Background: an optimization exercise with open tools, aiming at small area. Do not read the settings as production practice.
At most, simulation tests tie the RTL to the original design; equivalence was not proved.
Not every run is shown, and edits may drop behaviour that the tests do not exercise.
No functional check of the RTL was part of runs 2, 3, 9 and 10.

### design/flow/run.sh
#!/bin/bash
# synth_recipe.tcl (not shown) runs the flow's synth.tcl, then flattens the netlist and writes it again
# the make line also repeats each setting of config.mk as NAME=value (left out here)
make -C /OpenROAD-flow-scripts/flow DESIGN_CONFIG=/design/flow/config.mk WORK_HOME=/design/flow/orfs CLKGATE_MAP_FILE= SYNTH_SCRIPT=/design/flow/synth_recipe.tcl finish
### design/flow/config.mk
export PLATFORM = sky130hd
export DESIGN_NAME = MulRawFN
export DESIGN_NICKNAME = MulRawFN
export VERILOG_FILES = /design/flow/design.v
export SDC_FILE = /design/flow/constraint.sdc
export NUM_CORES = 4
export LEC_CHECK = 0
export CAP_MARGIN = 20
export CORE_MARGIN = 2
export CORE_UTILIZATION = 40
export SLEW_MARGIN = 20
export SYNTH_HIERARCHICAL = 1
export SYNTH_MINIMUM_KEEP_SIZE = 0
### design/flow/constraint.sdc
create_clock -name core_clock -period 8.5 [get_ports {clock}]
set_input_delay 1.7000 -clock core_clock [delete_from_list [all_inputs] [get_ports {clock}]]
set_output_delay 1.7000 -clock core_clock [all_outputs]
set_load 0.01 [all_outputs]
### design/flow/design.v
module FA(input a, input b, input ci, output s, output co);
  assign s = a ^ b ^ ci;
  assign co = (a & b) | (a & ci) | (b & ci);
endmodule
module HA(input a, input b, output s, output co);
  assign s = a ^ b;
  assign co = a & b;
endmodule
module AO22(input a1, input b1, input a2, input b2, output y);
  assign y = (a1 & b1) | (a2 & b2);
endmodule
module MulRawFN(
  input         clock,
  input         reset,
  input         io_a_isNaN,
  input         io_a_isInf,
  input         io_a_isZero,
  input  [8:0]  io_a_exp,
  input  [22:0] io_a_sig,
  input         io_b_isNaN,
  input         io_b_isInf,
  input         io_b_isZero,
  input  [8:0]  io_b_exp,
  input  [22:0] io_b_sig,
  output        io_invalidExc,
  output        io_rawOut_isNaN,
  output        io_rawOut_isInf,
  output        io_rawOut_isZero,
  output [8:0]  io_rawOut_exp,
  output [22:0] io_rawOut_sig
);
  wire [23:0] A = {1'b1, io_a_sig};
  wire [23:0] B = {1'b1, io_b_sig};
  wire neg0, one0, two0;
  wire pp1;
  wire pp2;
  wire m3;
  wire pp4;
  wire m5;
  wire pp6;
  wire m7;
  wire pp8;
  wire m9;
  wire pp10;
  wire m11;
  wire pp12;
  wire m13;
  wire pp14;
  wire m15;
  wire pp16;
  wire m17;
  wire pp18;
  wire m19;
  wire pp20;
  wire m21;
  wire pp22;
  wire m23;
  wire pp24;
  wire m25;
  wire pp26;
  wire m27;
  wire pp28;
  wire m29;
  wire pp30;
  wire m31;
  wire pp32;
  wire m33;
  wire pp34;
  wire m35;
  wire pp36;
  wire m37;
  wire pp38;
  wire m39;
  wire pp40;
  wire m41;
  wire pp42;
  wire m43;
  wire pp44;
  wire m45;
  wire pp46;
  wire pp47;
  wire sn48;
  wire neg1, one1, two1;
  wire pp49;
  wire pp50;
  wire m51;
  wire pp52;
  wire m53;
  wire pp54;
  wire m55;
  wire pp56;
  wire m57;
  wire pp58;
  wire m59;
  wire pp60;
  wire m61;
  wire pp62;
  wire m63;
  wire pp64;
  wire m65;
  wire pp66;
  wire m67;
  wire pp68;
  wire m69;
  wire pp70;
  wire m71;
  wire pp72;
  wire m73;
  wire pp74;
  wire m75;
  wire pp76;
  wire m77;
  wire pp78;
  wire m79;
  wire pp80;
  wire m81;
  wire pp82;
  wire m83;
  wire pp84;
  wire m85;
  wire pp86;
  wire m87;
  wire pp88;
  wire m89;
  wire pp90;
  wire m91;
  wire pp92;
  wire m93;
  wire pp94;
  wire pp95;
  wire sn96;
  wire neg2, one2, two2;
  wire pp97;
  wire pp98;
  wire m99;
  wire pp100;
  wire m101;
  wire pp102;
  wire m103;
  wire pp104;
  wire m105;
  wire pp106;
  wire m107;
  wire pp108;
  wire m109;
  wire pp110;
  wire m111;
  wire pp112;
  wire m113;
  wire pp114;
  wire m115;
  wire pp116;
  wire m117;
  wire pp118;
  wire m119;
  wire pp120;
  wire m121;
  wire pp122;
  wire m123;
  wire pp124;
  wire m125;
  wire pp126;
  wire m127;
  wire pp128;
  wire m129;
  wire pp130;
  wire m131;
  wire pp132;
  wire m133;
  wire pp134;
  wire m135;
  wire pp136;
  wire m137;
  wire pp138;
  wire m139;
  wire pp140;
  wire m141;
  wire pp142;
  wire pp143;
  wire sn144;
  wire neg3, one3, two3;
  wire pp145;
  wire pp146;
  wire m147;
  wire pp148;
  wire m149;
  wire pp150;
  wire m151;
  wire pp152;
  wire m153;
  wire pp154;
  wire m155;
  wire pp156;
  wire m157;
  wire pp158;
  wire m159;
  wire pp160;
  wire m161;
  wire pp162;
  wire m163;
  wire pp164;
  wire m165;
  wire pp166;
  wire m167;
  wire pp168;
  wire m169;
  wire pp170;
  wire m171;
  wire pp172;
  wire m173;
  wire pp174;
  wire m175;
  wire pp176;
  wire m177;
  wire pp178;
  wire m179;
  wire pp180;
  wire m181;
  wire pp182;
  wire m183;
  wire pp184;
  wire m185;
  wire pp186;
  wire m187;
  wire pp188;
  wire m189;
  wire pp190;
  wire pp191;
  wire sn192;
  wire neg4, one4, two4;
  wire pp193;
  wire pp194;
  wire m195;
  wire pp196;
  wire m197;
  wire pp198;
  wire m199;
  wire pp200;
  wire m201;
  wire pp202;
  wire m203;
  wire pp204;
  wire m205;
  wire pp206;
  wire m207;
  wire pp208;
  wire m209;
  wire pp210;
  wire m211;
  wire pp212;
  wire m213;
  wire pp214;
  wire m215;
  wire pp216;
  wire m217;
  wire pp218;
  wire m219;
  wire pp220;
  wire m221;
  wire pp222;
  wire m223;
  wire pp224;
  wire m225;
  wire pp226;
  wire m227;
  wire pp228;
  wire m229;
  wire pp230;
  wire m231;
  wire pp232;
  wire m233;
  wire pp234;
  wire m235;
  wire pp236;
  wire m237;
  wire pp238;
  wire pp239;
  wire sn240;
  wire neg5, one5, two5;
  wire pp241;
  wire pp242;
  wire m243;
  wire pp244;
  wire m245;
  wire pp246;
  wire m247;
  wire pp248;
  wire m249;
  wire pp250;
  wire m251;
  wire pp252;
  wire m253;
  wire pp254;
  wire m255;
  wire pp256;
  wire m257;
  wire pp258;
  wire m259;
  wire pp260;
  wire m261;
  wire pp262;
  wire m263;
  wire pp264;
  wire m265;
  wire pp266;
  wire m267;
  wire pp268;
  wire m269;
  wire pp270;
  wire m271;
  wire pp272;
  wire m273;
  wire pp274;
  wire m275;
  wire pp276;
  wire m277;
  wire pp278;
  wire m279;
  wire pp280;
  wire m281;
  wire pp282;
  wire m283;
  wire pp284;
  wire m285;
  wire pp286;
  wire pp287;
  wire sn288;
  wire neg6, one6, two6;
  wire pp289;
  wire pp290;
  wire m291;
  wire pp292;
  wire m293;
  wire pp294;
  wire m295;
  wire pp296;
  wire m297;
  wire pp298;
  wire m299;
  wire pp300;
  wire m301;
  wire pp302;
  wire m303;
  wire pp304;
  wire m305;
  wire pp306;
  wire m307;
  wire pp308;
  wire m309;
  wire pp310;
  wire m311;
  wire pp312;
  wire m313;
  wire pp314;
  wire m315;
  wire pp316;
  wire m317;
  wire pp318;
  wire m319;
  wire pp320;
  wire m321;
  wire pp322;
  wire m323;
  wire pp324;
  wire m325;
  wire pp326;
  wire m327;
  wire pp328;
  wire m329;
  wire pp330;
  wire m331;
  wire pp332;
  wire m333;
  wire pp334;
  wire pp335;
  wire sn336;
  wire neg7, one7, two7;
  wire pp337;
  wire pp338;
  wire m339;
  wire pp340;
  wire m341;
  wire pp342;
  wire m343;
  wire pp344;
  wire m345;
  wire pp346;
  wire m347;
  wire pp348;
  wire m349;
  wire pp350;
  wire m351;
  wire pp352;
  wire m353;
  wire pp354;
  wire m355;
  wire pp356;
  wire m357;
  wire pp358;
  wire m359;
  wire pp360;
  wire m361;
  wire pp362;
  wire m363;
  wire pp364;
  wire m365;
  wire pp366;
  wire m367;
  wire pp368;
  wire m369;
  wire pp370;
  wire m371;
  wire pp372;
  wire m373;
  wire pp374;
  wire m375;
  wire pp376;
  wire m377;
  wire pp378;
  wire m379;
  wire pp380;
  wire m381;
  wire pp382;
  wire pp383;
  wire sn384;
  wire neg8, one8, two8;
  wire pp385;
  wire pp386;
  wire m387;
  wire pp388;
  wire m389;
  wire pp390;
  wire m391;
  wire pp392;
  wire m393;
  wire pp394;
  wire m395;
  wire pp396;
  wire m397;
  wire pp398;
  wire m399;
  wire pp400;
  wire m401;
  wire pp402;
  wire m403;
  wire pp404;
  wire m405;
  wire pp406;
  wire m407;
  wire pp408;
  wire m409;
  wire pp410;
  wire m411;
  wire pp412;
  wire m413;
  wire pp414;
  wire m415;
  wire pp416;
  wire m417;
  wire pp418;
  wire m419;
  wire pp420;
  wire m421;
  wire pp422;
  wire m423;
  wire pp424;
  wire m425;
  wire pp426;
  wire m427;
  wire pp428;
  wire m429;
  wire pp430;
  wire pp431;
  wire sn432;
  wire neg9, one9, two9;
  wire pp433;
  wire pp434;
  wire m435;
  wire pp436;
  wire m437;
  wire pp438;
  wire m439;
  wire pp440;
  wire m441;
  wire pp442;
  wire m443;
  wire pp444;
  wire m445;
  wire pp446;
  wire m447;
  wire pp448;
  wire m449;
  wire pp450;
  wire m451;
  wire pp452;
  wire m453;
  wire pp454;
  wire m455;
  wire pp456;
  wire m457;
  wire pp458;
  wire m459;
  wire pp460;
  wire m461;
  wire pp462;
  wire m463;
  wire pp464;
  wire m465;
  wire pp466;
  wire m467;
  wire pp468;
  wire m469;
  wire pp470;
  wire m471;
  wire pp472;
  wire m473;
  wire pp474;
  wire m475;
  wire pp476;
  wire m477;
  wire pp478;
  wire pp479;
  wire sn480;
  wire neg10, one10, two10;
  wire pp481;
  wire pp482;
  wire m483;
  wire pp484;
  wire m485;
  wire pp486;
  wire m487;
  wire pp488;
  wire m489;
  wire pp490;
  wire m491;
  wire pp492;
  wire m493;
  wire pp494;
  wire m495;
  wire pp496;
  wire m497;
  wire pp498;
  wire m499;
  wire pp500;
  wire m501;
  wire pp502;
  wire m503;
  wire pp504;
  wire m505;
  wire pp506;
  wire m507;
  wire pp508;
  wire m509;
  wire pp510;
  wire m511;
  wire pp512;
  wire m513;
  wire pp514;
  wire m515;
  wire pp516;
  wire m517;
  wire pp518;
  wire m519;
  wire pp520;
  wire m521;
  wire pp522;
  wire m523;
  wire pp524;
  wire m525;
  wire pp526;
  wire pp527;
  wire sn528;
  wire one11, two11;
  wire pp529;
  wire pp530;
  wire m531;
  wire pp532;
  wire m533;
  wire pp534;
  wire m535;
  wire pp536;
  wire m537;
  wire pp538;
  wire m539;
  wire pp540;
  wire m541;
  wire pp542;
  wire m543;
  wire pp544;
  wire m545;
  wire pp546;
  wire m547;
  wire pp548;
  wire m549;
  wire pp550;
  wire m551;
  wire pp552;
  wire m553;
  wire pp554;
  wire m555;
  wire pp556;
  wire m557;
  wire pp558;
  wire m559;
  wire pp560;
  wire m561;
  wire pp562;
  wire m563;
  wire pp564;
  wire m565;
  wire pp566;
  wire m567;
  wire pp568;
  wire m569;
  wire pp570;
  wire m571;
  wire pp572;
  wire m573;
  wire pp574;
  wire pp575;
  wire s576;
  wire c577;
  wire s578;
  wire c579;
  wire s580;
  wire c581;
  wire s582;
  wire c583;
  wire s584;
  wire c585;
  wire s586;
  wire c587;
  wire s588;
  wire c589;
  wire s590;
  wire c591;
  wire s592;
  wire c593;
  wire s594;
  wire c595;
  wire s596;
  wire c597;
  wire s598;
  wire c599;
  wire s600;
  wire c601;
  wire s602;
  wire c603;
  wire s604;
  wire c605;
  wire s606;
  wire c607;
  wire s608;
  wire c609;
  wire s610;
  wire c611;
  wire s612;
  wire c613;
  wire s614;
  wire c615;
  wire s616;
  wire c617;
  wire s618;
  wire c619;
  wire s620;
  wire c621;
  wire s622;
  wire c623;
  wire s624;
  wire c625;
  wire s626;
  wire c627;
  wire s628;
  wire c629;
  wire s630;
  wire c631;
  wire s632;
  wire c633;
  wire s634;
  wire c635;
  wire s636;
  wire c637;
  wire s638;
  wire c639;
  wire s640;
  wire c641;
  wire s642;
  wire c643;
  wire s644;
  wire c645;
  wire s646;
  wire c647;
  wire s648;
  wire c649;
  wire s650;
  wire c651;
  wire s652;
  wire c653;
  wire s654;
  wire c655;
  wire s656;
  wire c657;
  wire s658;
  wire c659;
  wire s660;
  wire c661;
  wire s662;
  wire c663;
  wire s664;
  wire c665;
  wire s666;
  wire c667;
  wire s668;
  wire c669;
  wire s670;
  wire c671;
  wire s672;
  wire c673;
  wire s674;
  wire c675;
  wire s676;
  wire c677;
  wire s678;
  wire c679;
  wire s680;
  wire c681;
  wire s682;
  wire c683;
  wire s684;
  wire c685;
  wire s686;
  wire c687;
  wire s688;
  wire c689;
  wire s690;
  wire c691;
  wire s692;
  wire c693;
  wire s694;
  wire c695;
  wire s696;
  wire c697;
  wire s698;
  wire c699;
  wire s700;
  wire c701;
  wire s702;
  wire c703;
  wire s704;
  wire c705;
  wire s706;
  wire c707;
  wire s708;
  wire c709;
  wire s710;
  wire c711;
  wire s712;
  wire c713;
  wire s714;
  wire c715;
  wire s716;
  wire c717;
  wire s718;
  wire c719;
  wire s720;
  wire c721;
  wire s722;
  wire c723;
  wire s724;
  wire c725;
  wire s726;
  wire c727;
  wire s728;
  wire c729;
  wire s730;
  wire c731;
  wire s732;
  wire c733;
  wire s734;
  wire c735;
  wire s736;
  wire c737;
  wire s738;
  wire c739;
  wire s740;
  wire c741;
  wire s742;
  wire c743;
  wire s744;
  wire c745;
  wire s746;
  wire c747;
  wire s748;
  wire c749;
  wire s750;
  wire c751;
  wire s752;
  wire c753;
  wire s754;
  wire c755;
  wire s756;
  wire c757;
  wire s758;
  wire c759;
  wire s760;
  wire c761;
  wire s762;
  wire c763;
  wire s764;
  wire c765;
  wire s766;
  wire c767;
  wire s768;
  wire c769;
  wire s770;
  wire c771;
  wire s772;
  wire c773;
  wire s774;
  wire c775;
  wire s776;
  wire c777;
  wire s778;
  wire c779;
  wire s780;
  wire c781;
  wire s782;
  wire c783;
  wire s784;
  wire c785;
  wire s786;
  wire c787;
  wire s788;
  wire c789;
  wire s790;
  wire c791;
  wire s792;
  wire c793;
  wire s794;
  wire c795;
  wire s796;
  wire c797;
  wire s798;
  wire c799;
  wire s800;
  wire c801;
  wire s802;
  wire c803;
  wire s804;
  wire c805;
  wire s806;
  wire c807;
  wire s808;
  wire c809;
  wire s810;
  wire c811;
  wire s812;
  wire c813;
  wire s814;
  wire c815;
  wire s816;
  wire c817;
  wire s818;
  wire c819;
  wire s820;
  wire c821;
  wire s822;
  wire c823;
  wire s824;
  wire c825;
  wire s826;
  wire c827;
  wire s828;
  wire c829;
  wire s830;
  wire c831;
  wire s832;
  wire c833;
  wire s834;
  wire c835;
  wire s836;
  wire c837;
  wire s838;
  wire c839;
  wire s840;
  wire c841;
  wire s842;
  wire c843;
  wire s844;
  wire c845;
  wire s846;
  wire c847;
  wire s848;
  wire c849;
  wire s850;
  wire c851;
  wire s852;
  wire c853;
  wire s854;
  wire c855;
  wire s856;
  wire c857;
  wire s858;
  wire c859;
  wire s860;
  wire c861;
  wire s862;
  wire c863;
  wire s864;
  wire c865;
  wire s866;
  wire c867;
  wire s868;
  wire c869;
  wire s870;
  wire c871;
  wire s872;
  wire c873;
  wire s874;
  wire c875;
  wire s876;
  wire c877;
  wire s878;
  wire c879;
  wire s880;
  wire c881;
  wire s882;
  wire c883;
  wire s884;
  wire c885;
  wire s886;
  wire c887;
  wire s888;
  wire c889;
  wire s890;
  wire c891;
  wire s892;
  wire c893;
  wire s894;
  wire c895;
  wire s896;
  wire c897;
  wire s898;
  wire c899;
  wire s900;
  wire c901;
  wire s902;
  wire c903;
  wire s904;
  wire c905;
  wire s906;
  wire c907;
  wire s908;
  wire c909;
  wire s910;
  wire c911;
  wire s912;
  wire c913;
  wire s914;
  wire c915;
  wire s916;
  wire c917;
  wire s918;
  wire c919;
  wire s920;
  wire c921;
  wire s922;
  wire c923;
  wire s924;
  wire c925;
  wire s926;
  wire c927;
  wire s928;
  wire c929;
  wire s930;
  wire c931;
  wire s932;
  wire c933;
  wire s934;
  wire c935;
  wire s936;
  wire c937;
  wire s938;
  wire c939;
  wire s940;
  wire c941;
  wire s942;
  wire c943;
  wire s944;
  wire c945;
  wire s946;
  wire c947;
  wire s948;
  wire c949;
  wire s950;
  wire c951;
  wire s952;
  wire c953;
  wire s954;
  wire c955;
  wire s956;
  wire c957;
  wire s958;
  wire c959;
  wire s960;
  wire c961;
  wire s962;
  wire c963;
  wire s964;
  wire c965;
  wire s966;
  wire c967;
  wire s968;
  wire c969;
  wire s970;
  wire c971;
  wire s972;
  wire c973;
  wire s974;
  wire c975;
  wire s976;
  wire c977;
  wire s978;
  wire c979;
  wire s980;
  wire c981;
  wire s982;
  wire c983;
  wire s984;
  wire c985;
  wire s986;
  wire c987;
  wire s988;
  wire c989;
  wire s990;
  wire c991;
  wire s992;
  wire c993;
  wire s994;
  wire c995;
  wire s996;
  wire c997;
  wire s998;
  wire c999;
  wire s1000;
  wire c1001;
  wire s1002;
  wire c1003;
  wire s1004;
  wire c1005;
  wire s1006;
  wire c1007;
  wire s1008;
  wire c1009;
  wire s1010;
  wire c1011;
  wire s1012;
  wire c1013;
  wire s1014;
  wire c1015;
  wire s1016;
  wire c1017;
  wire s1018;
  wire c1019;
  wire s1020;
  wire c1021;
  wire s1022;
  wire c1023;
  wire s1024;
  wire c1025;
  wire s1026;
  wire c1027;
  wire s1028;
  wire c1029;
  wire s1030;
  wire c1031;
  wire s1032;
  wire c1033;
  wire s1034;
  wire c1035;
  wire s1036;
  wire c1037;
  wire s1038;
  wire c1039;
  wire s1040;
  wire c1041;
  wire s1042;
  wire c1043;
  wire s1044;
  wire c1045;
  wire s1046;
  wire c1047;
  wire s1048;
  wire c1049;
  wire s1050;
  wire c1051;
  wire s1052;
  wire c1053;
  wire s1054;
  wire c1055;
  wire s1056;
  wire c1057;
  wire s1058;
  wire c1059;
  wire s1060;
  wire c1061;
  wire s1062;
  wire c1063;
  wire s1064;
  wire c1065;
  wire s1066;
  wire c1067;
  wire s1068;
  wire c1069;
  wire s1070;
  wire c1071;
  wire s1072;
  wire c1073;
  wire s1074;
  wire c1075;
  wire s1076;
  wire c1077;
  wire s1078;
  wire c1079;
  wire s1080;
  wire c1081;
  wire s1082;
  wire c1083;
  wire s1084;
  wire c1085;
  wire s1086;
  wire c1087;
  wire s1088;
  wire c1089;
  wire s1090;
  wire c1091;
  wire s1092;
  wire c1093;
  wire s1094;
  wire c1095;
  wire s1096;
  wire c1097;
  wire s1098;
  wire c1099;
  wire s1100;
  wire c1101;
  wire s1102;
  wire c1103;
  wire s1104;
  wire c1105;
  wire s1106;
  wire c1107;
  wire s1108;
  wire c1109;
  wire s1110;
  wire c1111;
  wire s1112;
  wire c1113;
  wire s1114;
  wire c1115;
  wire s1116;
  wire c1117;
  wire s1118;
  wire c1119;
  wire s1120;
  wire c1121;
  wire s1122;
  wire c1123;
  wire s1124;
  wire c1125;
  wire s1126;
  wire c1127;
  wire s1128;
  wire c1129;
  wire s1130;
  wire c1131;
  wire s1132;
  wire c1133;
  wire s1134;
  wire c1135;
  wire s1136;
  wire c1137;
  wire s1138;
  wire c1139;
  wire s1140;
  wire c1141;
  wire s1142;
  wire c1143;
  wire s1144;
  wire c1145;
  wire s1146;
  wire c1147;
  wire s1148;
  wire c1149;
  wire s1150;
  wire c1151;
  wire s1152;
  wire c1153;
  wire s1154;
  wire c1155;
  wire s1156;
  wire c1157;
  wire s1158;
  wire c1159;
  wire s1160;
  wire c1161;
  wire s1162;
  wire c1163;
  wire s1164;
  wire c1165;
  wire s1166;
  wire c1167;
  wire [47:0] R0, R1, P;
  wire [47:0] gen, prp;
  wire [47:0] C;
  wire G1168;
  wire G1169;
  wire P1170;
  wire G1171;
  wire P1172;
  wire G1173;
  wire P1174;
  wire G1175;
  wire P1176;
  wire G1177;
  wire P1178;
  wire G1179;
  wire P1180;
  wire G1181;
  wire P1182;
  wire G1183;
  wire P1184;
  wire G1185;
  wire P1186;
  wire G1187;
  wire P1188;
  wire G1189;
  wire P1190;
  wire G1191;
  wire P1192;
  wire G1193;
  wire P1194;
  wire G1195;
  wire P1196;
  wire G1197;
  wire P1198;
  wire G1199;
  wire P1200;
  wire G1201;
  wire P1202;
  wire G1203;
  wire P1204;
  wire G1205;
  wire P1206;
  wire G1207;
  wire P1208;
  wire G1209;
  wire P1210;
  wire G1211;
  wire P1212;
  wire G1213;
  wire P1214;
  wire G1215;
  wire G1216;
  wire P1217;
  wire G1218;
  wire P1219;
  wire G1220;
  wire P1221;
  wire G1222;
  wire P1223;
  wire G1224;
  wire P1225;
  wire G1226;
  wire P1227;
  wire G1228;
  wire P1229;
  wire G1230;
  wire P1231;
  wire G1232;
  wire P1233;
  wire G1234;
  wire P1235;
  wire G1236;
  wire P1237;
  wire G1238;
  wire G1239;
  wire P1240;
  wire G1241;
  wire P1242;
  wire G1243;
  wire P1244;
  wire G1245;
  wire P1246;
  wire G1247;
  wire P1248;
  wire G1249;
  wire G1250;
  wire P1251;
  wire G1252;
  wire P1253;
  wire G1254;
  wire G1255;
  wire G1256;
  wire G1257;
  wire G1258;
  wire G1259;
  wire G1260;
  wire G1261;
  wire G1262;
  wire G1263;
  wire G1264;
  wire G1265;
  wire G1266;
  wire G1267;
  wire G1268;
  wire G1269;
  wire G1270;
  wire G1271;
  wire G1272;
  wire G1273;
  wire G1274;
  wire G1275;
  wire G1276;
  wire G1277;
  wire G1278;
  wire G1279;
  wire G1280;
  wire G1281;
  wire G1282;
  wire G1283;
  wire G1284;
  wire G1285;
  wire G1286;
  wire G1287;
  wire G1288;
  wire G1289;
  wire G1290;
  wire G1291;
  wire G1292;
  wire G1293;
  wire G1294;
  wire G1295;
  wire G1296;
  assign neg0 = B[1];
  assign one0 = B[0] ^ 1'b0;
  assign two0 = (B[1] & ~B[0] & ~1'b0) | (~B[1] & B[0] & 1'b0);
  assign pp1 = (one0 & A[0]) ^ neg0;
  AO22 u_ao0_1 (.a1(one0), .b1(A[1]), .a2(two0), .b2(A[0]), .y(m3));
  assign pp2 = m3 ^ neg0;
  AO22 u_ao0_2 (.a1(one0), .b1(A[2]), .a2(two0), .b2(A[1]), .y(m5));
  assign pp4 = m5 ^ neg0;
  AO22 u_ao0_3 (.a1(one0), .b1(A[3]), .a2(two0), .b2(A[2]), .y(m7));
  assign pp6 = m7 ^ neg0;
  AO22 u_ao0_4 (.a1(one0), .b1(A[4]), .a2(two0), .b2(A[3]), .y(m9));
  assign pp8 = m9 ^ neg0;
  AO22 u_ao0_5 (.a1(one0), .b1(A[5]), .a2(two0), .b2(A[4]), .y(m11));
  assign pp10 = m11 ^ neg0;
  AO22 u_ao0_6 (.a1(one0), .b1(A[6]), .a2(two0), .b2(A[5]), .y(m13));
  assign pp12 = m13 ^ neg0;
  AO22 u_ao0_7 (.a1(one0), .b1(A[7]), .a2(two0), .b2(A[6]), .y(m15));
  assign pp14 = m15 ^ neg0;
  AO22 u_ao0_8 (.a1(one0), .b1(A[8]), .a2(two0), .b2(A[7]), .y(m17));
  assign pp16 = m17 ^ neg0;
  AO22 u_ao0_9 (.a1(one0), .b1(A[9]), .a2(two0), .b2(A[8]), .y(m19));
  assign pp18 = m19 ^ neg0;
  AO22 u_ao0_10 (.a1(one0), .b1(A[10]), .a2(two0), .b2(A[9]), .y(m21));
  assign pp20 = m21 ^ neg0;
  AO22 u_ao0_11 (.a1(one0), .b1(A[11]), .a2(two0), .b2(A[10]), .y(m23));
  assign pp22 = m23 ^ neg0;
  AO22 u_ao0_12 (.a1(one0), .b1(A[12]), .a2(two0), .b2(A[11]), .y(m25));
  assign pp24 = m25 ^ neg0;
  AO22 u_ao0_13 (.a1(one0), .b1(A[13]), .a2(two0), .b2(A[12]), .y(m27));
  assign pp26 = m27 ^ neg0;
  AO22 u_ao0_14 (.a1(one0), .b1(A[14]), .a2(two0), .b2(A[13]), .y(m29));
  assign pp28 = m29 ^ neg0;
  AO22 u_ao0_15 (.a1(one0), .b1(A[15]), .a2(two0), .b2(A[14]), .y(m31));
  assign pp30 = m31 ^ neg0;
  AO22 u_ao0_16 (.a1(one0), .b1(A[16]), .a2(two0), .b2(A[15]), .y(m33));
  assign pp32 = m33 ^ neg0;
  AO22 u_ao0_17 (.a1(one0), .b1(A[17]), .a2(two0), .b2(A[16]), .y(m35));
  assign pp34 = m35 ^ neg0;
  AO22 u_ao0_18 (.a1(one0), .b1(A[18]), .a2(two0), .b2(A[17]), .y(m37));
  assign pp36 = m37 ^ neg0;
  AO22 u_ao0_19 (.a1(one0), .b1(A[19]), .a2(two0), .b2(A[18]), .y(m39));
  assign pp38 = m39 ^ neg0;
  AO22 u_ao0_20 (.a1(one0), .b1(A[20]), .a2(two0), .b2(A[19]), .y(m41));
  assign pp40 = m41 ^ neg0;
  AO22 u_ao0_21 (.a1(one0), .b1(A[21]), .a2(two0), .b2(A[20]), .y(m43));
  assign pp42 = m43 ^ neg0;
  AO22 u_ao0_22 (.a1(one0), .b1(A[22]), .a2(two0), .b2(A[21]), .y(m45));
  assign pp44 = m45 ^ neg0;
  assign pp46 = (one0 | (two0 & A[22])) ^ neg0;
  assign pp47 = two0 ^ neg0;
  assign sn48 = ~neg0;
  assign neg1 = B[3];
  assign one1 = B[2] ^ B[1];
  assign two1 = (B[3] & ~B[2] & ~B[1]) | (~B[3] & B[2] & B[1]);
  assign pp49 = (one1 & A[0]) ^ neg1;
  AO22 u_ao1_1 (.a1(one1), .b1(A[1]), .a2(two1), .b2(A[0]), .y(m51));
  assign pp50 = m51 ^ neg1;
  AO22 u_ao1_2 (.a1(one1), .b1(A[2]), .a2(two1), .b2(A[1]), .y(m53));
  assign pp52 = m53 ^ neg1;
  AO22 u_ao1_3 (.a1(one1), .b1(A[3]), .a2(two1), .b2(A[2]), .y(m55));
  assign pp54 = m55 ^ neg1;
  AO22 u_ao1_4 (.a1(one1), .b1(A[4]), .a2(two1), .b2(A[3]), .y(m57));
  assign pp56 = m57 ^ neg1;
  AO22 u_ao1_5 (.a1(one1), .b1(A[5]), .a2(two1), .b2(A[4]), .y(m59));
  assign pp58 = m59 ^ neg1;
  AO22 u_ao1_6 (.a1(one1), .b1(A[6]), .a2(two1), .b2(A[5]), .y(m61));
  assign pp60 = m61 ^ neg1;
  AO22 u_ao1_7 (.a1(one1), .b1(A[7]), .a2(two1), .b2(A[6]), .y(m63));
  assign pp62 = m63 ^ neg1;
  AO22 u_ao1_8 (.a1(one1), .b1(A[8]), .a2(two1), .b2(A[7]), .y(m65));
  assign pp64 = m65 ^ neg1;
  AO22 u_ao1_9 (.a1(one1), .b1(A[9]), .a2(two1), .b2(A[8]), .y(m67));
  assign pp66 = m67 ^ neg1;
  AO22 u_ao1_10 (.a1(one1), .b1(A[10]), .a2(two1), .b2(A[9]), .y(m69));
  assign pp68 = m69 ^ neg1;
  AO22 u_ao1_11 (.a1(one1), .b1(A[11]), .a2(two1), .b2(A[10]), .y(m71));
  assign pp70 = m71 ^ neg1;
  AO22 u_ao1_12 (.a1(one1), .b1(A[12]), .a2(two1), .b2(A[11]), .y(m73));
  assign pp72 = m73 ^ neg1;
  AO22 u_ao1_13 (.a1(one1), .b1(A[13]), .a2(two1), .b2(A[12]), .y(m75));
  assign pp74 = m75 ^ neg1;
  AO22 u_ao1_14 (.a1(one1), .b1(A[14]), .a2(two1), .b2(A[13]), .y(m77));
  assign pp76 = m77 ^ neg1;
  AO22 u_ao1_15 (.a1(one1), .b1(A[15]), .a2(two1), .b2(A[14]), .y(m79));
  assign pp78 = m79 ^ neg1;
  AO22 u_ao1_16 (.a1(one1), .b1(A[16]), .a2(two1), .b2(A[15]), .y(m81));
  assign pp80 = m81 ^ neg1;
  AO22 u_ao1_17 (.a1(one1), .b1(A[17]), .a2(two1), .b2(A[16]), .y(m83));
  assign pp82 = m83 ^ neg1;
  AO22 u_ao1_18 (.a1(one1), .b1(A[18]), .a2(two1), .b2(A[17]), .y(m85));
  assign pp84 = m85 ^ neg1;
  AO22 u_ao1_19 (.a1(one1), .b1(A[19]), .a2(two1), .b2(A[18]), .y(m87));
  assign pp86 = m87 ^ neg1;
  AO22 u_ao1_20 (.a1(one1), .b1(A[20]), .a2(two1), .b2(A[19]), .y(m89));
  assign pp88 = m89 ^ neg1;
  AO22 u_ao1_21 (.a1(one1), .b1(A[21]), .a2(two1), .b2(A[20]), .y(m91));
  assign pp90 = m91 ^ neg1;
  AO22 u_ao1_22 (.a1(one1), .b1(A[22]), .a2(two1), .b2(A[21]), .y(m93));
  assign pp92 = m93 ^ neg1;
  assign pp94 = (one1 | (two1 & A[22])) ^ neg1;
  assign pp95 = two1 ^ neg1;
  assign sn96 = ~neg1;
  assign neg2 = B[5];
  assign one2 = B[4] ^ B[3];
  assign two2 = (B[5] & ~B[4] & ~B[3]) | (~B[5] & B[4] & B[3]);
  assign pp97 = (one2 & A[0]) ^ neg2;
  AO22 u_ao2_1 (.a1(one2), .b1(A[1]), .a2(two2), .b2(A[0]), .y(m99));
  assign pp98 = m99 ^ neg2;
  AO22 u_ao2_2 (.a1(one2), .b1(A[2]), .a2(two2), .b2(A[1]), .y(m101));
  assign pp100 = m101 ^ neg2;
  AO22 u_ao2_3 (.a1(one2), .b1(A[3]), .a2(two2), .b2(A[2]), .y(m103));
  assign pp102 = m103 ^ neg2;
  AO22 u_ao2_4 (.a1(one2), .b1(A[4]), .a2(two2), .b2(A[3]), .y(m105));
  assign pp104 = m105 ^ neg2;
  AO22 u_ao2_5 (.a1(one2), .b1(A[5]), .a2(two2), .b2(A[4]), .y(m107));
  assign pp106 = m107 ^ neg2;
  AO22 u_ao2_6 (.a1(one2), .b1(A[6]), .a2(two2), .b2(A[5]), .y(m109));
  assign pp108 = m109 ^ neg2;
  AO22 u_ao2_7 (.a1(one2), .b1(A[7]), .a2(two2), .b2(A[6]), .y(m111));
  assign pp110 = m111 ^ neg2;
  AO22 u_ao2_8 (.a1(one2), .b1(A[8]), .a2(two2), .b2(A[7]), .y(m113));
  assign pp112 = m113 ^ neg2;
  AO22 u_ao2_9 (.a1(one2), .b1(A[9]), .a2(two2), .b2(A[8]), .y(m115));
  assign pp114 = m115 ^ neg2;
  AO22 u_ao2_10 (.a1(one2), .b1(A[10]), .a2(two2), .b2(A[9]), .y(m117));
  assign pp116 = m117 ^ neg2;
  AO22 u_ao2_11 (.a1(one2), .b1(A[11]), .a2(two2), .b2(A[10]), .y(m119));
  assign pp118 = m119 ^ neg2;
  AO22 u_ao2_12 (.a1(one2), .b1(A[12]), .a2(two2), .b2(A[11]), .y(m121));
  assign pp120 = m121 ^ neg2;
  AO22 u_ao2_13 (.a1(one2), .b1(A[13]), .a2(two2), .b2(A[12]), .y(m123));
  assign pp122 = m123 ^ neg2;
  AO22 u_ao2_14 (.a1(one2), .b1(A[14]), .a2(two2), .b2(A[13]), .y(m125));
  assign pp124 = m125 ^ neg2;
  AO22 u_ao2_15 (.a1(one2), .b1(A[15]), .a2(two2), .b2(A[14]), .y(m127));
  assign pp126 = m127 ^ neg2;
  AO22 u_ao2_16 (.a1(one2), .b1(A[16]), .a2(two2), .b2(A[15]), .y(m129));
  assign pp128 = m129 ^ neg2;
  AO22 u_ao2_17 (.a1(one2), .b1(A[17]), .a2(two2), .b2(A[16]), .y(m131));
  assign pp130 = m131 ^ neg2;
  AO22 u_ao2_18 (.a1(one2), .b1(A[18]), .a2(two2), .b2(A[17]), .y(m133));
  assign pp132 = m133 ^ neg2;
  AO22 u_ao2_19 (.a1(one2), .b1(A[19]), .a2(two2), .b2(A[18]), .y(m135));
  assign pp134 = m135 ^ neg2;
  AO22 u_ao2_20 (.a1(one2), .b1(A[20]), .a2(two2), .b2(A[19]), .y(m137));
  assign pp136 = m137 ^ neg2;
  AO22 u_ao2_21 (.a1(one2), .b1(A[21]), .a2(two2), .b2(A[20]), .y(m139));
  assign pp138 = m139 ^ neg2;
  AO22 u_ao2_22 (.a1(one2), .b1(A[22]), .a2(two2), .b2(A[21]), .y(m141));
  assign pp140 = m141 ^ neg2;
  assign pp142 = (one2 | (two2 & A[22])) ^ neg2;
  assign pp143 = two2 ^ neg2;
  assign sn144 = ~neg2;
  assign neg3 = B[7];
  assign one3 = B[6] ^ B[5];
  assign two3 = (B[7] & ~B[6] & ~B[5]) | (~B[7] & B[6] & B[5]);
  assign pp145 = (one3 & A[0]) ^ neg3;
  AO22 u_ao3_1 (.a1(one3), .b1(A[1]), .a2(two3), .b2(A[0]), .y(m147));
  assign pp146 = m147 ^ neg3;
  AO22 u_ao3_2 (.a1(one3), .b1(A[2]), .a2(two3), .b2(A[1]), .y(m149));
  assign pp148 = m149 ^ neg3;
  AO22 u_ao3_3 (.a1(one3), .b1(A[3]), .a2(two3), .b2(A[2]), .y(m151));
  assign pp150 = m151 ^ neg3;
  AO22 u_ao3_4 (.a1(one3), .b1(A[4]), .a2(two3), .b2(A[3]), .y(m153));
  assign pp152 = m153 ^ neg3;
  AO22 u_ao3_5 (.a1(one3), .b1(A[5]), .a2(two3), .b2(A[4]), .y(m155));
  assign pp154 = m155 ^ neg3;
  AO22 u_ao3_6 (.a1(one3), .b1(A[6]), .a2(two3), .b2(A[5]), .y(m157));
  assign pp156 = m157 ^ neg3;
  AO22 u_ao3_7 (.a1(one3), .b1(A[7]), .a2(two3), .b2(A[6]), .y(m159));
  assign pp158 = m159 ^ neg3;
  AO22 u_ao3_8 (.a1(one3), .b1(A[8]), .a2(two3), .b2(A[7]), .y(m161));
  assign pp160 = m161 ^ neg3;
  AO22 u_ao3_9 (.a1(one3), .b1(A[9]), .a2(two3), .b2(A[8]), .y(m163));
  assign pp162 = m163 ^ neg3;
  AO22 u_ao3_10 (.a1(one3), .b1(A[10]), .a2(two3), .b2(A[9]), .y(m165));
  assign pp164 = m165 ^ neg3;
  AO22 u_ao3_11 (.a1(one3), .b1(A[11]), .a2(two3), .b2(A[10]), .y(m167));
  assign pp166 = m167 ^ neg3;
  AO22 u_ao3_12 (.a1(one3), .b1(A[12]), .a2(two3), .b2(A[11]), .y(m169));
  assign pp168 = m169 ^ neg3;
  AO22 u_ao3_13 (.a1(one3), .b1(A[13]), .a2(two3), .b2(A[12]), .y(m171));
  assign pp170 = m171 ^ neg3;
  AO22 u_ao3_14 (.a1(one3), .b1(A[14]), .a2(two3), .b2(A[13]), .y(m173));
  assign pp172 = m173 ^ neg3;
  AO22 u_ao3_15 (.a1(one3), .b1(A[15]), .a2(two3), .b2(A[14]), .y(m175));
  assign pp174 = m175 ^ neg3;
  AO22 u_ao3_16 (.a1(one3), .b1(A[16]), .a2(two3), .b2(A[15]), .y(m177));
  assign pp176 = m177 ^ neg3;
  AO22 u_ao3_17 (.a1(one3), .b1(A[17]), .a2(two3), .b2(A[16]), .y(m179));
  assign pp178 = m179 ^ neg3;
  AO22 u_ao3_18 (.a1(one3), .b1(A[18]), .a2(two3), .b2(A[17]), .y(m181));
  assign pp180 = m181 ^ neg3;
  AO22 u_ao3_19 (.a1(one3), .b1(A[19]), .a2(two3), .b2(A[18]), .y(m183));
  assign pp182 = m183 ^ neg3;
  AO22 u_ao3_20 (.a1(one3), .b1(A[20]), .a2(two3), .b2(A[19]), .y(m185));
  assign pp184 = m185 ^ neg3;
  AO22 u_ao3_21 (.a1(one3), .b1(A[21]), .a2(two3), .b2(A[20]), .y(m187));
  assign pp186 = m187 ^ neg3;
  AO22 u_ao3_22 (.a1(one3), .b1(A[22]), .a2(two3), .b2(A[21]), .y(m189));
  assign pp188 = m189 ^ neg3;
  assign pp190 = (one3 | (two3 & A[22])) ^ neg3;
  assign pp191 = two3 ^ neg3;
  assign sn192 = ~neg3;
  assign neg4 = B[9];
  assign one4 = B[8] ^ B[7];
  assign two4 = (B[9] & ~B[8] & ~B[7]) | (~B[9] & B[8] & B[7]);
  assign pp193 = (one4 & A[0]) ^ neg4;
  AO22 u_ao4_1 (.a1(one4), .b1(A[1]), .a2(two4), .b2(A[0]), .y(m195));
  assign pp194 = m195 ^ neg4;
  AO22 u_ao4_2 (.a1(one4), .b1(A[2]), .a2(two4), .b2(A[1]), .y(m197));
  assign pp196 = m197 ^ neg4;
  AO22 u_ao4_3 (.a1(one4), .b1(A[3]), .a2(two4), .b2(A[2]), .y(m199));
  assign pp198 = m199 ^ neg4;
  AO22 u_ao4_4 (.a1(one4), .b1(A[4]), .a2(two4), .b2(A[3]), .y(m201));
  assign pp200 = m201 ^ neg4;
  AO22 u_ao4_5 (.a1(one4), .b1(A[5]), .a2(two4), .b2(A[4]), .y(m203));
  assign pp202 = m203 ^ neg4;
  AO22 u_ao4_6 (.a1(one4), .b1(A[6]), .a2(two4), .b2(A[5]), .y(m205));
  assign pp204 = m205 ^ neg4;
  AO22 u_ao4_7 (.a1(one4), .b1(A[7]), .a2(two4), .b2(A[6]), .y(m207));
  assign pp206 = m207 ^ neg4;
  AO22 u_ao4_8 (.a1(one4), .b1(A[8]), .a2(two4), .b2(A[7]), .y(m209));
  assign pp208 = m209 ^ neg4;
  AO22 u_ao4_9 (.a1(one4), .b1(A[9]), .a2(two4), .b2(A[8]), .y(m211));
  assign pp210 = m211 ^ neg4;
  AO22 u_ao4_10 (.a1(one4), .b1(A[10]), .a2(two4), .b2(A[9]), .y(m213));
  assign pp212 = m213 ^ neg4;
  AO22 u_ao4_11 (.a1(one4), .b1(A[11]), .a2(two4), .b2(A[10]), .y(m215));
  assign pp214 = m215 ^ neg4;
  AO22 u_ao4_12 (.a1(one4), .b1(A[12]), .a2(two4), .b2(A[11]), .y(m217));
  assign pp216 = m217 ^ neg4;
  AO22 u_ao4_13 (.a1(one4), .b1(A[13]), .a2(two4), .b2(A[12]), .y(m219));
  assign pp218 = m219 ^ neg4;
  AO22 u_ao4_14 (.a1(one4), .b1(A[14]), .a2(two4), .b2(A[13]), .y(m221));
  assign pp220 = m221 ^ neg4;
  AO22 u_ao4_15 (.a1(one4), .b1(A[15]), .a2(two4), .b2(A[14]), .y(m223));
  assign pp222 = m223 ^ neg4;
  AO22 u_ao4_16 (.a1(one4), .b1(A[16]), .a2(two4), .b2(A[15]), .y(m225));
  assign pp224 = m225 ^ neg4;
  AO22 u_ao4_17 (.a1(one4), .b1(A[17]), .a2(two4), .b2(A[16]), .y(m227));
  assign pp226 = m227 ^ neg4;
  AO22 u_ao4_18 (.a1(one4), .b1(A[18]), .a2(two4), .b2(A[17]), .y(m229));
  assign pp228 = m229 ^ neg4;
  AO22 u_ao4_19 (.a1(one4), .b1(A[19]), .a2(two4), .b2(A[18]), .y(m231));
  assign pp230 = m231 ^ neg4;
  AO22 u_ao4_20 (.a1(one4), .b1(A[20]), .a2(two4), .b2(A[19]), .y(m233));
  assign pp232 = m233 ^ neg4;
  AO22 u_ao4_21 (.a1(one4), .b1(A[21]), .a2(two4), .b2(A[20]), .y(m235));
  assign pp234 = m235 ^ neg4;
  AO22 u_ao4_22 (.a1(one4), .b1(A[22]), .a2(two4), .b2(A[21]), .y(m237));
  assign pp236 = m237 ^ neg4;
  assign pp238 = (one4 | (two4 & A[22])) ^ neg4;
  assign pp239 = two4 ^ neg4;
  assign sn240 = ~neg4;
  assign neg5 = B[11];
  assign one5 = B[10] ^ B[9];
  assign two5 = (B[11] & ~B[10] & ~B[9]) | (~B[11] & B[10] & B[9]);
  assign pp241 = (one5 & A[0]) ^ neg5;
  AO22 u_ao5_1 (.a1(one5), .b1(A[1]), .a2(two5), .b2(A[0]), .y(m243));
  assign pp242 = m243 ^ neg5;
  AO22 u_ao5_2 (.a1(one5), .b1(A[2]), .a2(two5), .b2(A[1]), .y(m245));
  assign pp244 = m245 ^ neg5;
  AO22 u_ao5_3 (.a1(one5), .b1(A[3]), .a2(two5), .b2(A[2]), .y(m247));
  assign pp246 = m247 ^ neg5;
  AO22 u_ao5_4 (.a1(one5), .b1(A[4]), .a2(two5), .b2(A[3]), .y(m249));
  assign pp248 = m249 ^ neg5;
  AO22 u_ao5_5 (.a1(one5), .b1(A[5]), .a2(two5), .b2(A[4]), .y(m251));
  assign pp250 = m251 ^ neg5;
  AO22 u_ao5_6 (.a1(one5), .b1(A[6]), .a2(two5), .b2(A[5]), .y(m253));
  assign pp252 = m253 ^ neg5;
  AO22 u_ao5_7 (.a1(one5), .b1(A[7]), .a2(two5), .b2(A[6]), .y(m255));
  assign pp254 = m255 ^ neg5;
  AO22 u_ao5_8 (.a1(one5), .b1(A[8]), .a2(two5), .b2(A[7]), .y(m257));
  assign pp256 = m257 ^ neg5;
  AO22 u_ao5_9 (.a1(one5), .b1(A[9]), .a2(two5), .b2(A[8]), .y(m259));
  assign pp258 = m259 ^ neg5;
  AO22 u_ao5_10 (.a1(one5), .b1(A[10]), .a2(two5), .b2(A[9]), .y(m261));
  assign pp260 = m261 ^ neg5;
  AO22 u_ao5_11 (.a1(one5), .b1(A[11]), .a2(two5), .b2(A[10]), .y(m263));
  assign pp262 = m263 ^ neg5;
  AO22 u_ao5_12 (.a1(one5), .b1(A[12]), .a2(two5), .b2(A[11]), .y(m265));
  assign pp264 = m265 ^ neg5;
  AO22 u_ao5_13 (.a1(one5), .b1(A[13]), .a2(two5), .b2(A[12]), .y(m267));
  assign pp266 = m267 ^ neg5;
  AO22 u_ao5_14 (.a1(one5), .b1(A[14]), .a2(two5), .b2(A[13]), .y(m269));
  assign pp268 = m269 ^ neg5;
  AO22 u_ao5_15 (.a1(one5), .b1(A[15]), .a2(two5), .b2(A[14]), .y(m271));
  assign pp270 = m271 ^ neg5;
  AO22 u_ao5_16 (.a1(one5), .b1(A[16]), .a2(two5), .b2(A[15]), .y(m273));
  assign pp272 = m273 ^ neg5;
  AO22 u_ao5_17 (.a1(one5), .b1(A[17]), .a2(two5), .b2(A[16]), .y(m275));
  assign pp274 = m275 ^ neg5;
  AO22 u_ao5_18 (.a1(one5), .b1(A[18]), .a2(two5), .b2(A[17]), .y(m277));
  assign pp276 = m277 ^ neg5;
  AO22 u_ao5_19 (.a1(one5), .b1(A[19]), .a2(two5), .b2(A[18]), .y(m279));
  assign pp278 = m279 ^ neg5;
  AO22 u_ao5_20 (.a1(one5), .b1(A[20]), .a2(two5), .b2(A[19]), .y(m281));
  assign pp280 = m281 ^ neg5;
  AO22 u_ao5_21 (.a1(one5), .b1(A[21]), .a2(two5), .b2(A[20]), .y(m283));
  assign pp282 = m283 ^ neg5;
  AO22 u_ao5_22 (.a1(one5), .b1(A[22]), .a2(two5), .b2(A[21]), .y(m285));
  assign pp284 = m285 ^ neg5;
  assign pp286 = (one5 | (two5 & A[22])) ^ neg5;
  assign pp287 = two5 ^ neg5;
  assign sn288 = ~neg5;
  assign neg6 = B[13];
  assign one6 = B[12] ^ B[11];
  assign two6 = (B[13] & ~B[12] & ~B[11]) | (~B[13] & B[12] & B[11]);
  assign pp289 = (one6 & A[0]) ^ neg6;
  AO22 u_ao6_1 (.a1(one6), .b1(A[1]), .a2(two6), .b2(A[0]), .y(m291));
  assign pp290 = m291 ^ neg6;
  AO22 u_ao6_2 (.a1(one6), .b1(A[2]), .a2(two6), .b2(A[1]), .y(m293));
  assign pp292 = m293 ^ neg6;
  AO22 u_ao6_3 (.a1(one6), .b1(A[3]), .a2(two6), .b2(A[2]), .y(m295));
  assign pp294 = m295 ^ neg6;
  AO22 u_ao6_4 (.a1(one6), .b1(A[4]), .a2(two6), .b2(A[3]), .y(m297));
  assign pp296 = m297 ^ neg6;
  AO22 u_ao6_5 (.a1(one6), .b1(A[5]), .a2(two6), .b2(A[4]), .y(m299));
  assign pp298 = m299 ^ neg6;
  AO22 u_ao6_6 (.a1(one6), .b1(A[6]), .a2(two6), .b2(A[5]), .y(m301));
  assign pp300 = m301 ^ neg6;
  AO22 u_ao6_7 (.a1(one6), .b1(A[7]), .a2(two6), .b2(A[6]), .y(m303));
  assign pp302 = m303 ^ neg6;
  AO22 u_ao6_8 (.a1(one6), .b1(A[8]), .a2(two6), .b2(A[7]), .y(m305));
  assign pp304 = m305 ^ neg6;
  AO22 u_ao6_9 (.a1(one6), .b1(A[9]), .a2(two6), .b2(A[8]), .y(m307));
  assign pp306 = m307 ^ neg6;
  AO22 u_ao6_10 (.a1(one6), .b1(A[10]), .a2(two6), .b2(A[9]), .y(m309));
  assign pp308 = m309 ^ neg6;
  AO22 u_ao6_11 (.a1(one6), .b1(A[11]), .a2(two6), .b2(A[10]), .y(m311));
  assign pp310 = m311 ^ neg6;
  AO22 u_ao6_12 (.a1(one6), .b1(A[12]), .a2(two6), .b2(A[11]), .y(m313));
  assign pp312 = m313 ^ neg6;
  AO22 u_ao6_13 (.a1(one6), .b1(A[13]), .a2(two6), .b2(A[12]), .y(m315));
  assign pp314 = m315 ^ neg6;
  AO22 u_ao6_14 (.a1(one6), .b1(A[14]), .a2(two6), .b2(A[13]), .y(m317));
  assign pp316 = m317 ^ neg6;
  AO22 u_ao6_15 (.a1(one6), .b1(A[15]), .a2(two6), .b2(A[14]), .y(m319));
  assign pp318 = m319 ^ neg6;
  AO22 u_ao6_16 (.a1(one6), .b1(A[16]), .a2(two6), .b2(A[15]), .y(m321));
  assign pp320 = m321 ^ neg6;
  AO22 u_ao6_17 (.a1(one6), .b1(A[17]), .a2(two6), .b2(A[16]), .y(m323));
  assign pp322 = m323 ^ neg6;
  AO22 u_ao6_18 (.a1(one6), .b1(A[18]), .a2(two6), .b2(A[17]), .y(m325));
  assign pp324 = m325 ^ neg6;
  AO22 u_ao6_19 (.a1(one6), .b1(A[19]), .a2(two6), .b2(A[18]), .y(m327));
  assign pp326 = m327 ^ neg6;
  AO22 u_ao6_20 (.a1(one6), .b1(A[20]), .a2(two6), .b2(A[19]), .y(m329));
  assign pp328 = m329 ^ neg6;
  AO22 u_ao6_21 (.a1(one6), .b1(A[21]), .a2(two6), .b2(A[20]), .y(m331));
  assign pp330 = m331 ^ neg6;
  AO22 u_ao6_22 (.a1(one6), .b1(A[22]), .a2(two6), .b2(A[21]), .y(m333));
  assign pp332 = m333 ^ neg6;
  assign pp334 = (one6 | (two6 & A[22])) ^ neg6;
  assign pp335 = two6 ^ neg6;
  assign sn336 = ~neg6;
  assign neg7 = B[15];
  assign one7 = B[14] ^ B[13];
  assign two7 = (B[15] & ~B[14] & ~B[13]) | (~B[15] & B[14] & B[13]);
  assign pp337 = (one7 & A[0]) ^ neg7;
  AO22 u_ao7_1 (.a1(one7), .b1(A[1]), .a2(two7), .b2(A[0]), .y(m339));
  assign pp338 = m339 ^ neg7;
  AO22 u_ao7_2 (.a1(one7), .b1(A[2]), .a2(two7), .b2(A[1]), .y(m341));
  assign pp340 = m341 ^ neg7;
  AO22 u_ao7_3 (.a1(one7), .b1(A[3]), .a2(two7), .b2(A[2]), .y(m343));
  assign pp342 = m343 ^ neg7;
  AO22 u_ao7_4 (.a1(one7), .b1(A[4]), .a2(two7), .b2(A[3]), .y(m345));
  assign pp344 = m345 ^ neg7;
  AO22 u_ao7_5 (.a1(one7), .b1(A[5]), .a2(two7), .b2(A[4]), .y(m347));
  assign pp346 = m347 ^ neg7;
  AO22 u_ao7_6 (.a1(one7), .b1(A[6]), .a2(two7), .b2(A[5]), .y(m349));
  assign pp348 = m349 ^ neg7;
  AO22 u_ao7_7 (.a1(one7), .b1(A[7]), .a2(two7), .b2(A[6]), .y(m351));
  assign pp350 = m351 ^ neg7;
  AO22 u_ao7_8 (.a1(one7), .b1(A[8]), .a2(two7), .b2(A[7]), .y(m353));
  assign pp352 = m353 ^ neg7;
  AO22 u_ao7_9 (.a1(one7), .b1(A[9]), .a2(two7), .b2(A[8]), .y(m355));
  assign pp354 = m355 ^ neg7;
  AO22 u_ao7_10 (.a1(one7), .b1(A[10]), .a2(two7), .b2(A[9]), .y(m357));
  assign pp356 = m357 ^ neg7;
  AO22 u_ao7_11 (.a1(one7), .b1(A[11]), .a2(two7), .b2(A[10]), .y(m359));
  assign pp358 = m359 ^ neg7;
  AO22 u_ao7_12 (.a1(one7), .b1(A[12]), .a2(two7), .b2(A[11]), .y(m361));
  assign pp360 = m361 ^ neg7;
  AO22 u_ao7_13 (.a1(one7), .b1(A[13]), .a2(two7), .b2(A[12]), .y(m363));
  assign pp362 = m363 ^ neg7;
  AO22 u_ao7_14 (.a1(one7), .b1(A[14]), .a2(two7), .b2(A[13]), .y(m365));
  assign pp364 = m365 ^ neg7;
  AO22 u_ao7_15 (.a1(one7), .b1(A[15]), .a2(two7), .b2(A[14]), .y(m367));
  assign pp366 = m367 ^ neg7;
  AO22 u_ao7_16 (.a1(one7), .b1(A[16]), .a2(two7), .b2(A[15]), .y(m369));
  assign pp368 = m369 ^ neg7;
  AO22 u_ao7_17 (.a1(one7), .b1(A[17]), .a2(two7), .b2(A[16]), .y(m371));
  assign pp370 = m371 ^ neg7;
  AO22 u_ao7_18 (.a1(one7), .b1(A[18]), .a2(two7), .b2(A[17]), .y(m373));
  assign pp372 = m373 ^ neg7;
  AO22 u_ao7_19 (.a1(one7), .b1(A[19]), .a2(two7), .b2(A[18]), .y(m375));
  assign pp374 = m375 ^ neg7;
  AO22 u_ao7_20 (.a1(one7), .b1(A[20]), .a2(two7), .b2(A[19]), .y(m377));
  assign pp376 = m377 ^ neg7;
  AO22 u_ao7_21 (.a1(one7), .b1(A[21]), .a2(two7), .b2(A[20]), .y(m379));
  assign pp378 = m379 ^ neg7;
  AO22 u_ao7_22 (.a1(one7), .b1(A[22]), .a2(two7), .b2(A[21]), .y(m381));
  assign pp380 = m381 ^ neg7;
  assign pp382 = (one7 | (two7 & A[22])) ^ neg7;
  assign pp383 = two7 ^ neg7;
  assign sn384 = ~neg7;
  assign neg8 = B[17];
  assign one8 = B[16] ^ B[15];
  assign two8 = (B[17] & ~B[16] & ~B[15]) | (~B[17] & B[16] & B[15]);
  assign pp385 = (one8 & A[0]) ^ neg8;
  AO22 u_ao8_1 (.a1(one8), .b1(A[1]), .a2(two8), .b2(A[0]), .y(m387));
  assign pp386 = m387 ^ neg8;
  AO22 u_ao8_2 (.a1(one8), .b1(A[2]), .a2(two8), .b2(A[1]), .y(m389));
  assign pp388 = m389 ^ neg8;
  AO22 u_ao8_3 (.a1(one8), .b1(A[3]), .a2(two8), .b2(A[2]), .y(m391));
  assign pp390 = m391 ^ neg8;
  AO22 u_ao8_4 (.a1(one8), .b1(A[4]), .a2(two8), .b2(A[3]), .y(m393));
  assign pp392 = m393 ^ neg8;
  AO22 u_ao8_5 (.a1(one8), .b1(A[5]), .a2(two8), .b2(A[4]), .y(m395));
  assign pp394 = m395 ^ neg8;
  AO22 u_ao8_6 (.a1(one8), .b1(A[6]), .a2(two8), .b2(A[5]), .y(m397));
  assign pp396 = m397 ^ neg8;
  AO22 u_ao8_7 (.a1(one8), .b1(A[7]), .a2(two8), .b2(A[6]), .y(m399));
  assign pp398 = m399 ^ neg8;
  AO22 u_ao8_8 (.a1(one8), .b1(A[8]), .a2(two8), .b2(A[7]), .y(m401));
  assign pp400 = m401 ^ neg8;
  AO22 u_ao8_9 (.a1(one8), .b1(A[9]), .a2(two8), .b2(A[8]), .y(m403));
  assign pp402 = m403 ^ neg8;
  AO22 u_ao8_10 (.a1(one8), .b1(A[10]), .a2(two8), .b2(A[9]), .y(m405));
  assign pp404 = m405 ^ neg8;
  AO22 u_ao8_11 (.a1(one8), .b1(A[11]), .a2(two8), .b2(A[10]), .y(m407));
  assign pp406 = m407 ^ neg8;
  AO22 u_ao8_12 (.a1(one8), .b1(A[12]), .a2(two8), .b2(A[11]), .y(m409));
  assign pp408 = m409 ^ neg8;
  AO22 u_ao8_13 (.a1(one8), .b1(A[13]), .a2(two8), .b2(A[12]), .y(m411));
  assign pp410 = m411 ^ neg8;
  AO22 u_ao8_14 (.a1(one8), .b1(A[14]), .a2(two8), .b2(A[13]), .y(m413));
  assign pp412 = m413 ^ neg8;
  AO22 u_ao8_15 (.a1(one8), .b1(A[15]), .a2(two8), .b2(A[14]), .y(m415));
  assign pp414 = m415 ^ neg8;
  AO22 u_ao8_16 (.a1(one8), .b1(A[16]), .a2(two8), .b2(A[15]), .y(m417));
  assign pp416 = m417 ^ neg8;
  AO22 u_ao8_17 (.a1(one8), .b1(A[17]), .a2(two8), .b2(A[16]), .y(m419));
  assign pp418 = m419 ^ neg8;
  AO22 u_ao8_18 (.a1(one8), .b1(A[18]), .a2(two8), .b2(A[17]), .y(m421));
  assign pp420 = m421 ^ neg8;
  AO22 u_ao8_19 (.a1(one8), .b1(A[19]), .a2(two8), .b2(A[18]), .y(m423));
  assign pp422 = m423 ^ neg8;
  AO22 u_ao8_20 (.a1(one8), .b1(A[20]), .a2(two8), .b2(A[19]), .y(m425));
  assign pp424 = m425 ^ neg8;
  AO22 u_ao8_21 (.a1(one8), .b1(A[21]), .a2(two8), .b2(A[20]), .y(m427));
  assign pp426 = m427 ^ neg8;
  AO22 u_ao8_22 (.a1(one8), .b1(A[22]), .a2(two8), .b2(A[21]), .y(m429));
  assign pp428 = m429 ^ neg8;
  assign pp430 = (one8 | (two8 & A[22])) ^ neg8;
  assign pp431 = two8 ^ neg8;
  assign sn432 = ~neg8;
  assign neg9 = B[19];
  assign one9 = B[18] ^ B[17];
  assign two9 = (B[19] & ~B[18] & ~B[17]) | (~B[19] & B[18] & B[17]);
  assign pp433 = (one9 & A[0]) ^ neg9;
  AO22 u_ao9_1 (.a1(one9), .b1(A[1]), .a2(two9), .b2(A[0]), .y(m435));
  assign pp434 = m435 ^ neg9;
  AO22 u_ao9_2 (.a1(one9), .b1(A[2]), .a2(two9), .b2(A[1]), .y(m437));
  assign pp436 = m437 ^ neg9;
  AO22 u_ao9_3 (.a1(one9), .b1(A[3]), .a2(two9), .b2(A[2]), .y(m439));
  assign pp438 = m439 ^ neg9;
  AO22 u_ao9_4 (.a1(one9), .b1(A[4]), .a2(two9), .b2(A[3]), .y(m441));
  assign pp440 = m441 ^ neg9;
  AO22 u_ao9_5 (.a1(one9), .b1(A[5]), .a2(two9), .b2(A[4]), .y(m443));
  assign pp442 = m443 ^ neg9;
  AO22 u_ao9_6 (.a1(one9), .b1(A[6]), .a2(two9), .b2(A[5]), .y(m445));
  assign pp444 = m445 ^ neg9;
  AO22 u_ao9_7 (.a1(one9), .b1(A[7]), .a2(two9), .b2(A[6]), .y(m447));
  assign pp446 = m447 ^ neg9;
  AO22 u_ao9_8 (.a1(one9), .b1(A[8]), .a2(two9), .b2(A[7]), .y(m449));
  assign pp448 = m449 ^ neg9;
  AO22 u_ao9_9 (.a1(one9), .b1(A[9]), .a2(two9), .b2(A[8]), .y(m451));
  assign pp450 = m451 ^ neg9;
  AO22 u_ao9_10 (.a1(one9), .b1(A[10]), .a2(two9), .b2(A[9]), .y(m453));
  assign pp452 = m453 ^ neg9;
  AO22 u_ao9_11 (.a1(one9), .b1(A[11]), .a2(two9), .b2(A[10]), .y(m455));
  assign pp454 = m455 ^ neg9;
  AO22 u_ao9_12 (.a1(one9), .b1(A[12]), .a2(two9), .b2(A[11]), .y(m457));
  assign pp456 = m457 ^ neg9;
  AO22 u_ao9_13 (.a1(one9), .b1(A[13]), .a2(two9), .b2(A[12]), .y(m459));
  assign pp458 = m459 ^ neg9;
  AO22 u_ao9_14 (.a1(one9), .b1(A[14]), .a2(two9), .b2(A[13]), .y(m461));
  assign pp460 = m461 ^ neg9;
  AO22 u_ao9_15 (.a1(one9), .b1(A[15]), .a2(two9), .b2(A[14]), .y(m463));
  assign pp462 = m463 ^ neg9;
  AO22 u_ao9_16 (.a1(one9), .b1(A[16]), .a2(two9), .b2(A[15]), .y(m465));
  assign pp464 = m465 ^ neg9;
  AO22 u_ao9_17 (.a1(one9), .b1(A[17]), .a2(two9), .b2(A[16]), .y(m467));
  assign pp466 = m467 ^ neg9;
  AO22 u_ao9_18 (.a1(one9), .b1(A[18]), .a2(two9), .b2(A[17]), .y(m469));
  assign pp468 = m469 ^ neg9;
  AO22 u_ao9_19 (.a1(one9), .b1(A[19]), .a2(two9), .b2(A[18]), .y(m471));
  assign pp470 = m471 ^ neg9;
  AO22 u_ao9_20 (.a1(one9), .b1(A[20]), .a2(two9), .b2(A[19]), .y(m473));
  assign pp472 = m473 ^ neg9;
  AO22 u_ao9_21 (.a1(one9), .b1(A[21]), .a2(two9), .b2(A[20]), .y(m475));
  assign pp474 = m475 ^ neg9;
  AO22 u_ao9_22 (.a1(one9), .b1(A[22]), .a2(two9), .b2(A[21]), .y(m477));
  assign pp476 = m477 ^ neg9;
  assign pp478 = (one9 | (two9 & A[22])) ^ neg9;
  assign pp479 = two9 ^ neg9;
  assign sn480 = ~neg9;
  assign neg10 = B[21];
  assign one10 = B[20] ^ B[19];
  assign two10 = (B[21] & ~B[20] & ~B[19]) | (~B[21] & B[20] & B[19]);
  assign pp481 = (one10 & A[0]) ^ neg10;
  AO22 u_ao10_1 (.a1(one10), .b1(A[1]), .a2(two10), .b2(A[0]), .y(m483));
  assign pp482 = m483 ^ neg10;
  AO22 u_ao10_2 (.a1(one10), .b1(A[2]), .a2(two10), .b2(A[1]), .y(m485));
  assign pp484 = m485 ^ neg10;
  AO22 u_ao10_3 (.a1(one10), .b1(A[3]), .a2(two10), .b2(A[2]), .y(m487));
  assign pp486 = m487 ^ neg10;
  AO22 u_ao10_4 (.a1(one10), .b1(A[4]), .a2(two10), .b2(A[3]), .y(m489));
  assign pp488 = m489 ^ neg10;
  AO22 u_ao10_5 (.a1(one10), .b1(A[5]), .a2(two10), .b2(A[4]), .y(m491));
  assign pp490 = m491 ^ neg10;
  AO22 u_ao10_6 (.a1(one10), .b1(A[6]), .a2(two10), .b2(A[5]), .y(m493));
  assign pp492 = m493 ^ neg10;
  AO22 u_ao10_7 (.a1(one10), .b1(A[7]), .a2(two10), .b2(A[6]), .y(m495));
  assign pp494 = m495 ^ neg10;
  AO22 u_ao10_8 (.a1(one10), .b1(A[8]), .a2(two10), .b2(A[7]), .y(m497));
  assign pp496 = m497 ^ neg10;
  AO22 u_ao10_9 (.a1(one10), .b1(A[9]), .a2(two10), .b2(A[8]), .y(m499));
  assign pp498 = m499 ^ neg10;
  AO22 u_ao10_10 (.a1(one10), .b1(A[10]), .a2(two10), .b2(A[9]), .y(m501));
  assign pp500 = m501 ^ neg10;
  AO22 u_ao10_11 (.a1(one10), .b1(A[11]), .a2(two10), .b2(A[10]), .y(m503));
  assign pp502 = m503 ^ neg10;
  AO22 u_ao10_12 (.a1(one10), .b1(A[12]), .a2(two10), .b2(A[11]), .y(m505));
  assign pp504 = m505 ^ neg10;
  AO22 u_ao10_13 (.a1(one10), .b1(A[13]), .a2(two10), .b2(A[12]), .y(m507));
  assign pp506 = m507 ^ neg10;
  AO22 u_ao10_14 (.a1(one10), .b1(A[14]), .a2(two10), .b2(A[13]), .y(m509));
  assign pp508 = m509 ^ neg10;
  AO22 u_ao10_15 (.a1(one10), .b1(A[15]), .a2(two10), .b2(A[14]), .y(m511));
  assign pp510 = m511 ^ neg10;
  AO22 u_ao10_16 (.a1(one10), .b1(A[16]), .a2(two10), .b2(A[15]), .y(m513));
  assign pp512 = m513 ^ neg10;
  AO22 u_ao10_17 (.a1(one10), .b1(A[17]), .a2(two10), .b2(A[16]), .y(m515));
  assign pp514 = m515 ^ neg10;
  AO22 u_ao10_18 (.a1(one10), .b1(A[18]), .a2(two10), .b2(A[17]), .y(m517));
  assign pp516 = m517 ^ neg10;
  AO22 u_ao10_19 (.a1(one10), .b1(A[19]), .a2(two10), .b2(A[18]), .y(m519));
  assign pp518 = m519 ^ neg10;
  AO22 u_ao10_20 (.a1(one10), .b1(A[20]), .a2(two10), .b2(A[19]), .y(m521));
  assign pp520 = m521 ^ neg10;
  AO22 u_ao10_21 (.a1(one10), .b1(A[21]), .a2(two10), .b2(A[20]), .y(m523));
  assign pp522 = m523 ^ neg10;
  AO22 u_ao10_22 (.a1(one10), .b1(A[22]), .a2(two10), .b2(A[21]), .y(m525));
  assign pp524 = m525 ^ neg10;
  assign pp526 = (one10 | (two10 & A[22])) ^ neg10;
  assign pp527 = two10 ^ neg10;
  assign sn528 = ~neg10;
  assign one11 = B[22] ^ B[21];
  assign two11 = ~B[22] & ~B[21];
  assign pp529 = ~(one11 & A[0]);
  AO22 u_ao11_1 (.a1(one11), .b1(A[1]), .a2(two11), .b2(A[0]), .y(m531));
  assign pp530 = ~m531;
  AO22 u_ao11_2 (.a1(one11), .b1(A[2]), .a2(two11), .b2(A[1]), .y(m533));
  assign pp532 = ~m533;
  AO22 u_ao11_3 (.a1(one11), .b1(A[3]), .a2(two11), .b2(A[2]), .y(m535));
  assign pp534 = ~m535;
  AO22 u_ao11_4 (.a1(one11), .b1(A[4]), .a2(two11), .b2(A[3]), .y(m537));
  assign pp536 = ~m537;
  AO22 u_ao11_5 (.a1(one11), .b1(A[5]), .a2(two11), .b2(A[4]), .y(m539));
  assign pp538 = ~m539;
  AO22 u_ao11_6 (.a1(one11), .b1(A[6]), .a2(two11), .b2(A[5]), .y(m541));
  assign pp540 = ~m541;
  AO22 u_ao11_7 (.a1(one11), .b1(A[7]), .a2(two11), .b2(A[6]), .y(m543));
  assign pp542 = ~m543;
  AO22 u_ao11_8 (.a1(one11), .b1(A[8]), .a2(two11), .b2(A[7]), .y(m545));
  assign pp544 = ~m545;
  AO22 u_ao11_9 (.a1(one11), .b1(A[9]), .a2(two11), .b2(A[8]), .y(m547));
  assign pp546 = ~m547;
  AO22 u_ao11_10 (.a1(one11), .b1(A[10]), .a2(two11), .b2(A[9]), .y(m549));
  assign pp548 = ~m549;
  AO22 u_ao11_11 (.a1(one11), .b1(A[11]), .a2(two11), .b2(A[10]), .y(m551));
  assign pp550 = ~m551;
  AO22 u_ao11_12 (.a1(one11), .b1(A[12]), .a2(two11), .b2(A[11]), .y(m553));
  assign pp552 = ~m553;
  AO22 u_ao11_13 (.a1(one11), .b1(A[13]), .a2(two11), .b2(A[12]), .y(m555));
  assign pp554 = ~m555;
  AO22 u_ao11_14 (.a1(one11), .b1(A[14]), .a2(two11), .b2(A[13]), .y(m557));
  assign pp556 = ~m557;
  AO22 u_ao11_15 (.a1(one11), .b1(A[15]), .a2(two11), .b2(A[14]), .y(m559));
  assign pp558 = ~m559;
  AO22 u_ao11_16 (.a1(one11), .b1(A[16]), .a2(two11), .b2(A[15]), .y(m561));
  assign pp560 = ~m561;
  AO22 u_ao11_17 (.a1(one11), .b1(A[17]), .a2(two11), .b2(A[16]), .y(m563));
  assign pp562 = ~m563;
  AO22 u_ao11_18 (.a1(one11), .b1(A[18]), .a2(two11), .b2(A[17]), .y(m565));
  assign pp564 = ~m565;
  AO22 u_ao11_19 (.a1(one11), .b1(A[19]), .a2(two11), .b2(A[18]), .y(m567));
  assign pp566 = ~m567;
  AO22 u_ao11_20 (.a1(one11), .b1(A[20]), .a2(two11), .b2(A[19]), .y(m569));
  assign pp568 = ~m569;
  AO22 u_ao11_21 (.a1(one11), .b1(A[21]), .a2(two11), .b2(A[20]), .y(m571));
  assign pp570 = ~m571;
  AO22 u_ao11_22 (.a1(one11), .b1(A[22]), .a2(two11), .b2(A[21]), .y(m573));
  assign pp572 = ~m573;
  assign pp574 = ~(one11 | (two11 & A[22]));
  assign pp575 = ~two11;
  HA u_ha1 (.a(neg1), .b(pp4), .s(s576), .co(c577));
  HA u_ha2 (.a(pp6), .b(pp50), .s(s578), .co(c579));
  FA u_fa1 (.a(neg2), .b(pp8), .ci(pp52), .s(s580), .co(c581));
  HA u_ha3 (.a(pp97), .b(c579), .s(s582), .co(c583));
  FA u_fa2 (.a(pp10), .b(pp54), .ci(pp98), .s(s584), .co(c585));
  HA u_ha4 (.a(c581), .b(c583), .s(s586), .co(c587));
  FA u_fa3 (.a(neg3), .b(pp12), .ci(pp56), .s(s588), .co(c589));
  FA u_fa4 (.a(pp100), .b(pp145), .ci(c585), .s(s590), .co(c591));
  HA u_ha5 (.a(s588), .b(c587), .s(s592), .co(c593));
  FA u_fa5 (.a(pp14), .b(pp58), .ci(pp102), .s(s594), .co(c595));
  FA u_fa6 (.a(pp146), .b(c589), .ci(s594), .s(s596), .co(c597));
  HA u_ha6 (.a(c591), .b(c593), .s(s598), .co(c599));
  FA u_fa7 (.a(neg4), .b(pp16), .ci(pp60), .s(s600), .co(c601));
  FA u_fa8 (.a(pp104), .b(pp148), .ci(pp193), .s(s602), .co(c603));
  FA u_fa9 (.a(c595), .b(s600), .ci(s602), .s(s604), .co(c605));
  HA u_ha7 (.a(c597), .b(s604), .s(s606), .co(c607));
  FA u_fa10 (.a(pp18), .b(pp62), .ci(pp106), .s(s608), .co(c609));
  FA u_fa11 (.a(pp150), .b(pp194), .ci(c601), .s(s610), .co(c611));
  FA u_fa12 (.a(c603), .b(s608), .ci(c605), .s(s612), .co(c613));
  HA u_ha8 (.a(s610), .b(c607), .s(s614), .co(c615));
  FA u_fa13 (.a(neg5), .b(pp20), .ci(pp64), .s(s616), .co(c617));
  FA u_fa14 (.a(pp108), .b(pp152), .ci(pp196), .s(s618), .co(c619));
  FA u_fa15 (.a(pp241), .b(c609), .ci(s616), .s(s620), .co(c621));
  FA u_fa16 (.a(s618), .b(c611), .ci(s620), .s(s622), .co(c623));
  HA u_ha9 (.a(c613), .b(c615), .s(s624), .co(c625));
  FA u_fa17 (.a(pp22), .b(pp66), .ci(pp110), .s(s626), .co(c627));
  FA u_fa18 (.a(pp154), .b(pp198), .ci(pp242), .s(s628), .co(c629));
  FA u_fa19 (.a(c617), .b(c619), .ci(s626), .s(s630), .co(c631));
  FA u_fa20 (.a(s628), .b(c621), .ci(s630), .s(s632), .co(c633));
  HA u_ha10 (.a(c623), .b(s632), .s(s634), .co(c635));
  FA u_fa21 (.a(neg6), .b(pp24), .ci(pp68), .s(s636), .co(c637));
  FA u_fa22 (.a(pp112), .b(pp156), .ci(pp200), .s(s638), .co(c639));
  FA u_fa23 (.a(pp244), .b(pp289), .ci(c627), .s(s640), .co(c641));
  FA u_fa24 (.a(c629), .b(s636), .ci(s638), .s(s642), .co(c643));
  FA u_fa25 (.a(c631), .b(s640), .ci(s642), .s(s644), .co(c645));
  HA u_ha11 (.a(c633), .b(s644), .s(s646), .co(c647));
  FA u_fa26 (.a(pp26), .b(pp70), .ci(pp114), .s(s648), .co(c649));
  FA u_fa27 (.a(pp158), .b(pp202), .ci(pp246), .s(s650), .co(c651));
  FA u_fa28 (.a(pp290), .b(c637), .ci(c639), .s(s652), .co(c653));
  FA u_fa29 (.a(s648), .b(s650), .ci(c641), .s(s654), .co(c655));
  FA u_fa30 (.a(c643), .b(s652), .ci(s654), .s(s656), .co(c657));
  HA u_ha12 (.a(c645), .b(c647), .s(s658), .co(c659));
  FA u_fa31 (.a(neg7), .b(pp28), .ci(pp72), .s(s660), .co(c661));
  FA u_fa32 (.a(pp116), .b(pp160), .ci(pp204), .s(s662), .co(c663));
  FA u_fa33 (.a(pp248), .b(pp292), .ci(pp337), .s(s664), .co(c665));
  FA u_fa34 (.a(c649), .b(c651), .ci(s660), .s(s666), .co(c667));
  FA u_fa35 (.a(s662), .b(s664), .ci(c653), .s(s668), .co(c669));
  FA u_fa36 (.a(s666), .b(c655), .ci(s668), .s(s670), .co(c671));
  HA u_ha13 (.a(c657), .b(s670), .s(s672), .co(c673));
  FA u_fa37 (.a(pp30), .b(pp74), .ci(pp118), .s(s674), .co(c675));
  FA u_fa38 (.a(pp162), .b(pp206), .ci(pp250), .s(s676), .co(c677));
  FA u_fa39 (.a(pp294), .b(pp338), .ci(c661), .s(s678), .co(c679));
  FA u_fa40 (.a(c663), .b(c665), .ci(s674), .s(s680), .co(c681));
  FA u_fa41 (.a(s676), .b(c667), .ci(s678), .s(s682), .co(c683));
  FA u_fa42 (.a(s680), .b(c669), .ci(s682), .s(s684), .co(c685));
  HA u_ha14 (.a(c671), .b(s684), .s(s686), .co(c687));
  FA u_fa43 (.a(neg8), .b(pp32), .ci(pp76), .s(s688), .co(c689));
  FA u_fa44 (.a(pp120), .b(pp164), .ci(pp208), .s(s690), .co(c691));
  FA u_fa45 (.a(pp252), .b(pp296), .ci(pp340), .s(s692), .co(c693));
  FA u_fa46 (.a(pp385), .b(c675), .ci(c677), .s(s694), .co(c695));
  FA u_fa47 (.a(s688), .b(s690), .ci(s692), .s(s696), .co(c697));
  FA u_fa48 (.a(c679), .b(c681), .ci(s694), .s(s698), .co(c699));
  FA u_fa49 (.a(s696), .b(c683), .ci(s698), .s(s700), .co(c701));
  HA u_ha15 (.a(c685), .b(s700), .s(s702), .co(c703));
  FA u_fa50 (.a(pp34), .b(pp78), .ci(pp122), .s(s704), .co(c705));
  FA u_fa51 (.a(pp166), .b(pp210), .ci(pp254), .s(s706), .co(c707));
  FA u_fa52 (.a(pp298), .b(pp342), .ci(pp386), .s(s708), .co(c709));
  FA u_fa53 (.a(c689), .b(c691), .ci(c693), .s(s710), .co(c711));
  FA u_fa54 (.a(s704), .b(s706), .ci(s708), .s(s712), .co(c713));
  FA u_fa55 (.a(c695), .b(c697), .ci(s710), .s(s714), .co(c715));
  FA u_fa56 (.a(s712), .b(c699), .ci(s714), .s(s716), .co(c717));
  HA u_ha16 (.a(c701), .b(s716), .s(s718), .co(c719));
  FA u_fa57 (.a(neg9), .b(pp36), .ci(pp80), .s(s720), .co(c721));
  FA u_fa58 (.a(pp124), .b(pp168), .ci(pp212), .s(s722), .co(c723));
  FA u_fa59 (.a(pp256), .b(pp300), .ci(pp344), .s(s724), .co(c725));
  FA u_fa60 (.a(pp388), .b(pp433), .ci(c705), .s(s726), .co(c727));
  FA u_fa61 (.a(c707), .b(c709), .ci(s720), .s(s728), .co(c729));
  FA u_fa62 (.a(s722), .b(s724), .ci(c711), .s(s730), .co(c731));
  FA u_fa63 (.a(c713), .b(s726), .ci(s728), .s(s732), .co(c733));
  FA u_fa64 (.a(c715), .b(s730), .ci(s732), .s(s734), .co(c735));
  HA u_ha17 (.a(c717), .b(s734), .s(s736), .co(c737));
  FA u_fa65 (.a(pp38), .b(pp82), .ci(pp126), .s(s738), .co(c739));
  FA u_fa66 (.a(pp170), .b(pp214), .ci(pp258), .s(s740), .co(c741));
  FA u_fa67 (.a(pp302), .b(pp346), .ci(pp390), .s(s742), .co(c743));
  FA u_fa68 (.a(pp434), .b(c721), .ci(c723), .s(s744), .co(c745));
  FA u_fa69 (.a(c725), .b(s738), .ci(s740), .s(s746), .co(c747));
  FA u_fa70 (.a(s742), .b(c727), .ci(c729), .s(s748), .co(c749));
  FA u_fa71 (.a(s744), .b(s746), .ci(c731), .s(s750), .co(c751));
  FA u_fa72 (.a(c733), .b(s748), .ci(s750), .s(s752), .co(c753));
  HA u_ha18 (.a(c735), .b(c737), .s(s754), .co(c755));
  FA u_fa73 (.a(neg10), .b(pp40), .ci(pp84), .s(s756), .co(c757));
  FA u_fa74 (.a(pp128), .b(pp172), .ci(pp216), .s(s758), .co(c759));
  FA u_fa75 (.a(pp260), .b(pp304), .ci(pp348), .s(s760), .co(c761));
  FA u_fa76 (.a(pp392), .b(pp436), .ci(pp481), .s(s762), .co(c763));
  FA u_fa77 (.a(c739), .b(c741), .ci(c743), .s(s764), .co(c765));
  FA u_fa78 (.a(s756), .b(s758), .ci(s760), .s(s766), .co(c767));
  FA u_fa79 (.a(s762), .b(c745), .ci(c747), .s(s768), .co(c769));
  FA u_fa80 (.a(s764), .b(s766), .ci(c749), .s(s770), .co(c771));
  FA u_fa81 (.a(s768), .b(c751), .ci(s770), .s(s772), .co(c773));
  HA u_ha19 (.a(c753), .b(s772), .s(s774), .co(c775));
  FA u_fa82 (.a(pp42), .b(pp86), .ci(pp130), .s(s776), .co(c777));
  FA u_fa83 (.a(pp174), .b(pp218), .ci(pp262), .s(s778), .co(c779));
  FA u_fa84 (.a(pp306), .b(pp350), .ci(pp394), .s(s780), .co(c781));
  FA u_fa85 (.a(pp438), .b(pp482), .ci(c757), .s(s782), .co(c783));
  FA u_fa86 (.a(c759), .b(c761), .ci(c763), .s(s784), .co(c785));
  FA u_fa87 (.a(s776), .b(s778), .ci(s780), .s(s786), .co(c787));
  FA u_fa88 (.a(c765), .b(c767), .ci(s782), .s(s788), .co(c789));
  FA u_fa89 (.a(s784), .b(s786), .ci(c769), .s(s790), .co(c791));
  FA u_fa90 (.a(s788), .b(c771), .ci(s790), .s(s792), .co(c793));
  HA u_ha20 (.a(c773), .b(s792), .s(s794), .co(c795));
  assign s796 = ~(pp44 ^ pp88);
  assign c797 = pp44 | pp88;
  FA u_fa91 (.a(pp132), .b(pp176), .ci(pp220), .s(s798), .co(c799));
  FA u_fa92 (.a(pp264), .b(pp308), .ci(pp352), .s(s800), .co(c801));
  FA u_fa93 (.a(pp396), .b(pp440), .ci(pp484), .s(s802), .co(c803));
  FA u_fa94 (.a(pp529), .b(s796), .ci(c777), .s(s804), .co(c805));
  FA u_fa95 (.a(c779), .b(c781), .ci(s798), .s(s806), .co(c807));
  FA u_fa96 (.a(s800), .b(s802), .ci(c783), .s(s808), .co(c809));
  FA u_fa97 (.a(c785), .b(c787), .ci(s804), .s(s810), .co(c811));
  FA u_fa98 (.a(s806), .b(c789), .ci(s808), .s(s812), .co(c813));
  FA u_fa99 (.a(s810), .b(c791), .ci(s812), .s(s814), .co(c815));
  HA u_ha21 (.a(c793), .b(s814), .s(s816), .co(c817));
  FA u_fa100 (.a(pp46), .b(pp90), .ci(pp134), .s(s818), .co(c819));
  FA u_fa101 (.a(pp178), .b(pp222), .ci(pp266), .s(s820), .co(c821));
  FA u_fa102 (.a(pp310), .b(pp354), .ci(pp398), .s(s822), .co(c823));
  FA u_fa103 (.a(pp442), .b(pp486), .ci(pp530), .s(s824), .co(c825));
  FA u_fa104 (.a(c797), .b(c799), .ci(c801), .s(s826), .co(c827));
  FA u_fa105 (.a(c803), .b(s818), .ci(s820), .s(s828), .co(c829));
  FA u_fa106 (.a(s822), .b(s824), .ci(c805), .s(s830), .co(c831));
  FA u_fa107 (.a(c807), .b(s826), .ci(s828), .s(s832), .co(c833));
  FA u_fa108 (.a(c809), .b(c811), .ci(s830), .s(s834), .co(c835));
  FA u_fa109 (.a(s832), .b(c813), .ci(s834), .s(s836), .co(c837));
  HA u_ha22 (.a(c815), .b(s836), .s(s838), .co(c839));
  FA u_fa110 (.a(A[0]), .b(pp47), .ci(pp92), .s(s840), .co(c841));
  FA u_fa111 (.a(pp136), .b(pp180), .ci(pp224), .s(s842), .co(c843));
  FA u_fa112 (.a(pp268), .b(pp312), .ci(pp356), .s(s844), .co(c845));
  FA u_fa113 (.a(pp400), .b(pp444), .ci(pp488), .s(s846), .co(c847));
  FA u_fa114 (.a(pp532), .b(c819), .ci(c821), .s(s848), .co(c849));
  FA u_fa115 (.a(c823), .b(c825), .ci(s840), .s(s850), .co(c851));
  FA u_fa116 (.a(s842), .b(s844), .ci(s846), .s(s852), .co(c853));
  FA u_fa117 (.a(c827), .b(c829), .ci(s848), .s(s854), .co(c855));
  FA u_fa118 (.a(s850), .b(s852), .ci(c831), .s(s856), .co(c857));
  FA u_fa119 (.a(c833), .b(s854), .ci(c835), .s(s858), .co(c859));
  FA u_fa120 (.a(s856), .b(c837), .ci(s858), .s(s860), .co(c861));
  FA u_fa121 (.a(neg0), .b(A[1]), .ci(pp94), .s(s862), .co(c863));
  FA u_fa122 (.a(pp138), .b(pp182), .ci(pp226), .s(s864), .co(c865));
  FA u_fa123 (.a(pp270), .b(pp314), .ci(pp358), .s(s866), .co(c867));
  FA u_fa124 (.a(pp402), .b(pp446), .ci(pp490), .s(s868), .co(c869));
  FA u_fa125 (.a(pp534), .b(c841), .ci(c843), .s(s870), .co(c871));
  FA u_fa126 (.a(c845), .b(c847), .ci(s862), .s(s872), .co(c873));
  FA u_fa127 (.a(s864), .b(s866), .ci(s868), .s(s874), .co(c875));
  FA u_fa128 (.a(c849), .b(c851), .ci(c853), .s(s876), .co(c877));
  FA u_fa129 (.a(s870), .b(s872), .ci(s874), .s(s878), .co(c879));
  FA u_fa130 (.a(c855), .b(s876), .ci(s878), .s(s880), .co(c881));
  FA u_fa131 (.a(c857), .b(s880), .ci(c859), .s(s882), .co(c883));
  FA u_fa132 (.a(neg0), .b(A[2]), .ci(pp95), .s(s884), .co(c885));
  FA u_fa133 (.a(pp140), .b(pp184), .ci(pp228), .s(s886), .co(c887));
  FA u_fa134 (.a(pp272), .b(pp316), .ci(pp360), .s(s888), .co(c889));
  FA u_fa135 (.a(pp404), .b(pp448), .ci(pp492), .s(s890), .co(c891));
  FA u_fa136 (.a(pp536), .b(c863), .ci(c865), .s(s892), .co(c893));
  FA u_fa137 (.a(c867), .b(c869), .ci(s884), .s(s894), .co(c895));
  FA u_fa138 (.a(s886), .b(s888), .ci(s890), .s(s896), .co(c897));
  FA u_fa139 (.a(c871), .b(c873), .ci(c875), .s(s898), .co(c899));
  FA u_fa140 (.a(s892), .b(s894), .ci(s896), .s(s900), .co(c901));
  FA u_fa141 (.a(c877), .b(c879), .ci(s898), .s(s902), .co(c903));
  FA u_fa142 (.a(s900), .b(c881), .ci(s902), .s(s904), .co(c905));
  FA u_fa143 (.a(A[3]), .b(sn48), .ci(sn96), .s(s906), .co(c907));
  FA u_fa144 (.a(pp142), .b(pp186), .ci(pp230), .s(s908), .co(c909));
  FA u_fa145 (.a(pp274), .b(pp318), .ci(pp362), .s(s910), .co(c911));
  FA u_fa146 (.a(pp406), .b(pp450), .ci(pp494), .s(s912), .co(c913));
  FA u_fa147 (.a(pp538), .b(s906), .ci(c885), .s(s914), .co(c915));
  FA u_fa148 (.a(c887), .b(c889), .ci(c891), .s(s916), .co(c917));
  FA u_fa149 (.a(s908), .b(s910), .ci(s912), .s(s918), .co(c919));
  FA u_fa150 (.a(c893), .b(c895), .ci(c897), .s(s920), .co(c921));
  FA u_fa151 (.a(s914), .b(s916), .ci(s918), .s(s922), .co(c923));
  FA u_fa152 (.a(c899), .b(c901), .ci(s920), .s(s924), .co(c925));
  FA u_fa153 (.a(s922), .b(c903), .ci(s924), .s(s926), .co(c927));
  assign s928 = ~(A[4] ^ pp143);
  assign c929 = A[4] | pp143;
  FA u_fa154 (.a(pp188), .b(pp232), .ci(pp276), .s(s930), .co(c931));
  FA u_fa155 (.a(pp320), .b(pp364), .ci(pp408), .s(s932), .co(c933));
  FA u_fa156 (.a(pp452), .b(pp496), .ci(pp540), .s(s934), .co(c935));
  FA u_fa157 (.a(c907), .b(s928), .ci(c909), .s(s936), .co(c937));
  FA u_fa158 (.a(c911), .b(c913), .ci(s930), .s(s938), .co(c939));
  FA u_fa159 (.a(s932), .b(s934), .ci(c915), .s(s940), .co(c941));
  FA u_fa160 (.a(c917), .b(c919), .ci(s936), .s(s942), .co(c943));
  FA u_fa161 (.a(s938), .b(c921), .ci(s940), .s(s944), .co(c945));
  FA u_fa162 (.a(c923), .b(s942), .ci(c925), .s(s946), .co(c947));
  HA u_ha23 (.a(s944), .b(c927), .s(s948), .co(c949));
  FA u_fa163 (.a(A[5]), .b(sn144), .ci(pp190), .s(s950), .co(c951));
  FA u_fa164 (.a(pp234), .b(pp278), .ci(pp322), .s(s952), .co(c953));
  FA u_fa165 (.a(pp366), .b(pp410), .ci(pp454), .s(s954), .co(c955));
  FA u_fa166 (.a(pp498), .b(pp542), .ci(c929), .s(s956), .co(c957));
  FA u_fa167 (.a(c931), .b(c933), .ci(c935), .s(s958), .co(c959));
  FA u_fa168 (.a(s950), .b(s952), .ci(s954), .s(s960), .co(c961));
  FA u_fa169 (.a(s956), .b(c937), .ci(c939), .s(s962), .co(c963));
  FA u_fa170 (.a(s958), .b(s960), .ci(c941), .s(s964), .co(c965));
  FA u_fa171 (.a(c943), .b(s962), .ci(c945), .s(s966), .co(c967));
  FA u_fa172 (.a(s964), .b(c947), .ci(s966), .s(s968), .co(c969));
  assign s970 = ~(A[6] ^ pp191);
  assign c971 = A[6] | pp191;
  FA u_fa173 (.a(pp236), .b(pp280), .ci(pp324), .s(s972), .co(c973));
  FA u_fa174 (.a(pp368), .b(pp412), .ci(pp456), .s(s974), .co(c975));
  FA u_fa175 (.a(pp500), .b(pp544), .ci(s970), .s(s976), .co(c977));
  FA u_fa176 (.a(c951), .b(c953), .ci(c955), .s(s978), .co(c979));
  FA u_fa177 (.a(s972), .b(s974), .ci(c957), .s(s980), .co(c981));
  FA u_fa178 (.a(s976), .b(c959), .ci(c961), .s(s982), .co(c983));
  FA u_fa179 (.a(s978), .b(s980), .ci(c963), .s(s984), .co(c985));
  FA u_fa180 (.a(s982), .b(c965), .ci(s984), .s(s986), .co(c987));
  HA u_ha24 (.a(c967), .b(s986), .s(s988), .co(c989));
  FA u_fa181 (.a(A[7]), .b(sn192), .ci(pp238), .s(s990), .co(c991));
  FA u_fa182 (.a(pp282), .b(pp326), .ci(pp370), .s(s992), .co(c993));
  FA u_fa183 (.a(pp414), .b(pp458), .ci(pp502), .s(s994), .co(c995));
  FA u_fa184 (.a(pp546), .b(c971), .ci(c973), .s(s996), .co(c997));
  FA u_fa185 (.a(c975), .b(s990), .ci(s992), .s(s998), .co(c999));
  FA u_fa186 (.a(s994), .b(c977), .ci(c979), .s(s1000), .co(c1001));
  FA u_fa187 (.a(s996), .b(s998), .ci(c981), .s(s1002), .co(c1003));
  FA u_fa188 (.a(c983), .b(s1000), .ci(s1002), .s(s1004), .co(c1005));
  FA u_fa189 (.a(c985), .b(s1004), .ci(c987), .s(s1006), .co(c1007));
  assign s1008 = ~(A[8] ^ pp239);
  assign c1009 = A[8] | pp239;
  FA u_fa190 (.a(pp284), .b(pp328), .ci(pp372), .s(s1010), .co(c1011));
  FA u_fa191 (.a(pp416), .b(pp460), .ci(pp504), .s(s1012), .co(c1013));
  FA u_fa192 (.a(pp548), .b(s1008), .ci(c991), .s(s1014), .co(c1015));
  FA u_fa193 (.a(c993), .b(c995), .ci(s1010), .s(s1016), .co(c1017));
  FA u_fa194 (.a(s1012), .b(c997), .ci(c999), .s(s1018), .co(c1019));
  FA u_fa195 (.a(s1014), .b(s1016), .ci(c1001), .s(s1020), .co(c1021));
  FA u_fa196 (.a(s1018), .b(c1003), .ci(s1020), .s(s1022), .co(c1023));
  HA u_ha25 (.a(c1005), .b(s1022), .s(s1024), .co(c1025));
  FA u_fa197 (.a(A[9]), .b(sn240), .ci(pp286), .s(s1026), .co(c1027));
  FA u_fa198 (.a(pp330), .b(pp374), .ci(pp418), .s(s1028), .co(c1029));
  FA u_fa199 (.a(pp462), .b(pp506), .ci(pp550), .s(s1030), .co(c1031));
  FA u_fa200 (.a(c1009), .b(c1011), .ci(c1013), .s(s1032), .co(c1033));
  FA u_fa201 (.a(s1026), .b(s1028), .ci(s1030), .s(s1034), .co(c1035));
  FA u_fa202 (.a(c1015), .b(c1017), .ci(s1032), .s(s1036), .co(c1037));
  FA u_fa203 (.a(s1034), .b(c1019), .ci(s1036), .s(s1038), .co(c1039));
  FA u_fa204 (.a(c1021), .b(s1038), .ci(c1023), .s(s1040), .co(c1041));
  assign s1042 = ~(A[10] ^ pp287);
  assign c1043 = A[10] | pp287;
  FA u_fa205 (.a(pp332), .b(pp376), .ci(pp420), .s(s1044), .co(c1045));
  FA u_fa206 (.a(pp464), .b(pp508), .ci(pp552), .s(s1046), .co(c1047));
  FA u_fa207 (.a(s1042), .b(c1027), .ci(c1029), .s(s1048), .co(c1049));
  FA u_fa208 (.a(c1031), .b(s1044), .ci(s1046), .s(s1050), .co(c1051));
  FA u_fa209 (.a(c1033), .b(c1035), .ci(s1048), .s(s1052), .co(c1053));
  FA u_fa210 (.a(s1050), .b(c1037), .ci(s1052), .s(s1054), .co(c1055));
  HA u_ha26 (.a(c1039), .b(s1054), .s(s1056), .co(c1057));
  FA u_fa211 (.a(A[11]), .b(sn288), .ci(pp334), .s(s1058), .co(c1059));
  FA u_fa212 (.a(pp378), .b(pp422), .ci(pp466), .s(s1060), .co(c1061));
  FA u_fa213 (.a(pp510), .b(pp554), .ci(c1043), .s(s1062), .co(c1063));
  FA u_fa214 (.a(c1045), .b(c1047), .ci(s1058), .s(s1064), .co(c1065));
  FA u_fa215 (.a(s1060), .b(s1062), .ci(c1049), .s(s1066), .co(c1067));
  FA u_fa216 (.a(c1051), .b(s1064), .ci(c1053), .s(s1068), .co(c1069));
  FA u_fa217 (.a(s1066), .b(c1055), .ci(s1068), .s(s1070), .co(c1071));
  assign s1072 = ~(A[12] ^ pp335);
  assign c1073 = A[12] | pp335;
  FA u_fa218 (.a(pp380), .b(pp424), .ci(pp468), .s(s1074), .co(c1075));
  FA u_fa219 (.a(pp512), .b(pp556), .ci(s1072), .s(s1076), .co(c1077));
  FA u_fa220 (.a(c1059), .b(c1061), .ci(s1074), .s(s1078), .co(c1079));
  FA u_fa221 (.a(c1063), .b(s1076), .ci(c1065), .s(s1080), .co(c1081));
  FA u_fa222 (.a(s1078), .b(c1067), .ci(s1080), .s(s1082), .co(c1083));
  HA u_ha27 (.a(c1069), .b(s1082), .s(s1084), .co(c1085));
  FA u_fa223 (.a(A[13]), .b(sn336), .ci(pp382), .s(s1086), .co(c1087));
  FA u_fa224 (.a(pp426), .b(pp470), .ci(pp514), .s(s1088), .co(c1089));
  FA u_fa225 (.a(pp558), .b(c1073), .ci(c1075), .s(s1090), .co(c1091));
  FA u_fa226 (.a(s1086), .b(s1088), .ci(c1077), .s(s1092), .co(c1093));
  FA u_fa227 (.a(c1079), .b(s1090), .ci(s1092), .s(s1094), .co(c1095));
  FA u_fa228 (.a(c1081), .b(s1094), .ci(c1083), .s(s1096), .co(c1097));
  assign s1098 = ~(A[14] ^ pp383);
  assign c1099 = A[14] | pp383;
  FA u_fa229 (.a(pp428), .b(pp472), .ci(pp516), .s(s1100), .co(c1101));
  FA u_fa230 (.a(pp560), .b(s1098), .ci(c1087), .s(s1102), .co(c1103));
  FA u_fa231 (.a(c1089), .b(s1100), .ci(c1091), .s(s1104), .co(c1105));
  FA u_fa232 (.a(s1102), .b(c1093), .ci(s1104), .s(s1106), .co(c1107));
  HA u_ha28 (.a(c1095), .b(s1106), .s(s1108), .co(c1109));
  FA u_fa233 (.a(A[15]), .b(sn384), .ci(pp430), .s(s1110), .co(c1111));
  FA u_fa234 (.a(pp474), .b(pp518), .ci(pp562), .s(s1112), .co(c1113));
  FA u_fa235 (.a(c1099), .b(c1101), .ci(s1110), .s(s1114), .co(c1115));
  FA u_fa236 (.a(s1112), .b(c1103), .ci(s1114), .s(s1116), .co(c1117));
  FA u_fa237 (.a(c1105), .b(s1116), .ci(c1107), .s(s1118), .co(c1119));
  assign s1120 = ~(A[16] ^ pp431);
  assign c1121 = A[16] | pp431;
  FA u_fa238 (.a(pp476), .b(pp520), .ci(pp564), .s(s1122), .co(c1123));
  FA u_fa239 (.a(s1120), .b(c1111), .ci(c1113), .s(s1124), .co(c1125));
  FA u_fa240 (.a(s1122), .b(c1115), .ci(s1124), .s(s1126), .co(c1127));
  HA u_ha29 (.a(c1117), .b(s1126), .s(s1128), .co(c1129));
  FA u_fa241 (.a(A[17]), .b(sn432), .ci(pp478), .s(s1130), .co(c1131));
  FA u_fa242 (.a(pp522), .b(pp566), .ci(c1121), .s(s1132), .co(c1133));
  FA u_fa243 (.a(c1123), .b(s1130), .ci(s1132), .s(s1134), .co(c1135));
  FA u_fa244 (.a(c1125), .b(s1134), .ci(c1127), .s(s1136), .co(c1137));
  assign s1138 = ~(A[18] ^ pp479);
  assign c1139 = A[18] | pp479;
  FA u_fa245 (.a(pp524), .b(pp568), .ci(s1138), .s(s1140), .co(c1141));
  FA u_fa246 (.a(c1131), .b(c1133), .ci(s1140), .s(s1142), .co(c1143));
  HA u_ha30 (.a(c1135), .b(s1142), .s(s1144), .co(c1145));
  FA u_fa247 (.a(A[19]), .b(sn480), .ci(pp526), .s(s1146), .co(c1147));
  FA u_fa248 (.a(pp570), .b(c1139), .ci(s1146), .s(s1148), .co(c1149));
  FA u_fa249 (.a(c1141), .b(s1148), .ci(c1143), .s(s1150), .co(c1151));
  assign s1152 = ~(A[20] ^ pp527);
  assign c1153 = A[20] | pp527;
  FA u_fa250 (.a(pp572), .b(s1152), .ci(c1147), .s(s1154), .co(c1155));
  HA u_ha31 (.a(c1149), .b(s1154), .s(s1156), .co(c1157));
  FA u_fa251 (.a(A[21]), .b(sn528), .ci(pp574), .s(s1158), .co(c1159));
  FA u_fa252 (.a(c1153), .b(s1158), .ci(c1155), .s(s1160), .co(c1161));
  assign s1162 = ~(A[22] ^ pp575);
  assign c1163 = A[22] | pp575;
  HA u_ha32 (.a(s1162), .b(c1159), .s(s1164), .co(c1165));
  assign s1166 = ~(c1163 ^ c1165);
  assign c1167 = c1163 | c1165;
  assign R0 = {s1166, c1161, c1157, c1151, c1145, c1137, c1129, c1119, c1109, c1097, c1085, c1071, c1057, c1041, c1025, c1007, c989, c969, c949, s946, c905, c883, c861, c839, c817, c795, c775, c755, s752, c719, c703, c687, c673, c659, s656, c635, c625, s622, s612, c599, s596, s590, s584, s580, c577, pp49, pp2, pp1};
  assign R1 = {1'b0, s1164, s1160, s1156, s1150, s1144, s1136, s1128, s1118, s1108, s1096, s1084, s1070, s1056, s1040, s1024, s1006, s988, s968, s948, s926, s904, s882, s860, s838, s816, s794, s774, s754, s736, s718, s702, s686, s672, s658, s646, s634, s624, s614, s606, s598, s592, s586, s582, s578, s576, 1'b0, neg0};
  assign gen = R0 & R1;
  assign prp = R0 ^ R1;
  assign G1168 = gen[1] | (prp[1] & gen[0]);
  assign G1169 = gen[3] | (prp[3] & gen[2]);
  assign P1170 = prp[3] & prp[2];
  assign G1171 = gen[5] | (prp[5] & gen[4]);
  assign P1172 = prp[5] & prp[4];
  assign G1173 = gen[7] | (prp[7] & gen[6]);
  assign P1174 = prp[7] & prp[6];
  assign G1175 = gen[9] | (prp[9] & gen[8]);
  assign P1176 = prp[9] & prp[8];
  assign G1177 = gen[11] | (prp[11] & gen[10]);
  assign P1178 = prp[11] & prp[10];
  assign G1179 = gen[13] | (prp[13] & gen[12]);
  assign P1180 = prp[13] & prp[12];
  assign G1181 = gen[15] | (prp[15] & gen[14]);
  assign P1182 = prp[15] & prp[14];
  assign G1183 = gen[17] | (prp[17] & gen[16]);
  assign P1184 = prp[17] & prp[16];
  assign G1185 = gen[19] | (prp[19] & gen[18]);
  assign P1186 = prp[19] & prp[18];
  assign G1187 = gen[21] | (prp[21] & gen[20]);
  assign P1188 = prp[21] & prp[20];
  assign G1189 = gen[23] | (prp[23] & gen[22]);
  assign P1190 = prp[23] & prp[22];
  assign G1191 = gen[25] | (prp[25] & gen[24]);
  assign P1192 = prp[25] & prp[24];
  assign G1193 = gen[27] | (prp[27] & gen[26]);
  assign P1194 = prp[27] & prp[26];
  assign G1195 = gen[29] | (prp[29] & gen[28]);
  assign P1196 = prp[29] & prp[28];
  assign G1197 = gen[31] | (prp[31] & gen[30]);
  assign P1198 = prp[31] & prp[30];
  assign G1199 = gen[33] | (prp[33] & gen[32]);
  assign P1200 = prp[33] & prp[32];
  assign G1201 = gen[35] | (prp[35] & gen[34]);
  assign P1202 = prp[35] & prp[34];
  assign G1203 = gen[37] | (prp[37] & gen[36]);
  assign P1204 = prp[37] & prp[36];
  assign G1205 = gen[39] | (prp[39] & gen[38]);
  assign P1206 = prp[39] & prp[38];
  assign G1207 = gen[41] | (prp[41] & gen[40]);
  assign P1208 = prp[41] & prp[40];
  assign G1209 = gen[43] | (prp[43] & gen[42]);
  assign P1210 = prp[43] & prp[42];
  assign G1211 = gen[45] | (prp[45] & gen[44]);
  assign P1212 = prp[45] & prp[44];
  assign G1213 = gen[47] | (prp[47] & gen[46]);
  assign P1214 = prp[47] & prp[46];
  assign G1215 = G1169 | (P1170 & G1168);
  assign G1216 = G1173 | (P1174 & G1171);
  assign P1217 = P1174 & P1172;
  assign G1218 = G1177 | (P1178 & G1175);
  assign P1219 = P1178 & P1176;
  assign G1220 = G1181 | (P1182 & G1179);
  assign P1221 = P1182 & P1180;
  assign G1222 = G1185 | (P1186 & G1183);
  assign P1223 = P1186 & P1184;
  assign G1224 = G1189 | (P1190 & G1187);
  assign P1225 = P1190 & P1188;
  assign G1226 = G1193 | (P1194 & G1191);
  assign P1227 = P1194 & P1192;
  assign G1228 = G1197 | (P1198 & G1195);
  assign P1229 = P1198 & P1196;
  assign G1230 = G1201 | (P1202 & G1199);
  assign P1231 = P1202 & P1200;
  assign G1232 = G1205 | (P1206 & G1203);
  assign P1233 = P1206 & P1204;
  assign G1234 = G1209 | (P1210 & G1207);
  assign P1235 = P1210 & P1208;
  assign G1236 = G1213 | (P1214 & G1211);
  assign P1237 = P1214 & P1212;
  assign G1238 = G1216 | (P1217 & G1215);
  assign G1239 = G1220 | (P1221 & G1218);
  assign P1240 = P1221 & P1219;
  assign G1241 = G1224 | (P1225 & G1222);
  assign P1242 = P1225 & P1223;
  assign G1243 = G1228 | (P1229 & G1226);
  assign P1244 = P1229 & P1227;
  assign G1245 = G1232 | (P1233 & G1230);
  assign P1246 = P1233 & P1231;
  assign G1247 = G1236 | (P1237 & G1234);
  assign P1248 = P1237 & P1235;
  assign G1249 = G1239 | (P1240 & G1238);
  assign G1250 = G1243 | (P1244 & G1241);
  assign P1251 = P1244 & P1242;
  assign G1252 = G1247 | (P1248 & G1245);
  assign P1253 = P1248 & P1246;
  assign G1254 = G1250 | (P1251 & G1249);
  assign G1255 = G1252 | (P1253 & G1254);
  assign G1256 = G1241 | (P1242 & G1249);
  assign G1257 = G1245 | (P1246 & G1254);
  assign G1258 = G1218 | (P1219 & G1238);
  assign G1259 = G1222 | (P1223 & G1249);
  assign G1260 = G1226 | (P1227 & G1256);
  assign G1261 = G1230 | (P1231 & G1254);
  assign G1262 = G1234 | (P1235 & G1257);
  assign G1263 = G1171 | (P1172 & G1215);
  assign G1264 = G1175 | (P1176 & G1238);
  assign G1265 = G1179 | (P1180 & G1258);
  assign G1266 = G1183 | (P1184 & G1249);
  assign G1267 = G1187 | (P1188 & G1259);
  assign G1268 = G1191 | (P1192 & G1256);
  assign G1269 = G1195 | (P1196 & G1260);
  assign G1270 = G1199 | (P1200 & G1254);
  assign G1271 = G1203 | (P1204 & G1261);
  assign G1272 = G1207 | (P1208 & G1257);
  assign G1273 = G1211 | (P1212 & G1262);
  assign G1274 = gen[2] | (prp[2] & G1168);
  assign G1275 = gen[4] | (prp[4] & G1215);
  assign G1276 = gen[6] | (prp[6] & G1263);
  assign G1277 = gen[8] | (prp[8] & G1238);
  assign G1278 = gen[10] | (prp[10] & G1264);
  assign G1279 = gen[12] | (prp[12] & G1258);
  assign G1280 = gen[14] | (prp[14] & G1265);
  assign G1281 = gen[16] | (prp[16] & G1249);
  assign G1282 = gen[18] | (prp[18] & G1266);
  assign G1283 = gen[20] | (prp[20] & G1259);
  assign G1284 = gen[22] | (prp[22] & G1267);
  assign G1285 = gen[24] | (prp[24] & G1256);
  assign G1286 = gen[26] | (prp[26] & G1268);
  assign G1287 = gen[28] | (prp[28] & G1260);
  assign G1288 = gen[30] | (prp[30] & G1269);
  assign G1289 = gen[32] | (prp[32] & G1254);
  assign G1290 = gen[34] | (prp[34] & G1270);
  assign G1291 = gen[36] | (prp[36] & G1261);
  assign G1292 = gen[38] | (prp[38] & G1271);
  assign G1293 = gen[40] | (prp[40] & G1257);
  assign G1294 = gen[42] | (prp[42] & G1272);
  assign G1295 = gen[44] | (prp[44] & G1262);
  assign G1296 = gen[46] | (prp[46] & G1273);
  assign C[0] = 1'b0;
  assign C[1] = gen[0];
  assign C[2] = G1168;
  assign C[3] = G1274;
  assign C[4] = G1215;
  assign C[5] = G1275;
  assign C[6] = G1263;
  assign C[7] = G1276;
  assign C[8] = G1238;
  assign C[9] = G1277;
  assign C[10] = G1264;
  assign C[11] = G1278;
  assign C[12] = G1258;
  assign C[13] = G1279;
  assign C[14] = G1265;
  assign C[15] = G1280;
  assign C[16] = G1249;
  assign C[17] = G1281;
  assign C[18] = G1266;
  assign C[19] = G1282;
  assign C[20] = G1259;
  assign C[21] = G1283;
  assign C[22] = G1267;
  assign C[23] = G1284;
  assign C[24] = G1256;
  assign C[25] = G1285;
  assign C[26] = G1268;
  assign C[27] = G1286;
  assign C[28] = G1260;
  assign C[29] = G1287;
  assign C[30] = G1269;
  assign C[31] = G1288;
  assign C[32] = G1254;
  assign C[33] = G1289;
  assign C[34] = G1270;
  assign C[35] = G1290;
  assign C[36] = G1261;
  assign C[37] = G1291;
  assign C[38] = G1271;
  assign C[39] = G1292;
  assign C[40] = G1257;
  assign C[41] = G1293;
  assign C[42] = G1272;
  assign C[43] = G1294;
  assign C[44] = G1262;
  assign C[45] = G1295;
  assign C[46] = G1273;
  assign C[47] = G1296;
  assign P = prp ^ C;
  wire sNaN_a = io_a_isNaN & ~io_a_isInf & ~io_a_isZero & (io_a_exp == 9'h1ff) & ~io_a_sig[22] & (io_a_sig[21:0] != 22'h0);
  wire sNaN_b = io_b_isNaN & ~io_b_isInf & ~io_b_isZero & (io_b_exp == 9'h1ff) & ~io_b_sig[22] & (io_b_sig[21:0] != 22'h0);
  reg        invalidExc_reg, isNaN_reg, isInf_reg, isZero_reg;
  reg [8:0]  exp_reg;
  reg [25:0] prodHi_reg;
  reg        stickyLo_reg;
  always @(posedge clock) begin
    invalidExc_reg <= sNaN_a | sNaN_b | (io_a_isInf & io_b_isZero) | (io_a_isZero & io_b_isInf);
    isNaN_reg <= io_a_isNaN | io_b_isNaN;
    isInf_reg <= io_a_isInf | io_b_isInf;
    isZero_reg <= io_a_isZero | io_b_isZero;
    exp_reg <= io_a_exp + io_b_exp + 9'h101;
    prodHi_reg <= P[47:22];
    stickyLo_reg <= |P[21:0];
  end
  wire top = prodHi_reg[25];
  wire [22:0] preF = top ? prodHi_reg[24:2] : prodHi_reg[23:1];
  wire gb   = top ? prodHi_reg[1] : prodHi_reg[0];
  wire rest = top ? (prodHi_reg[0] | stickyLo_reg) : stickyLo_reg;
  wire roundUp = gb & (rest | preF[0]);
  wire [23:0] F = {1'b0, preF} + {23'h0, roundUp};
  wire [8:0] E = exp_reg + {8'h0, top | F[23]};
  assign io_invalidExc = invalidExc_reg;
  assign io_rawOut_isNaN = isNaN_reg;
  assign io_rawOut_isInf = isInf_reg;
  assign io_rawOut_isZero = isZero_reg;
  assign io_rawOut_exp = isZero_reg ? 9'h0 : E;
  assign io_rawOut_sig = isZero_reg ? 23'h0 : F[22:0];
endmodule
run_1/cts.png
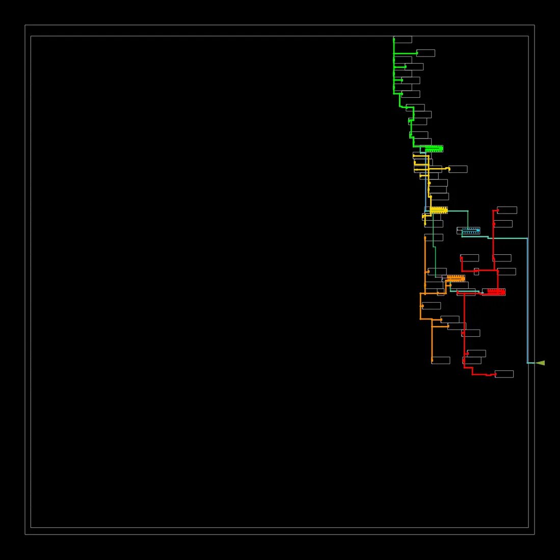
Root Driver: clkbuf_16
sequential cells: 40
total CTS buffers: 5
Num Clock Sinks: 40

run_1/layers.png
Scale bar: 50 um. Only two layers are drawn.
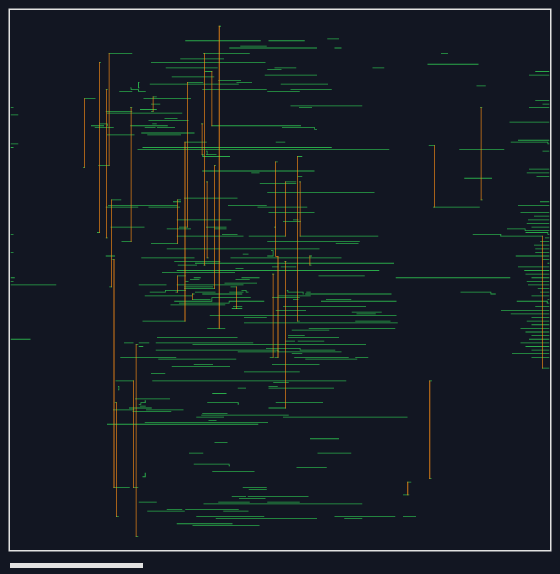
[green] M3 | wire length: 4160 um
[orange] M4 | wire length: 1390 um

==> results.py, run 1 <==
metrics = {
    "setup_path": {
        "crit_path_frequent_cell": "fa_1",
        "crit_family": "adder cells",
        "cp-start-kind": "input port",
        "critPathKind": "in -> reg",
        "worstPathRequired_ps": 8650,
        "path_cells": "clkdlybuf4s50_1 -> nand2b_1 -> o21ai_1 -> buf_4 -> a22o_1 -> xor2_1 -> fa_1 -> fa_1 -> fa_1 -> fa_1 -> fa_1 -> ha_1 -> ha_1 -> nand4_1 -> nor3_1 -> nand4_1 -> buf_4 -> nand2_1 -> nor3_1 -> buf_4 -> o21a_1 -> o21ai_1 -> a31o_2 -> fa_1",
        "slowest_delay_ps": 540,
        "cp_max_fo": 6,
        "arrival_ps": 8320,
        "critPathSlowestCell": "fa_1",
        "endpoint_kind": "flop",
        "cp_num_buf_inv": 4,
    },
    "logic_synthesis": {
        "synth_edf_count": 0,
        "synthMuxAreaShare_pct": 0.340,
        "synthArstFlopShare_pct": 0,
        "syn_area_um2": 15800,
        "synth-seq-cells": 40,
        "ys_seq_area_share_pct": 5.06,
        "synthAdderAreaFrac_pct": 43.6,
        "synth_fp_nets": 2055,
        "avgSynthCellArea_um2": 9.92,
        "synth_xor_area_share_pct": 17.4,
        "synth_top_family_by_area": "adder cells",
        "synth-compound-area-share_pct": 21.6,
        "yosys_warnings": 7,
        "ys.flop_type": "dfxtp_1",
        "syn_inst": 1597,
        "yosysUniqueCellTypes": 66,
        "synth-simple-area-share_pct": 8.10,
    },
    "timing": {
        "finalWorstSetupSlack_ps": 330,
        "fin_setup_tns_ps": 0,
        "slew_headroom_pct": 30.5,
        "whs_ps": 2020,
        "finalHoldViolations": 0,
        "rsz0062_at_grt": "no",
        "min_period_over_period_pct": 96.1,
        "finalSetupViolations": 0,
        "fin_crit_ps": 8170,
        "fmax_mhz": 122,
        "worst_slew_pin_slew_ps": 1040,
        "maxSlewViolCount": 0,
    },
    "clocking": {
        "cts_tree": "yes",
        "clockBufferDepth": 2,
        "cts_hold_buf": 0,
        "h-tree-depth": 2,
        "clk_pin_slew_worst_paths_ps": 60,
    },
    "finish": {
        "largest_register_ffs": 26,
        "areaGrowthSynthToFinish_pct": 18.9,
        "layout_common_cells": "xor2_1, fa_1, a22o_1, buf_4, ha_1",
        "stdcell_area_um2": 18800,
        "layoutNonFillerInstCount": 2344,
        "fillerInstances": 3653,
        "antenna_cells": 0,
        "drive_gt1_share_pct": 11.7,
        "finalNetCount": 2283,
        "postLayoutCoreUtil_pct": 48.5,
        "final_common_cell": "xor2_1",
    },
    "floorplanning": {
        "die_area_um2": 41200,
        "die_w_um": 203,
        "core-area_um2": 38800,
        "die_h_um": 203,
        "io_pins": 108,
        "rows": 72,
        "start_util_pct": 40.8,
    },
    "routing": {
        "routed_wirelength_um": 52300,
        "vias_per_cell": 5.80,
        "drc_errors": 0,
        "wl_per_cell_um": 22.3,
        "ant_nets": 0,
        "drtIter0Drc": 1073,
        "num_vias": 13600,
        "first_pass_iters": 5,
    },
    "global_route": {
        "grt_pass1_wl_um": 82100,
        "overflow": 0,
        "antenna_found_initial": 0,
        "grt_use_total_pct": 25.7,
        "grt_pass1_vias": 14100,
        "grt_max_degree": 34,
    },
    "placement": {
        "preCtsSetupSlack_ps": -158,
        "routabilityCongestion": 0.918,
        "portBuffers": 106,
        "hpwl_um": 42800,
        "dp_cells": 2336,
        "placed_area_um2": 18700,
    },
    "run_status": {
        "status": "timing/DRC/antenna clean",
    },
    "min_path": {
        "hp-class": "in -> reg",
    },
    "job": {
        "max-cap-violations": 0,
    },
}
run_1/gates.png
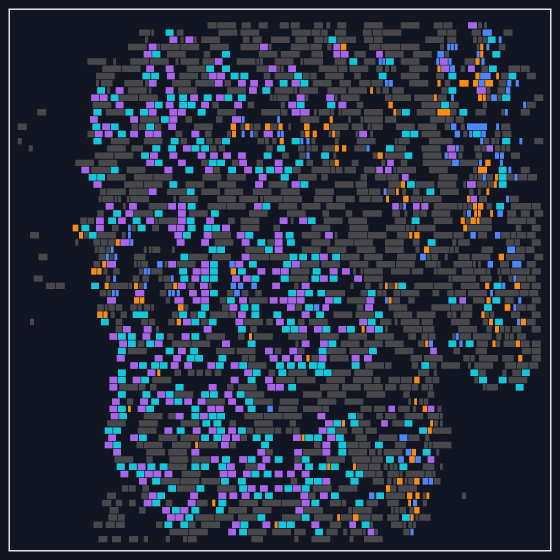
[orange] nand cells | cells: 118 | where: widely spread
[purple] non-inverting ao/oa cells | cells: 302
[blue] nor cells | cells: 107
[cyan] xor and xnor cells | cells: 314

[run 1: worst paths after layout]
| kind | startpoint | end | depth (start not counted) | slack [ps] |
|---|---|---|---|---|
| worst max-delay path | io_b_sig[10] | prodHi_reg[16] | 24 | 330 |
| worst min-delay path | io_b_isNaN | isNaN_reg | 2 | 2020 |
[run 1: final cells by class]
type	count	area [um2]	share of cell area, %
Sequential cell	40	802	4.26
Multi-Input combinational cell	1394	14400	76.6
Tap cell	518	648	3.44
Clock inverter	3	42.5	0.226
Clock buffer	5	125	0.664
Inverter	107	402	2.13
Timing Repair Buffer	277	2380	12.6
[run 1: Yosys cell counts (5+ instances only)]
cell	count	area share, %
xor2_1	278	15
fa_1	276	35
a22o_1	266	15
ha_1	110	8.7
inv_1	107	2.5
nor2_1	67	1.6
a21oi_1	58	1.8
nand2_1	46	1.1
clkbuf_1	44	1.0
o21ai_0	43	1.4
dfxtp_1	40	5.1
nand3_1	38	1.2
xnor2_1	36	2.0
a21o_1	19	0.90
nand2b_1	15	0.59
nand4_1	15	0.59
nor2b_1	11	0.43
buf_1	10	0.24
nor3_1	10	0.32
nor4_1	10	0.40
and2_1	9	0.36
a32o_1	8	0.51
a21boi_0	5	0.24
o21bai_1	5	0.24
[run 1: kinds of logic after synthesis]
| logic type | Yosys count |
|---|---|
| AOI/OAI and AO/OA | 440 |
| DFF | 40 |
| xor gates and xnor gates | 314 |
| muxes | 5 |
| buffers and inverters | 163 |
| and+or+nand+nor | 249 |
| adders and majority gates | 386 |
[run 1: Yosys stat by module (local to each module, per instance)]
module	cell area, um2	flip-flops and latches
HA	12.5	0
FA	20.0	0
AO22	8.76	0
MulRawFN	8080	40
[run 1: what timing repair did]
action | CTS | global route
setup endpoints to repair | 0 | 9
setup buffers | 0 | 0
gates resized for setup | 0 | 4
[run 1: routing by layer]
metal	GRT usage [%]	routed length, um	up-vias
li1	-	-	6121
met1	36.9	23600	6804
met2	40.7	23100	591
met3	3.56	4160	73
met4	6.65	1390	0
met5	0	0	-
run_1/clock_wires.png
Scale bar: 50 um.
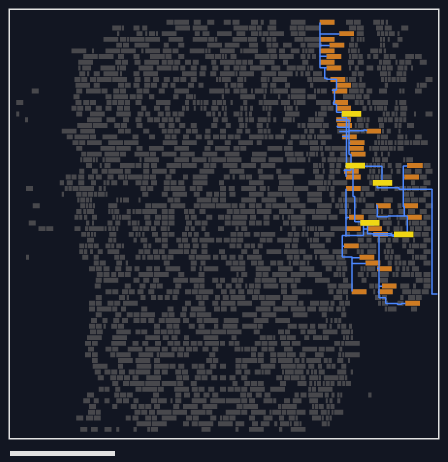

==> run 1 -> run 2 <==
--- a/design/flow/design.v
+++ b/design/flow/design.v
@@ -1210,9 +1210,9 @@
   wire c1165;
   wire s1166;
   wire c1167;
-  wire [47:0] R0, R1, P;
+  wire [47:0] R0, R1;
   wire [47:0] gen, prp;
-  wire [47:0] C;
+  wire [47:0] P;
   wire G1168;
   wire G1169;
   wire P1170;
@@ -1235,36 +1235,37 @@
   wire G1187;
   wire P1188;
   wire G1189;
-  wire P1190;
-  wire G1191;
-  wire P1192;
-  wire G1193;
-  wire P1194;
-  wire G1195;
-  wire P1196;
-  wire G1197;
-  wire P1198;
+  wire G1190;
+  wire P1191;
+  wire G1192;
+  wire P1193;
+  wire G1194;
+  wire P1195;
+  wire G1196;
+  wire P1197;
+  wire G1198;
   wire G1199;
   wire P1200;
   wire G1201;
-  wire P1202;
+  wire G1202;
   wire G1203;
-  wire P1204;
+  wire G1204;
   wire G1205;
-  wire P1206;
+  wire G1206;
   wire G1207;
-  wire P1208;
+  wire G1208;
   wire G1209;
-  wire P1210;
+  wire G1210;
   wire G1211;
-  wire P1212;
+  wire G1212;
   wire G1213;
-  wire P1214;
+  wire G1214;
   wire G1215;
   wire G1216;
-  wire P1217;
+  wire G1217;
   wire G1218;
-  wire P1219;
+  wire [21:0] orA;
+  wire G1219;
   wire G1220;
   wire P1221;
   wire G1222;
@@ -1284,27 +1285,27 @@
   wire G1236;
   wire P1237;
   wire G1238;
-  wire G1239;
-  wire P1240;
-  wire G1241;
-  wire P1242;
-  wire G1243;
-  wire P1244;
+  wire P1239;
+  wire G1240;
+  wire P1241;
+  wire G1242;
+  wire P1243;
+  wire G1244;
   wire G1245;
   wire P1246;
   wire G1247;
   wire P1248;
   wire G1249;
-  wire G1250;
-  wire P1251;
-  wire G1252;
-  wire P1253;
-  wire G1254;
+  wire P1250;
+  wire G1251;
+  wire P1252;
+  wire G1253;
+  wire P1254;
   wire G1255;
   wire G1256;
-  wire G1257;
+  wire P1257;
   wire G1258;
-  wire G1259;
+  wire P1259;
   wire G1260;
   wire G1261;
   wire G1262;
@@ -1328,20 +1329,7 @@
   wire G1280;
   wire G1281;
   wire G1282;
-  wire G1283;
-  wire G1284;
-  wire G1285;
-  wire G1286;
-  wire G1287;
-  wire G1288;
-  wire G1289;
-  wire G1290;
-  wire G1291;
-  wire G1292;
-  wire G1293;
-  wire G1294;
-  wire G1295;
-  wire G1296;
+  wire [47:0] C;
   assign neg0 = B[1];
   assign one0 = B[0] ^ 1'b0;
   assign two0 = (B[1] & ~B[0] & ~1'b0) | (~B[1] & B[0] & 1'b0);
@@ -2285,165 +2273,154 @@
   assign P1186 = prp[19] & prp[18];
   assign G1187 = gen[21] | (prp[21] & gen[20]);
   assign P1188 = prp[21] & prp[20];
-  assign G1189 = gen[23] | (prp[23] & gen[22]);
-  assign P1190 = prp[23] & prp[22];
-  assign G1191 = gen[25] | (prp[25] & gen[24]);
-  assign P1192 = prp[25] & prp[24];
-  assign G1193 = gen[27] | (prp[27] & gen[26]);
-  assign P1194 = prp[27] & prp[26];
-  assign G1195 = gen[29] | (prp[29] & gen[28]);
-  assign P1196 = prp[29] & prp[28];
-  assign G1197 = gen[31] | (prp[31] & gen[30]);
-  assign P1198 = prp[31] & prp[30];
-  assign G1199 = gen[33] | (prp[33] & gen[32]);
-  assign P1200 = prp[33] & prp[32];
-  assign G1201 = gen[35] | (prp[35] & gen[34]);
-  assign P1202 = prp[35] & prp[34];
-  assign G1203 = gen[37] | (prp[37] & gen[36]);
-  assign P1204 = prp[37] & prp[36];
-  assign G1205 = gen[39] | (prp[39] & gen[38]);
-  assign P1206 = prp[39] & prp[38];
-  assign G1207 = gen[41] | (prp[41] & gen[40]);
-  assign P1208 = prp[41] & prp[40];
-  assign G1209 = gen[43] | (prp[43] & gen[42]);
-  assign P1210 = prp[43] & prp[42];
-  assign G1211 = gen[45] | (prp[45] & gen[44]);
-  assign P1212 = prp[45] & prp[44];
-  assign G1213 = gen[47] | (prp[47] & gen[46]);
-  assign P1214 = prp[47] & prp[46];
-  assign G1215 = G1169 | (P1170 & G1168);
-  assign G1216 = G1173 | (P1174 & G1171);
-  assign P1217 = P1174 & P1172;
-  assign G1218 = G1177 | (P1178 & G1175);
-  assign P1219 = P1178 & P1176;
-  assign G1220 = G1181 | (P1182 & G1179);
-  assign P1221 = P1182 & P1180;
-  assign G1222 = G1185 | (P1186 & G1183);
-  assign P1223 = P1186 & P1184;
-  assign G1224 = G1189 | (P1190 & G1187);
-  assign P1225 = P1190 & P1188;
-  assign G1226 = G1193 | (P1194 & G1191);
-  assign P1227 = P1194 & P1192;
-  assign G1228 = G1197 | (P1198 & G1195);
-  assign P1229 = P1198 & P1196;
-  assign G1230 = G1201 | (P1202 & G1199);
-  assign P1231 = P1202 & P1200;
-  assign G1232 = G1205 | (P1206 & G1203);
-  assign P1233 = P1206 & P1204;
-  assign G1234 = G1209 | (P1210 & G1207);
-  assign P1235 = P1210 & P1208;
-  assign G1236 = G1213 | (P1214 & G1211);
-  assign P1237 = P1214 & P1212;
-  assign G1238 = G1216 | (P1217 & G1215);
-  assign G1239 = G1220 | (P1221 & G1218);
-  assign P1240 = P1221 & P1219;
-  assign G1241 = G1224 | (P1225 & G1222);
-  assign P1242 = P1225 & P1223;
-  assign G1243 = G1228 | (P1229 & G1226);
-  assign P1244 = P1229 & P1227;
-  assign G1245 = G1232 | (P1233 & G1230);
-  assign P1246 = P1233 & P1231;
-  assign G1247 = G1236 | (P1237 & G1234);
-  assign P1248 = P1237 & P1235;
-  assign G1249 = G1239 | (P1240 & G1238);
-  assign G1250 = G1243 | (P1244 & G1241);
-  assign P1251 = P1244 & P1242;
-  assign G1252 = G1247 | (P1248 & G1245);
-  assign P1253 = P1248 & P1246;
-  assign G1254 = G1250 | (P1251 & G1249);
-  assign G1255 = G1252 | (P1253 & G1254);
-  assign G1256 = G1241 | (P1242 & G1249);
-  assign G1257 = G1245 | (P1246 & G1254);
-  assign G1258 = G1218 | (P1219 & G1238);
-  assign G1259 = G1222 | (P1223 & G1249);
-  assign G1260 = G1226 | (P1227 & G1256);
-  assign G1261 = G1230 | (P1231 & G1254);
-  assign G1262 = G1234 | (P1235 & G1257);
-  assign G1263 = G1171 | (P1172 & G1215);
-  assign G1264 = G1175 | (P1176 & G1238);
-  assign G1265 = G1179 | (P1180 & G1258);
-  assign G1266 = G1183 | (P1184 & G1249);
-  assign G1267 = G1187 | (P1188 & G1259);
-  assign G1268 = G1191 | (P1192 & G1256);
-  assign G1269 = G1195 | (P1196 & G1260);
-  assign G1270 = G1199 | (P1200 & G1254);
-  assign G1271 = G1203 | (P1204 & G1261);
-  assign G1272 = G1207 | (P1208 & G1257);
-  assign G1273 = G1211 | (P1212 & G1262);
-  assign G1274 = gen[2] | (prp[2] & G1168);
-  assign G1275 = gen[4] | (prp[4] & G1215);
-  assign G1276 = gen[6] | (prp[6] & G1263);
-  assign G1277 = gen[8] | (prp[8] & G1238);
-  assign G1278 = gen[10] | (prp[10] & G1264);
-  assign G1279 = gen[12] | (prp[12] & G1258);
-  assign G1280 = gen[14] | (prp[14] & G1265);
-  assign G1281 = gen[16] | (prp[16] & G1249);
-  assign G1282 = gen[18] | (prp[18] & G1266);
-  assign G1283 = gen[20] | (prp[20] & G1259);
-  assign G1284 = gen[22] | (prp[22] & G1267);
-  assign G1285 = gen[24] | (prp[24] & G1256);
-  assign G1286 = gen[26] | (prp[26] & G1268);
-  assign G1287 = gen[28] | (prp[28] & G1260);
-  assign G1288 = gen[30] | (prp[30] & G1269);
-  assign G1289 = gen[32] | (prp[32] & G1254);
-  assign G1290 = gen[34] | (prp[34] & G1270);
-  assign G1291 = gen[36] | (prp[36] & G1261);
-  assign G1292 = gen[38] | (prp[38] & G1271);
-  assign G1293 = gen[40] | (prp[40] & G1257);
-  assign G1294 = gen[42] | (prp[42] & G1272);
-  assign G1295 = gen[44] | (prp[44] & G1262);
-  assign G1296 = gen[46] | (prp[46] & G1273);
-  assign C[0] = 1'b0;
-  assign C[1] = gen[0];
-  assign C[2] = G1168;
-  assign C[3] = G1274;
-  assign C[4] = G1215;
-  assign C[5] = G1275;
-  assign C[6] = G1263;
-  assign C[7] = G1276;
-  assign C[8] = G1238;
-  assign C[9] = G1277;
-  assign C[10] = G1264;
-  assign C[11] = G1278;
-  assign C[12] = G1258;
-  assign C[13] = G1279;
-  assign C[14] = G1265;
-  assign C[15] = G1280;
-  assign C[16] = G1249;
-  assign C[17] = G1281;
-  assign C[18] = G1266;
-  assign C[19] = G1282;
-  assign C[20] = G1259;
-  assign C[21] = G1283;
-  assign C[22] = G1267;
-  assign C[23] = G1284;
-  assign C[24] = G1256;
-  assign C[25] = G1285;
-  assign C[26] = G1268;
-  assign C[27] = G1286;
-  assign C[28] = G1260;
-  assign C[29] = G1287;
-  assign C[30] = G1269;
-  assign C[31] = G1288;
-  assign C[32] = G1254;
-  assign C[33] = G1289;
-  assign C[34] = G1270;
-  assign C[35] = G1290;
-  assign C[36] = G1261;
-  assign C[37] = G1291;
-  assign C[38] = G1271;
-  assign C[39] = G1292;
-  assign C[40] = G1257;
-  assign C[41] = G1293;
-  assign C[42] = G1272;
-  assign C[43] = G1294;
-  assign C[44] = G1262;
-  assign C[45] = G1295;
-  assign C[46] = G1273;
-  assign C[47] = G1296;
-  assign P = prp ^ C;
+  assign G1189 = G1169 | (P1170 & G1168);
+  assign G1190 = G1173 | (P1174 & G1171);
+  assign P1191 = P1174 & P1172;
+  assign G1192 = G1177 | (P1178 & G1175);
+  assign P1193 = P1178 & P1176;
+  assign G1194 = G1181 | (P1182 & G1179);
+  assign P1195 = P1182 & P1180;
+  assign G1196 = G1185 | (P1186 & G1183);
+  assign P1197 = P1186 & P1184;
+  assign G1198 = G1190 | (P1191 & G1189);
+  assign G1199 = G1194 | (P1195 & G1192);
+  assign P1200 = P1195 & P1193;
+  assign G1201 = G1199 | (P1200 & G1198);
+  assign G1202 = G1192 | (P1193 & G1198);
+  assign G1203 = G1196 | (P1197 & G1201);
+  assign G1204 = G1171 | (P1172 & G1189);
+  assign G1205 = G1175 | (P1176 & G1198);
+  assign G1206 = G1179 | (P1180 & G1202);
+  assign G1207 = G1183 | (P1184 & G1201);
+  assign G1208 = G1187 | (P1188 & G1203);
+  assign G1209 = gen[2] | (prp[2] & G1168);
+  assign G1210 = gen[4] | (prp[4] & G1189);
+  assign G1211 = gen[6] | (prp[6] & G1204);
+  assign G1212 = gen[8] | (prp[8] & G1198);
+  assign G1213 = gen[10] | (prp[10] & G1205);
+  assign G1214 = gen[12] | (prp[12] & G1202);
+  assign G1215 = gen[14] | (prp[14] & G1206);
+  assign G1216 = gen[16] | (prp[16] & G1201);
+  assign G1217 = gen[18] | (prp[18] & G1207);
+  assign G1218 = gen[20] | (prp[20] & G1203);
+  assign orA[0] = A[0];
+  assign orA[1] = orA[0] | A[1];
+  assign orA[2] = orA[1] | A[2];
+  assign orA[3] = orA[2] | A[3];
+  assign orA[4] = orA[3] | A[4];
+  assign orA[5] = orA[4] | A[5];
+  assign orA[6] = orA[5] | A[6];
+  assign orA[7] = orA[6] | A[7];
+  assign orA[8] = orA[7] | A[8];
+  assign orA[9] = orA[8] | A[9];
+  assign orA[10] = orA[9] | A[10];
+  assign orA[11] = orA[10] | A[11];
+  assign orA[12] = orA[11] | A[12];
+  assign orA[13] = orA[12] | A[13];
+  assign orA[14] = orA[13] | A[14];
+  assign orA[15] = orA[14] | A[15];
+  assign orA[16] = orA[15] | A[16];
+  assign orA[17] = orA[16] | A[17];
+  assign orA[18] = orA[17] | A[18];
+  assign orA[19] = orA[18] | A[19];
+  assign orA[20] = orA[19] | A[20];
+  assign orA[21] = orA[20] | A[21];
+  wire stickyLo = (B[0] & orA[21]) | (B[1] & orA[20]) | (B[2] & orA[19]) | (B[3] & orA[18]) | (B[4] & orA[17]) | (B[5] & orA[16]) | (B[6] & orA[15]) | (B[7] & orA[14]) | (B[8] & orA[13]) | (B[9] & orA[12]) | (B[10] & orA[11]) | (B[11] & orA[10]) | (B[12] & orA[9]) | (B[13] & orA[8]) | (B[14] & orA[7]) | (B[15] & orA[6]) | (B[16] & orA[5]) | (B[17] & orA[4]) | (B[18] & orA[3]) | (B[19] & orA[2]) | (B[20] & orA[1]) | (B[21] & orA[0]);
+  assign P[21:0] = 22'b0;
+  assign G1219 = gen[22] | (prp[22] & G1208);
+  assign G1220 = gen[24] | (prp[24] & gen[23]);
+  assign P1221 = prp[24] & prp[23];
+  assign G1222 = gen[26] | (prp[26] & gen[25]);
+  assign P1223 = prp[26] & prp[25];
+  assign G1224 = gen[28] | (prp[28] & gen[27]);
+  assign P1225 = prp[28] & prp[27];
+  assign G1226 = gen[30] | (prp[30] & gen[29]);
+  assign P1227 = prp[30] & prp[29];
+  assign G1228 = gen[32] | (prp[32] & gen[31]);
+  assign P1229 = prp[32] & prp[31];
+  assign G1230 = gen[34] | (prp[34] & gen[33]);
+  assign P1231 = prp[34] & prp[33];
+  assign G1232 = gen[36] | (prp[36] & gen[35]);
+  assign P1233 = prp[36] & prp[35];
+  assign G1234 = gen[38] | (prp[38] & gen[37]);
+  assign P1235 = prp[38] & prp[37];
+  assign G1236 = gen[40] | (prp[40] & gen[39]);
+  assign P1237 = prp[40] & prp[39];
+  assign G1238 = gen[42] | (prp[42] & gen[41]);
+  assign P1239 = prp[42] & prp[41];
+  assign G1240 = gen[44] | (prp[44] & gen[43]);
+  assign P1241 = prp[44] & prp[43];
+  assign G1242 = gen[46] | (prp[46] & gen[45]);
+  assign P1243 = prp[46] & prp[45];
+  assign G1244 = G1220 | (P1221 & G1219);
+  assign G1245 = G1224 | (P1225 & G1222);
+  assign P1246 = P1225 & P1223;
+  assign G1247 = G1228 | (P1229 & G1226);
+  assign P1248 = P1229 & P1227;
+  assign G1249 = G1232 | (P1233 & G1230);
+  assign P1250 = P1233 & P1231;
+  assign G1251 = G1236 | (P1237 & G1234);
+  assign P1252 = P1237 & P1235;
+  assign G1253 = G1240 | (P1241 & G1238);
+  assign P1254 = P1241 & P1239;
+  assign G1255 = G1245 | (P1246 & G1244);
+  assign G1256 = G1249 | (P1250 & G1247);
+  assign P1257 = P1250 & P1248;
+  assign G1258 = G1253 | (P1254 & G1251);
+  assign P1259 = P1254 & P1252;
+  assign G1260 = G1256 | (P1257 & G1255);
+  assign G1261 = G1258 | (P1259 & G1260);
+  assign G1262 = G1247 | (P1248 & G1255);
+  assign G1263 = G1251 | (P1252 & G1260);
+  assign G1264 = G1222 | (P1223 & G1244);
+  assign G1265 = G1226 | (P1227 & G1255);
+  assign G1266 = G1230 | (P1231 & G1262);
+  assign G1267 = G1234 | (P1235 & G1260);
+  assign G1268 = G1238 | (P1239 & G1263);
+  assign G1269 = G1242 | (P1243 & G1261);
+  assign G1270 = gen[23] | (prp[23] & G1219);
+  assign G1271 = gen[25] | (prp[25] & G1244);
+  assign G1272 = gen[27] | (prp[27] & G1264);
+  assign G1273 = gen[29] | (prp[29] & G1255);
+  assign G1274 = gen[31] | (prp[31] & G1265);
+  assign G1275 = gen[33] | (prp[33] & G1262);
+  assign G1276 = gen[35] | (prp[35] & G1266);
+  assign G1277 = gen[37] | (prp[37] & G1260);
+  assign G1278 = gen[39] | (prp[39] & G1267);
+  assign G1279 = gen[41] | (prp[41] & G1263);
+  assign G1280 = gen[43] | (prp[43] & G1268);
+  assign G1281 = gen[45] | (prp[45] & G1261);
+  assign G1282 = gen[47] | (prp[47] & G1269);
+  assign C[22] = G1208;
+  assign C[23] = G1219;
+  assign C[24] = G1270;
+  assign C[25] = G1244;
+  assign C[26] = G1271;
+  assign C[27] = G1264;
+  assign C[28] = G1272;
+  assign C[29] = G1255;
+  assign C[30] = G1273;
+  assign C[31] = G1265;
+  assign C[32] = G1274;
+  assign C[33] = G1262;
+  assign C[34] = G1275;
+  assign C[35] = G1266;
+  assign C[36] = G1276;
+  assign C[37] = G1260;
+  assign C[38] = G1277;
+  assign C[39] = G1267;
+  assign C[40] = G1278;
+  assign C[41] = G1263;
+  assign C[42] = G1279;
+  assign C[43] = G1268;
+  assign C[44] = G1280;
+  assign C[45] = G1261;
+  assign C[46] = G1281;
+  assign C[47] = G1269;
+  assign P[47:22] = prp[47:22] ^ C[47:22];
   wire sNaN_a = io_a_isNaN & ~io_a_isInf & ~io_a_isZero & (io_a_exp == 9'h1ff) & ~io_a_sig[22] & (io_a_sig[21:0] != 22'h0);
   wire sNaN_b = io_b_isNaN & ~io_b_isInf & ~io_b_isZero & (io_b_exp == 9'h1ff) & ~io_b_sig[22] & (io_b_sig[21:0] != 22'h0);
+  wire isZero = io_a_isZero | io_b_isZero;
   reg        invalidExc_reg, isNaN_reg, isInf_reg, isZero_reg;
   reg [8:0]  exp_reg;
   reg [25:0] prodHi_reg;
@@ -2452,22 +2429,92 @@
     invalidExc_reg <= sNaN_a | sNaN_b | (io_a_isInf & io_b_isZero) | (io_a_isZero & io_b_isInf);
     isNaN_reg <= io_a_isNaN | io_b_isNaN;
     isInf_reg <= io_a_isInf | io_b_isInf;
-    isZero_reg <= io_a_isZero | io_b_isZero;
-    exp_reg <= io_a_exp + io_b_exp + 9'h101;
+    isZero_reg <= isZero;
+    exp_reg <= isZero ? 9'h0 : io_a_exp + io_b_exp + 9'h101;
     prodHi_reg <= P[47:22];
-    stickyLo_reg <= |P[21:0];
+    stickyLo_reg <= stickyLo;
   end
   wire top = prodHi_reg[25];
-  wire [22:0] preF = top ? prodHi_reg[24:2] : prodHi_reg[23:1];
-  wire gb   = top ? prodHi_reg[1] : prodHi_reg[0];
-  wire rest = top ? (prodHi_reg[0] | stickyLo_reg) : stickyLo_reg;
+  wire sT = top & ~isZero_reg;
+  wire sN = ~top & ~isZero_reg;
+  wire [22:0] preF;
+  wire gb;
+  wire [23:0] c;
+  wire [22:0] F;
+  AO22 u_mx0 (.a1(sT), .b1(prodHi_reg[2]), .a2(sN), .b2(prodHi_reg[1]), .y(preF[0]));
+  AO22 u_mx1 (.a1(sT), .b1(prodHi_reg[3]), .a2(sN), .b2(prodHi_reg[2]), .y(preF[1]));
+  AO22 u_mx2 (.a1(sT), .b1(prodHi_reg[4]), .a2(sN), .b2(prodHi_reg[3]), .y(preF[2]));
+  AO22 u_mx3 (.a1(sT), .b1(prodHi_reg[5]), .a2(sN), .b2(prodHi_reg[4]), .y(preF[3]));
+  AO22 u_mx4 (.a1(sT), .b1(prodHi_reg[6]), .a2(sN), .b2(prodHi_reg[5]), .y(preF[4]));
+  AO22 u_mx5 (.a1(sT), .b1(prodHi_reg[7]), .a2(sN), .b2(prodHi_reg[6]), .y(preF[5]));
+  AO22 u_mx6 (.a1(sT), .b1(prodHi_reg[8]), .a2(sN), .b2(prodHi_reg[7]), .y(preF[6]));
+  AO22 u_mx7 (.a1(sT), .b1(prodHi_reg[9]), .a2(sN), .b2(prodHi_reg[8]), .y(preF[7]));
+  AO22 u_mx8 (.a1(sT), .b1(prodHi_reg[10]), .a2(sN), .b2(prodHi_reg[9]), .y(preF[8]));
+  AO22 u_mx9 (.a1(sT), .b1(prodHi_reg[11]), .a2(sN), .b2(prodHi_reg[10]), .y(preF[9]));
+  AO22 u_mx10 (.a1(sT), .b1(prodHi_reg[12]), .a2(sN), .b2(prodHi_reg[11]), .y(preF[10]));
+  AO22 u_mx11 (.a1(sT), .b1(prodHi_reg[13]), .a2(sN), .b2(prodHi_reg[12]), .y(preF[11]));
+  AO22 u_mx12 (.a1(sT), .b1(prodHi_reg[14]), .a2(sN), .b2(prodHi_reg[13]), .y(preF[12]));
+  AO22 u_mx13 (.a1(sT), .b1(prodHi_reg[15]), .a2(sN), .b2(prodHi_reg[14]), .y(preF[13]));
+  AO22 u_mx14 (.a1(sT), .b1(prodHi_reg[16]), .a2(sN), .b2(prodHi_reg[15]), .y(preF[14]));
+  AO22 u_mx15 (.a1(sT), .b1(prodHi_reg[17]), .a2(sN), .b2(prodHi_reg[16]), .y(preF[15]));
+  AO22 u_mx16 (.a1(sT), .b1(prodHi_reg[18]), .a2(sN), .b2(prodHi_reg[17]), .y(preF[16]));
+  AO22 u_mx17 (.a1(sT), .b1(prodHi_reg[19]), .a2(sN), .b2(prodHi_reg[18]), .y(preF[17]));
+  AO22 u_mx18 (.a1(sT), .b1(prodHi_reg[20]), .a2(sN), .b2(prodHi_reg[19]), .y(preF[18]));
+  AO22 u_mx19 (.a1(sT), .b1(prodHi_reg[21]), .a2(sN), .b2(prodHi_reg[20]), .y(preF[19]));
+  AO22 u_mx20 (.a1(sT), .b1(prodHi_reg[22]), .a2(sN), .b2(prodHi_reg[21]), .y(preF[20]));
+  AO22 u_mx21 (.a1(sT), .b1(prodHi_reg[23]), .a2(sN), .b2(prodHi_reg[22]), .y(preF[21]));
+  AO22 u_mx22 (.a1(sT), .b1(prodHi_reg[24]), .a2(sN), .b2(prodHi_reg[23]), .y(preF[22]));
+  AO22 u_mxg (.a1(sT), .b1(prodHi_reg[1]), .a2(sN), .b2(prodHi_reg[0]), .y(gb));
+  wire rest = (top & prodHi_reg[0]) | stickyLo_reg;
   wire roundUp = gb & (rest | preF[0]);
-  wire [23:0] F = {1'b0, preF} + {23'h0, roundUp};
-  wire [8:0] E = exp_reg + {8'h0, top | F[23]};
+  wire cb0 = roundUp;
+  HA u_inc0 (.a(preF[0]), .b(cb0), .s(F[0]), .co(c[1]));
+  HA u_inc1 (.a(preF[1]), .b(c[1]), .s(F[1]), .co(c[2]));
+  HA u_inc2 (.a(preF[2]), .b(c[2]), .s(F[2]), .co(c[3]));
+  HA u_inc3 (.a(preF[3]), .b(c[3]), .s(F[3]), .co(c[4]));
+  HA u_inc4 (.a(preF[4]), .b(c[4]), .s(F[4]), .co(c[5]));
+  assign F[5] = preF[5] ^ c[5];
+  wire ao0 = preF[0] & preF[1] & preF[2] & preF[3] & preF[4] & preF[5];
+  wire cb1 = (cb0 & ao0);
+  HA u_inc6 (.a(preF[6]), .b(cb1), .s(F[6]), .co(c[7]));
+  HA u_inc7 (.a(preF[7]), .b(c[7]), .s(F[7]), .co(c[8]));
+  HA u_inc8 (.a(preF[8]), .b(c[8]), .s(F[8]), .co(c[9]));
+  HA u_inc9 (.a(preF[9]), .b(c[9]), .s(F[9]), .co(c[10]));
+  HA u_inc10 (.a(preF[10]), .b(c[10]), .s(F[10]), .co(c[11]));
+  assign F[11] = preF[11] ^ c[11];
+  wire ao1 = preF[6] & preF[7] & preF[8] & preF[9] & preF[10] & preF[11];
+  wire cb2 = (cb1 & ao1);
+  HA u_inc12 (.a(preF[12]), .b(cb2), .s(F[12]), .co(c[13]));
+  HA u_inc13 (.a(preF[13]), .b(c[13]), .s(F[13]), .co(c[14]));
+  HA u_inc14 (.a(preF[14]), .b(c[14]), .s(F[14]), .co(c[15]));
+  HA u_inc15 (.a(preF[15]), .b(c[15]), .s(F[15]), .co(c[16]));
+  HA u_inc16 (.a(preF[16]), .b(c[16]), .s(F[16]), .co(c[17]));
+  assign F[17] = preF[17] ^ c[17];
+  wire ao2 = preF[12] & preF[13] & preF[14] & preF[15] & preF[16] & preF[17];
+  wire cb3 = (cb2 & ao2);
+  HA u_inc18 (.a(preF[18]), .b(cb3), .s(F[18]), .co(c[19]));
+  HA u_inc19 (.a(preF[19]), .b(c[19]), .s(F[19]), .co(c[20]));
+  HA u_inc20 (.a(preF[20]), .b(c[20]), .s(F[20]), .co(c[21]));
+  HA u_inc21 (.a(preF[21]), .b(c[21]), .s(F[21]), .co(c[22]));
+  assign F[22] = preF[22] ^ c[22];
+  wire ao3 = preF[18] & preF[19] & preF[20] & preF[21] & preF[22];
+  wire inc = sT | (cb3 & ao3);
+  wire [9:0] ce;
+  wire [8:0] E;
+  assign ce[0] = inc;
+  HA u_einc0 (.a(exp_reg[0]), .b(ce[0]), .s(E[0]), .co(ce[1]));
+  HA u_einc1 (.a(exp_reg[1]), .b(ce[1]), .s(E[1]), .co(ce[2]));
+  HA u_einc2 (.a(exp_reg[2]), .b(ce[2]), .s(E[2]), .co(ce[3]));
+  HA u_einc3 (.a(exp_reg[3]), .b(ce[3]), .s(E[3]), .co(ce[4]));
+  HA u_einc4 (.a(exp_reg[4]), .b(ce[4]), .s(E[4]), .co(ce[5]));
+  HA u_einc5 (.a(exp_reg[5]), .b(ce[5]), .s(E[5]), .co(ce[6]));
+  HA u_einc6 (.a(exp_reg[6]), .b(ce[6]), .s(E[6]), .co(ce[7]));
+  HA u_einc7 (.a(exp_reg[7]), .b(ce[7]), .s(E[7]), .co(ce[8]));
+  assign E[8] = exp_reg[8] ^ ce[8];
   assign io_invalidExc = invalidExc_reg;
   assign io_rawOut_isNaN = isNaN_reg;
   assign io_rawOut_isInf = isInf_reg;
   assign io_rawOut_isZero = isZero_reg;
-  assign io_rawOut_exp = isZero_reg ? 9'h0 : E;
-  assign io_rawOut_sig = isZero_reg ? 23'h0 : F[22:0];
+  assign io_rawOut_exp = E;
+  assign io_rawOut_sig = F;
 endmodule
run_2/clock_wires.png
Scale bar: 50 um.
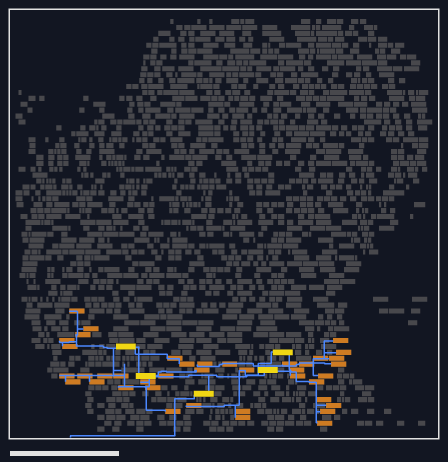
[orange] flip-flops | count: 40
[yellow] clock-net drivers | count: 5
[blue] clock wires | length: 633 um
flops lie: a horizontal strip, bottom

run_2/cts.png
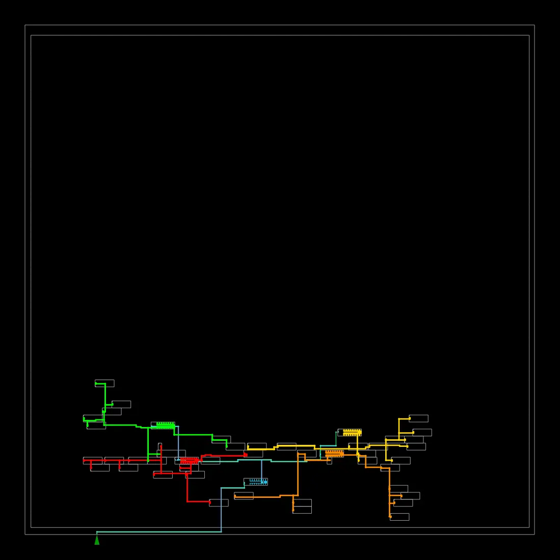
H-tree Lvls: 2

==> results.py, run 2 <==
metrics = {
    "timing": {
        "whs_ps": 2010,
        "fin_setup_tns_ps": 0,
        "fmax_mhz": 120,
        "min_period_over_period_pct": 97.7,
        "slew_headroom_pct": 52.0,
        "worst_slew_pin_slew_ps": 717,
        "finalWorstSetupSlack_ps": 195,
        "fin_crit_ps": 8310,
        "finalHoldViolations": 0,
        "maxSlewViolCount": 0,
    },
    "global_route": {
        "grt_use_total_pct": 27.3,
        "grtUsageMet3_pct": 7.09,
        "antenna_found_initial": 2,
        "grt_busiest_layer": "met2",
        "grt_use_met2_pct": 43.4,
        "overflow": 0,
        "grt_max_degree": 28,
        "grt_pass1_wl_um": 80300,
        "use_met1_pct": 35.9,
        "grt_pass1_vias": 13700,
    },
    "logic_synthesis": {
        "ys_seq_area_share_pct": 5.37,
        "syn_inst": 1426,
        "synth_area_leader_cell": "fa_1",
        "synth-seq-cells": 40,
        "post-synth-top-count-cell": "a22o_1",
        "yosys_warnings": 7,
        "yosys.area.top_type_share_pct": 35.7,
        "synth_edf_count": 0,
        "synthArstFlopShare_pct": 0,
        "ys.flop_type": "dfxtp_1",
        "synth_fp_nets": 1895,
        "synth_area_leaders": "fa_1, a22o_1, xor2_1",
        "syn_area_um2": 14900,
        "synthTopCellsByCount": "a22o_1, xor2_1, fa_1",
    },
    "floorplanning": {
        "core-area_um2": 36700,
        "die_area_um2": 38800,
        "start_util_pct": 40.6,
        "io_pins": 108,
        "die_w_um": 197,
    },
    "finish": {
        "largest_register_ffs": 26,
        "finalNetCount": 2175,
        "postLayoutCoreUtil_pct": 51.4,
        "drive_gt1_share_pct": 19.6,
        "areaGrowthSynthToFinish_pct": 26.4,
        "layoutNonFillerInstCount": 2176,
        "layout_common_cells": "a22o_1, fa_1, xor2_1, buf_4, ha_1",
        "fillerInstances": 3311,
    },
    "routing": {
        "first_pass_iters": 7,
        "drtIter0Drc": 1072,
        "num_vias": 12900,
        "ant_nets": 0,
        "drc_errors": 0,
        "wl_per_cell_um": 24.0,
        "vias_per_cell": 5.95,
    },
    "clocking": {
        "numCtsBuffers": 5,
        "cts_tree": "yes",
        "cts_sinks": 40,
        "cts_root_buffer": "clkbuf_16",
        "clockBufferDepth": 2,
    },
    "placement": {
        "placed_area_um2": 18100,
        "portBuffers": 106,
        "hpwl_um": 42000,
        "routabilityCongestion": 0.952,
        "dp_cells": 2154,
    },
    "min_path": {
        "hp-class": "in -> reg",
    },
    "setup_path": {
        "critPathSlowestCell": "fa_1",
        "endpoint_kind": "flop",
        "worstPathRequired_ps": 8680,
    },
    "run_status": {
        "status": "timing/DRC/antenna clean",
    },
    "job": {
        "max-cap-violations": 0,
    },
}
run_2/layers.png
Scale bar: 50 um. Only two layers are drawn.
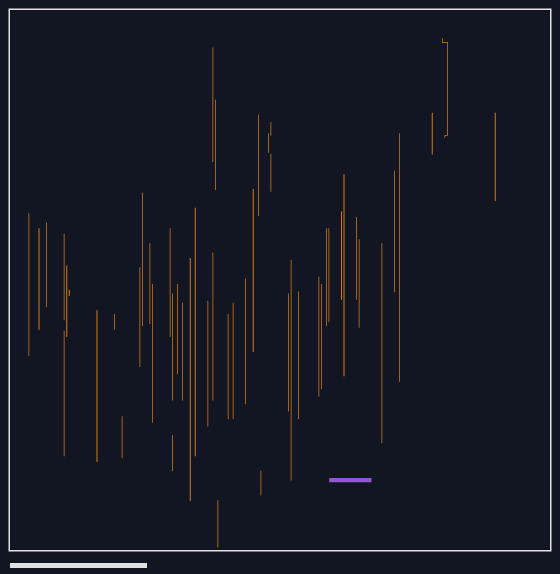
[purple] M5 | wire length: 13.8 um
[orange] M4 | wire length: 2030 um

-- run 2: cell types whose count changed after synthesis, moves of 20 or more --
cell,delta
inv_1,-33
a21oi_1,-31
a22o_1,+22
ha_1,+21
nor2_1,-21
nand2_1,-20
-- run 2: what timing repair did --
action                                  4_1_cts  5_1_grt
setup buffers                                 9        6
endpoints found under the setup margin       22       18
gates resized for setup                      75       55
pin swaps                                    32       39
hold buffers                                  0        0
-- run 2: routing by layer --
| metal | part of all wire, % | up-vias |
|---|---|---|
| li1 | - | 5680 |
| met1 | 41 | 6584 |
| met2 | 46 | 567 |
| met3 | 8.9 | 113 |
| met4 | 3.9 | 2 |
| met5 | 0.025 | - |
-- run 2: final timing paths --
check | startpoint | to | slack (ps)
max | io_b_sig[16] | prodHi_reg[24] | 190
min | io_b_isNaN | isNaN_reg | 2010
-- run 2: area by class of cell --
| type | count | area [um2] | area share, % |
|---|---|---|---|
| multi-input combinational | 1259 | 14200 | 75.2 |
| timing repair buffer | 325 | 2830 | 15.0 |
| sequential | 40 | 801 | 4.25 |
| tap | 468 | 586 | 3.11 |
| inverter | 75 | 282 | 1.49 |
| clock buffer | 6 | 129 | 0.684 |
| clock inverter | 2 | 35.0 | 0.186 |
| antenna | 1 | 2.50 | 0.0133 |
-- run 2: Yosys stat by module, one instance, submodules excluded --
module | flip-flops and latches | cell area [um2]
HA | 0 | 12.5
AO22 | 0 | 8.76
FA | 0 | 20.0
MulRawFN | 40 | 6610
-- run 2: logic make-up (layout without fill, tap and decap cells) --
| group | after synthesis | count (layout) | synth area share, % |
|---|---|---|---|
| adder cells (fa/ha/maj) | 397 | 397 | 46.7 |
| AND/OR/NAND/NOR | 161 | 161 | 5.49 |
| buffers and inverters | 127 | 408 | 3.20 |
| XOR/XNOR | 288 | 288 | 16.9 |
| other | 0 | 1 | 0 |
| multiplexers | 2 | 2 | 0.134 |
| AO/OA/AOI/OAI | 411 | 411 | 22.2 |
| flip-flops | 40 | 40 | 5.37 |
-- run 2: worst max-delay path, delay by kind of cell --
family	cells	cell delay [ps]
AOI/OAI and AO/OA	9	1840
xor gates and xnor gates	2	340
adders and majority gates	9	3270
buffers and inverters	3	860
and+or+nand+nor	3	450
run_2/closeup.png
Window x 79 to 119, y 79 to 119 um. Cells in grey, sequential cells in the stronger grey; small squares are vias.
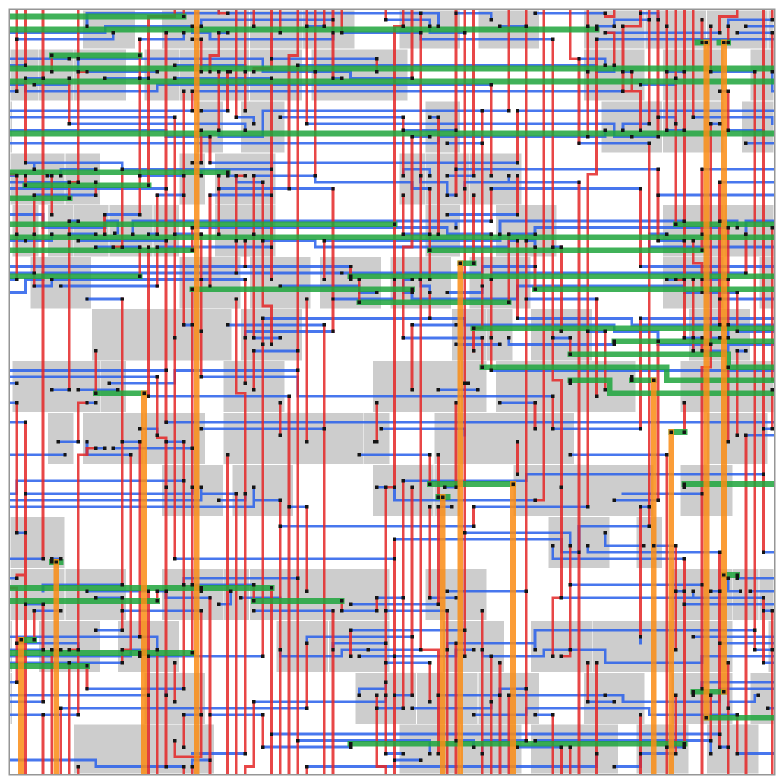

==> run 2 -> run 3 <==
--- a/design/flow/design.v
+++ b/design/flow/design.v
@@ -9,6 +9,269 @@
 module AO22(input a1, input b1, input a2, input b2, output y);
   assign y = (a1 & b1) | (a2 & b2);
 endmodule
+module CPA(input [47:0] gen, input [47:0] prp, output [25:0] PH);
+  wire [47:0] P;
+  wire G1168;
+  wire G1169;
+  wire P1170;
+  wire G1171;
+  wire P1172;
+  wire G1173;
+  wire P1174;
+  wire G1175;
+  wire P1176;
+  wire G1177;
+  wire P1178;
+  wire G1179;
+  wire P1180;
+  wire G1181;
+  wire P1182;
+  wire G1183;
+  wire P1184;
+  wire G1185;
+  wire P1186;
+  wire G1187;
+  wire P1188;
+  wire G1189;
+  wire G1190;
+  wire P1191;
+  wire G1192;
+  wire P1193;
+  wire G1194;
+  wire P1195;
+  wire G1196;
+  wire P1197;
+  wire G1198;
+  wire G1199;
+  wire P1200;
+  wire G1201;
+  wire G1202;
+  wire G1203;
+  wire G1204;
+  wire G1205;
+  wire G1206;
+  wire G1207;
+  wire G1208;
+  wire G1209;
+  wire G1210;
+  wire G1211;
+  wire G1212;
+  wire G1213;
+  wire G1214;
+  wire G1215;
+  wire G1216;
+  wire G1217;
+  wire G1218;
+  wire G1219;
+  wire G1220;
+  wire P1221;
+  wire G1222;
+  wire P1223;
+  wire G1224;
+  wire P1225;
+  wire G1226;
+  wire P1227;
+  wire G1228;
+  wire P1229;
+  wire G1230;
+  wire P1231;
+  wire G1232;
+  wire P1233;
+  wire G1234;
+  wire P1235;
+  wire G1236;
+  wire P1237;
+  wire G1238;
+  wire P1239;
+  wire G1240;
+  wire P1241;
+  wire G1242;
+  wire P1243;
+  wire G1244;
+  wire G1245;
+  wire P1246;
+  wire G1247;
+  wire P1248;
+  wire G1249;
+  wire P1250;
+  wire G1251;
+  wire P1252;
+  wire G1253;
+  wire P1254;
+  wire G1255;
+  wire G1256;
+  wire P1257;
+  wire G1258;
+  wire P1259;
+  wire G1260;
+  wire G1261;
+  wire G1262;
+  wire G1263;
+  wire G1264;
+  wire G1265;
+  wire G1266;
+  wire G1267;
+  wire G1268;
+  wire G1269;
+  wire G1270;
+  wire G1271;
+  wire G1272;
+  wire G1273;
+  wire G1274;
+  wire G1275;
+  wire G1276;
+  wire G1277;
+  wire G1278;
+  wire G1279;
+  wire G1280;
+  wire G1281;
+  wire G1282;
+  wire [47:0] C;
+  assign G1168 = gen[1] | (prp[1] & gen[0]);
+  assign G1169 = gen[3] | (prp[3] & gen[2]);
+  assign P1170 = prp[3] & prp[2];
+  assign G1171 = gen[5] | (prp[5] & gen[4]);
+  assign P1172 = prp[5] & prp[4];
+  assign G1173 = gen[7] | (prp[7] & gen[6]);
+  assign P1174 = prp[7] & prp[6];
+  assign G1175 = gen[9] | (prp[9] & gen[8]);
+  assign P1176 = prp[9] & prp[8];
+  assign G1177 = gen[11] | (prp[11] & gen[10]);
+  assign P1178 = prp[11] & prp[10];
+  assign G1179 = gen[13] | (prp[13] & gen[12]);
+  assign P1180 = prp[13] & prp[12];
+  assign G1181 = gen[15] | (prp[15] & gen[14]);
+  assign P1182 = prp[15] & prp[14];
+  assign G1183 = gen[17] | (prp[17] & gen[16]);
+  assign P1184 = prp[17] & prp[16];
+  assign G1185 = gen[19] | (prp[19] & gen[18]);
+  assign P1186 = prp[19] & prp[18];
+  assign G1187 = gen[21] | (prp[21] & gen[20]);
+  assign P1188 = prp[21] & prp[20];
+  assign G1189 = G1169 | (P1170 & G1168);
+  assign G1190 = G1173 | (P1174 & G1171);
+  assign P1191 = P1174 & P1172;
+  assign G1192 = G1177 | (P1178 & G1175);
+  assign P1193 = P1178 & P1176;
+  assign G1194 = G1181 | (P1182 & G1179);
+  assign P1195 = P1182 & P1180;
+  assign G1196 = G1185 | (P1186 & G1183);
+  assign P1197 = P1186 & P1184;
+  assign G1198 = G1190 | (P1191 & G1189);
+  assign G1199 = G1194 | (P1195 & G1192);
+  assign P1200 = P1195 & P1193;
+  assign G1201 = G1199 | (P1200 & G1198);
+  assign G1202 = G1192 | (P1193 & G1198);
+  assign G1203 = G1196 | (P1197 & G1201);
+  assign G1204 = G1171 | (P1172 & G1189);
+  assign G1205 = G1175 | (P1176 & G1198);
+  assign G1206 = G1179 | (P1180 & G1202);
+  assign G1207 = G1183 | (P1184 & G1201);
+  assign G1208 = G1187 | (P1188 & G1203);
+  assign G1209 = gen[2] | (prp[2] & G1168);
+  assign G1210 = gen[4] | (prp[4] & G1189);
+  assign G1211 = gen[6] | (prp[6] & G1204);
+  assign G1212 = gen[8] | (prp[8] & G1198);
+  assign G1213 = gen[10] | (prp[10] & G1205);
+  assign G1214 = gen[12] | (prp[12] & G1202);
+  assign G1215 = gen[14] | (prp[14] & G1206);
+  assign G1216 = gen[16] | (prp[16] & G1201);
+  assign G1217 = gen[18] | (prp[18] & G1207);
+  assign G1218 = gen[20] | (prp[20] & G1203);
+  assign P[21:0] = 22'b0;
+  assign G1219 = gen[22] | (prp[22] & G1208);
+  assign G1220 = gen[24] | (prp[24] & gen[23]);
+  assign P1221 = prp[24] & prp[23];
+  assign G1222 = gen[26] | (prp[26] & gen[25]);
+  assign P1223 = prp[26] & prp[25];
+  assign G1224 = gen[28] | (prp[28] & gen[27]);
+  assign P1225 = prp[28] & prp[27];
+  assign G1226 = gen[30] | (prp[30] & gen[29]);
+  assign P1227 = prp[30] & prp[29];
+  assign G1228 = gen[32] | (prp[32] & gen[31]);
+  assign P1229 = prp[32] & prp[31];
+  assign G1230 = gen[34] | (prp[34] & gen[33]);
+  assign P1231 = prp[34] & prp[33];
+  assign G1232 = gen[36] | (prp[36] & gen[35]);
+  assign P1233 = prp[36] & prp[35];
+  assign G1234 = gen[38] | (prp[38] & gen[37]);
+  assign P1235 = prp[38] & prp[37];
+  assign G1236 = gen[40] | (prp[40] & gen[39]);
+  assign P1237 = prp[40] & prp[39];
+  assign G1238 = gen[42] | (prp[42] & gen[41]);
+  assign P1239 = prp[42] & prp[41];
+  assign G1240 = gen[44] | (prp[44] & gen[43]);
+  assign P1241 = prp[44] & prp[43];
+  assign G1242 = gen[46] | (prp[46] & gen[45]);
+  assign P1243 = prp[46] & prp[45];
+  assign G1244 = G1220 | (P1221 & G1219);
+  assign G1245 = G1224 | (P1225 & G1222);
+  assign P1246 = P1225 & P1223;
+  assign G1247 = G1228 | (P1229 & G1226);
+  assign P1248 = P1229 & P1227;
+  assign G1249 = G1232 | (P1233 & G1230);
+  assign P1250 = P1233 & P1231;
+  assign G1251 = G1236 | (P1237 & G1234);
+  assign P1252 = P1237 & P1235;
+  assign G1253 = G1240 | (P1241 & G1238);
+  assign P1254 = P1241 & P1239;
+  assign G1255 = G1245 | (P1246 & G1244);
+  assign G1256 = G1249 | (P1250 & G1247);
+  assign P1257 = P1250 & P1248;
+  assign G1258 = G1253 | (P1254 & G1251);
+  assign P1259 = P1254 & P1252;
+  assign G1260 = G1256 | (P1257 & G1255);
+  assign G1261 = G1258 | (P1259 & G1260);
+  assign G1262 = G1247 | (P1248 & G1255);
+  assign G1263 = G1251 | (P1252 & G1260);
+  assign G1264 = G1222 | (P1223 & G1244);
+  assign G1265 = G1226 | (P1227 & G1255);
+  assign G1266 = G1230 | (P1231 & G1262);
+  assign G1267 = G1234 | (P1235 & G1260);
+  assign G1268 = G1238 | (P1239 & G1263);
+  assign G1269 = G1242 | (P1243 & G1261);
+  assign G1270 = gen[23] | (prp[23] & G1219);
+  assign G1271 = gen[25] | (prp[25] & G1244);
+  assign G1272 = gen[27] | (prp[27] & G1264);
+  assign G1273 = gen[29] | (prp[29] & G1255);
+  assign G1274 = gen[31] | (prp[31] & G1265);
+  assign G1275 = gen[33] | (prp[33] & G1262);
+  assign G1276 = gen[35] | (prp[35] & G1266);
+  assign G1277 = gen[37] | (prp[37] & G1260);
+  assign G1278 = gen[39] | (prp[39] & G1267);
+  assign G1279 = gen[41] | (prp[41] & G1263);
+  assign G1280 = gen[43] | (prp[43] & G1268);
+  assign G1281 = gen[45] | (prp[45] & G1261);
+  assign G1282 = gen[47] | (prp[47] & G1269);
+  assign C[22] = G1208;
+  assign C[23] = G1219;
+  assign C[24] = G1270;
+  assign C[25] = G1244;
+  assign C[26] = G1271;
+  assign C[27] = G1264;
+  assign C[28] = G1272;
+  assign C[29] = G1255;
+  assign C[30] = G1273;
+  assign C[31] = G1265;
+  assign C[32] = G1274;
+  assign C[33] = G1262;
+  assign C[34] = G1275;
+  assign C[35] = G1266;
+  assign C[36] = G1276;
+  assign C[37] = G1260;
+  assign C[38] = G1277;
+  assign C[39] = G1267;
+  assign C[40] = G1278;
+  assign C[41] = G1263;
+  assign C[42] = G1279;
+  assign C[43] = G1268;
+  assign C[44] = G1280;
+  assign C[45] = G1261;
+  assign C[46] = G1281;
+  assign C[47] = G1269;
+  assign P[47:22] = prp[47:22] ^ C[47:22];
+  assign PH = P[47:22];
+endmodule
 module MulRawFN(
   input         clock,
   input         reset,
@@ -1213,123 +1476,7 @@
   wire [47:0] R0, R1;
   wire [47:0] gen, prp;
   wire [47:0] P;
-  wire G1168;
-  wire G1169;
-  wire P1170;
-  wire G1171;
-  wire P1172;
-  wire G1173;
-  wire P1174;
-  wire G1175;
-  wire P1176;
-  wire G1177;
-  wire P1178;
-  wire G1179;
-  wire P1180;
-  wire G1181;
-  wire P1182;
-  wire G1183;
-  wire P1184;
-  wire G1185;
-  wire P1186;
-  wire G1187;
-  wire P1188;
-  wire G1189;
-  wire G1190;
-  wire P1191;
-  wire G1192;
-  wire P1193;
-  wire G1194;
-  wire P1195;
-  wire G1196;
-  wire P1197;
-  wire G1198;
-  wire G1199;
-  wire P1200;
-  wire G1201;
-  wire G1202;
-  wire G1203;
-  wire G1204;
-  wire G1205;
-  wire G1206;
-  wire G1207;
-  wire G1208;
-  wire G1209;
-  wire G1210;
-  wire G1211;
-  wire G1212;
-  wire G1213;
-  wire G1214;
-  wire G1215;
-  wire G1216;
-  wire G1217;
-  wire G1218;
   wire [21:0] orA;
-  wire G1219;
-  wire G1220;
-  wire P1221;
-  wire G1222;
-  wire P1223;
-  wire G1224;
-  wire P1225;
-  wire G1226;
-  wire P1227;
-  wire G1228;
-  wire P1229;
-  wire G1230;
-  wire P1231;
-  wire G1232;
-  wire P1233;
-  wire G1234;
-  wire P1235;
-  wire G1236;
-  wire P1237;
-  wire G1238;
-  wire P1239;
-  wire G1240;
-  wire P1241;
-  wire G1242;
-  wire P1243;
-  wire G1244;
-  wire G1245;
-  wire P1246;
-  wire G1247;
-  wire P1248;
-  wire G1249;
-  wire P1250;
-  wire G1251;
-  wire P1252;
-  wire G1253;
-  wire P1254;
-  wire G1255;
-  wire G1256;
-  wire P1257;
-  wire G1258;
-  wire P1259;
-  wire G1260;
-  wire G1261;
-  wire G1262;
-  wire G1263;
-  wire G1264;
-  wire G1265;
-  wire G1266;
-  wire G1267;
-  wire G1268;
-  wire G1269;
-  wire G1270;
-  wire G1271;
-  wire G1272;
-  wire G1273;
-  wire G1274;
-  wire G1275;
-  wire G1276;
-  wire G1277;
-  wire G1278;
-  wire G1279;
-  wire G1280;
-  wire G1281;
-  wire G1282;
-  wire [47:0] C;
   assign neg0 = B[1];
   assign one0 = B[0] ^ 1'b0;
   assign two0 = (B[1] & ~B[0] & ~1'b0) | (~B[1] & B[0] & 1'b0);
@@ -2250,174 +2397,80 @@
   assign c1167 = c1163 | c1165;
   assign R0 = {s1166, c1161, c1157, c1151, c1145, c1137, c1129, c1119, c1109, c1097, c1085, c1071, c1057, c1041, c1025, c1007, c989, c969, c949, s946, c905, c883, c861, c839, c817, c795, c775, c755, s752, c719, c703, c687, c673, c659, s656, c635, c625, s622, s612, c599, s596, s590, s584, s580, c577, pp49, pp2, pp1};
   assign R1 = {1'b0, s1164, s1160, s1156, s1150, s1144, s1136, s1128, s1118, s1108, s1096, s1084, s1070, s1056, s1040, s1024, s1006, s988, s968, s948, s926, s904, s882, s860, s838, s816, s794, s774, s754, s736, s718, s702, s686, s672, s658, s646, s634, s624, s614, s606, s598, s592, s586, s582, s578, s576, 1'b0, neg0};
-  assign gen = R0 & R1;
-  assign prp = R0 ^ R1;
-  assign G1168 = gen[1] | (prp[1] & gen[0]);
-  assign G1169 = gen[3] | (prp[3] & gen[2]);
-  assign P1170 = prp[3] & prp[2];
-  assign G1171 = gen[5] | (prp[5] & gen[4]);
-  assign P1172 = prp[5] & prp[4];
-  assign G1173 = gen[7] | (prp[7] & gen[6]);
-  assign P1174 = prp[7] & prp[6];
-  assign G1175 = gen[9] | (prp[9] & gen[8]);
-  assign P1176 = prp[9] & prp[8];
-  assign G1177 = gen[11] | (prp[11] & gen[10]);
-  assign P1178 = prp[11] & prp[10];
-  assign G1179 = gen[13] | (prp[13] & gen[12]);
-  assign P1180 = prp[13] & prp[12];
-  assign G1181 = gen[15] | (prp[15] & gen[14]);
-  assign P1182 = prp[15] & prp[14];
-  assign G1183 = gen[17] | (prp[17] & gen[16]);
-  assign P1184 = prp[17] & prp[16];
-  assign G1185 = gen[19] | (prp[19] & gen[18]);
-  assign P1186 = prp[19] & prp[18];
-  assign G1187 = gen[21] | (prp[21] & gen[20]);
-  assign P1188 = prp[21] & prp[20];
-  assign G1189 = G1169 | (P1170 & G1168);
-  assign G1190 = G1173 | (P1174 & G1171);
-  assign P1191 = P1174 & P1172;
-  assign G1192 = G1177 | (P1178 & G1175);
-  assign P1193 = P1178 & P1176;
-  assign G1194 = G1181 | (P1182 & G1179);
-  assign P1195 = P1182 & P1180;
-  assign G1196 = G1185 | (P1186 & G1183);
-  assign P1197 = P1186 & P1184;
-  assign G1198 = G1190 | (P1191 & G1189);
-  assign G1199 = G1194 | (P1195 & G1192);
-  assign P1200 = P1195 & P1193;
-  assign G1201 = G1199 | (P1200 & G1198);
-  assign G1202 = G1192 | (P1193 & G1198);
-  assign G1203 = G1196 | (P1197 & G1201);
-  assign G1204 = G1171 | (P1172 & G1189);
-  assign G1205 = G1175 | (P1176 & G1198);
-  assign G1206 = G1179 | (P1180 & G1202);
-  assign G1207 = G1183 | (P1184 & G1201);
-  assign G1208 = G1187 | (P1188 & G1203);
-  assign G1209 = gen[2] | (prp[2] & G1168);
-  assign G1210 = gen[4] | (prp[4] & G1189);
-  assign G1211 = gen[6] | (prp[6] & G1204);
-  assign G1212 = gen[8] | (prp[8] & G1198);
-  assign G1213 = gen[10] | (prp[10] & G1205);
-  assign G1214 = gen[12] | (prp[12] & G1202);
-  assign G1215 = gen[14] | (prp[14] & G1206);
-  assign G1216 = gen[16] | (prp[16] & G1201);
-  assign G1217 = gen[18] | (prp[18] & G1207);
-  assign G1218 = gen[20] | (prp[20] & G1203);
-  assign orA[0] = A[0];
-  assign orA[1] = orA[0] | A[1];
-  assign orA[2] = orA[1] | A[2];
-  assign orA[3] = orA[2] | A[3];
-  assign orA[4] = orA[3] | A[4];
-  assign orA[5] = orA[4] | A[5];
-  assign orA[6] = orA[5] | A[6];
-  assign orA[7] = orA[6] | A[7];
-  assign orA[8] = orA[7] | A[8];
-  assign orA[9] = orA[8] | A[9];
-  assign orA[10] = orA[9] | A[10];
-  assign orA[11] = orA[10] | A[11];
-  assign orA[12] = orA[11] | A[12];
-  assign orA[13] = orA[12] | A[13];
-  assign orA[14] = orA[13] | A[14];
-  assign orA[15] = orA[14] | A[15];
-  assign orA[16] = orA[15] | A[16];
-  assign orA[17] = orA[16] | A[17];
-  assign orA[18] = orA[17] | A[18];
-  assign orA[19] = orA[18] | A[19];
-  assign orA[20] = orA[19] | A[20];
-  assign orA[21] = orA[20] | A[21];
+  HA u_gp0 (.a(R0[0]), .b(R1[0]), .s(prp[0]), .co(gen[0]));
+  assign gen[1] = 1'b0;
+  assign prp[1] = pp2;
+  HA u_gp2 (.a(R0[2]), .b(R1[2]), .s(prp[2]), .co(gen[2]));
+  HA u_gp3 (.a(R0[3]), .b(R1[3]), .s(prp[3]), .co(gen[3]));
+  HA u_gp4 (.a(R0[4]), .b(R1[4]), .s(prp[4]), .co(gen[4]));
+  HA u_gp5 (.a(R0[5]), .b(R1[5]), .s(prp[5]), .co(gen[5]));
+  HA u_gp6 (.a(R0[6]), .b(R1[6]), .s(prp[6]), .co(gen[6]));
+  HA u_gp7 (.a(R0[7]), .b(R1[7]), .s(prp[7]), .co(gen[7]));
+  HA u_gp8 (.a(R0[8]), .b(R1[8]), .s(prp[8]), .co(gen[8]));
+  HA u_gp9 (.a(R0[9]), .b(R1[9]), .s(prp[9]), .co(gen[9]));
+  HA u_gp10 (.a(R0[10]), .b(R1[10]), .s(prp[10]), .co(gen[10]));
+  HA u_gp11 (.a(R0[11]), .b(R1[11]), .s(prp[11]), .co(gen[11]));
+  HA u_gp12 (.a(R0[12]), .b(R1[12]), .s(prp[12]), .co(gen[12]));
+  HA u_gp13 (.a(R0[13]), .b(R1[13]), .s(prp[13]), .co(gen[13]));
+  HA u_gp14 (.a(R0[14]), .b(R1[14]), .s(prp[14]), .co(gen[14]));
+  HA u_gp15 (.a(R0[15]), .b(R1[15]), .s(prp[15]), .co(gen[15]));
+  HA u_gp16 (.a(R0[16]), .b(R1[16]), .s(prp[16]), .co(gen[16]));
+  HA u_gp17 (.a(R0[17]), .b(R1[17]), .s(prp[17]), .co(gen[17]));
+  HA u_gp18 (.a(R0[18]), .b(R1[18]), .s(prp[18]), .co(gen[18]));
+  HA u_gp19 (.a(R0[19]), .b(R1[19]), .s(prp[19]), .co(gen[19]));
+  HA u_gp20 (.a(R0[20]), .b(R1[20]), .s(prp[20]), .co(gen[20]));
+  HA u_gp21 (.a(R0[21]), .b(R1[21]), .s(prp[21]), .co(gen[21]));
+  HA u_gp22 (.a(R0[22]), .b(R1[22]), .s(prp[22]), .co(gen[22]));
+  HA u_gp23 (.a(R0[23]), .b(R1[23]), .s(prp[23]), .co(gen[23]));
+  HA u_gp24 (.a(R0[24]), .b(R1[24]), .s(prp[24]), .co(gen[24]));
+  HA u_gp25 (.a(R0[25]), .b(R1[25]), .s(prp[25]), .co(gen[25]));
+  HA u_gp26 (.a(R0[26]), .b(R1[26]), .s(prp[26]), .co(gen[26]));
+  HA u_gp27 (.a(R0[27]), .b(R1[27]), .s(prp[27]), .co(gen[27]));
+  HA u_gp28 (.a(R0[28]), .b(R1[28]), .s(prp[28]), .co(gen[28]));
+  HA u_gp29 (.a(R0[29]), .b(R1[29]), .s(prp[29]), .co(gen[29]));
+  HA u_gp30 (.a(R0[30]), .b(R1[30]), .s(prp[30]), .co(gen[30]));
+  HA u_gp31 (.a(R0[31]), .b(R1[31]), .s(prp[31]), .co(gen[31]));
+  HA u_gp32 (.a(R0[32]), .b(R1[32]), .s(prp[32]), .co(gen[32]));
+  HA u_gp33 (.a(R0[33]), .b(R1[33]), .s(prp[33]), .co(gen[33]));
+  HA u_gp34 (.a(R0[34]), .b(R1[34]), .s(prp[34]), .co(gen[34]));
+  HA u_gp35 (.a(R0[35]), .b(R1[35]), .s(prp[35]), .co(gen[35]));
+  HA u_gp36 (.a(R0[36]), .b(R1[36]), .s(prp[36]), .co(gen[36]));
+  HA u_gp37 (.a(R0[37]), .b(R1[37]), .s(prp[37]), .co(gen[37]));
+  HA u_gp38 (.a(R0[38]), .b(R1[38]), .s(prp[38]), .co(gen[38]));
+  HA u_gp39 (.a(R0[39]), .b(R1[39]), .s(prp[39]), .co(gen[39]));
+  HA u_gp40 (.a(R0[40]), .b(R1[40]), .s(prp[40]), .co(gen[40]));
+  HA u_gp41 (.a(R0[41]), .b(R1[41]), .s(prp[41]), .co(gen[41]));
+  HA u_gp42 (.a(R0[42]), .b(R1[42]), .s(prp[42]), .co(gen[42]));
+  HA u_gp43 (.a(R0[43]), .b(R1[43]), .s(prp[43]), .co(gen[43]));
+  HA u_gp44 (.a(R0[44]), .b(R1[44]), .s(prp[44]), .co(gen[44]));
+  HA u_gp45 (.a(R0[45]), .b(R1[45]), .s(prp[45]), .co(gen[45]));
+  HA u_gp46 (.a(R0[46]), .b(R1[46]), .s(prp[46]), .co(gen[46]));
+  assign gen[47] = 1'b0;
+  assign prp[47] = s1166;
+  CPA u_cpa (.gen(gen), .prp(prp), .PH(P[47:22]));
+  assign orA[0] = |A[0:0];
+  assign orA[1] = |A[1:0];
+  assign orA[2] = |A[2:0];
+  assign orA[3] = |A[3:0];
+  assign orA[4] = |A[4:0];
+  assign orA[5] = |A[5:0];
+  assign orA[6] = |A[6:0];
+  assign orA[7] = |A[7:0];
+  assign orA[8] = |A[8:0];
+  assign orA[9] = |A[9:0];
+  assign orA[10] = |A[10:0];
+  assign orA[11] = |A[11:0];
+  assign orA[12] = |A[12:0];
+  assign orA[13] = |A[13:0];
+  assign orA[14] = |A[14:0];
+  assign orA[15] = |A[15:0];
+  assign orA[16] = |A[16:0];
+  assign orA[17] = |A[17:0];
+  assign orA[18] = |A[18:0];
+  assign orA[19] = |A[19:0];
+  assign orA[20] = |A[20:0];
+  assign orA[21] = |A[21:0];
   wire stickyLo = (B[0] & orA[21]) | (B[1] & orA[20]) | (B[2] & orA[19]) | (B[3] & orA[18]) | (B[4] & orA[17]) | (B[5] & orA[16]) | (B[6] & orA[15]) | (B[7] & orA[14]) | (B[8] & orA[13]) | (B[9] & orA[12]) | (B[10] & orA[11]) | (B[11] & orA[10]) | (B[12] & orA[9]) | (B[13] & orA[8]) | (B[14] & orA[7]) | (B[15] & orA[6]) | (B[16] & orA[5]) | (B[17] & orA[4]) | (B[18] & orA[3]) | (B[19] & orA[2]) | (B[20] & orA[1]) | (B[21] & orA[0]);
-  assign P[21:0] = 22'b0;
-  assign G1219 = gen[22] | (prp[22] & G1208);
-  assign G1220 = gen[24] | (prp[24] & gen[23]);
-  assign P1221 = prp[24] & prp[23];
-  assign G1222 = gen[26] | (prp[26] & gen[25]);
-  assign P1223 = prp[26] & prp[25];
-  assign G1224 = gen[28] | (prp[28] & gen[27]);
-  assign P1225 = prp[28] & prp[27];
-  assign G1226 = gen[30] | (prp[30] & gen[29]);
-  assign P1227 = prp[30] & prp[29];
-  assign G1228 = gen[32] | (prp[32] & gen[31]);
-  assign P1229 = prp[32] & prp[31];
-  assign G1230 = gen[34] | (prp[34] & gen[33]);
-  assign P1231 = prp[34] & prp[33];
-  assign G1232 = gen[36] | (prp[36] & gen[35]);
-  assign P1233 = prp[36] & prp[35];
-  assign G1234 = gen[38] | (prp[38] & gen[37]);
-  assign P1235 = prp[38] & prp[37];
-  assign G1236 = gen[40] | (prp[40] & gen[39]);
-  assign P1237 = prp[40] & prp[39];
-  assign G1238 = gen[42] | (prp[42] & gen[41]);
-  assign P1239 = prp[42] & prp[41];
-  assign G1240 = gen[44] | (prp[44] & gen[43]);
-  assign P1241 = prp[44] & prp[43];
-  assign G1242 = gen[46] | (prp[46] & gen[45]);
-  assign P1243 = prp[46] & prp[45];
-  assign G1244 = G1220 | (P1221 & G1219);
-  assign G1245 = G1224 | (P1225 & G1222);
-  assign P1246 = P1225 & P1223;
-  assign G1247 = G1228 | (P1229 & G1226);
-  assign P1248 = P1229 & P1227;
-  assign G1249 = G1232 | (P1233 & G1230);
-  assign P1250 = P1233 & P1231;
-  assign G1251 = G1236 | (P1237 & G1234);
-  assign P1252 = P1237 & P1235;
-  assign G1253 = G1240 | (P1241 & G1238);
-  assign P1254 = P1241 & P1239;
-  assign G1255 = G1245 | (P1246 & G1244);
-  assign G1256 = G1249 | (P1250 & G1247);
-  assign P1257 = P1250 & P1248;
-  assign G1258 = G1253 | (P1254 & G1251);
-  assign P1259 = P1254 & P1252;
-  assign G1260 = G1256 | (P1257 & G1255);
-  assign G1261 = G1258 | (P1259 & G1260);
-  assign G1262 = G1247 | (P1248 & G1255);
-  assign G1263 = G1251 | (P1252 & G1260);
-  assign G1264 = G1222 | (P1223 & G1244);
-  assign G1265 = G1226 | (P1227 & G1255);
-  assign G1266 = G1230 | (P1231 & G1262);
-  assign G1267 = G1234 | (P1235 & G1260);
-  assign G1268 = G1238 | (P1239 & G1263);
-  assign G1269 = G1242 | (P1243 & G1261);
-  assign G1270 = gen[23] | (prp[23] & G1219);
-  assign G1271 = gen[25] | (prp[25] & G1244);
-  assign G1272 = gen[27] | (prp[27] & G1264);
-  assign G1273 = gen[29] | (prp[29] & G1255);
-  assign G1274 = gen[31] | (prp[31] & G1265);
-  assign G1275 = gen[33] | (prp[33] & G1262);
-  assign G1276 = gen[35] | (prp[35] & G1266);
-  assign G1277 = gen[37] | (prp[37] & G1260);
-  assign G1278 = gen[39] | (prp[39] & G1267);
-  assign G1279 = gen[41] | (prp[41] & G1263);
-  assign G1280 = gen[43] | (prp[43] & G1268);
-  assign G1281 = gen[45] | (prp[45] & G1261);
-  assign G1282 = gen[47] | (prp[47] & G1269);
-  assign C[22] = G1208;
-  assign C[23] = G1219;
-  assign C[24] = G1270;
-  assign C[25] = G1244;
-  assign C[26] = G1271;
-  assign C[27] = G1264;
-  assign C[28] = G1272;
-  assign C[29] = G1255;
-  assign C[30] = G1273;
-  assign C[31] = G1265;
-  assign C[32] = G1274;
-  assign C[33] = G1262;
-  assign C[34] = G1275;
-  assign C[35] = G1266;
-  assign C[36] = G1276;
-  assign C[37] = G1260;
-  assign C[38] = G1277;
-  assign C[39] = G1267;
-  assign C[40] = G1278;
-  assign C[41] = G1263;
-  assign C[42] = G1279;
-  assign C[43] = G1268;
-  assign C[44] = G1280;
-  assign C[45] = G1261;
-  assign C[46] = G1281;
-  assign C[47] = G1269;
-  assign P[47:22] = prp[47:22] ^ C[47:22];
   wire sNaN_a = io_a_isNaN & ~io_a_isInf & ~io_a_isZero & (io_a_exp == 9'h1ff) & ~io_a_sig[22] & (io_a_sig[21:0] != 22'h0);
   wire sNaN_b = io_b_isNaN & ~io_b_isInf & ~io_b_isZero & (io_b_exp == 9'h1ff) & ~io_b_sig[22] & (io_b_sig[21:0] != 22'h0);
   wire isZero = io_a_isZero | io_b_isZero;
run_3/closeup.png
Window x 79 to 119, y 79 to 119 um. Cells in grey, sequential cells in the stronger grey; small squares are vias.
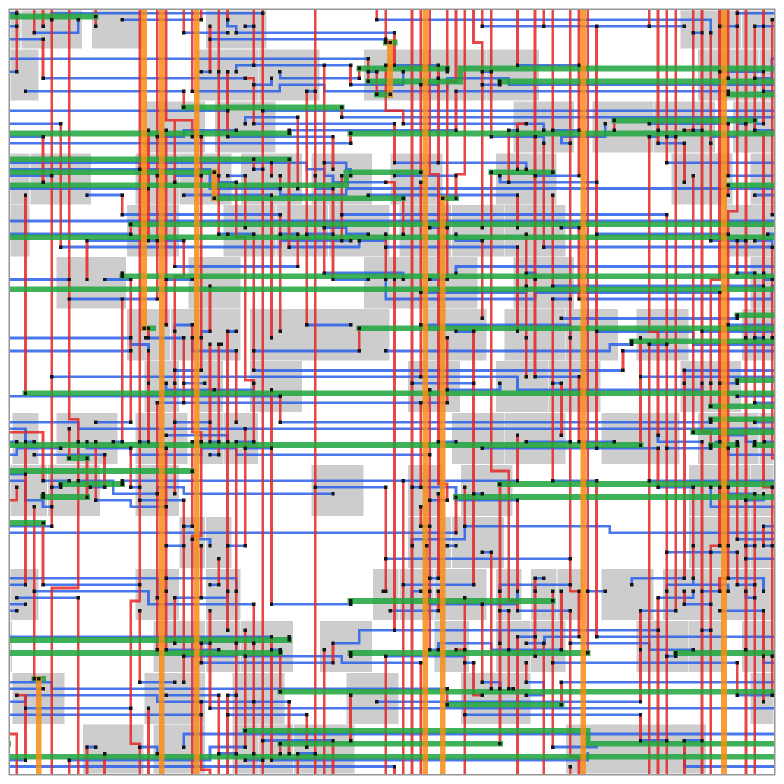
[red] M2
[orange] M4
[green] M3
[blue] M1
most frequent: buf_4 (30), a22o_1 (20), xor2_1 (16)
cells with their middle in the window: 107
sequential cells in the window: 0

run_3/layers.png
Scale bar: 50 um. Only two layers are drawn.
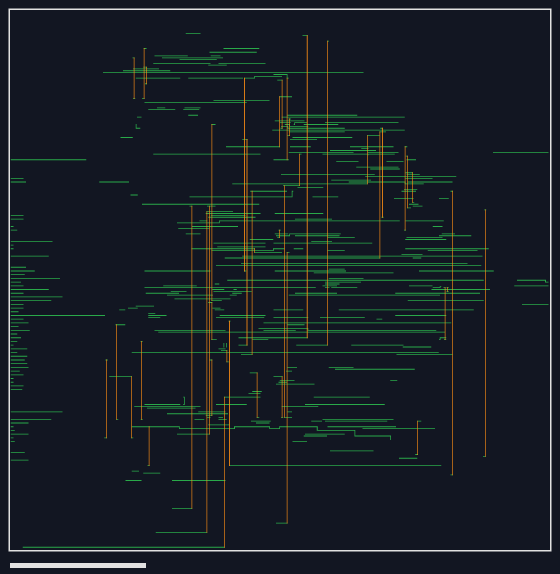
[green] M3 | wire length: 4560 um
[orange] M4 | wire length: 1810 um

run_3/gates.png
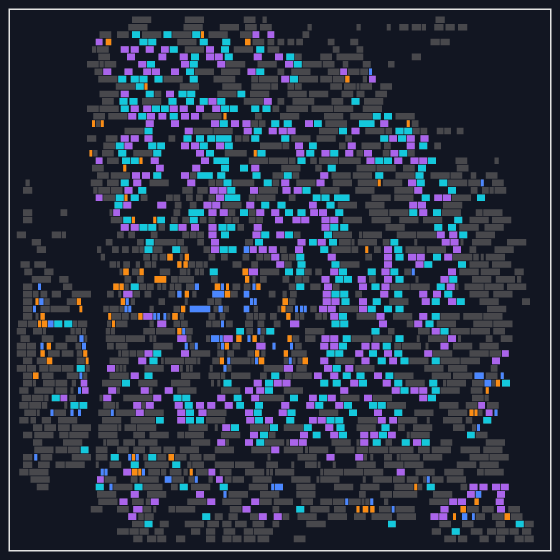
[purple] non-inverting ao/oa cells | cells: 319
[cyan] xor and xnor cells | cells: 288
[blue] nor cells | cells: 76
[orange] nand cells | cells: 82 | where: widely spread

==> results.py, run 3 <==
metrics = {
    "min_path": {
        "worstHoldStart": "io_b_isNaN",
        "hp-class": "in -> reg",
        "hold_depth": 2,
        "holdPathEnd": "isNaN_reg",
    },
    "global_route": {
        "antenna_found_initial": 2,
        "grt_use_total_pct": 26.7,
        "grt_max_degree": 30,
        "grt_pass1_wl_um": 78800,
        "overflow": 0,
        "grt_pass1_vias": 13600,
    },
    "logic_synthesis": {
        "synthArstFlopShare_pct": 0,
        "post-synth-top-count-cell": "a22o_1",
        "syn_inst": 1458,
        "ys.flop_type": "dfxtp_1",
        "synth_area_leaders": "fa_1, a22o_1, xor2_1",
        "synth_area_leader_cell": "fa_1",
        "yosysUniqueCellTypes": 65,
        "synth-seq-cells": 40,
        "synth_fp_nets": 1929,
        "yosys.area.top_type_share_pct": 33.6,
        "syn_area_um2": 15100,
        "synth_edf_count": 0,
        "synthTopCellsByCount": "a22o_1, xor2_1, fa_1",
        "ys_seq_area_share_pct": 5.32,
        "yosys_warnings": 7,
    },
    "finish": {
        "layout_common_cells": "a22o_1, xor2_1, fa_1, buf_4, ha_1",
        "stdcell_area_um2": 18300,
        "finalNetCount": 2178,
        "fillerInstances": 3490,
        "layoutNonFillerInstCount": 2220,
        "areaGrowthSynthToFinish_pct": 21.6,
        "ff_latch_area_um2": 801,
        "drive_gt1_share_pct": 15.0,
        "final_common_cell": "a22o_1",
        "largest_register_ffs": 26,
        "multi_input_area_um2": 13900,
    },
    "run_status": {
        "status": "timing/DRC/antenna clean",
    },
    "placement": {
        "hpwl_um": 41900,
        "dp_cells": 2207,
        "routabilityCongestion": 0.945,
        "placed_area_um2": 17900,
        "portBuffers": 106,
        "preCtsSetupSlack_ps": -677,
    },
    "setup_path": {
        "crit_family": "adder cells",
        "crit_cells": 31,
        "endpoint_kind": "flop",
        "slowest_delay_ps": 510,
        "crit_path_frequent_cell": "buf_4",
        "cp-start-kind": "input port",
        "critPathKind": "in -> reg",
        "worstPathRequired_ps": 8730,
        "cp_num_buf_inv": 7,
        "critPathSlowestCell": "fa_1",
        "arrival_ps": 8480,
    },
    "clocking": {
        "cts_hold_buf": 0,
        "cts_root_buffer": "clkbuf_16",
        "cts_sinks": 40,
        "numCtsBuffers": 5,
        "cts_tree": "yes",
        "h-tree-depth": 2,
        "clockBufferDepth": 2,
    },
    "timing": {
        "finalWorstSetupSlack_ps": 249,
        "maxSlewViolCount": 0,
        "fin_crit_ps": 8250,
        "worst_slew_pin_slew_ps": 921,
        "rsz0062_at_grt": "yes",
        "min_period_over_period_pct": 97.1,
        "whs_ps": 2000,
        "finalHoldViolations": 0,
        "slew_headroom_pct": 38.4,
        "fmax_mhz": 121,
    },
    "routing": {
        "routed_wirelength_um": 51300,
        "drtIter0Drc": 1040,
        "ant_nets": 0,
        "drc_errors": 0,
        "num_vias": 13000,
        "wl_per_cell_um": 23.1,
        "vias_per_cell": 5.85,
        "first_pass_iters": 5,
    },
    "floorplanning": {
        "rows": 71,
        "io_pins": 108,
        "die_area_um2": 39200,
        "start_util_pct": 40.3,
        "die_w_um": 198,
        "core-area_um2": 37400,
    },
    "job": {
        "max-cap-violations": 0,
    },
}
run 3: changes by cell type after synthesis, sizes merged, moves of 6 or more:
cell,previous run,this run
ha,131,146
fa,266,253
nor2,46,57
xnor2,20,30
xor2,268,258
buf,14,23
a21o,21,15
clkbuf,38,32
run 3: modules after synthesis, one instance, submodules excluded:
module	cells inside	cell area, um2
CPA	124	855
MulRawFN	689	5330
FA	1	20.0
HA	1	12.5
AO22	1	8.76
run 3: cell families after synthesis:
| logic type | share of synthesized area [%] |
|---|---|
| AO/OA/AOI/OAI | 22.3 |
| XOR/XNOR | 16.7 |
| adder cells (fa/ha/maj) | 45.8 |
| buffers and inverters | 3.48 |
| flip-flops | 5.32 |
| multiplexers | 0.0664 |
| other | 0.0249 |
| AND/OR/NAND/NOR | 6.25 |
run 3: layout make-up:
cell class                 instances  share of cell area, %
multi-input combinational       1287                   75.8
antenna                            1                 0.0137
tap                              511                   3.49
clock inverter                     3                  0.253
inverter                          76                   1.56
timing repair buffer             297                   13.8
sequential                        40                   4.37
clock buffer                       5                  0.683
run 3: worst max path at each step:
stage | startpoint | to | slack, ps
floorplan | io_b_sig[3] | prodHi_reg[24] | 30
global placement | io_b_sig[2] | prodHi_reg[24] | -530
detailed placement | io_b_sig[2] | prodHi_reg[24] | -680
CTS | io_b_sig[12] | prodHi_reg[18] | 7
global route | io_b_sig[14] | prodHi_reg[18] | -9
finish | io_b_sig[14] | prodHi_reg[18] | 250
run 3: timing repair:
item | in CTS | in global routing
setup endpoints to repair | 14 | 11
cloned | 0 | 1
pin swaps | 1 | 5
gates resized for setup | 13 | 34
setup buffers | 1 | 2
hold endpoints to repair | 0 | 0
run 3: per-layer routing:
metal | track usage [%] | wire length (um)
met1 | 35.7 | 21300
met2 | 43.2 | 23700
met3 | 5.31 | 4560
met4 | 9.33 | 1810
met5 | 0 | 0
run 3: metrics by stage:
| step | utilization, % | TNS, ps |
|---|---|---|
| 3_5_place_dp | 48.0 | -7840 |
| 2_1_floorplan | - | 0 |
| 5_1_grt | 49.0 | -9.22 |
| 6_report | 49.0 | 0 |
| 3_3_place_gp | 48.0 | -4640 |
| 4_1_cts | 48.5 | 0 |
run_3/clock_wires.png
Scale bar: 50 um.
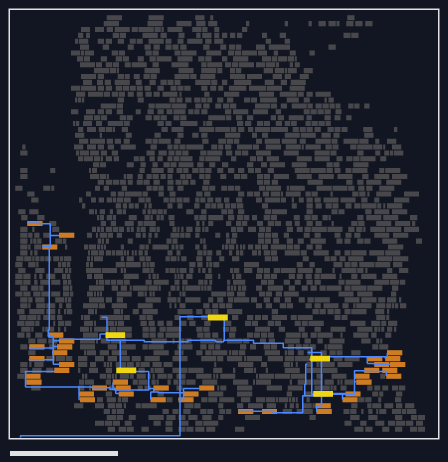

==> run 3 -> run 4 <==
--- a/design/flow/design.v
+++ b/design/flow/design.v
@@ -34,53 +34,53 @@
   wire P1188;
   wire G1189;
   wire G1190;
-  wire P1191;
-  wire G1192;
-  wire P1193;
-  wire G1194;
-  wire P1195;
-  wire G1196;
-  wire P1197;
-  wire G1198;
+  wire G1191;
+  wire P1192;
+  wire G1193;
+  wire P1194;
+  wire G1195;
+  wire P1196;
+  wire G1197;
+  wire P1198;
   wire G1199;
   wire P1200;
   wire G1201;
-  wire G1202;
+  wire P1202;
   wire G1203;
-  wire G1204;
+  wire P1204;
   wire G1205;
-  wire G1206;
+  wire P1206;
   wire G1207;
   wire G1208;
   wire G1209;
   wire G1210;
   wire G1211;
-  wire G1212;
+  wire P1212;
   wire G1213;
-  wire G1214;
+  wire P1214;
   wire G1215;
-  wire G1216;
+  wire P1216;
   wire G1217;
-  wire G1218;
+  wire P1218;
   wire G1219;
-  wire G1220;
-  wire P1221;
-  wire G1222;
-  wire P1223;
+  wire P1220;
+  wire G1221;
+  wire P1222;
+  wire G1223;
   wire G1224;
-  wire P1225;
+  wire G1225;
   wire G1226;
-  wire P1227;
+  wire G1227;
   wire G1228;
-  wire P1229;
+  wire G1229;
   wire G1230;
-  wire P1231;
+  wire G1231;
   wire G1232;
-  wire P1233;
+  wire G1233;
   wire G1234;
-  wire P1235;
+  wire G1235;
   wire G1236;
-  wire P1237;
+  wire G1237;
   wire G1238;
   wire P1239;
   wire G1240;
@@ -88,44 +88,92 @@
   wire G1242;
   wire P1243;
   wire G1244;
-  wire G1245;
-  wire P1246;
-  wire G1247;
-  wire P1248;
-  wire G1249;
-  wire P1250;
-  wire G1251;
-  wire P1252;
-  wire G1253;
-  wire P1254;
-  wire G1255;
+  wire P1245;
+  wire G1246;
+  wire P1247;
+  wire G1248;
+  wire P1249;
+  wire G1250;
+  wire P1251;
+  wire G1252;
+  wire P1253;
+  wire G1254;
+  wire P1255;
   wire G1256;
   wire P1257;
   wire G1258;
   wire P1259;
   wire G1260;
-  wire G1261;
+  wire P1261;
   wire G1262;
   wire G1263;
   wire G1264;
-  wire G1265;
+  wire P1265;
   wire G1266;
-  wire G1267;
+  wire P1267;
   wire G1268;
-  wire G1269;
+  wire P1269;
   wire G1270;
-  wire G1271;
+  wire P1271;
   wire G1272;
-  wire G1273;
+  wire P1273;
   wire G1274;
-  wire G1275;
+  wire P1275;
   wire G1276;
-  wire G1277;
+  wire P1277;
   wire G1278;
-  wire G1279;
+  wire P1279;
   wire G1280;
-  wire G1281;
+  wire P1281;
   wire G1282;
+  wire P1283;
+  wire G1284;
+  wire P1285;
+  wire G1286;
+  wire G1287;
+  wire G1288;
+  wire G1289;
+  wire G1290;
+  wire P1291;
+  wire G1292;
+  wire P1293;
+  wire G1294;
+  wire P1295;
+  wire G1296;
+  wire P1297;
+  wire G1298;
+  wire P1299;
+  wire G1300;
+  wire P1301;
+  wire G1302;
+  wire P1303;
+  wire G1304;
+  wire P1305;
+  wire G1306;
+  wire G1307;
+  wire G1308;
+  wire G1309;
+  wire G1310;
+  wire G1311;
+  wire G1312;
+  wire G1313;
+  wire G1314;
+  wire P1315;
+  wire G1316;
+  wire P1317;
+  wire G1318;
+  wire P1319;
+  wire G1320;
+  wire G1321;
+  wire G1322;
+  wire G1323;
+  wire G1324;
+  wire G1325;
+  wire G1326;
+  wire G1327;
+  wire G1328;
+  wire G1329;
+  wire G1330;
   wire [47:0] C;
   assign G1168 = gen[1] | (prp[1] & gen[0]);
   assign G1169 = gen[3] | (prp[3] & gen[2]);
@@ -148,127 +196,175 @@
   assign P1186 = prp[19] & prp[18];
   assign G1187 = gen[21] | (prp[21] & gen[20]);
   assign P1188 = prp[21] & prp[20];
-  assign G1189 = G1169 | (P1170 & G1168);
-  assign G1190 = G1173 | (P1174 & G1171);
-  assign P1191 = P1174 & P1172;
-  assign G1192 = G1177 | (P1178 & G1175);
-  assign P1193 = P1178 & P1176;
-  assign G1194 = G1181 | (P1182 & G1179);
-  assign P1195 = P1182 & P1180;
-  assign G1196 = G1185 | (P1186 & G1183);
-  assign P1197 = P1186 & P1184;
-  assign G1198 = G1190 | (P1191 & G1189);
-  assign G1199 = G1194 | (P1195 & G1192);
-  assign P1200 = P1195 & P1193;
-  assign G1201 = G1199 | (P1200 & G1198);
-  assign G1202 = G1192 | (P1193 & G1198);
-  assign G1203 = G1196 | (P1197 & G1201);
-  assign G1204 = G1171 | (P1172 & G1189);
-  assign G1205 = G1175 | (P1176 & G1198);
-  assign G1206 = G1179 | (P1180 & G1202);
-  assign G1207 = G1183 | (P1184 & G1201);
-  assign G1208 = G1187 | (P1188 & G1203);
-  assign G1209 = gen[2] | (prp[2] & G1168);
-  assign G1210 = gen[4] | (prp[4] & G1189);
-  assign G1211 = gen[6] | (prp[6] & G1204);
-  assign G1212 = gen[8] | (prp[8] & G1198);
-  assign G1213 = gen[10] | (prp[10] & G1205);
-  assign G1214 = gen[12] | (prp[12] & G1202);
-  assign G1215 = gen[14] | (prp[14] & G1206);
-  assign G1216 = gen[16] | (prp[16] & G1201);
-  assign G1217 = gen[18] | (prp[18] & G1207);
-  assign G1218 = gen[20] | (prp[20] & G1203);
+  assign G1189 = gen[2] | (prp[2] & G1168);
+  assign G1190 = G1169 | (P1170 & G1168);
+  assign G1191 = gen[6] | (prp[6] & G1171);
+  assign P1192 = prp[6] & P1172;
+  assign G1193 = G1173 | (P1174 & G1171);
+  assign P1194 = P1174 & P1172;
+  assign G1195 = gen[10] | (prp[10] & G1175);
+  assign P1196 = prp[10] & P1176;
+  assign G1197 = G1177 | (P1178 & G1175);
+  assign P1198 = P1178 & P1176;
+  assign G1199 = gen[14] | (prp[14] & G1179);
+  assign P1200 = prp[14] & P1180;
+  assign G1201 = G1181 | (P1182 & G1179);
+  assign P1202 = P1182 & P1180;
+  assign G1203 = gen[18] | (prp[18] & G1183);
+  assign P1204 = prp[18] & P1184;
+  assign G1205 = G1185 | (P1186 & G1183);
+  assign P1206 = P1186 & P1184;
+  assign G1207 = gen[4] | (prp[4] & G1190);
+  assign G1208 = G1171 | (P1172 & G1190);
+  assign G1209 = G1191 | (P1192 & G1190);
+  assign G1210 = G1193 | (P1194 & G1190);
+  assign G1211 = gen[12] | (prp[12] & G1197);
+  assign P1212 = prp[12] & P1198;
+  assign G1213 = G1179 | (P1180 & G1197);
+  assign P1214 = P1180 & P1198;
+  assign G1215 = G1199 | (P1200 & G1197);
+  assign P1216 = P1200 & P1198;
+  assign G1217 = G1201 | (P1202 & G1197);
+  assign P1218 = P1202 & P1198;
+  assign G1219 = gen[20] | (prp[20] & G1205);
+  assign P1220 = prp[20] & P1206;
+  assign G1221 = G1187 | (P1188 & G1205);
+  assign P1222 = P1188 & P1206;
+  assign G1223 = gen[8] | (prp[8] & G1210);
+  assign G1224 = G1175 | (P1176 & G1210);
+  assign G1225 = G1195 | (P1196 & G1210);
+  assign G1226 = G1197 | (P1198 & G1210);
+  assign G1227 = G1211 | (P1212 & G1210);
+  assign G1228 = G1213 | (P1214 & G1210);
+  assign G1229 = G1215 | (P1216 & G1210);
+  assign G1230 = G1217 | (P1218 & G1210);
+  assign G1231 = gen[16] | (prp[16] & G1230);
+  assign G1232 = G1183 | (P1184 & G1230);
+  assign G1233 = G1203 | (P1204 & G1230);
+  assign G1234 = G1205 | (P1206 & G1230);
+  assign G1235 = G1219 | (P1220 & G1230);
+  assign G1236 = G1221 | (P1222 & G1230);
   assign P[21:0] = 22'b0;
-  assign G1219 = gen[22] | (prp[22] & G1208);
-  assign G1220 = gen[24] | (prp[24] & gen[23]);
-  assign P1221 = prp[24] & prp[23];
-  assign G1222 = gen[26] | (prp[26] & gen[25]);
-  assign P1223 = prp[26] & prp[25];
-  assign G1224 = gen[28] | (prp[28] & gen[27]);
-  assign P1225 = prp[28] & prp[27];
-  assign G1226 = gen[30] | (prp[30] & gen[29]);
-  assign P1227 = prp[30] & prp[29];
-  assign G1228 = gen[32] | (prp[32] & gen[31]);
-  assign P1229 = prp[32] & prp[31];
-  assign G1230 = gen[34] | (prp[34] & gen[33]);
-  assign P1231 = prp[34] & prp[33];
-  assign G1232 = gen[36] | (prp[36] & gen[35]);
-  assign P1233 = prp[36] & prp[35];
-  assign G1234 = gen[38] | (prp[38] & gen[37]);
-  assign P1235 = prp[38] & prp[37];
-  assign G1236 = gen[40] | (prp[40] & gen[39]);
-  assign P1237 = prp[40] & prp[39];
-  assign G1238 = gen[42] | (prp[42] & gen[41]);
-  assign P1239 = prp[42] & prp[41];
-  assign G1240 = gen[44] | (prp[44] & gen[43]);
-  assign P1241 = prp[44] & prp[43];
-  assign G1242 = gen[46] | (prp[46] & gen[45]);
-  assign P1243 = prp[46] & prp[45];
-  assign G1244 = G1220 | (P1221 & G1219);
-  assign G1245 = G1224 | (P1225 & G1222);
-  assign P1246 = P1225 & P1223;
-  assign G1247 = G1228 | (P1229 & G1226);
-  assign P1248 = P1229 & P1227;
-  assign G1249 = G1232 | (P1233 & G1230);
-  assign P1250 = P1233 & P1231;
-  assign G1251 = G1236 | (P1237 & G1234);
-  assign P1252 = P1237 & P1235;
-  assign G1253 = G1240 | (P1241 & G1238);
-  assign P1254 = P1241 & P1239;
-  assign G1255 = G1245 | (P1246 & G1244);
-  assign G1256 = G1249 | (P1250 & G1247);
-  assign P1257 = P1250 & P1248;
-  assign G1258 = G1253 | (P1254 & G1251);
-  assign P1259 = P1254 & P1252;
-  assign G1260 = G1256 | (P1257 & G1255);
-  assign G1261 = G1258 | (P1259 & G1260);
-  assign G1262 = G1247 | (P1248 & G1255);
-  assign G1263 = G1251 | (P1252 & G1260);
-  assign G1264 = G1222 | (P1223 & G1244);
-  assign G1265 = G1226 | (P1227 & G1255);
-  assign G1266 = G1230 | (P1231 & G1262);
-  assign G1267 = G1234 | (P1235 & G1260);
-  assign G1268 = G1238 | (P1239 & G1263);
-  assign G1269 = G1242 | (P1243 & G1261);
-  assign G1270 = gen[23] | (prp[23] & G1219);
-  assign G1271 = gen[25] | (prp[25] & G1244);
-  assign G1272 = gen[27] | (prp[27] & G1264);
-  assign G1273 = gen[29] | (prp[29] & G1255);
-  assign G1274 = gen[31] | (prp[31] & G1265);
-  assign G1275 = gen[33] | (prp[33] & G1262);
-  assign G1276 = gen[35] | (prp[35] & G1266);
-  assign G1277 = gen[37] | (prp[37] & G1260);
-  assign G1278 = gen[39] | (prp[39] & G1267);
-  assign G1279 = gen[41] | (prp[41] & G1263);
-  assign G1280 = gen[43] | (prp[43] & G1268);
-  assign G1281 = gen[45] | (prp[45] & G1261);
-  assign G1282 = gen[47] | (prp[47] & G1269);
-  assign C[22] = G1208;
-  assign C[23] = G1219;
-  assign C[24] = G1270;
-  assign C[25] = G1244;
-  assign C[26] = G1271;
-  assign C[27] = G1264;
-  assign C[28] = G1272;
-  assign C[29] = G1255;
-  assign C[30] = G1273;
-  assign C[31] = G1265;
-  assign C[32] = G1274;
-  assign C[33] = G1262;
-  assign C[34] = G1275;
-  assign C[35] = G1266;
-  assign C[36] = G1276;
-  assign C[37] = G1260;
-  assign C[38] = G1277;
-  assign C[39] = G1267;
-  assign C[40] = G1278;
-  assign C[41] = G1263;
-  assign C[42] = G1279;
-  assign C[43] = G1268;
-  assign C[44] = G1280;
-  assign C[45] = G1261;
-  assign C[46] = G1281;
-  assign C[47] = G1269;
+  assign G1237 = gen[22] | (prp[22] & G1236);
+  assign G1238 = gen[24] | (prp[24] & gen[23]);
+  assign P1239 = prp[24] & prp[23];
+  assign G1240 = gen[26] | (prp[26] & gen[25]);
+  assign P1241 = prp[26] & prp[25];
+  assign G1242 = gen[28] | (prp[28] & gen[27]);
+  assign P1243 = prp[28] & prp[27];
+  assign G1244 = gen[30] | (prp[30] & gen[29]);
+  assign P1245 = prp[30] & prp[29];
+  assign G1246 = gen[32] | (prp[32] & gen[31]);
+  assign P1247 = prp[32] & prp[31];
+  assign G1248 = gen[34] | (prp[34] & gen[33]);
+  assign P1249 = prp[34] & prp[33];
+  assign G1250 = gen[36] | (prp[36] & gen[35]);
+  assign P1251 = prp[36] & prp[35];
+  assign G1252 = gen[38] | (prp[38] & gen[37]);
+  assign P1253 = prp[38] & prp[37];
+  assign G1254 = gen[40] | (prp[40] & gen[39]);
+  assign P1255 = prp[40] & prp[39];
+  assign G1256 = gen[42] | (prp[42] & gen[41]);
+  assign P1257 = prp[42] & prp[41];
+  assign G1258 = gen[44] | (prp[44] & gen[43]);
+  assign P1259 = prp[44] & prp[43];
+  assign G1260 = gen[46] | (prp[46] & gen[45]);
+  assign P1261 = prp[46] & prp[45];
+  assign G1262 = gen[23] | (prp[23] & G1237);
+  assign G1263 = G1238 | (P1239 & G1237);
+  assign G1264 = gen[27] | (prp[27] & G1240);
+  assign P1265 = prp[27] & P1241;
+  assign G1266 = G1242 | (P1243 & G1240);
+  assign P1267 = P1243 & P1241;
+  assign G1268 = gen[31] | (prp[31] & G1244);
+  assign P1269 = prp[31] & P1245;
+  assign G1270 = G1246 | (P1247 & G1244);
+  assign P1271 = P1247 & P1245;
+  assign G1272 = gen[35] | (prp[35] & G1248);
+  assign P1273 = prp[35] & P1249;
+  assign G1274 = G1250 | (P1251 & G1248);
+  assign P1275 = P1251 & P1249;
+  assign G1276 = gen[39] | (prp[39] & G1252);
+  assign P1277 = prp[39] & P1253;
+  assign G1278 = G1254 | (P1255 & G1252);
+  assign P1279 = P1255 & P1253;
+  assign G1280 = gen[43] | (prp[43] & G1256);
+  assign P1281 = prp[43] & P1257;
+  assign G1282 = G1258 | (P1259 & G1256);
+  assign P1283 = P1259 & P1257;
+  assign G1284 = gen[47] | (prp[47] & G1260);
+  assign P1285 = prp[47] & P1261;
+  assign G1286 = gen[25] | (prp[25] & G1263);
+  assign G1287 = G1240 | (P1241 & G1263);
+  assign G1288 = G1264 | (P1265 & G1263);
+  assign G1289 = G1266 | (P1267 & G1263);
+  assign G1290 = gen[33] | (prp[33] & G1270);
+  assign P1291 = prp[33] & P1271;
+  assign G1292 = G1248 | (P1249 & G1270);
+  assign P1293 = P1249 & P1271;
+  assign G1294 = G1272 | (P1273 & G1270);
+  assign P1295 = P1273 & P1271;
+  assign G1296 = G1274 | (P1275 & G1270);
+  assign P1297 = P1275 & P1271;
+  assign G1298 = gen[41] | (prp[41] & G1278);
+  assign P1299 = prp[41] & P1279;
+  assign G1300 = G1256 | (P1257 & G1278);
+  assign P1301 = P1257 & P1279;
+  assign G1302 = G1280 | (P1281 & G1278);
+  assign P1303 = P1281 & P1279;
+  assign G1304 = G1282 | (P1283 & G1278);
+  assign P1305 = P1283 & P1279;
+  assign G1306 = gen[29] | (prp[29] & G1289);
+  assign G1307 = G1244 | (P1245 & G1289);
+  assign G1308 = G1268 | (P1269 & G1289);
+  assign G1309 = G1270 | (P1271 & G1289);
+  assign G1310 = G1290 | (P1291 & G1289);
+  assign G1311 = G1292 | (P1293 & G1289);
+  assign G1312 = G1294 | (P1295 & G1289);
+  assign G1313 = G1296 | (P1297 & G1289);
+  assign G1314 = gen[45] | (prp[45] & G1304);
+  assign P1315 = prp[45] & P1305;
+  assign G1316 = G1260 | (P1261 & G1304);
+  assign P1317 = P1261 & P1305;
+  assign G1318 = G1284 | (P1285 & G1304);
+  assign P1319 = P1285 & P1305;
+  assign G1320 = gen[37] | (prp[37] & G1313);
+  assign G1321 = G1252 | (P1253 & G1313);
+  assign G1322 = G1276 | (P1277 & G1313);
+  assign G1323 = G1278 | (P1279 & G1313);
+  assign G1324 = G1298 | (P1299 & G1313);
+  assign G1325 = G1300 | (P1301 & G1313);
+  assign G1326 = G1302 | (P1303 & G1313);
+  assign G1327 = G1304 | (P1305 & G1313);
+  assign G1328 = G1314 | (P1315 & G1313);
+  assign G1329 = G1316 | (P1317 & G1313);
+  assign G1330 = G1318 | (P1319 & G1313);
+  assign C[22] = G1236;
+  assign C[23] = G1237;
+  assign C[24] = G1262;
+  assign C[25] = G1263;
+  assign C[26] = G1286;
+  assign C[27] = G1287;
+  assign C[28] = G1288;
+  assign C[29] = G1289;
+  assign C[30] = G1306;
+  assign C[31] = G1307;
+  assign C[32] = G1308;
+  assign C[33] = G1309;
+  assign C[34] = G1310;
+  assign C[35] = G1311;
+  assign C[36] = G1312;
+  assign C[37] = G1313;
+  assign C[38] = G1320;
+  assign C[39] = G1321;
+  assign C[40] = G1322;
+  assign C[41] = G1323;
+  assign C[42] = G1324;
+  assign C[43] = G1325;
+  assign C[44] = G1326;
+  assign C[45] = G1327;
+  assign C[46] = G1328;
+  assign C[47] = G1329;
   assign P[47:22] = prp[47:22] ^ C[47:22];
   assign PH = P[47:22];
 endmodule
==> design/flow/flow/run.sh (new file) <==
#!/bin/bash
# Standard ORFS flow (standard.sh, unchanged synthesis), with buf_1 port
# buffers and power recovery (downsizing of gates with positive slack) after global routing.
set -euo pipefail
export BUFFER_PORTS_ARGS="-buffer_cell sky130_fd_sc_hd__buf_1"
export RECOVER_POWER=100
bash standard.sh > standard.log 2>&1
==> design/flow/standard.sh (new file) <==
#!/bin/bash
# synth_recipe.tcl (not shown) runs the flow's synth.tcl, then flattens the netlist and writes it again
# the make line also repeats each setting of config.mk as NAME=value (left out here)
make -C /OpenROAD-flow-scripts/flow DESIGN_CONFIG=/design/flow/config.mk WORK_HOME=/design/flow/orfs CLKGATE_MAP_FILE= SYNTH_SCRIPT=/design/flow/synth_recipe.tcl "${@:-finish}"
removed: design/flow/run.sh
run_4/clock_wires.png
Scale bar: 50 um.
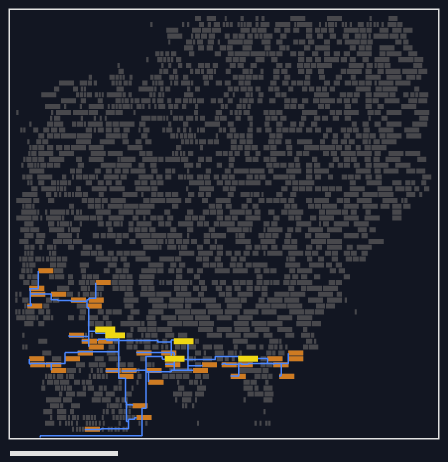

run_4/closeup.png
Window x 79 to 119, y 79 to 119 um. Cells in grey, sequential cells in the stronger grey; small squares are vias.
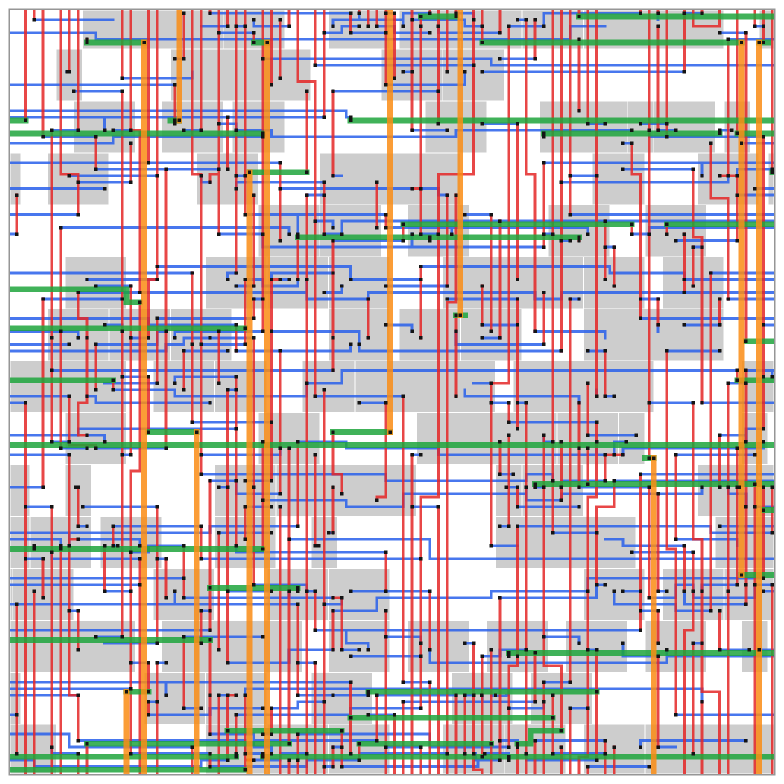
[orange] M4
[red] M2
[blue] M1
[green] M3
sequential cells in the window: 0
cells with their middle in the window: 95
most frequent: a22o_1 (34), xor2_1 (30), fa_1 (15)

run_4/layers.png
Scale bar: 50 um. Only two layers are drawn.
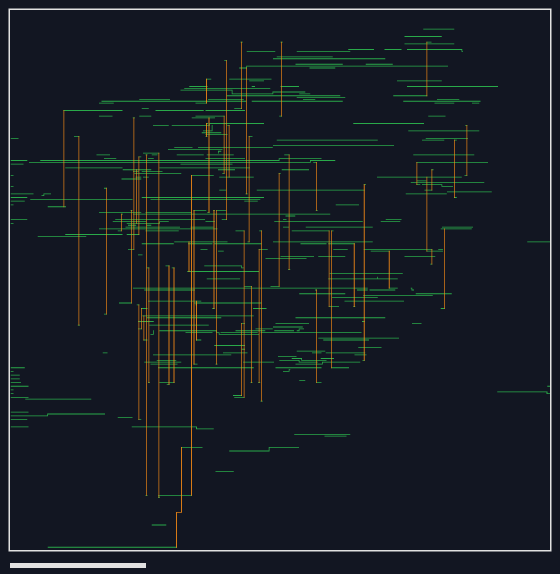
[green] M3 | wire length: 3810 um
[orange] M4 | wire length: 2030 um

==> results.py, run 4 <==
metrics = {
    "run_status": {
        "status": "timing/DRC/antenna clean",
    },
    "finish": {
        "finalNetCount": 2137,
        "postLayoutCoreUtil_pct": 46.1,
        "largest_register_ffs": 26,
        "layoutNonFillerInstCount": 2185,
        "layout_common_cells": "a22o_1, xor2_1, fa_1, buf_4, ha_1",
        "areaGrowthSynthToFinish_pct": 14.3,
        "drive_gt1_share_pct": 11.6,
        "final_common_cell": "a22o_1",
        "antenna_cells": 0,
    },
    "placement": {
        "hpwl_um": 40800,
        "routabilityCongestion": 0.929,
        "dp_cells": 2178,
        "preCtsSetupSlack_ps": 11.8,
    },
    "floorplanning": {
        "die_area_um2": 39400,
        "rows": 71,
        "io_pins": 108,
        "die_w_um": 198,
        "start_util_pct": 40.3,
        "core-area_um2": 37500,
    },
    "logic_synthesis": {
        "synthMuxAreaShare_pct": 0.0662,
        "yosys_warnings": 7,
        "syn_inst": 1462,
        "yosysUniqueCellTypes": 71,
        "synth-simple-area-share_pct": 6.29,
        "ys.flop_type": "dfxtp_1",
        "synthTopCellsByCount": "a22o_1, xor2_1, fa_1",
        "synth_top_family_by_area": "adder cells",
        "synth-seq-cells": 40,
        "yosys.area.top_type_share_pct": 33.5,
        "post-synth-top-count-cell": "a22o_1",
        "ys_seq_area_share_pct": 5.29,
        "synth_area_leaders": "fa_1, a22o_1, xor2_1",
        "synth_edf_count": 0,
        "synth_xor_area_share_pct": 16.9,
    },
    "min_path": {
        "hp-class": "in -> reg",
        "hold_depth": 2,
        "holdPathEnd": "isNaN_reg",
    },
    "timing": {
        "fin_crit_ps": 8120,
        "rsz0062_at_grt": "no",
        "fin_setup_tns_ps": 0,
        "maxSlewViolCount": 0,
        "fmax_mhz": 123,
        "finalWorstSetupSlack_ps": 375,
        "min_period_over_period_pct": 95.6,
        "finalHoldViolations": 0,
        "worst_slew_pin_slew_ps": 966,
        "slew_headroom_pct": 35.5,
    },
    "global_route": {
        "use_met1_pct": 34.6,
        "grt_pass1_wl_um": 77500,
        "grt_use_total_pct": 25.7,
        "antenna_found_initial": 1,
        "grtUsageMet3_pct": 3.44,
        "grt_pass1_vias": 13200,
        "overflow": 0,
        "grt_use_met2_pct": 42.2,
        "grt_busiest_layer": "met2",
    },
    "clocking": {
        "numCtsBuffers": 5,
        "h-tree-depth": 2,
        "clockBufferDepth": 2,
        "cts_tree": "yes",
        "cts_sinks": 40,
    },
    "setup_path": {
        "cp-start-kind": "input port",
        "crit_cells": 25,
        "startpoint": "io_b_sig[16]",
        "crit_family": "adder cells",
        "arrival_ps": 8310,
        "endpoint_kind": "flop",
        "slowest_delay_ps": 560,
        "worstPathRequired_ps": 8690,
        "critPathKind": "in -> reg",
        "cp_num_buf_inv": 3,
    },
    "routing": {
        "wl_per_cell_um": 23.0,
        "drc_errors": 0,
        "ant_nets": 0,
        "drtIter0Drc": 1165,
        "num_vias": 13000,
        "first_pass_iters": 6,
        "routed_wirelength_um": 50200,
    },
    "job": {
        "max-cap-violations": 0,
    },
}
==> run 4: cell count changes in the layout (fill, tap and decap cells not counted), sizes merged, moves of 5 or more <==
cell	previous run	this run
clkdlybuf4s50	89	0
buf	202	247
clkbuf	5	19
ha	146	138
nand2	30	25
==> run 4: cell type report <==
cell class	instances	area (um2)
fillers	3625	20200
multi-input cells	1291	13800
repair buffers	261	1600
flip-flops and latches	40	801
well taps	511	639
inverters	75	282
clock buffers	5	125
clock inverters	2	60.1
==> run 4: Yosys stat by module, one instance, submodules excluded <==
module	area (um2)	flops+latches
MulRawFN	5330	40
HA	12.5	0
AO22	8.76	0
FA	20.0	0
CPA	912	0
==> run 4: cell families after synthesis <==
kind of cell               after synthesis
buffers and inverters                  131
muxes                                    1
DFF                                     40
adders and majority gates              392
other                                    1
xor gates and xnor gates               292
AOI/OAI and AO/OA                      423
and+or+nand+nor                        182
==> run 4: repair_timing <==
| action | 4_1_cts | 5_1_grt |
|---|---|---|
| hold buffers | 0 | 0 |
| setup buffers | 0 | 0 |
| endpoints found under the setup margin | 0 | 1 |
| resized for setup | 0 | 1 |
==> run 4: worst max-delay path by stage <==
stage | to | slack [ps]
after detailed placement | prodHi_reg[21] | 10
after CTS | prodHi_reg[21] | 270
after floorplan | prodHi_reg[21] | 110
after global routing | prodHi_reg[21] | 50
final | prodHi_reg[21] | 380
after global placement | prodHi_reg[21] | 30
==> run 4: metal layers <==
metal / share of wire, % / vias to the layer above / wire [um]
met5: 0 / - / 0
met1: 41 / 6572 / 20700
met2: 47 / 579 / 23700
met4: 4.0 / 0 / 2030
li1: - / 5718 / -
met3: 7.6 / 113 / 3810
==> run 4: metrics by stage <==
step	hold WS, ps	cell area [um2]
floorplan	1800	15100
global placement	1910	17100
detailed placement	1910	17100
CTS	1620	17300
global route	1630	17300
finish	1630	17300
run_4/gates.png
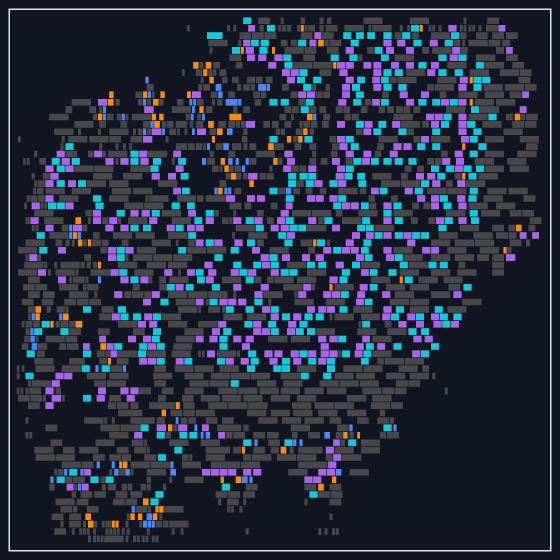

==> run 4 -> run 5 <==
==> design/flow/run.sh (new file) <==
#!/bin/bash
# synth_recipe.tcl (not shown) runs the flow's synth.tcl, then flattens the netlist and writes it again
# the make line also repeats each setting of config.mk as NAME=value (left out here)
make -C /OpenROAD-flow-scripts/flow DESIGN_CONFIG=/design/flow/config.mk WORK_HOME=/design/flow/orfs CLKGATE_MAP_FILE= SYNTH_SCRIPT=/design/flow/synth_recipe.tcl finish
removed: design/flow/flow/run.sh
removed: design/flow/standard.sh
run_5/gates.png
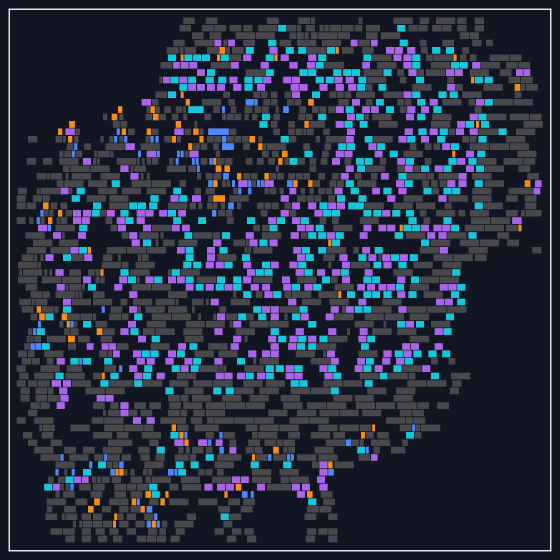
fraction of area in multi-input gates: 76.1%
final non-filler cell total: 2217
most common cell after layout, fill and taps aside: a22o_1

run_5/closeup.png
Window x 79 to 119, y 79 to 119 um. Cells in grey, sequential cells in the stronger grey; small squares are vias.
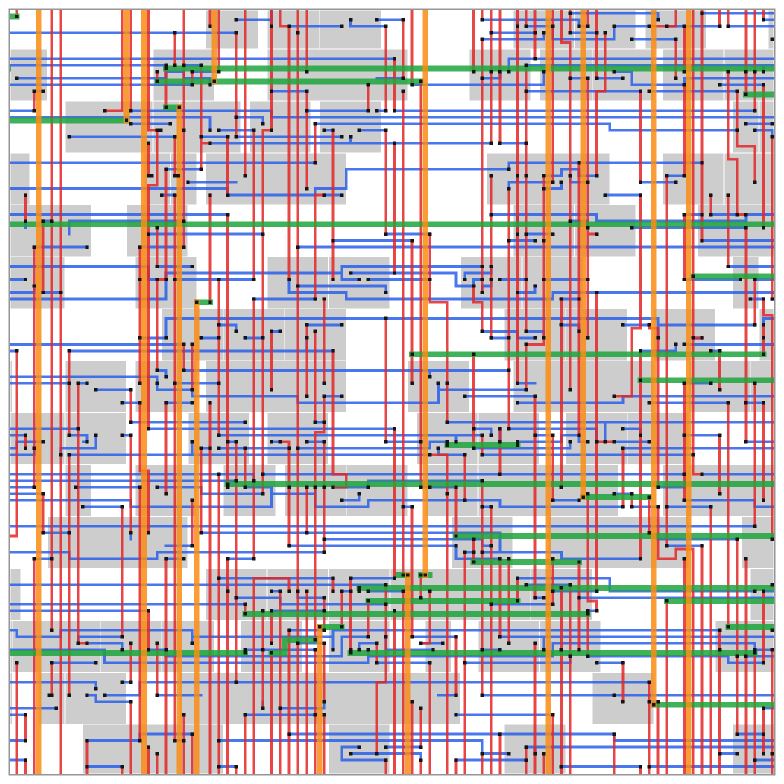

==> results.py, run 5 <==
metrics = {
    "clocking": {
        "cts_sinks": 40,
        "cts_hold_buf": 0,
        "clockBufferDepth": 2,
        "ctsResizeCount": 4,
        "cts_setup_buffers": 0,
        "cts_tree": "yes",
        "h-tree-depth": 2,
        "numCtsBuffers": 5,
    },
    "finish": {
        "largest_register_ffs": 26,
        "drive_gt1_share_pct": 13.7,
        "finalNetCount": 2167,
        "areaGrowthSynthToFinish_pct": 20.5,
        "layout_common_cells": "a22o_1, xor2_1, fa_1, buf_4, ha_1",
    },
    "placement": {
        "hpwl_um": 41000,
        "routabilityCongestion": 0.928,
        "portBuffers": 106,
    },
    "floorplanning": {
        "io_pins": 108,
        "start_util_pct": 40.3,
        "core-area_um2": 37500,
        "rows": 71,
        "die_area_um2": 39400,
    },
    "global_route": {
        "grtUsageMet3_pct": 5.39,
        "overflow": 0,
        "grt_pass1_wl_um": 77600,
        "grt_busiest_layer": "met2",
        "grt_pass1_vias": 13400,
        "grt_use_met2_pct": 41.6,
        "use_met1_pct": 34.6,
        "antenna_found_initial": 2,
        "grt_use_total_pct": 25.8,
    },
    "timing": {
        "maxSlewViolCount": 0,
        "slew_headroom_pct": 35.3,
        "finalHoldViolations": 0,
        "min_period_over_period_pct": 96.7,
        "rsz0062_at_grt": "no",
        "fmax_mhz": 122,
        "worst_slew_pin_slew_ps": 968,
        "fin_crit_ps": 8220,
        "fin_setup_tns_ps": 0,
    },
    "routing": {
        "ant_nets": 0,
        "num_vias": 13000,
        "drc_errors": 0,
        "wl_per_cell_um": 22.5,
        "first_pass_iters": 5,
    },
    "setup_path": {
        "arrival_ps": 8410,
        "critPathKind": "in -> reg",
        "cp-start-kind": "input port",
        "worstPathRequired_ps": 8690,
        "endpoint_kind": "flop",
    },
    "run_status": {
        "status": "timing/DRC/antenna clean",
    },
    "logic_synthesis": {
        "ys_seq_area_share_pct": 5.29,
        "yosys_warnings": 7,
        "ys.flop_type": "dfxtp_1",
        "yosys.area.top_type_share_pct": 33.5,
        "synth_top_family_by_area": "adder cells",
        "synth-seq-cells": 40,
        "synth-simple-area-share_pct": 6.29,
        "syn_inst": 1462,
        "synthMuxAreaShare_pct": 0.0662,
        "post-synth-top-count-cell": "a22o_1",
        "synth_edf_count": 0,
        "synth_xor_area_share_pct": 16.9,
        "yosysUniqueCellTypes": 71,
        "synthTopCellsByCount": "a22o_1, xor2_1, fa_1",
    },
    "job": {
        "max-cap-violations": 0,
    },
    "min_path": {
        "hp-class": "in -> reg",
    },
}
run_5/layers.png
Scale bar: 50 um. Only two layers are drawn.
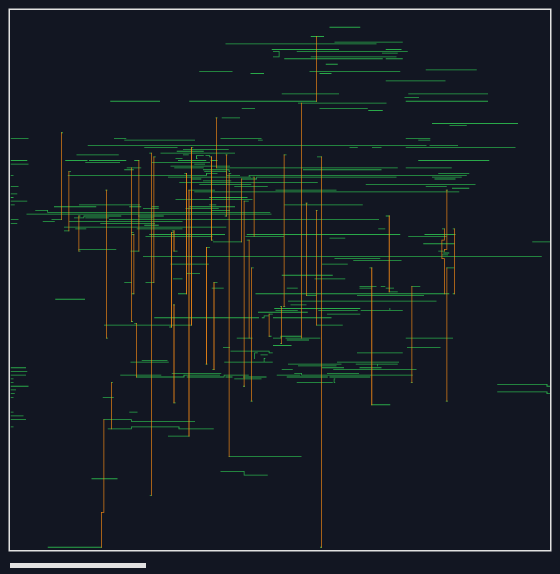
[orange] M4 | wire length: 1860 um
[green] M3 | wire length: 4020 um

-- run 5: Yosys stat by module (local to each module, per instance) --
module,flops+latches,area [um2]
HA,0,12.5
CPA,0,912
AO22,0,8.76
FA,0,20.0
MulRawFN,40,5330
-- run 5: layout make-up --
cell class,count,area (um2)
Timing Repair Buffer,291,2480
Antenna cell,1,2.50
Fill cell,3586,19300
Inverter,75,282
Clock buffer,7,143
Tap cell,511,639
Sequential cell,40,801
Multi-Input combinational cell,1291,13900
Clock inverter,1,7.51
-- run 5: metrics by stage --
step	hold WS (ps)	area [um2]	setup slack, ps	util [%]
after floorplan	1800	15100	112	-
after global placement	2290	18000	-378	48.0
after detailed placement	2310	18000	-443	48.0
after CTS	2010	18200	11.5	48.4
after global routing	2020	18200	7.78	48.6
final	2010	18200	278	48.6
-- run 5: cell families (layout without fill, tap and decap cells) --
family | count (synthesis) | after routing
xor+xnor | 292 | 292
simple gates | 182 | 182
mux | 1 | 1
fa+ha+maj | 392 | 392
buf+inv | 131 | 374
compound gates | 423 | 423
flops | 40 | 40
other cells | 1 | 2
-- run 5: worst paths after layout --
check | slack (ps) | endpoint | from | depth (start not counted)
worst max-delay path | 280 | prodHi_reg[21] | io_b_sig[2] | 26
worst min-delay path | 2010 | isNaN_reg | io_b_isNaN | 2
-- run 5: per-layer routing --
| metal | vias up | wire, um |
|---|---|---|
| met2 | 520 | 23200 |
| met4 | 0 | 1860 |
| met5 | - | 0 |
| met1 | 6570 | 20900 |
| li1 | 5783 | - |
| met3 | 93 | 4020 |
-- run 5: worst max-delay path: stages --
cell	delay [ps]
clkdlybuf4s50_1	450
buf_4	170
xor2_1	130
buf_4	160
buf_4	160
a22o_1	250
xor2_2	150
fa_1	580
fa_1	450
fa_1	510
fa_1	420
ha_1	290
ha_1	300
a21o_1	190
a21oi_4	150
o211ai_1	150
a221o_1	390
ha_2	210
o211ai_1	270
a21oi_2	140
o211ai_1	210
buf_4	170
a21oi_2	80
o21ai_4	170
or4b_1	440
o311ai_1	90
run_5/cts.png
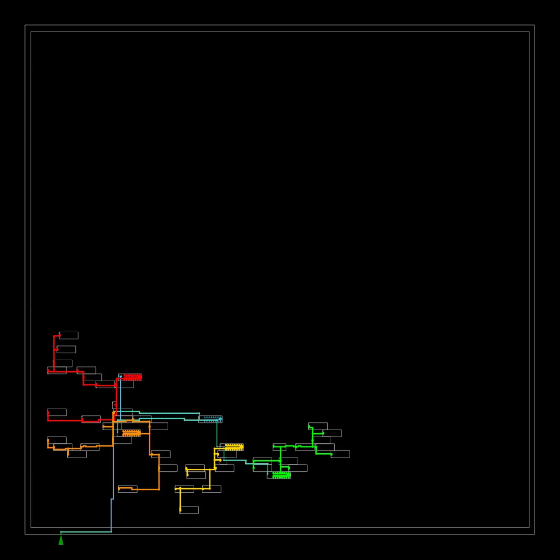

==> run 5 -> run 6 <==
==> design/flow/flow/run.sh (new file) <==
#!/bin/bash
# Standard ORFS flow (standard.sh, unchanged synthesis), with the port
# buffers made from buf_4 cells and power recovery (downsizing of gates with
# positive slack) after global routing.
set -euo pipefail
export BUFFER_PORTS_ARGS="-buffer_cell sky130_fd_sc_hd__buf_4"
export RECOVER_POWER=100
bash standard.sh > standard.log 2>&1
==> design/flow/standard.sh (new file) <==
#!/bin/bash
# synth_recipe.tcl (not shown) runs the flow's synth.tcl, then flattens the netlist and writes it again
# the make line also repeats each setting of config.mk as NAME=value (left out here)
make -C /OpenROAD-flow-scripts/flow DESIGN_CONFIG=/design/flow/config.mk WORK_HOME=/design/flow/orfs CLKGATE_MAP_FILE= SYNTH_SCRIPT=/design/flow/synth_recipe.tcl "${@:-finish}"
removed: design/flow/run.sh
run_6/cts.png
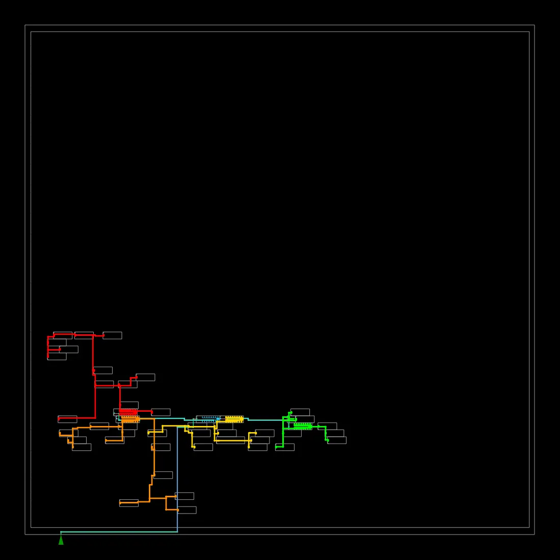

run_6/clock_wires.png
Scale bar: 50 um.
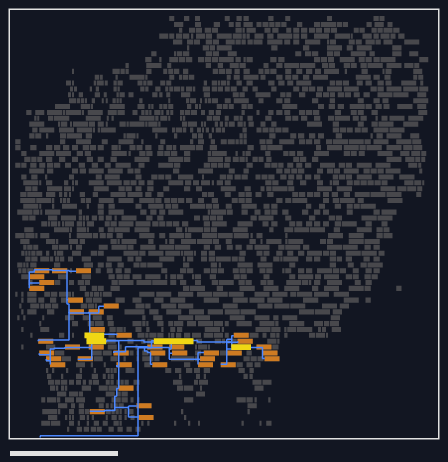

==> results.py, run 6 <==
metrics = {
    "timing": {
        "min_period_over_period_pct": 95.8,
        "fin_setup_tns_ps": 0,
        "whs_ps": 1610,
        "worst_slew_pin_slew_ps": 1280,
        "finalHoldViolations": 0,
        "maxSlewViolCount": 0,
        "fin_crit_ps": 8150,
        "fmax_mhz": 123,
        "rsz0062_at_grt": "no",
    },
    "finish": {
        "multi_input_area_um2": 13800,
        "fillerInstances": 3617,
        "final_common_cell": "a22o_1",
        "ff_latch_area_um2": 801,
        "layout_common_cells": "a22o_1, xor2_1, fa_1, buf_4, ha_1",
        "drive_gt1_share_pct": 12.2,
        "antenna_cells": 0,
        "areaGrowthSynthToFinish_pct": 13.4,
        "largest_register_ffs": 26,
    },
    "job": {
        "max-cap-violations": 0,
    },
    "floorplanning": {
        "core-area_um2": 37500,
        "start_util_pct": 40.3,
        "io_pins": 108,
        "die_area_um2": 39400,
    },
    "routing": {
        "drc_errors": 0,
        "wl_met2_um": 23700,
        "routedLengthMet1_um": 20900,
        "wl_per_cell_um": 23.4,
        "wl_met3_um": 3730,
        "ant_nets": 0,
        "num_vias": 12700,
        "first_pass_iters": 5,
    },
    "global_route": {
        "overflow": 0,
        "grt_use_total_pct": 25.7,
        "grt_pass1_wl_um": 77300,
    },
    "placement": {
        "routabilityCongestion": 0.936,
        "portBuffers": 106,
    },
    "logic_synthesis": {
        "ys_seq_area_share_pct": 5.29,
        "ys.flop_type": "dfxtp_1",
        "synth_edf_count": 0,
        "yosys_warnings": 7,
        "yosys.area.top_type_share_pct": 33.5,
        "synth-seq-cells": 40,
        "post-synth-top-count-cell": "a22o_1",
        "synth_fp_nets": 1925,
        "syn_inst": 1462,
        "synthTopCellsByCount": "a22o_1, xor2_1, fa_1",
    },
    "min_path": {
        "hp-class": "in -> reg",
        "hold_depth": 2,
    },
    "setup_path": {
        "arrival_ps": 8340,
        "startpoint": "io_a_sig[0]",
        "critPathSlowestCell": "clkbuf_1",
        "critPathKind": "in -> reg",
        "slowest_delay_ps": 970,
        "crit_path_frequent_cell": "ha_1",
        "cp-start-kind": "input port",
        "path_cells": "buf_4 -> clkbuf_1 -> a22o_1 -> xor2_1 -> fa_1 -> fa_1 -> fa_1 -> ha_1 -> ha_1 -> ha_1 -> a21o_1 -> a21o_1 -> a21oi_1 -> o211ai_1 -> a221o_1 -> ha_1 -> o211ai_1 -> a21oi_1 -> o211ai_1 -> buf_4 -> a21oi_2 -> o21ai_4 -> or4b_1 -> o311ai_1",
        "crit_end": "prodHi_reg[21]",
        "worstPathRequired_ps": 8690,
        "crit_family": "adder cells",
    },
    "clocking": {
        "cts_hold_buf": 0,
        "h-tree-depth": 2,
        "cts_tree": "yes",
        "cts_sinks": 40,
        "numCtsBuffers": 5,
        "cts_setup_buffers": 0,
        "clockBufferDepth": 2,
    },
    "run_status": {
        "status": "timing/DRC/antenna clean",
    },
}
run_6/layers.png
Scale bar: 50 um. Only two layers are drawn.
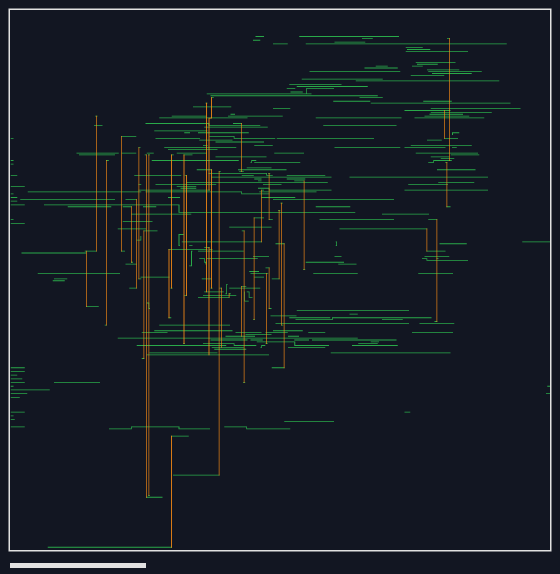
[green] M3 | wire length: 3730 um
[orange] M4 | wire length: 1590 um

==> run 6: worst min path at each step <==
| stage | from | to | slack (ps) |
|---|---|---|---|
| 2_1_floorplan | io_b_isInf | isInf_reg | 1800 |
| 3_3_place_gp | io_b_isNaN | isNaN_reg | 1890 |
| 3_5_place_dp | io_b_isNaN | isNaN_reg | 1900 |
| 4_1_cts | io_b_isNaN | isNaN_reg | 1600 |
| 5_1_grt | io_b_isNaN | isNaN_reg | 1600 |
| 6_report | io_b_isNaN | isNaN_reg | 1610 |
==> run 6: logic make-up (layout without fill, tap and decap cells) <==
kind of cell	count (synthesis)	count (layout)	synth area share, %
AOI/OAI and AO/OA	423	423	23.0
adders and majority gates	392	392	45.0
xor gates and xnor gates	292	292	16.9
and+or+nand+nor	182	182	6.29
buffers and inverters	131	292	3.47
DFF	40	40	5.29
other	1	1	0.0248
muxes	1	1	0.0662
==> run 6: layer usage <==
| layer | track usage [%] | up-vias |
|---|---|---|
| met1 | 34.8 | 6484 |
| met2 | 42.2 | 537 |
| met3 | 4.29 | 90 |
| li1 | - | 5624 |
| met5 | 0 | - |
| met4 | 7.79 | 0 |
==> run 6: stage by stage <==
stage               worst slack (ps)  instance area [um2]  util [%]  instances
CTS                              209                17300      46.2       2134
global placement                21.1                17100      45.7       2126
floorplan                        112                15100         -       1462
detailed placement             -58.3                17100      45.7       2126
finish                           354                17100      45.7       2134
global route                     112                17100      45.7       2134
==> run 6: area by class of cell <==
class                      count  area share, %
inverter                      75           1.64
tap                          511           3.73
timing repair buffer         209           8.53
clock inverter                 2          0.226
clock buffer                   6          0.810
sequential                    40           4.67
multi-input combinational   1291           80.4
==> run 6: modules after synthesis, one instance, submodules excluded <==
module | area (um2) | copies in the design | cells | flops+latches
FA | 20.0 | 252 | 1 | 0
HA | 12.5 | 105 | 1 | 0
CPA | 912 | 1 | 128 | 0
MulRawFN | 5330 | 1 | 689 | 40
AO22 | 8.76 | 288 | 1 | 0
run_6/gates.png
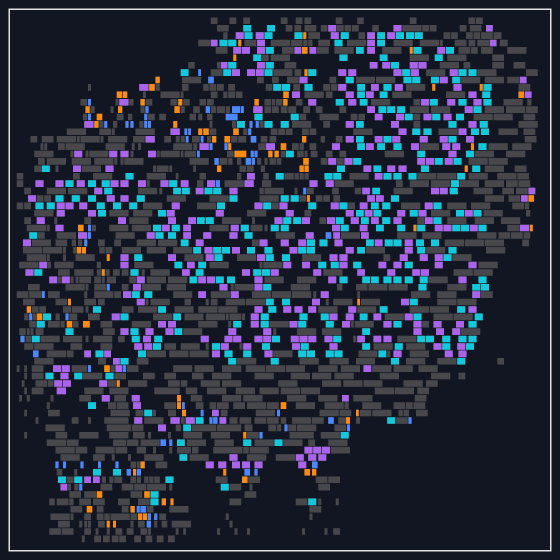

==> run 6 -> run 7 <==
==> design/flow/flow/run.sh (replaced) <==
#!/bin/bash
# Standard ORFS flow (standard.sh, unchanged synthesis), with the port
# buffers made from buf_2 cells and power recovery (downsizing of gates with
# positive slack) after global routing.
set -euo pipefail
export BUFFER_PORTS_ARGS="-buffer_cell sky130_fd_sc_hd__buf_2"
export RECOVER_POWER=100
bash standard.sh > standard.log 2>&1
run_7/gates.png
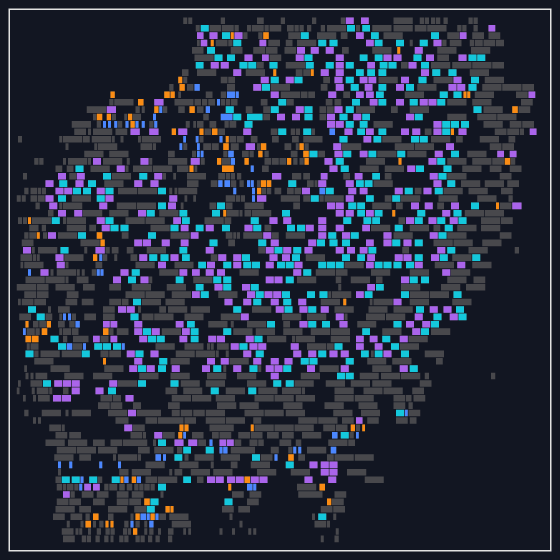
fraction of area in multi-input gates: 81.0%
final non-filler cell total: 2139

run_7/closeup.png
Window x 79 to 119, y 79 to 119 um. Cells in grey, sequential cells in the stronger grey; small squares are vias.
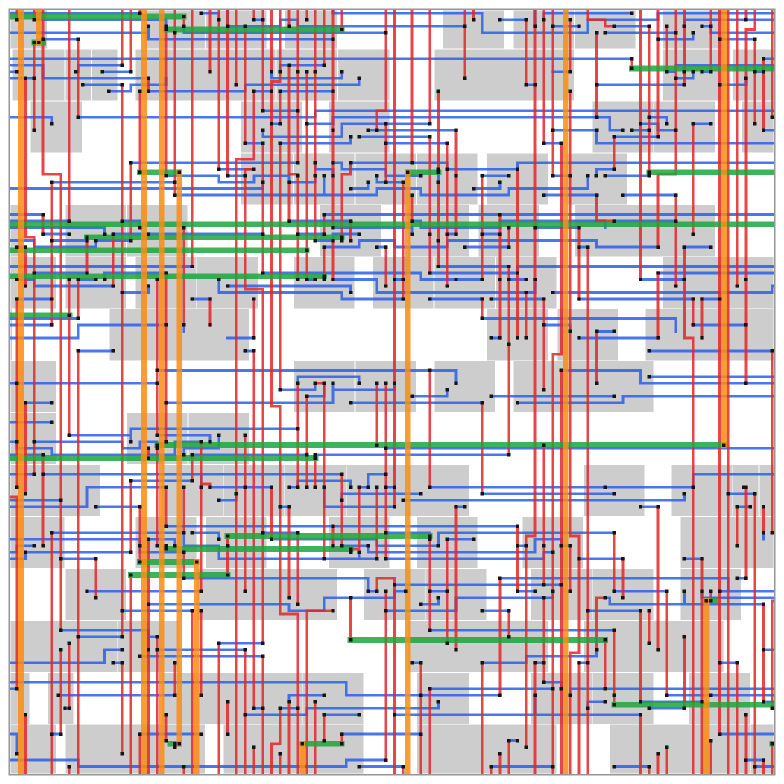

==> results.py, run 7 <==
metrics = {
    "run_status": {
        "status": "timing/DRC/antenna clean",
    },
    "finish": {
        "finalNetCount": 2088,
        "fillerInstances": 3716,
        "final_common_cell": "a22o_1",
        "layout_common_cells": "a22o_1, xor2_1, fa_1, ha_1, buf_4",
        "areaGrowthSynthToFinish_pct": 12.5,
        "largest_register_ffs": 26,
        "postLayoutCoreUtil_pct": 45.4,
        "stdcell_area_um2": 17000,
        "drive_gt1_share_pct": 12.4,
    },
    "setup_path": {
        "critPathKind": "in -> reg",
        "critPathSlowestCell": "fa_1",
        "endpoint_kind": "flop",
        "cp_num_buf_inv": 3,
        "cp-start-kind": "input port",
        "worstPathRequired_ps": 8680,
        "crit_family": "adder cells",
        "arrival_ps": 8300,
        "cp_max_fo": 14,
        "slowest_delay_ps": 570,
        "crit_path_frequent_cell": "fa_1",
    },
    "floorplanning": {
        "die_h_um": 198,
        "io_pins": 108,
        "core-area_um2": 37500,
        "die_area_um2": 39400,
        "die_w_um": 198,
        "start_util_pct": 40.3,
        "rows": 71,
    },
    "logic_synthesis": {
        "avgSynthCellArea_um2": 10.3,
        "yosys_warnings": 7,
        "syn_inst": 1462,
        "yosys.area.top_type_share_pct": 33.5,
        "synthTopCellsByCount": "a22o_1, xor2_1, fa_1",
        "synth_area_leaders": "fa_1, a22o_1, xor2_1",
        "yosysUniqueCellTypes": 71,
        "ys_seq_area_share_pct": 5.29,
        "synth-seq-cells": 40,
        "synth_fp_nets": 1925,
        "synth_area_leader_cell": "fa_1",
        "ys.flop_type": "dfxtp_1",
        "syn_area_um2": 15100,
        "post-synth-top-count-cell": "a22o_1",
        "synth_edf_count": 0,
        "synthArstFlopShare_pct": 0,
    },
    "global_route": {
        "grt_use_total_pct": 25.7,
        "grt_pass1_wl_um": 76900,
        "grt_max_degree": 32,
        "antenna_found_initial": 3,
        "grt_pass1_vias": 13200,
        "overflow": 0,
    },
    "routing": {
        "wl_per_cell_um": 23.3,
        "routed_wirelength_um": 49800,
        "vias_per_cell": 6.01,
        "drtIter0Drc": 1201,
        "ant_nets": 0,
        "drc_errors": 0,
        "num_vias": 12900,
        "first_pass_iters": 5,
    },
    "clocking": {
        "cts_tree": "yes",
        "numCtsBuffers": 5,
        "cts_setup_buffers": 0,
        "ctsResizeCount": 0,
        "cts_hold_buf": 0,
        "cts_root_buffer": "clkbuf_16",
        "h-tree-depth": 2,
        "clockBufferDepth": 2,
        "clk_pin_slew_worst_paths_ps": 60,
        "cts_sinks": 40,
    },
    "job": {
        "max-cap-violations": 0,
    },
    "timing": {
        "fin_setup_tns_ps": 0,
        "finalSetupViolations": 0,
        "finalHoldViolations": 0,
        "slew_headroom_pct": 18.3,
        "rsz0062_at_grt": "no",
        "worst_slew_pin_slew_ps": 1230,
        "maxSlewViolCount": 0,
        "fin_crit_ps": 8110,
        "fmax_mhz": 123,
        "min_period_over_period_pct": 95.4,
    },
    "min_path": {
        "hp-class": "in -> reg",
    },
    "placement": {
        "hpwl_um": 39400,
        "portBuffers": 106,
        "routabilityCongestion": 0.908,
        "placed_area_um2": 16900,
    },
}
run_7/layers.png
Scale bar: 50 um. Only two layers are drawn.
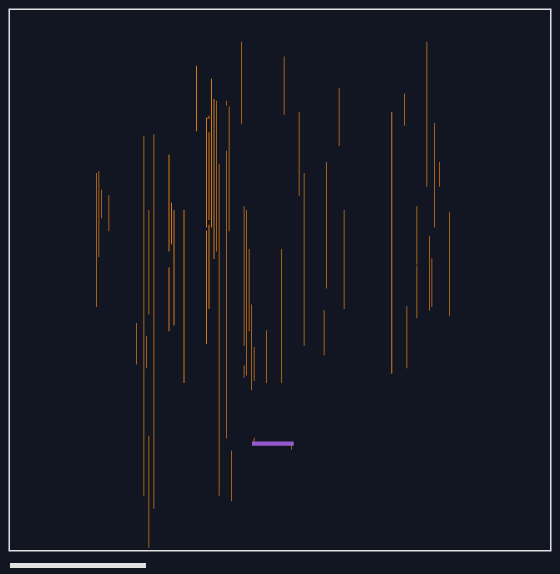
[purple] M5 | wire length: 13.8 um
[orange] M4 | wire length: 2170 um

-- run 7: final timing paths --
path / from / cells past startpoint / to / slack (ps)
worst min-delay path: io_b_isNaN / 2 / isNaN_reg / 1610
worst max-delay path: io_b_sig[8] / 26 / prodHi_reg[21] / 390
-- run 7: cell type report --
class | instances | area, um2 | area share [%]
clock buffer | 6 | 139 | 0.816
multi-input combinational | 1291 | 13800 | 81.0
tap | 511 | 639 | 3.76
inverter | 75 | 282 | 1.65
antenna | 2 | 5.00 | 0.0294
sequential | 40 | 801 | 4.71
timing repair buffer | 212 | 1340 | 7.90
clock inverter | 2 | 15.0 | 0.0882
-- run 7: kinds of logic (layout without fill, tap and decap cells) --
family,after synthesis,after routing,synth area share [%]
AOI/OAI and AO/OA,423,423,23.0
adders and majority gates,392,392,45.0
xor gates and xnor gates,292,292,16.9
and+or+nand+nor,182,182,6.29
buffers and inverters,131,295,3.47
DFF,40,40,5.29
other,1,3,0.0248
muxes,1,1,0.0662
-- run 7: Yosys stat by module (local to each module, per instance) --
module	area [um2]	copies in the design	cells inside	flip-flops and latches
AO22	8.76	288	1	0
MulRawFN	5330	1	689	40
CPA	912	1	128	0
FA	20.0	252	1	0
HA	12.5	105	1	0
-- run 7: metal layers --
layer  wire length [um]  vias up  track usage [%]
li1                   -     5621                -
met1              20800     6538             34.8
met2              23200      580             40.8
met3               3670      118             4.46
met4               2170        2             10.4
met5                 13        -                0
-- run 7: metrics by stage --
step	worst slack [ps]	cells	hold WS (ps)
floorplan	112	1462	1800
CTS	250	2137	1600
finish	387	2139	1610
global route	9.85	2138	1610
global placement	21.2	2129	1900
detailed placement	-24.2	2129	1900
==> run 7 -> run 8 <==
==> design/flow/flow/run.sh (replaced) <==
#!/bin/bash
# Standard synthesis first (standard.sh synth, unchanged). The layout steps
# then run with buf_2 port buffers, the larger buf_N cells kept out of buffering and
# sizing (the platform appends its own don't-use list), and power recovery
# (downsizing of gates with positive slack) after global routing.
set -euo pipefail
bash standard.sh synth > standard_synth.log 2>&1
export BUFFER_PORTS_ARGS="-buffer_cell sky130_fd_sc_hd__buf_2"
export RECOVER_POWER=100
export DONT_USE_CELLS="sky130_fd_sc_hd__buf_4 sky130_fd_sc_hd__buf_6 sky130_fd_sc_hd__buf_8 sky130_fd_sc_hd__buf_12 sky130_fd_sc_hd__buf_16"
bash standard.sh > standard.log 2>&1
run_8/clock_wires.png
Scale bar: 50 um.
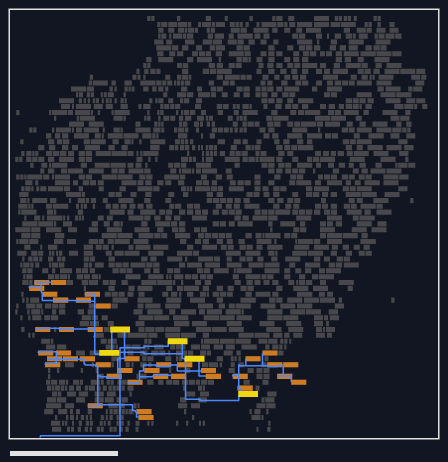
[orange] flip-flops | count: 40
[blue] clock wires | length: 600 um
[yellow] clock-net drivers | count: 5
routed clock nets: 6

==> results.py, run 8 <==
metrics = {
    "logic_synthesis": {
        "synth-seq-cells": 40,
        "post-synth-top-count-cell": "a22o_1",
        "synth_edf_count": 0,
        "synth_area_leader_cell": "fa_1",
        "ys_seq_area_share_pct": 5.29,
        "synth_fp_nets": 1925,
        "yosys.area.top_type_share_pct": 33.5,
        "yosys_warnings": 7,
        "synthArstFlopShare_pct": 0,
        "synth_area_leaders": "fa_1, a22o_1, xor2_1",
        "yosysUniqueCellTypes": 71,
        "syn_inst": 1462,
        "synthTopCellsByCount": "a22o_1, xor2_1, fa_1",
        "syn_area_um2": 15100,
        "ys.flop_type": "dfxtp_1",
        "avgSynthCellArea_um2": 10.3,
    },
    "timing": {
        "fin_crit_ps": 8110,
        "finalWorstSetupSlack_ps": 387,
        "maxSlewViolCount": 0,
        "fmax_mhz": 123,
        "min_period_over_period_pct": 95.4,
        "worst_slew_pin_slew_ps": 1230,
        "finalSetupViolations": 0,
        "slew_headroom_pct": 18.3,
        "rsz0062_at_grt": "no",
        "finalHoldViolations": 0,
        "fin_setup_tns_ps": 0,
    },
    "global_route": {
        "grt_pass1_vias": 13200,
        "grt_pass1_wl_um": 76900,
        "grt_max_degree": 32,
        "overflow": 0,
        "grt_use_total_pct": 25.7,
        "antenna_found_initial": 3,
    },
    "setup_path": {
        "crit_family": "adder cells",
        "slowest_delay_ps": 570,
        "critPathSlowestCell": "fa_1",
        "cp_max_fo": 14,
        "startpoint": "io_b_sig[8]",
        "endpoint_kind": "flop",
        "cp-start-kind": "input port",
        "arrival_ps": 8300,
        "worstPathRequired_ps": 8680,
        "crit_path_frequent_cell": "fa_1",
        "cp_num_buf_inv": 3,
        "critPathKind": "in -> reg",
    },
    "placement": {
        "portBuffers": 106,
        "placed_area_um2": 16900,
        "preCtsSetupSlack_ps": -24.2,
        "hpwl_um": 39400,
        "routabilityCongestion": 0.908,
    },
    "clocking": {
        "cts_sinks": 40,
        "cts_tree": "yes",
        "clockBufferDepth": 2,
        "numCtsBuffers": 5,
        "clk_pin_slew_worst_paths_ps": 60,
        "cts_root_buffer": "clkbuf_16",
        "cts_setup_buffers": 0,
        "h-tree-depth": 2,
    },
    "finish": {
        "areaGrowthSynthToFinish_pct": 12.5,
        "stdcell_area_um2": 17000,
        "layout_common_cells": "a22o_1, xor2_1, fa_1, ha_1, buf_4",
        "drive_gt1_share_pct": 12.4,
        "fillerInstances": 3716,
        "ff_latch_area_um2": 801,
        "multi_input_area_um2": 13800,
        "final_common_cell": "a22o_1",
        "finalNetCount": 2088,
        "postLayoutCoreUtil_pct": 45.4,
        "largest_register_ffs": 26,
    },
    "routing": {
        "first_pass_iters": 5,
        "routed_wirelength_um": 49800,
        "drc_errors": 0,
        "ant_nets": 0,
        "wl_per_cell_um": 23.3,
        "num_vias": 12900,
        "vias_per_cell": 6.01,
        "drtIter0Drc": 1201,
    },
    "floorplanning": {
        "die_h_um": 198,
        "die_area_um2": 39400,
        "start_util_pct": 40.3,
        "core-area_um2": 37500,
        "rows": 71,
        "die_w_um": 198,
        "io_pins": 108,
    },
    "min_path": {
        "hp-class": "in -> reg",
        "worstHoldStart": "io_b_isNaN",
    },
    "job": {
        "max-cap-violations": 0,
    },
    "run_status": {
        "status": "timing/DRC/antenna clean",
    },
}
run_8/cts.png
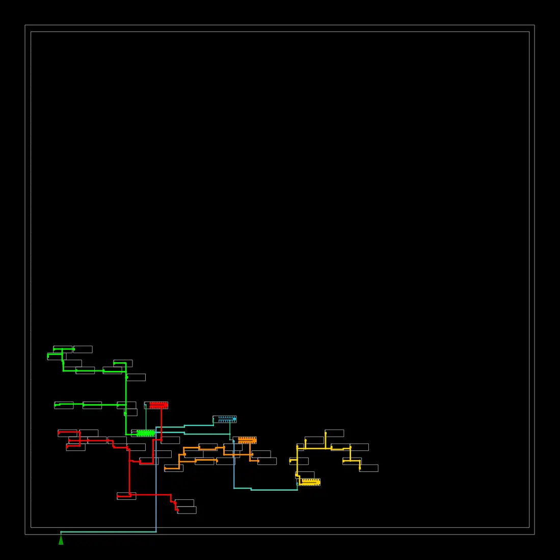

==> run 8: per-layer routing <==
metal / share of wire (%) / GRT usage [%] / vias to the layer above
met5: 0.026 / 0 / -
met4: 4.3 / 10.4 / 2
met2: 47 / 40.8 / 580
met1: 42 / 34.8 / 6538
li1: - / - / 5621
met3: 7.4 / 4.46 / 118
==> run 8: path summary, 6_finish.rpt <==
path,end,slack (ps),cells after the start
worst max-delay path,prodHi_reg[21],390,26
worst min-delay path,isNaN_reg,1610,2
==> run 8: cell families (layout without fill, tap and decap cells) <==
logic type                 after synthesis  in the layout  share of synthesized area [%]
muxes                                    1              1                         0.0662
AOI/OAI and AO/OA                      423            423                           23.0
adders and majority gates              392            392                           45.0
and+or+nand+nor                        182            182                           6.29
buffers and inverters                  131            295                           3.47
xor gates and xnor gates               292            292                           16.9
other                                    1              3                         0.0248
DFF                                     40             40                           5.29
==> run 8: per-stage QoR <==
step,hold slack [ps],instances
floorplan,1800,1462
global placement,1900,2129
detailed placement,1900,2129
CTS,1600,2137
global route,1610,2138
finish,1610,2139
==> run 8: modules after synthesis (local to each module, per instance) <==
module,flops+latches,times used,cell area [um2]
AO22,0,288,8.76
CPA,0,1,912
FA,0,252,20.0
HA,0,105,12.5
MulRawFN,40,1,5330
==> run 8: what timing repair did <==
action,4_1_cts,5_1_grt
endpoints found under the setup margin,0,1
hold buffers,0,0
endpoints found under the hold margin,0,0
resized for setup,0,3
==> run 8: cell type report <==
cell class	instances	share of cell area [%]
timing repair buffer	212	7.90
antenna	2	0.0294
multi-input combinational	1291	81.0
inverter	75	1.65
clock buffer	6	0.816
tap	511	3.76
sequential	40	4.71
clock inverter	2	0.0882
## Run 9: large edit since run 8, in outline
design/flow/design.v: 2669 -> 2616 lines; modules unchanged: 3
  MulRawFN: edited, 2299 -> 2605 lines
  removed: CPA
==> design/flow/run.sh (new file) <==
#!/bin/bash
# synth_recipe.tcl (not shown) runs the flow's synth.tcl, then flattens the netlist and writes it again
# the make line also repeats each setting of config.mk as NAME=value (left out here)
make -C /OpenROAD-flow-scripts/flow DESIGN_CONFIG=/design/flow/config.mk WORK_HOME=/design/flow/orfs CLKGATE_MAP_FILE= SYNTH_SCRIPT=/design/flow/synth_recipe.tcl finish
removed: design/flow/flow/run.sh
removed: design/flow/standard.sh
run_9/closeup.png
Window x 79 to 119, y 79 to 119 um. Cells in grey, sequential cells in the stronger grey; small squares are vias.
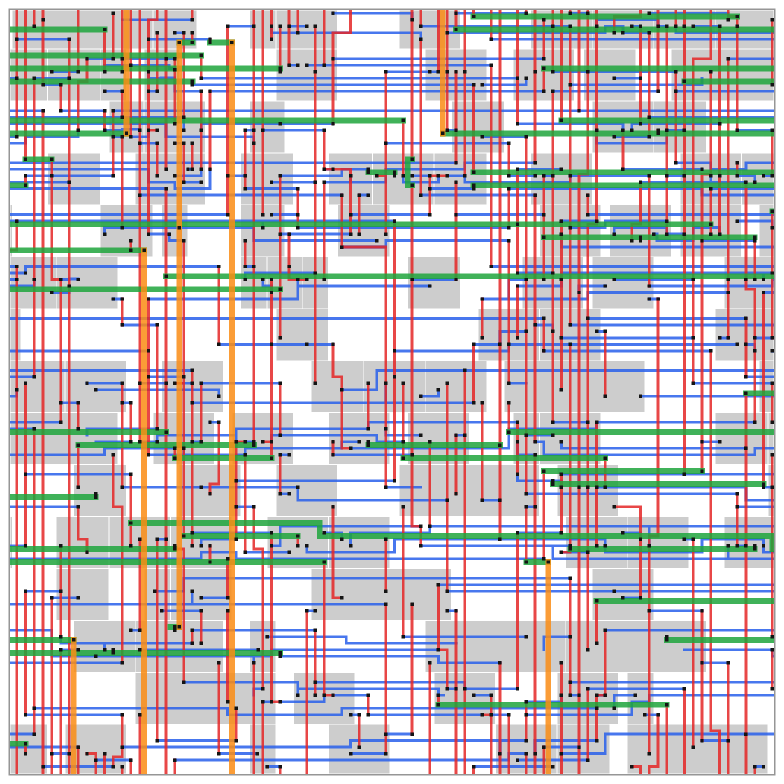
[green] M3
[red] M2
[orange] M4
[blue] M1
most frequent: a22o_1 (32), xor2_1 (20), buf_4 (17)
cells with their middle in the window: 103
sequential cells in the window: 0

run_9/clock_wires.png
Scale bar: 50 um.
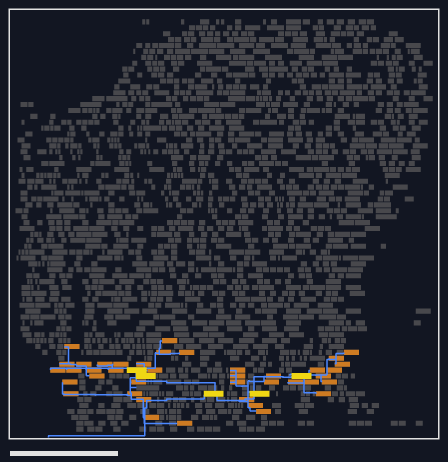
[yellow] clock-net drivers | count: 5
[orange] flip-flops | count: 40
[blue] clock wires | length: 545 um
routed clock nets: 6
flops lie: a horizontal strip, bottom

run_9/layers.png
Scale bar: 50 um. Only two layers are drawn.
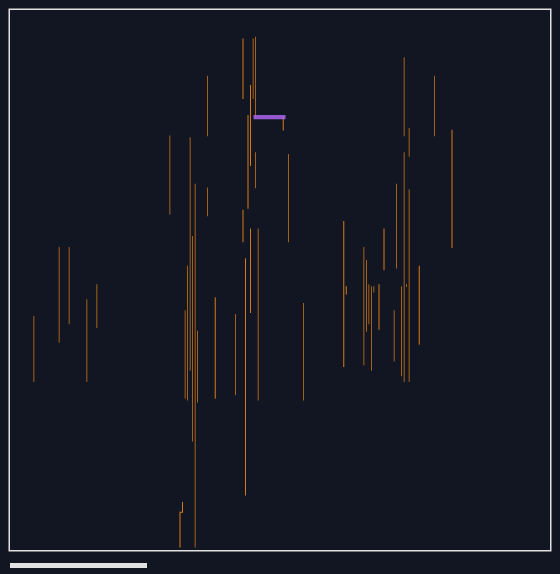
[purple] M5 | wire length: 10.1 um
[orange] M4 | wire length: 1660 um

==> results.py, run 9 <==
metrics = {
    "setup_path": {
        "worstPathRequired_ps": 8680,
        "cp-start-kind": "input port",
        "critPathKind": "in -> reg",
    },
    "placement": {
        "portBuffers": 106,
        "placed_area_um2": 18200,
        "hpwl_um": 42400,
        "routabilityCongestion": 0.947,
    },
    "logic_synthesis": {
        "syn_area_um2": 14900,
        "synth_fp_nets": 1917,
        "synth_area_leaders": "fa_1, a22o_1, xor2_1",
        "yosys.area.top_type_share_pct": 34.6,
        "ys.flop_type": "dfxtp_1",
        "synth_edf_count": 0,
        "synthTopCellsByCount": "a22o_1, xor2_1, fa_1",
        "synth_area_leader_cell": "fa_1",
        "yosysUniqueCellTypes": 51,
        "post-synth-top-count-cell": "a22o_1",
        "ys_seq_area_share_pct": 5.36,
    },
    "finish": {
        "multi_input_area_um2": 14000,
        "multi_input_area_share_pct": 74.9,
        "layout_common_cells": "a22o_1, xor2_1, fa_1, buf_4, ha_1",
        "stdcell_area_um2": 18700,
        "finalNetCount": 2203,
        "layoutNonFillerInstCount": 2212,
        "num-nonclk-inverters": 77,
        "antenna_cells": 1,
        "layout.nonclk_buf_share_pct": 15.3,
        "fillerInstances": 3388,
        "largest_register_ffs": 26,
        "drive_gt1_share_pct": 17.4,
    },
    "run_status": {
        "status": "timing/DRC/antenna clean",
    },
    "routing": {
        "wl_met3_um": 4570,
        "top_layer": "met5",
        "routed_wirelength_um": 53100,
        "vias_per_cell": 5.98,
        "routedLengthMet1_um": 22200,
        "num_vias": 13200,
        "wl_met2_um": 24700,
        "wl_per_cell_um": 24.0,
        "ant_nets": 0,
        "drtIter0Drc": 1136,
    },
    "min_path": {
        "hold_depth": 2,
        "worstHoldStart": "io_a_isNaN",
        "hp-class": "in -> reg",
        "holdPathEnd": "isNaN_reg",
    },
    "global_route": {
        "grt_use_total_pct": 27.5,
        "grt_busiest_layer": "met2",
        "use_met1_pct": 38.1,
        "grt_pass1_wl_um": 81700,
        "grtUsageMet3_pct": 5.02,
        "antenna_found_initial": 2,
        "grt_max_degree": 26,
    },
    "clocking": {
        "clockBufferDepth": 2,
        "clk_pin_slew_worst_paths_ps": 60,
        "cts_tree": "yes",
        "h-tree-depth": 2,
    },
    "floorplanning": {
        "die_area_um2": 38900,
        "rows": 70,
        "die_h_um": 197,
        "start_util_pct": 40.7,
    },
    "job": {
        "max-cap-violations": 0,
    },
    "timing": {
        "fin_setup_tns_ps": 0,
        "finalSetupViolations": 0,
        "slew_headroom_pct": 43.0,
        "finalHoldViolations": 0,
        "fmax_mhz": 121,
    },
}
-- run 9: changes by cell type in the layout (fill, tap and decap cells not counted), sizes merged, moves of 5 or more --
cell,before,now
nor3,8,17
o21ai,36,44
nand2,25,32
ha,138,131
fa,253,258
dlymetal6s2s,0,5
clkbuf,50,5
a21o,18,11
buf,168,239
clkdlybuf4s50,0,89
nor2,53,48
-- run 9: Yosys stat by module (local to each module, per instance) --
| module | copies in the design | cell area [um2] |
|---|---|---|
| MulRawFN | 1 | 6630 |
| HA | 59 | 12.5 |
| FA | 252 | 20.0 |
| AO22 | 288 | 8.76 |
-- run 9: kinds of logic after synthesis --
group / share of synthesized area [%]
AO/OA/AOI/OAI: 22.5
adder cells (fa/ha/maj): 45.5
XOR/XNOR: 17.2
AND/OR/NAND/NOR: 5.99
buffers and inverters: 3.32
flip-flops: 5.36
multiplexers: 0.0670
-- run 9: timing repair --
item | CTS | global route
hold buffers | 0 | 0
setup buffers | 3 | 3
hold endpoints to repair | 0 | 0
pin swaps | 4 | 19
setup endpoints to repair | 14 | 10
resized for setup | 7 | 46
-- run 9: how the worst max path moves through the flow --
stage	startpoint	to	slack, ps	cells past startpoint
after CTS	io_b_sig[2]	prodHi_reg[16]	7	30
final	io_b_sig[8]	prodHi_reg[16]	240	28
after floorplan	io_b_sig[11]	prodHi_reg[16]	6	28
after global routing	io_b_sig[8]	prodHi_reg[16]	-40	30
after detailed placement	io_b_sig[6]	prodHi_reg[16]	-780	29
after global placement	io_b_sig[6]	prodHi_reg[16]	-830	29
-- run 9: worst max-delay path, stage by stage --
cell and delay [ps]:
clkdlybuf4s50_1 490, buf_6 150, nand2b_4 140, o21ai_2 50
buf_6 140, a22o_1 230, xor2_2 160, fa_2 410
fa_1 440, fa_1 410, fa_1 470, fa_1 410
ha_1 310, ha_1 300, a21oi_2 180, nand3_1 110
a31o_4 270, fa_2 400, a211oi_4 250, o21ai_2 120
a21oi_2 140, buf_4 140, or2_2 110, nor2_1 50
nor3_2 200, o21bai_1 90, fa_1 370, xor2_1 160
-- run 9: per-stage QoR --
| step | setup slack [ps] | hold WS, ps |
|---|---|---|
| 2_1_floorplan | 5.77 | 1800 |
| 3_3_place_gp | -829 | 2310 |
| 6_report | 241 | 2020 |
| 5_1_grt | -38.7 | 2020 |
| 4_1_cts | 7.39 | 2010 |
| 3_5_place_dp | -778 | 2300 |
run_9/cts.png
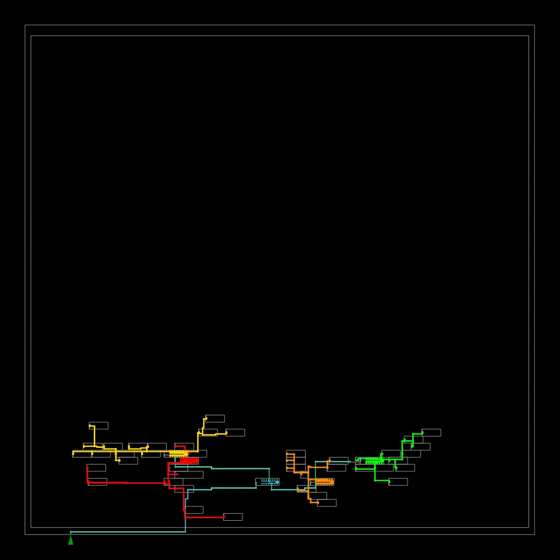

## Run 10: large edit since run 9, in outline
design/flow/design.v: 2616 -> 137 lines; modules unchanged: 0
  MulFullRawFN: new, 55 lines
  MulRawFN: edited, 2605 -> 82 lines
  removed: FA, HA, AO22
--- a/design/flow/config.mk
+++ b/design/flow/config.mk
@@ -10,4 +10,2 @@
 export CORE_UTILIZATION = 40
 export SLEW_MARGIN = 20
-export SYNTH_HIERARCHICAL = 1
-export SYNTH_MINIMUM_KEEP_SIZE = 0
run_10/cts.png
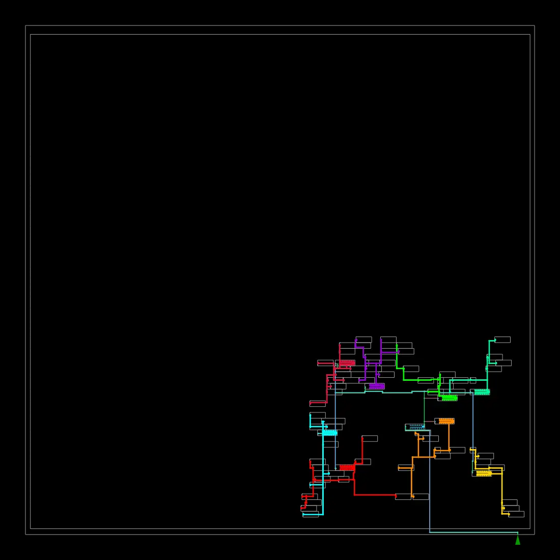
H-tree Lvls: 3
Num Clock Sinks: 61
total CTS buffers: 9

run_10/layers.png
Scale bar: 50 um. Only two layers are drawn.
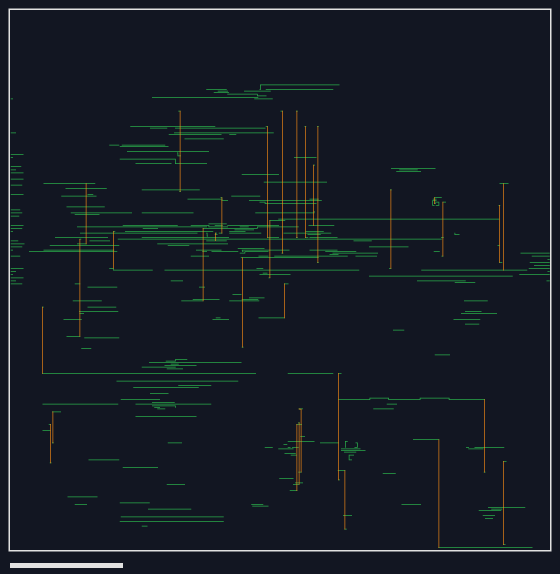
[orange] M4 | wire length: 1010 um
[green] M3 | wire length: 3570 um

==> results.py, run 10 <==
metrics = {
    "run_status": {
        "status": "timing/DRC/antenna clean",
    },
    "clocking": {
        "ctsResizeCount": 0,
        "clockBufferDepth": 2,
        "cts_tree": "yes",
    },
    "logic_synthesis": {
        "syn_area_um2": 21900,
        "synth_fp_nets": 3267,
        "synth_edf_count": 0,
        "post-synth-top-count-cell": "inv_1",
        "yosys.area.top_type_share_pct": 44.1,
        "ys_seq_area_share_pct": 5.57,
        "synth_area_leaders": "fa_1, ha_1, inv_1",
        "synthTopCellsByCount": "inv_1, fa_1, nand2_1",
    },
    "floorplanning": {
        "rows": 85,
        "start_util_pct": 40.6,
    },
    "global_route": {
        "grt_busiest_layer": "met2",
        "antenna_found_initial": 0,
        "grtUsageMet3_pct": 2.66,
        "grt_max_degree": 46,
        "grt_pass1_wl_um": 101000,
    },
    "routing": {
        "routedLengthMet1_um": 27200,
        "wl_per_cell_um": 18.2,
        "drtIter0Drc": 924,
        "top_layer": "met4",
        "wl_met3_um": 3570,
    },
    "placement": {
        "routabilityCongestion": 0.900,
        "hpwl_um": 52300,
    },
    "setup_path": {
        "slowest_delay_ps": 600,
        "critPathKind": "in -> reg",
    },
    "min_path": {
        "hp-class": "in -> reg",
    },
    "finish": {
        "layoutNonFillerInstCount": 3384,
    },
    "timing": {
        "finalHoldViolations": 0,
        "slew_headroom_pct": 33.0,
    },
    "job": {
        "max-cap-violations": 0,
    },
}
run_10/gates.png
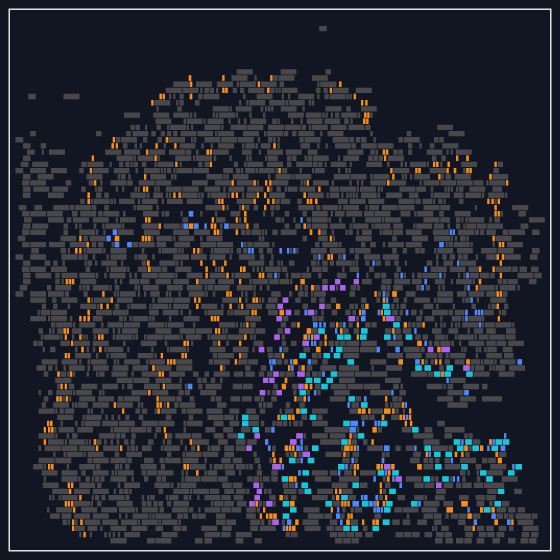
[blue] nor cells | cells: 135
[cyan] xor and xnor cells | cells: 87
[purple] non-inverting ao/oa cells | cells: 43
[orange] nand cells | cells: 393 | where: widely spread

run 10: cell count changes after synthesis, sizes merged, moves of 61 or more:
cell,before,now
inv,77,586
ha,131,192
clkbuf,42,110
nand2,32,343
xor2,266,36
and2,2,245
a22o,289,2
fa,258,483
run 10: critical path: cells and delay by family:
family                   cells  cell delay (ps)
AO/OA/AOI/OAI                5             1150
adder cells (fa/ha/maj)      8             3950
XOR/XNOR                     1              150
AND/OR/NAND/NOR              2              380
buffers and inverters        6             1090
run 10: cell families (layout without fill, tap and decap cells):
family                   Yosys count  after routing  share of synthesized area, %
adder cells (fa/ha/maj)          675            675                          55.1
buffers and inverters            710            878                          12.2
multiplexers                      13             13                         0.594
flip-flops                        61             61                          5.57
AND/OR/NAND/NOR                  794            794                          17.6
XOR/XNOR                          87             87                          3.48
AO/OA/AOI/OAI                    180            180                          5.53
run 10: cell type report:
| type | instances | area (um2) | share of cell area, % |
|---|---|---|---|
| clock inverters | 5 | 60.1 | 0.236 |
| repair buffers | 273 | 2770 | 10.9 |
| multi-input cells | 1749 | 18000 | 71.0 |
| flip-flops and latches | 61 | 1220 | 4.81 |
| well taps | 696 | 871 | 3.43 |
| inverters | 589 | 2210 | 8.70 |
| clock buffers | 11 | 243 | 0.956 |
run 10: final timing paths:
| path | startpoint | endpoint | cells after the start |
|---|---|---|---|
| setup / recovery | io_a_sig[15] | mulFullRaw.common_sigOut_reg[37] | 22 |
| hold / removal | io_a_isNaN | mulFullRaw.isNaN_reg | 2 |
run 10: stage by stage:
| step | TNS (ps) | setup slack [ps] | utilization (%) | instance area, um2 |
|---|---|---|---|---|
| 6_report | 0 | 286 | 47.0 | 25400 |
| 3_5_place_dp | -287 | -78.2 | 46.4 | 25100 |
| 2_1_floorplan | 0 | 590 | - | 21900 |
| 4_1_cts | 0 | 257 | 47.0 | 25400 |
| 3_3_place_gp | -60.8 | -27.8 | 46.4 | 25100 |
| 5_1_grt | 0 | 13.5 | 47.0 | 25400 |

[separate check: timing with driven ports]
In the flow no input, the clock included, has a driving cell. The finished layouts below were timed again as built, in two steps.
Step 1 assumes that a clkbuf_16 drives the clock port and a buf_2 every other input.
Step 2 moves the port delays by t, midway between the first and last clock arrival at a register: inputs arrive t later, outputs are due t later. That takes back most of the time a late clock gives input paths.
a / b / c = no drivers / after step 1 / after step 2; a / b = the first two.
run	t, ns	slack for setup (ns)	worst setup path after step 2	worst slew at a driven data input, ns
run 1	0.317	0.330 / 0.342 / 0.025	input to register	0.05
run 2	0.317	0.195 / 0.199 / -0.118	input to register	0.08
run 3	0.342	0.249 / 0.252 / -0.090	input to register	0.05
run 4	0.315	0.375 / 0.391 / 0.077	input to register	0.13
run 5	0.321	0.278 / 0.295 / -0.026	input to register	0.14
run 6	0.315	0.354 / 0.363 / 0.048	input to register	0.11
run 7	0.323	0.387 / 0.368 / 0.046	input to register	0.11
run 8	0.323	0.387 / 0.368 / 0.046	input to register	0.11
run 9	0.318	0.241 / 0.243 / -0.075	input to register	0.14
run 10	0.365	0.286 / 0.301 / -0.064	input to register	0.04
Met with ideal ports but missed after step 2: setup timing in 5 of these runs. The setup slack of run 10, which loses most, moves by +0.015 ns with the drivers and by -0.350 ns with both steps.
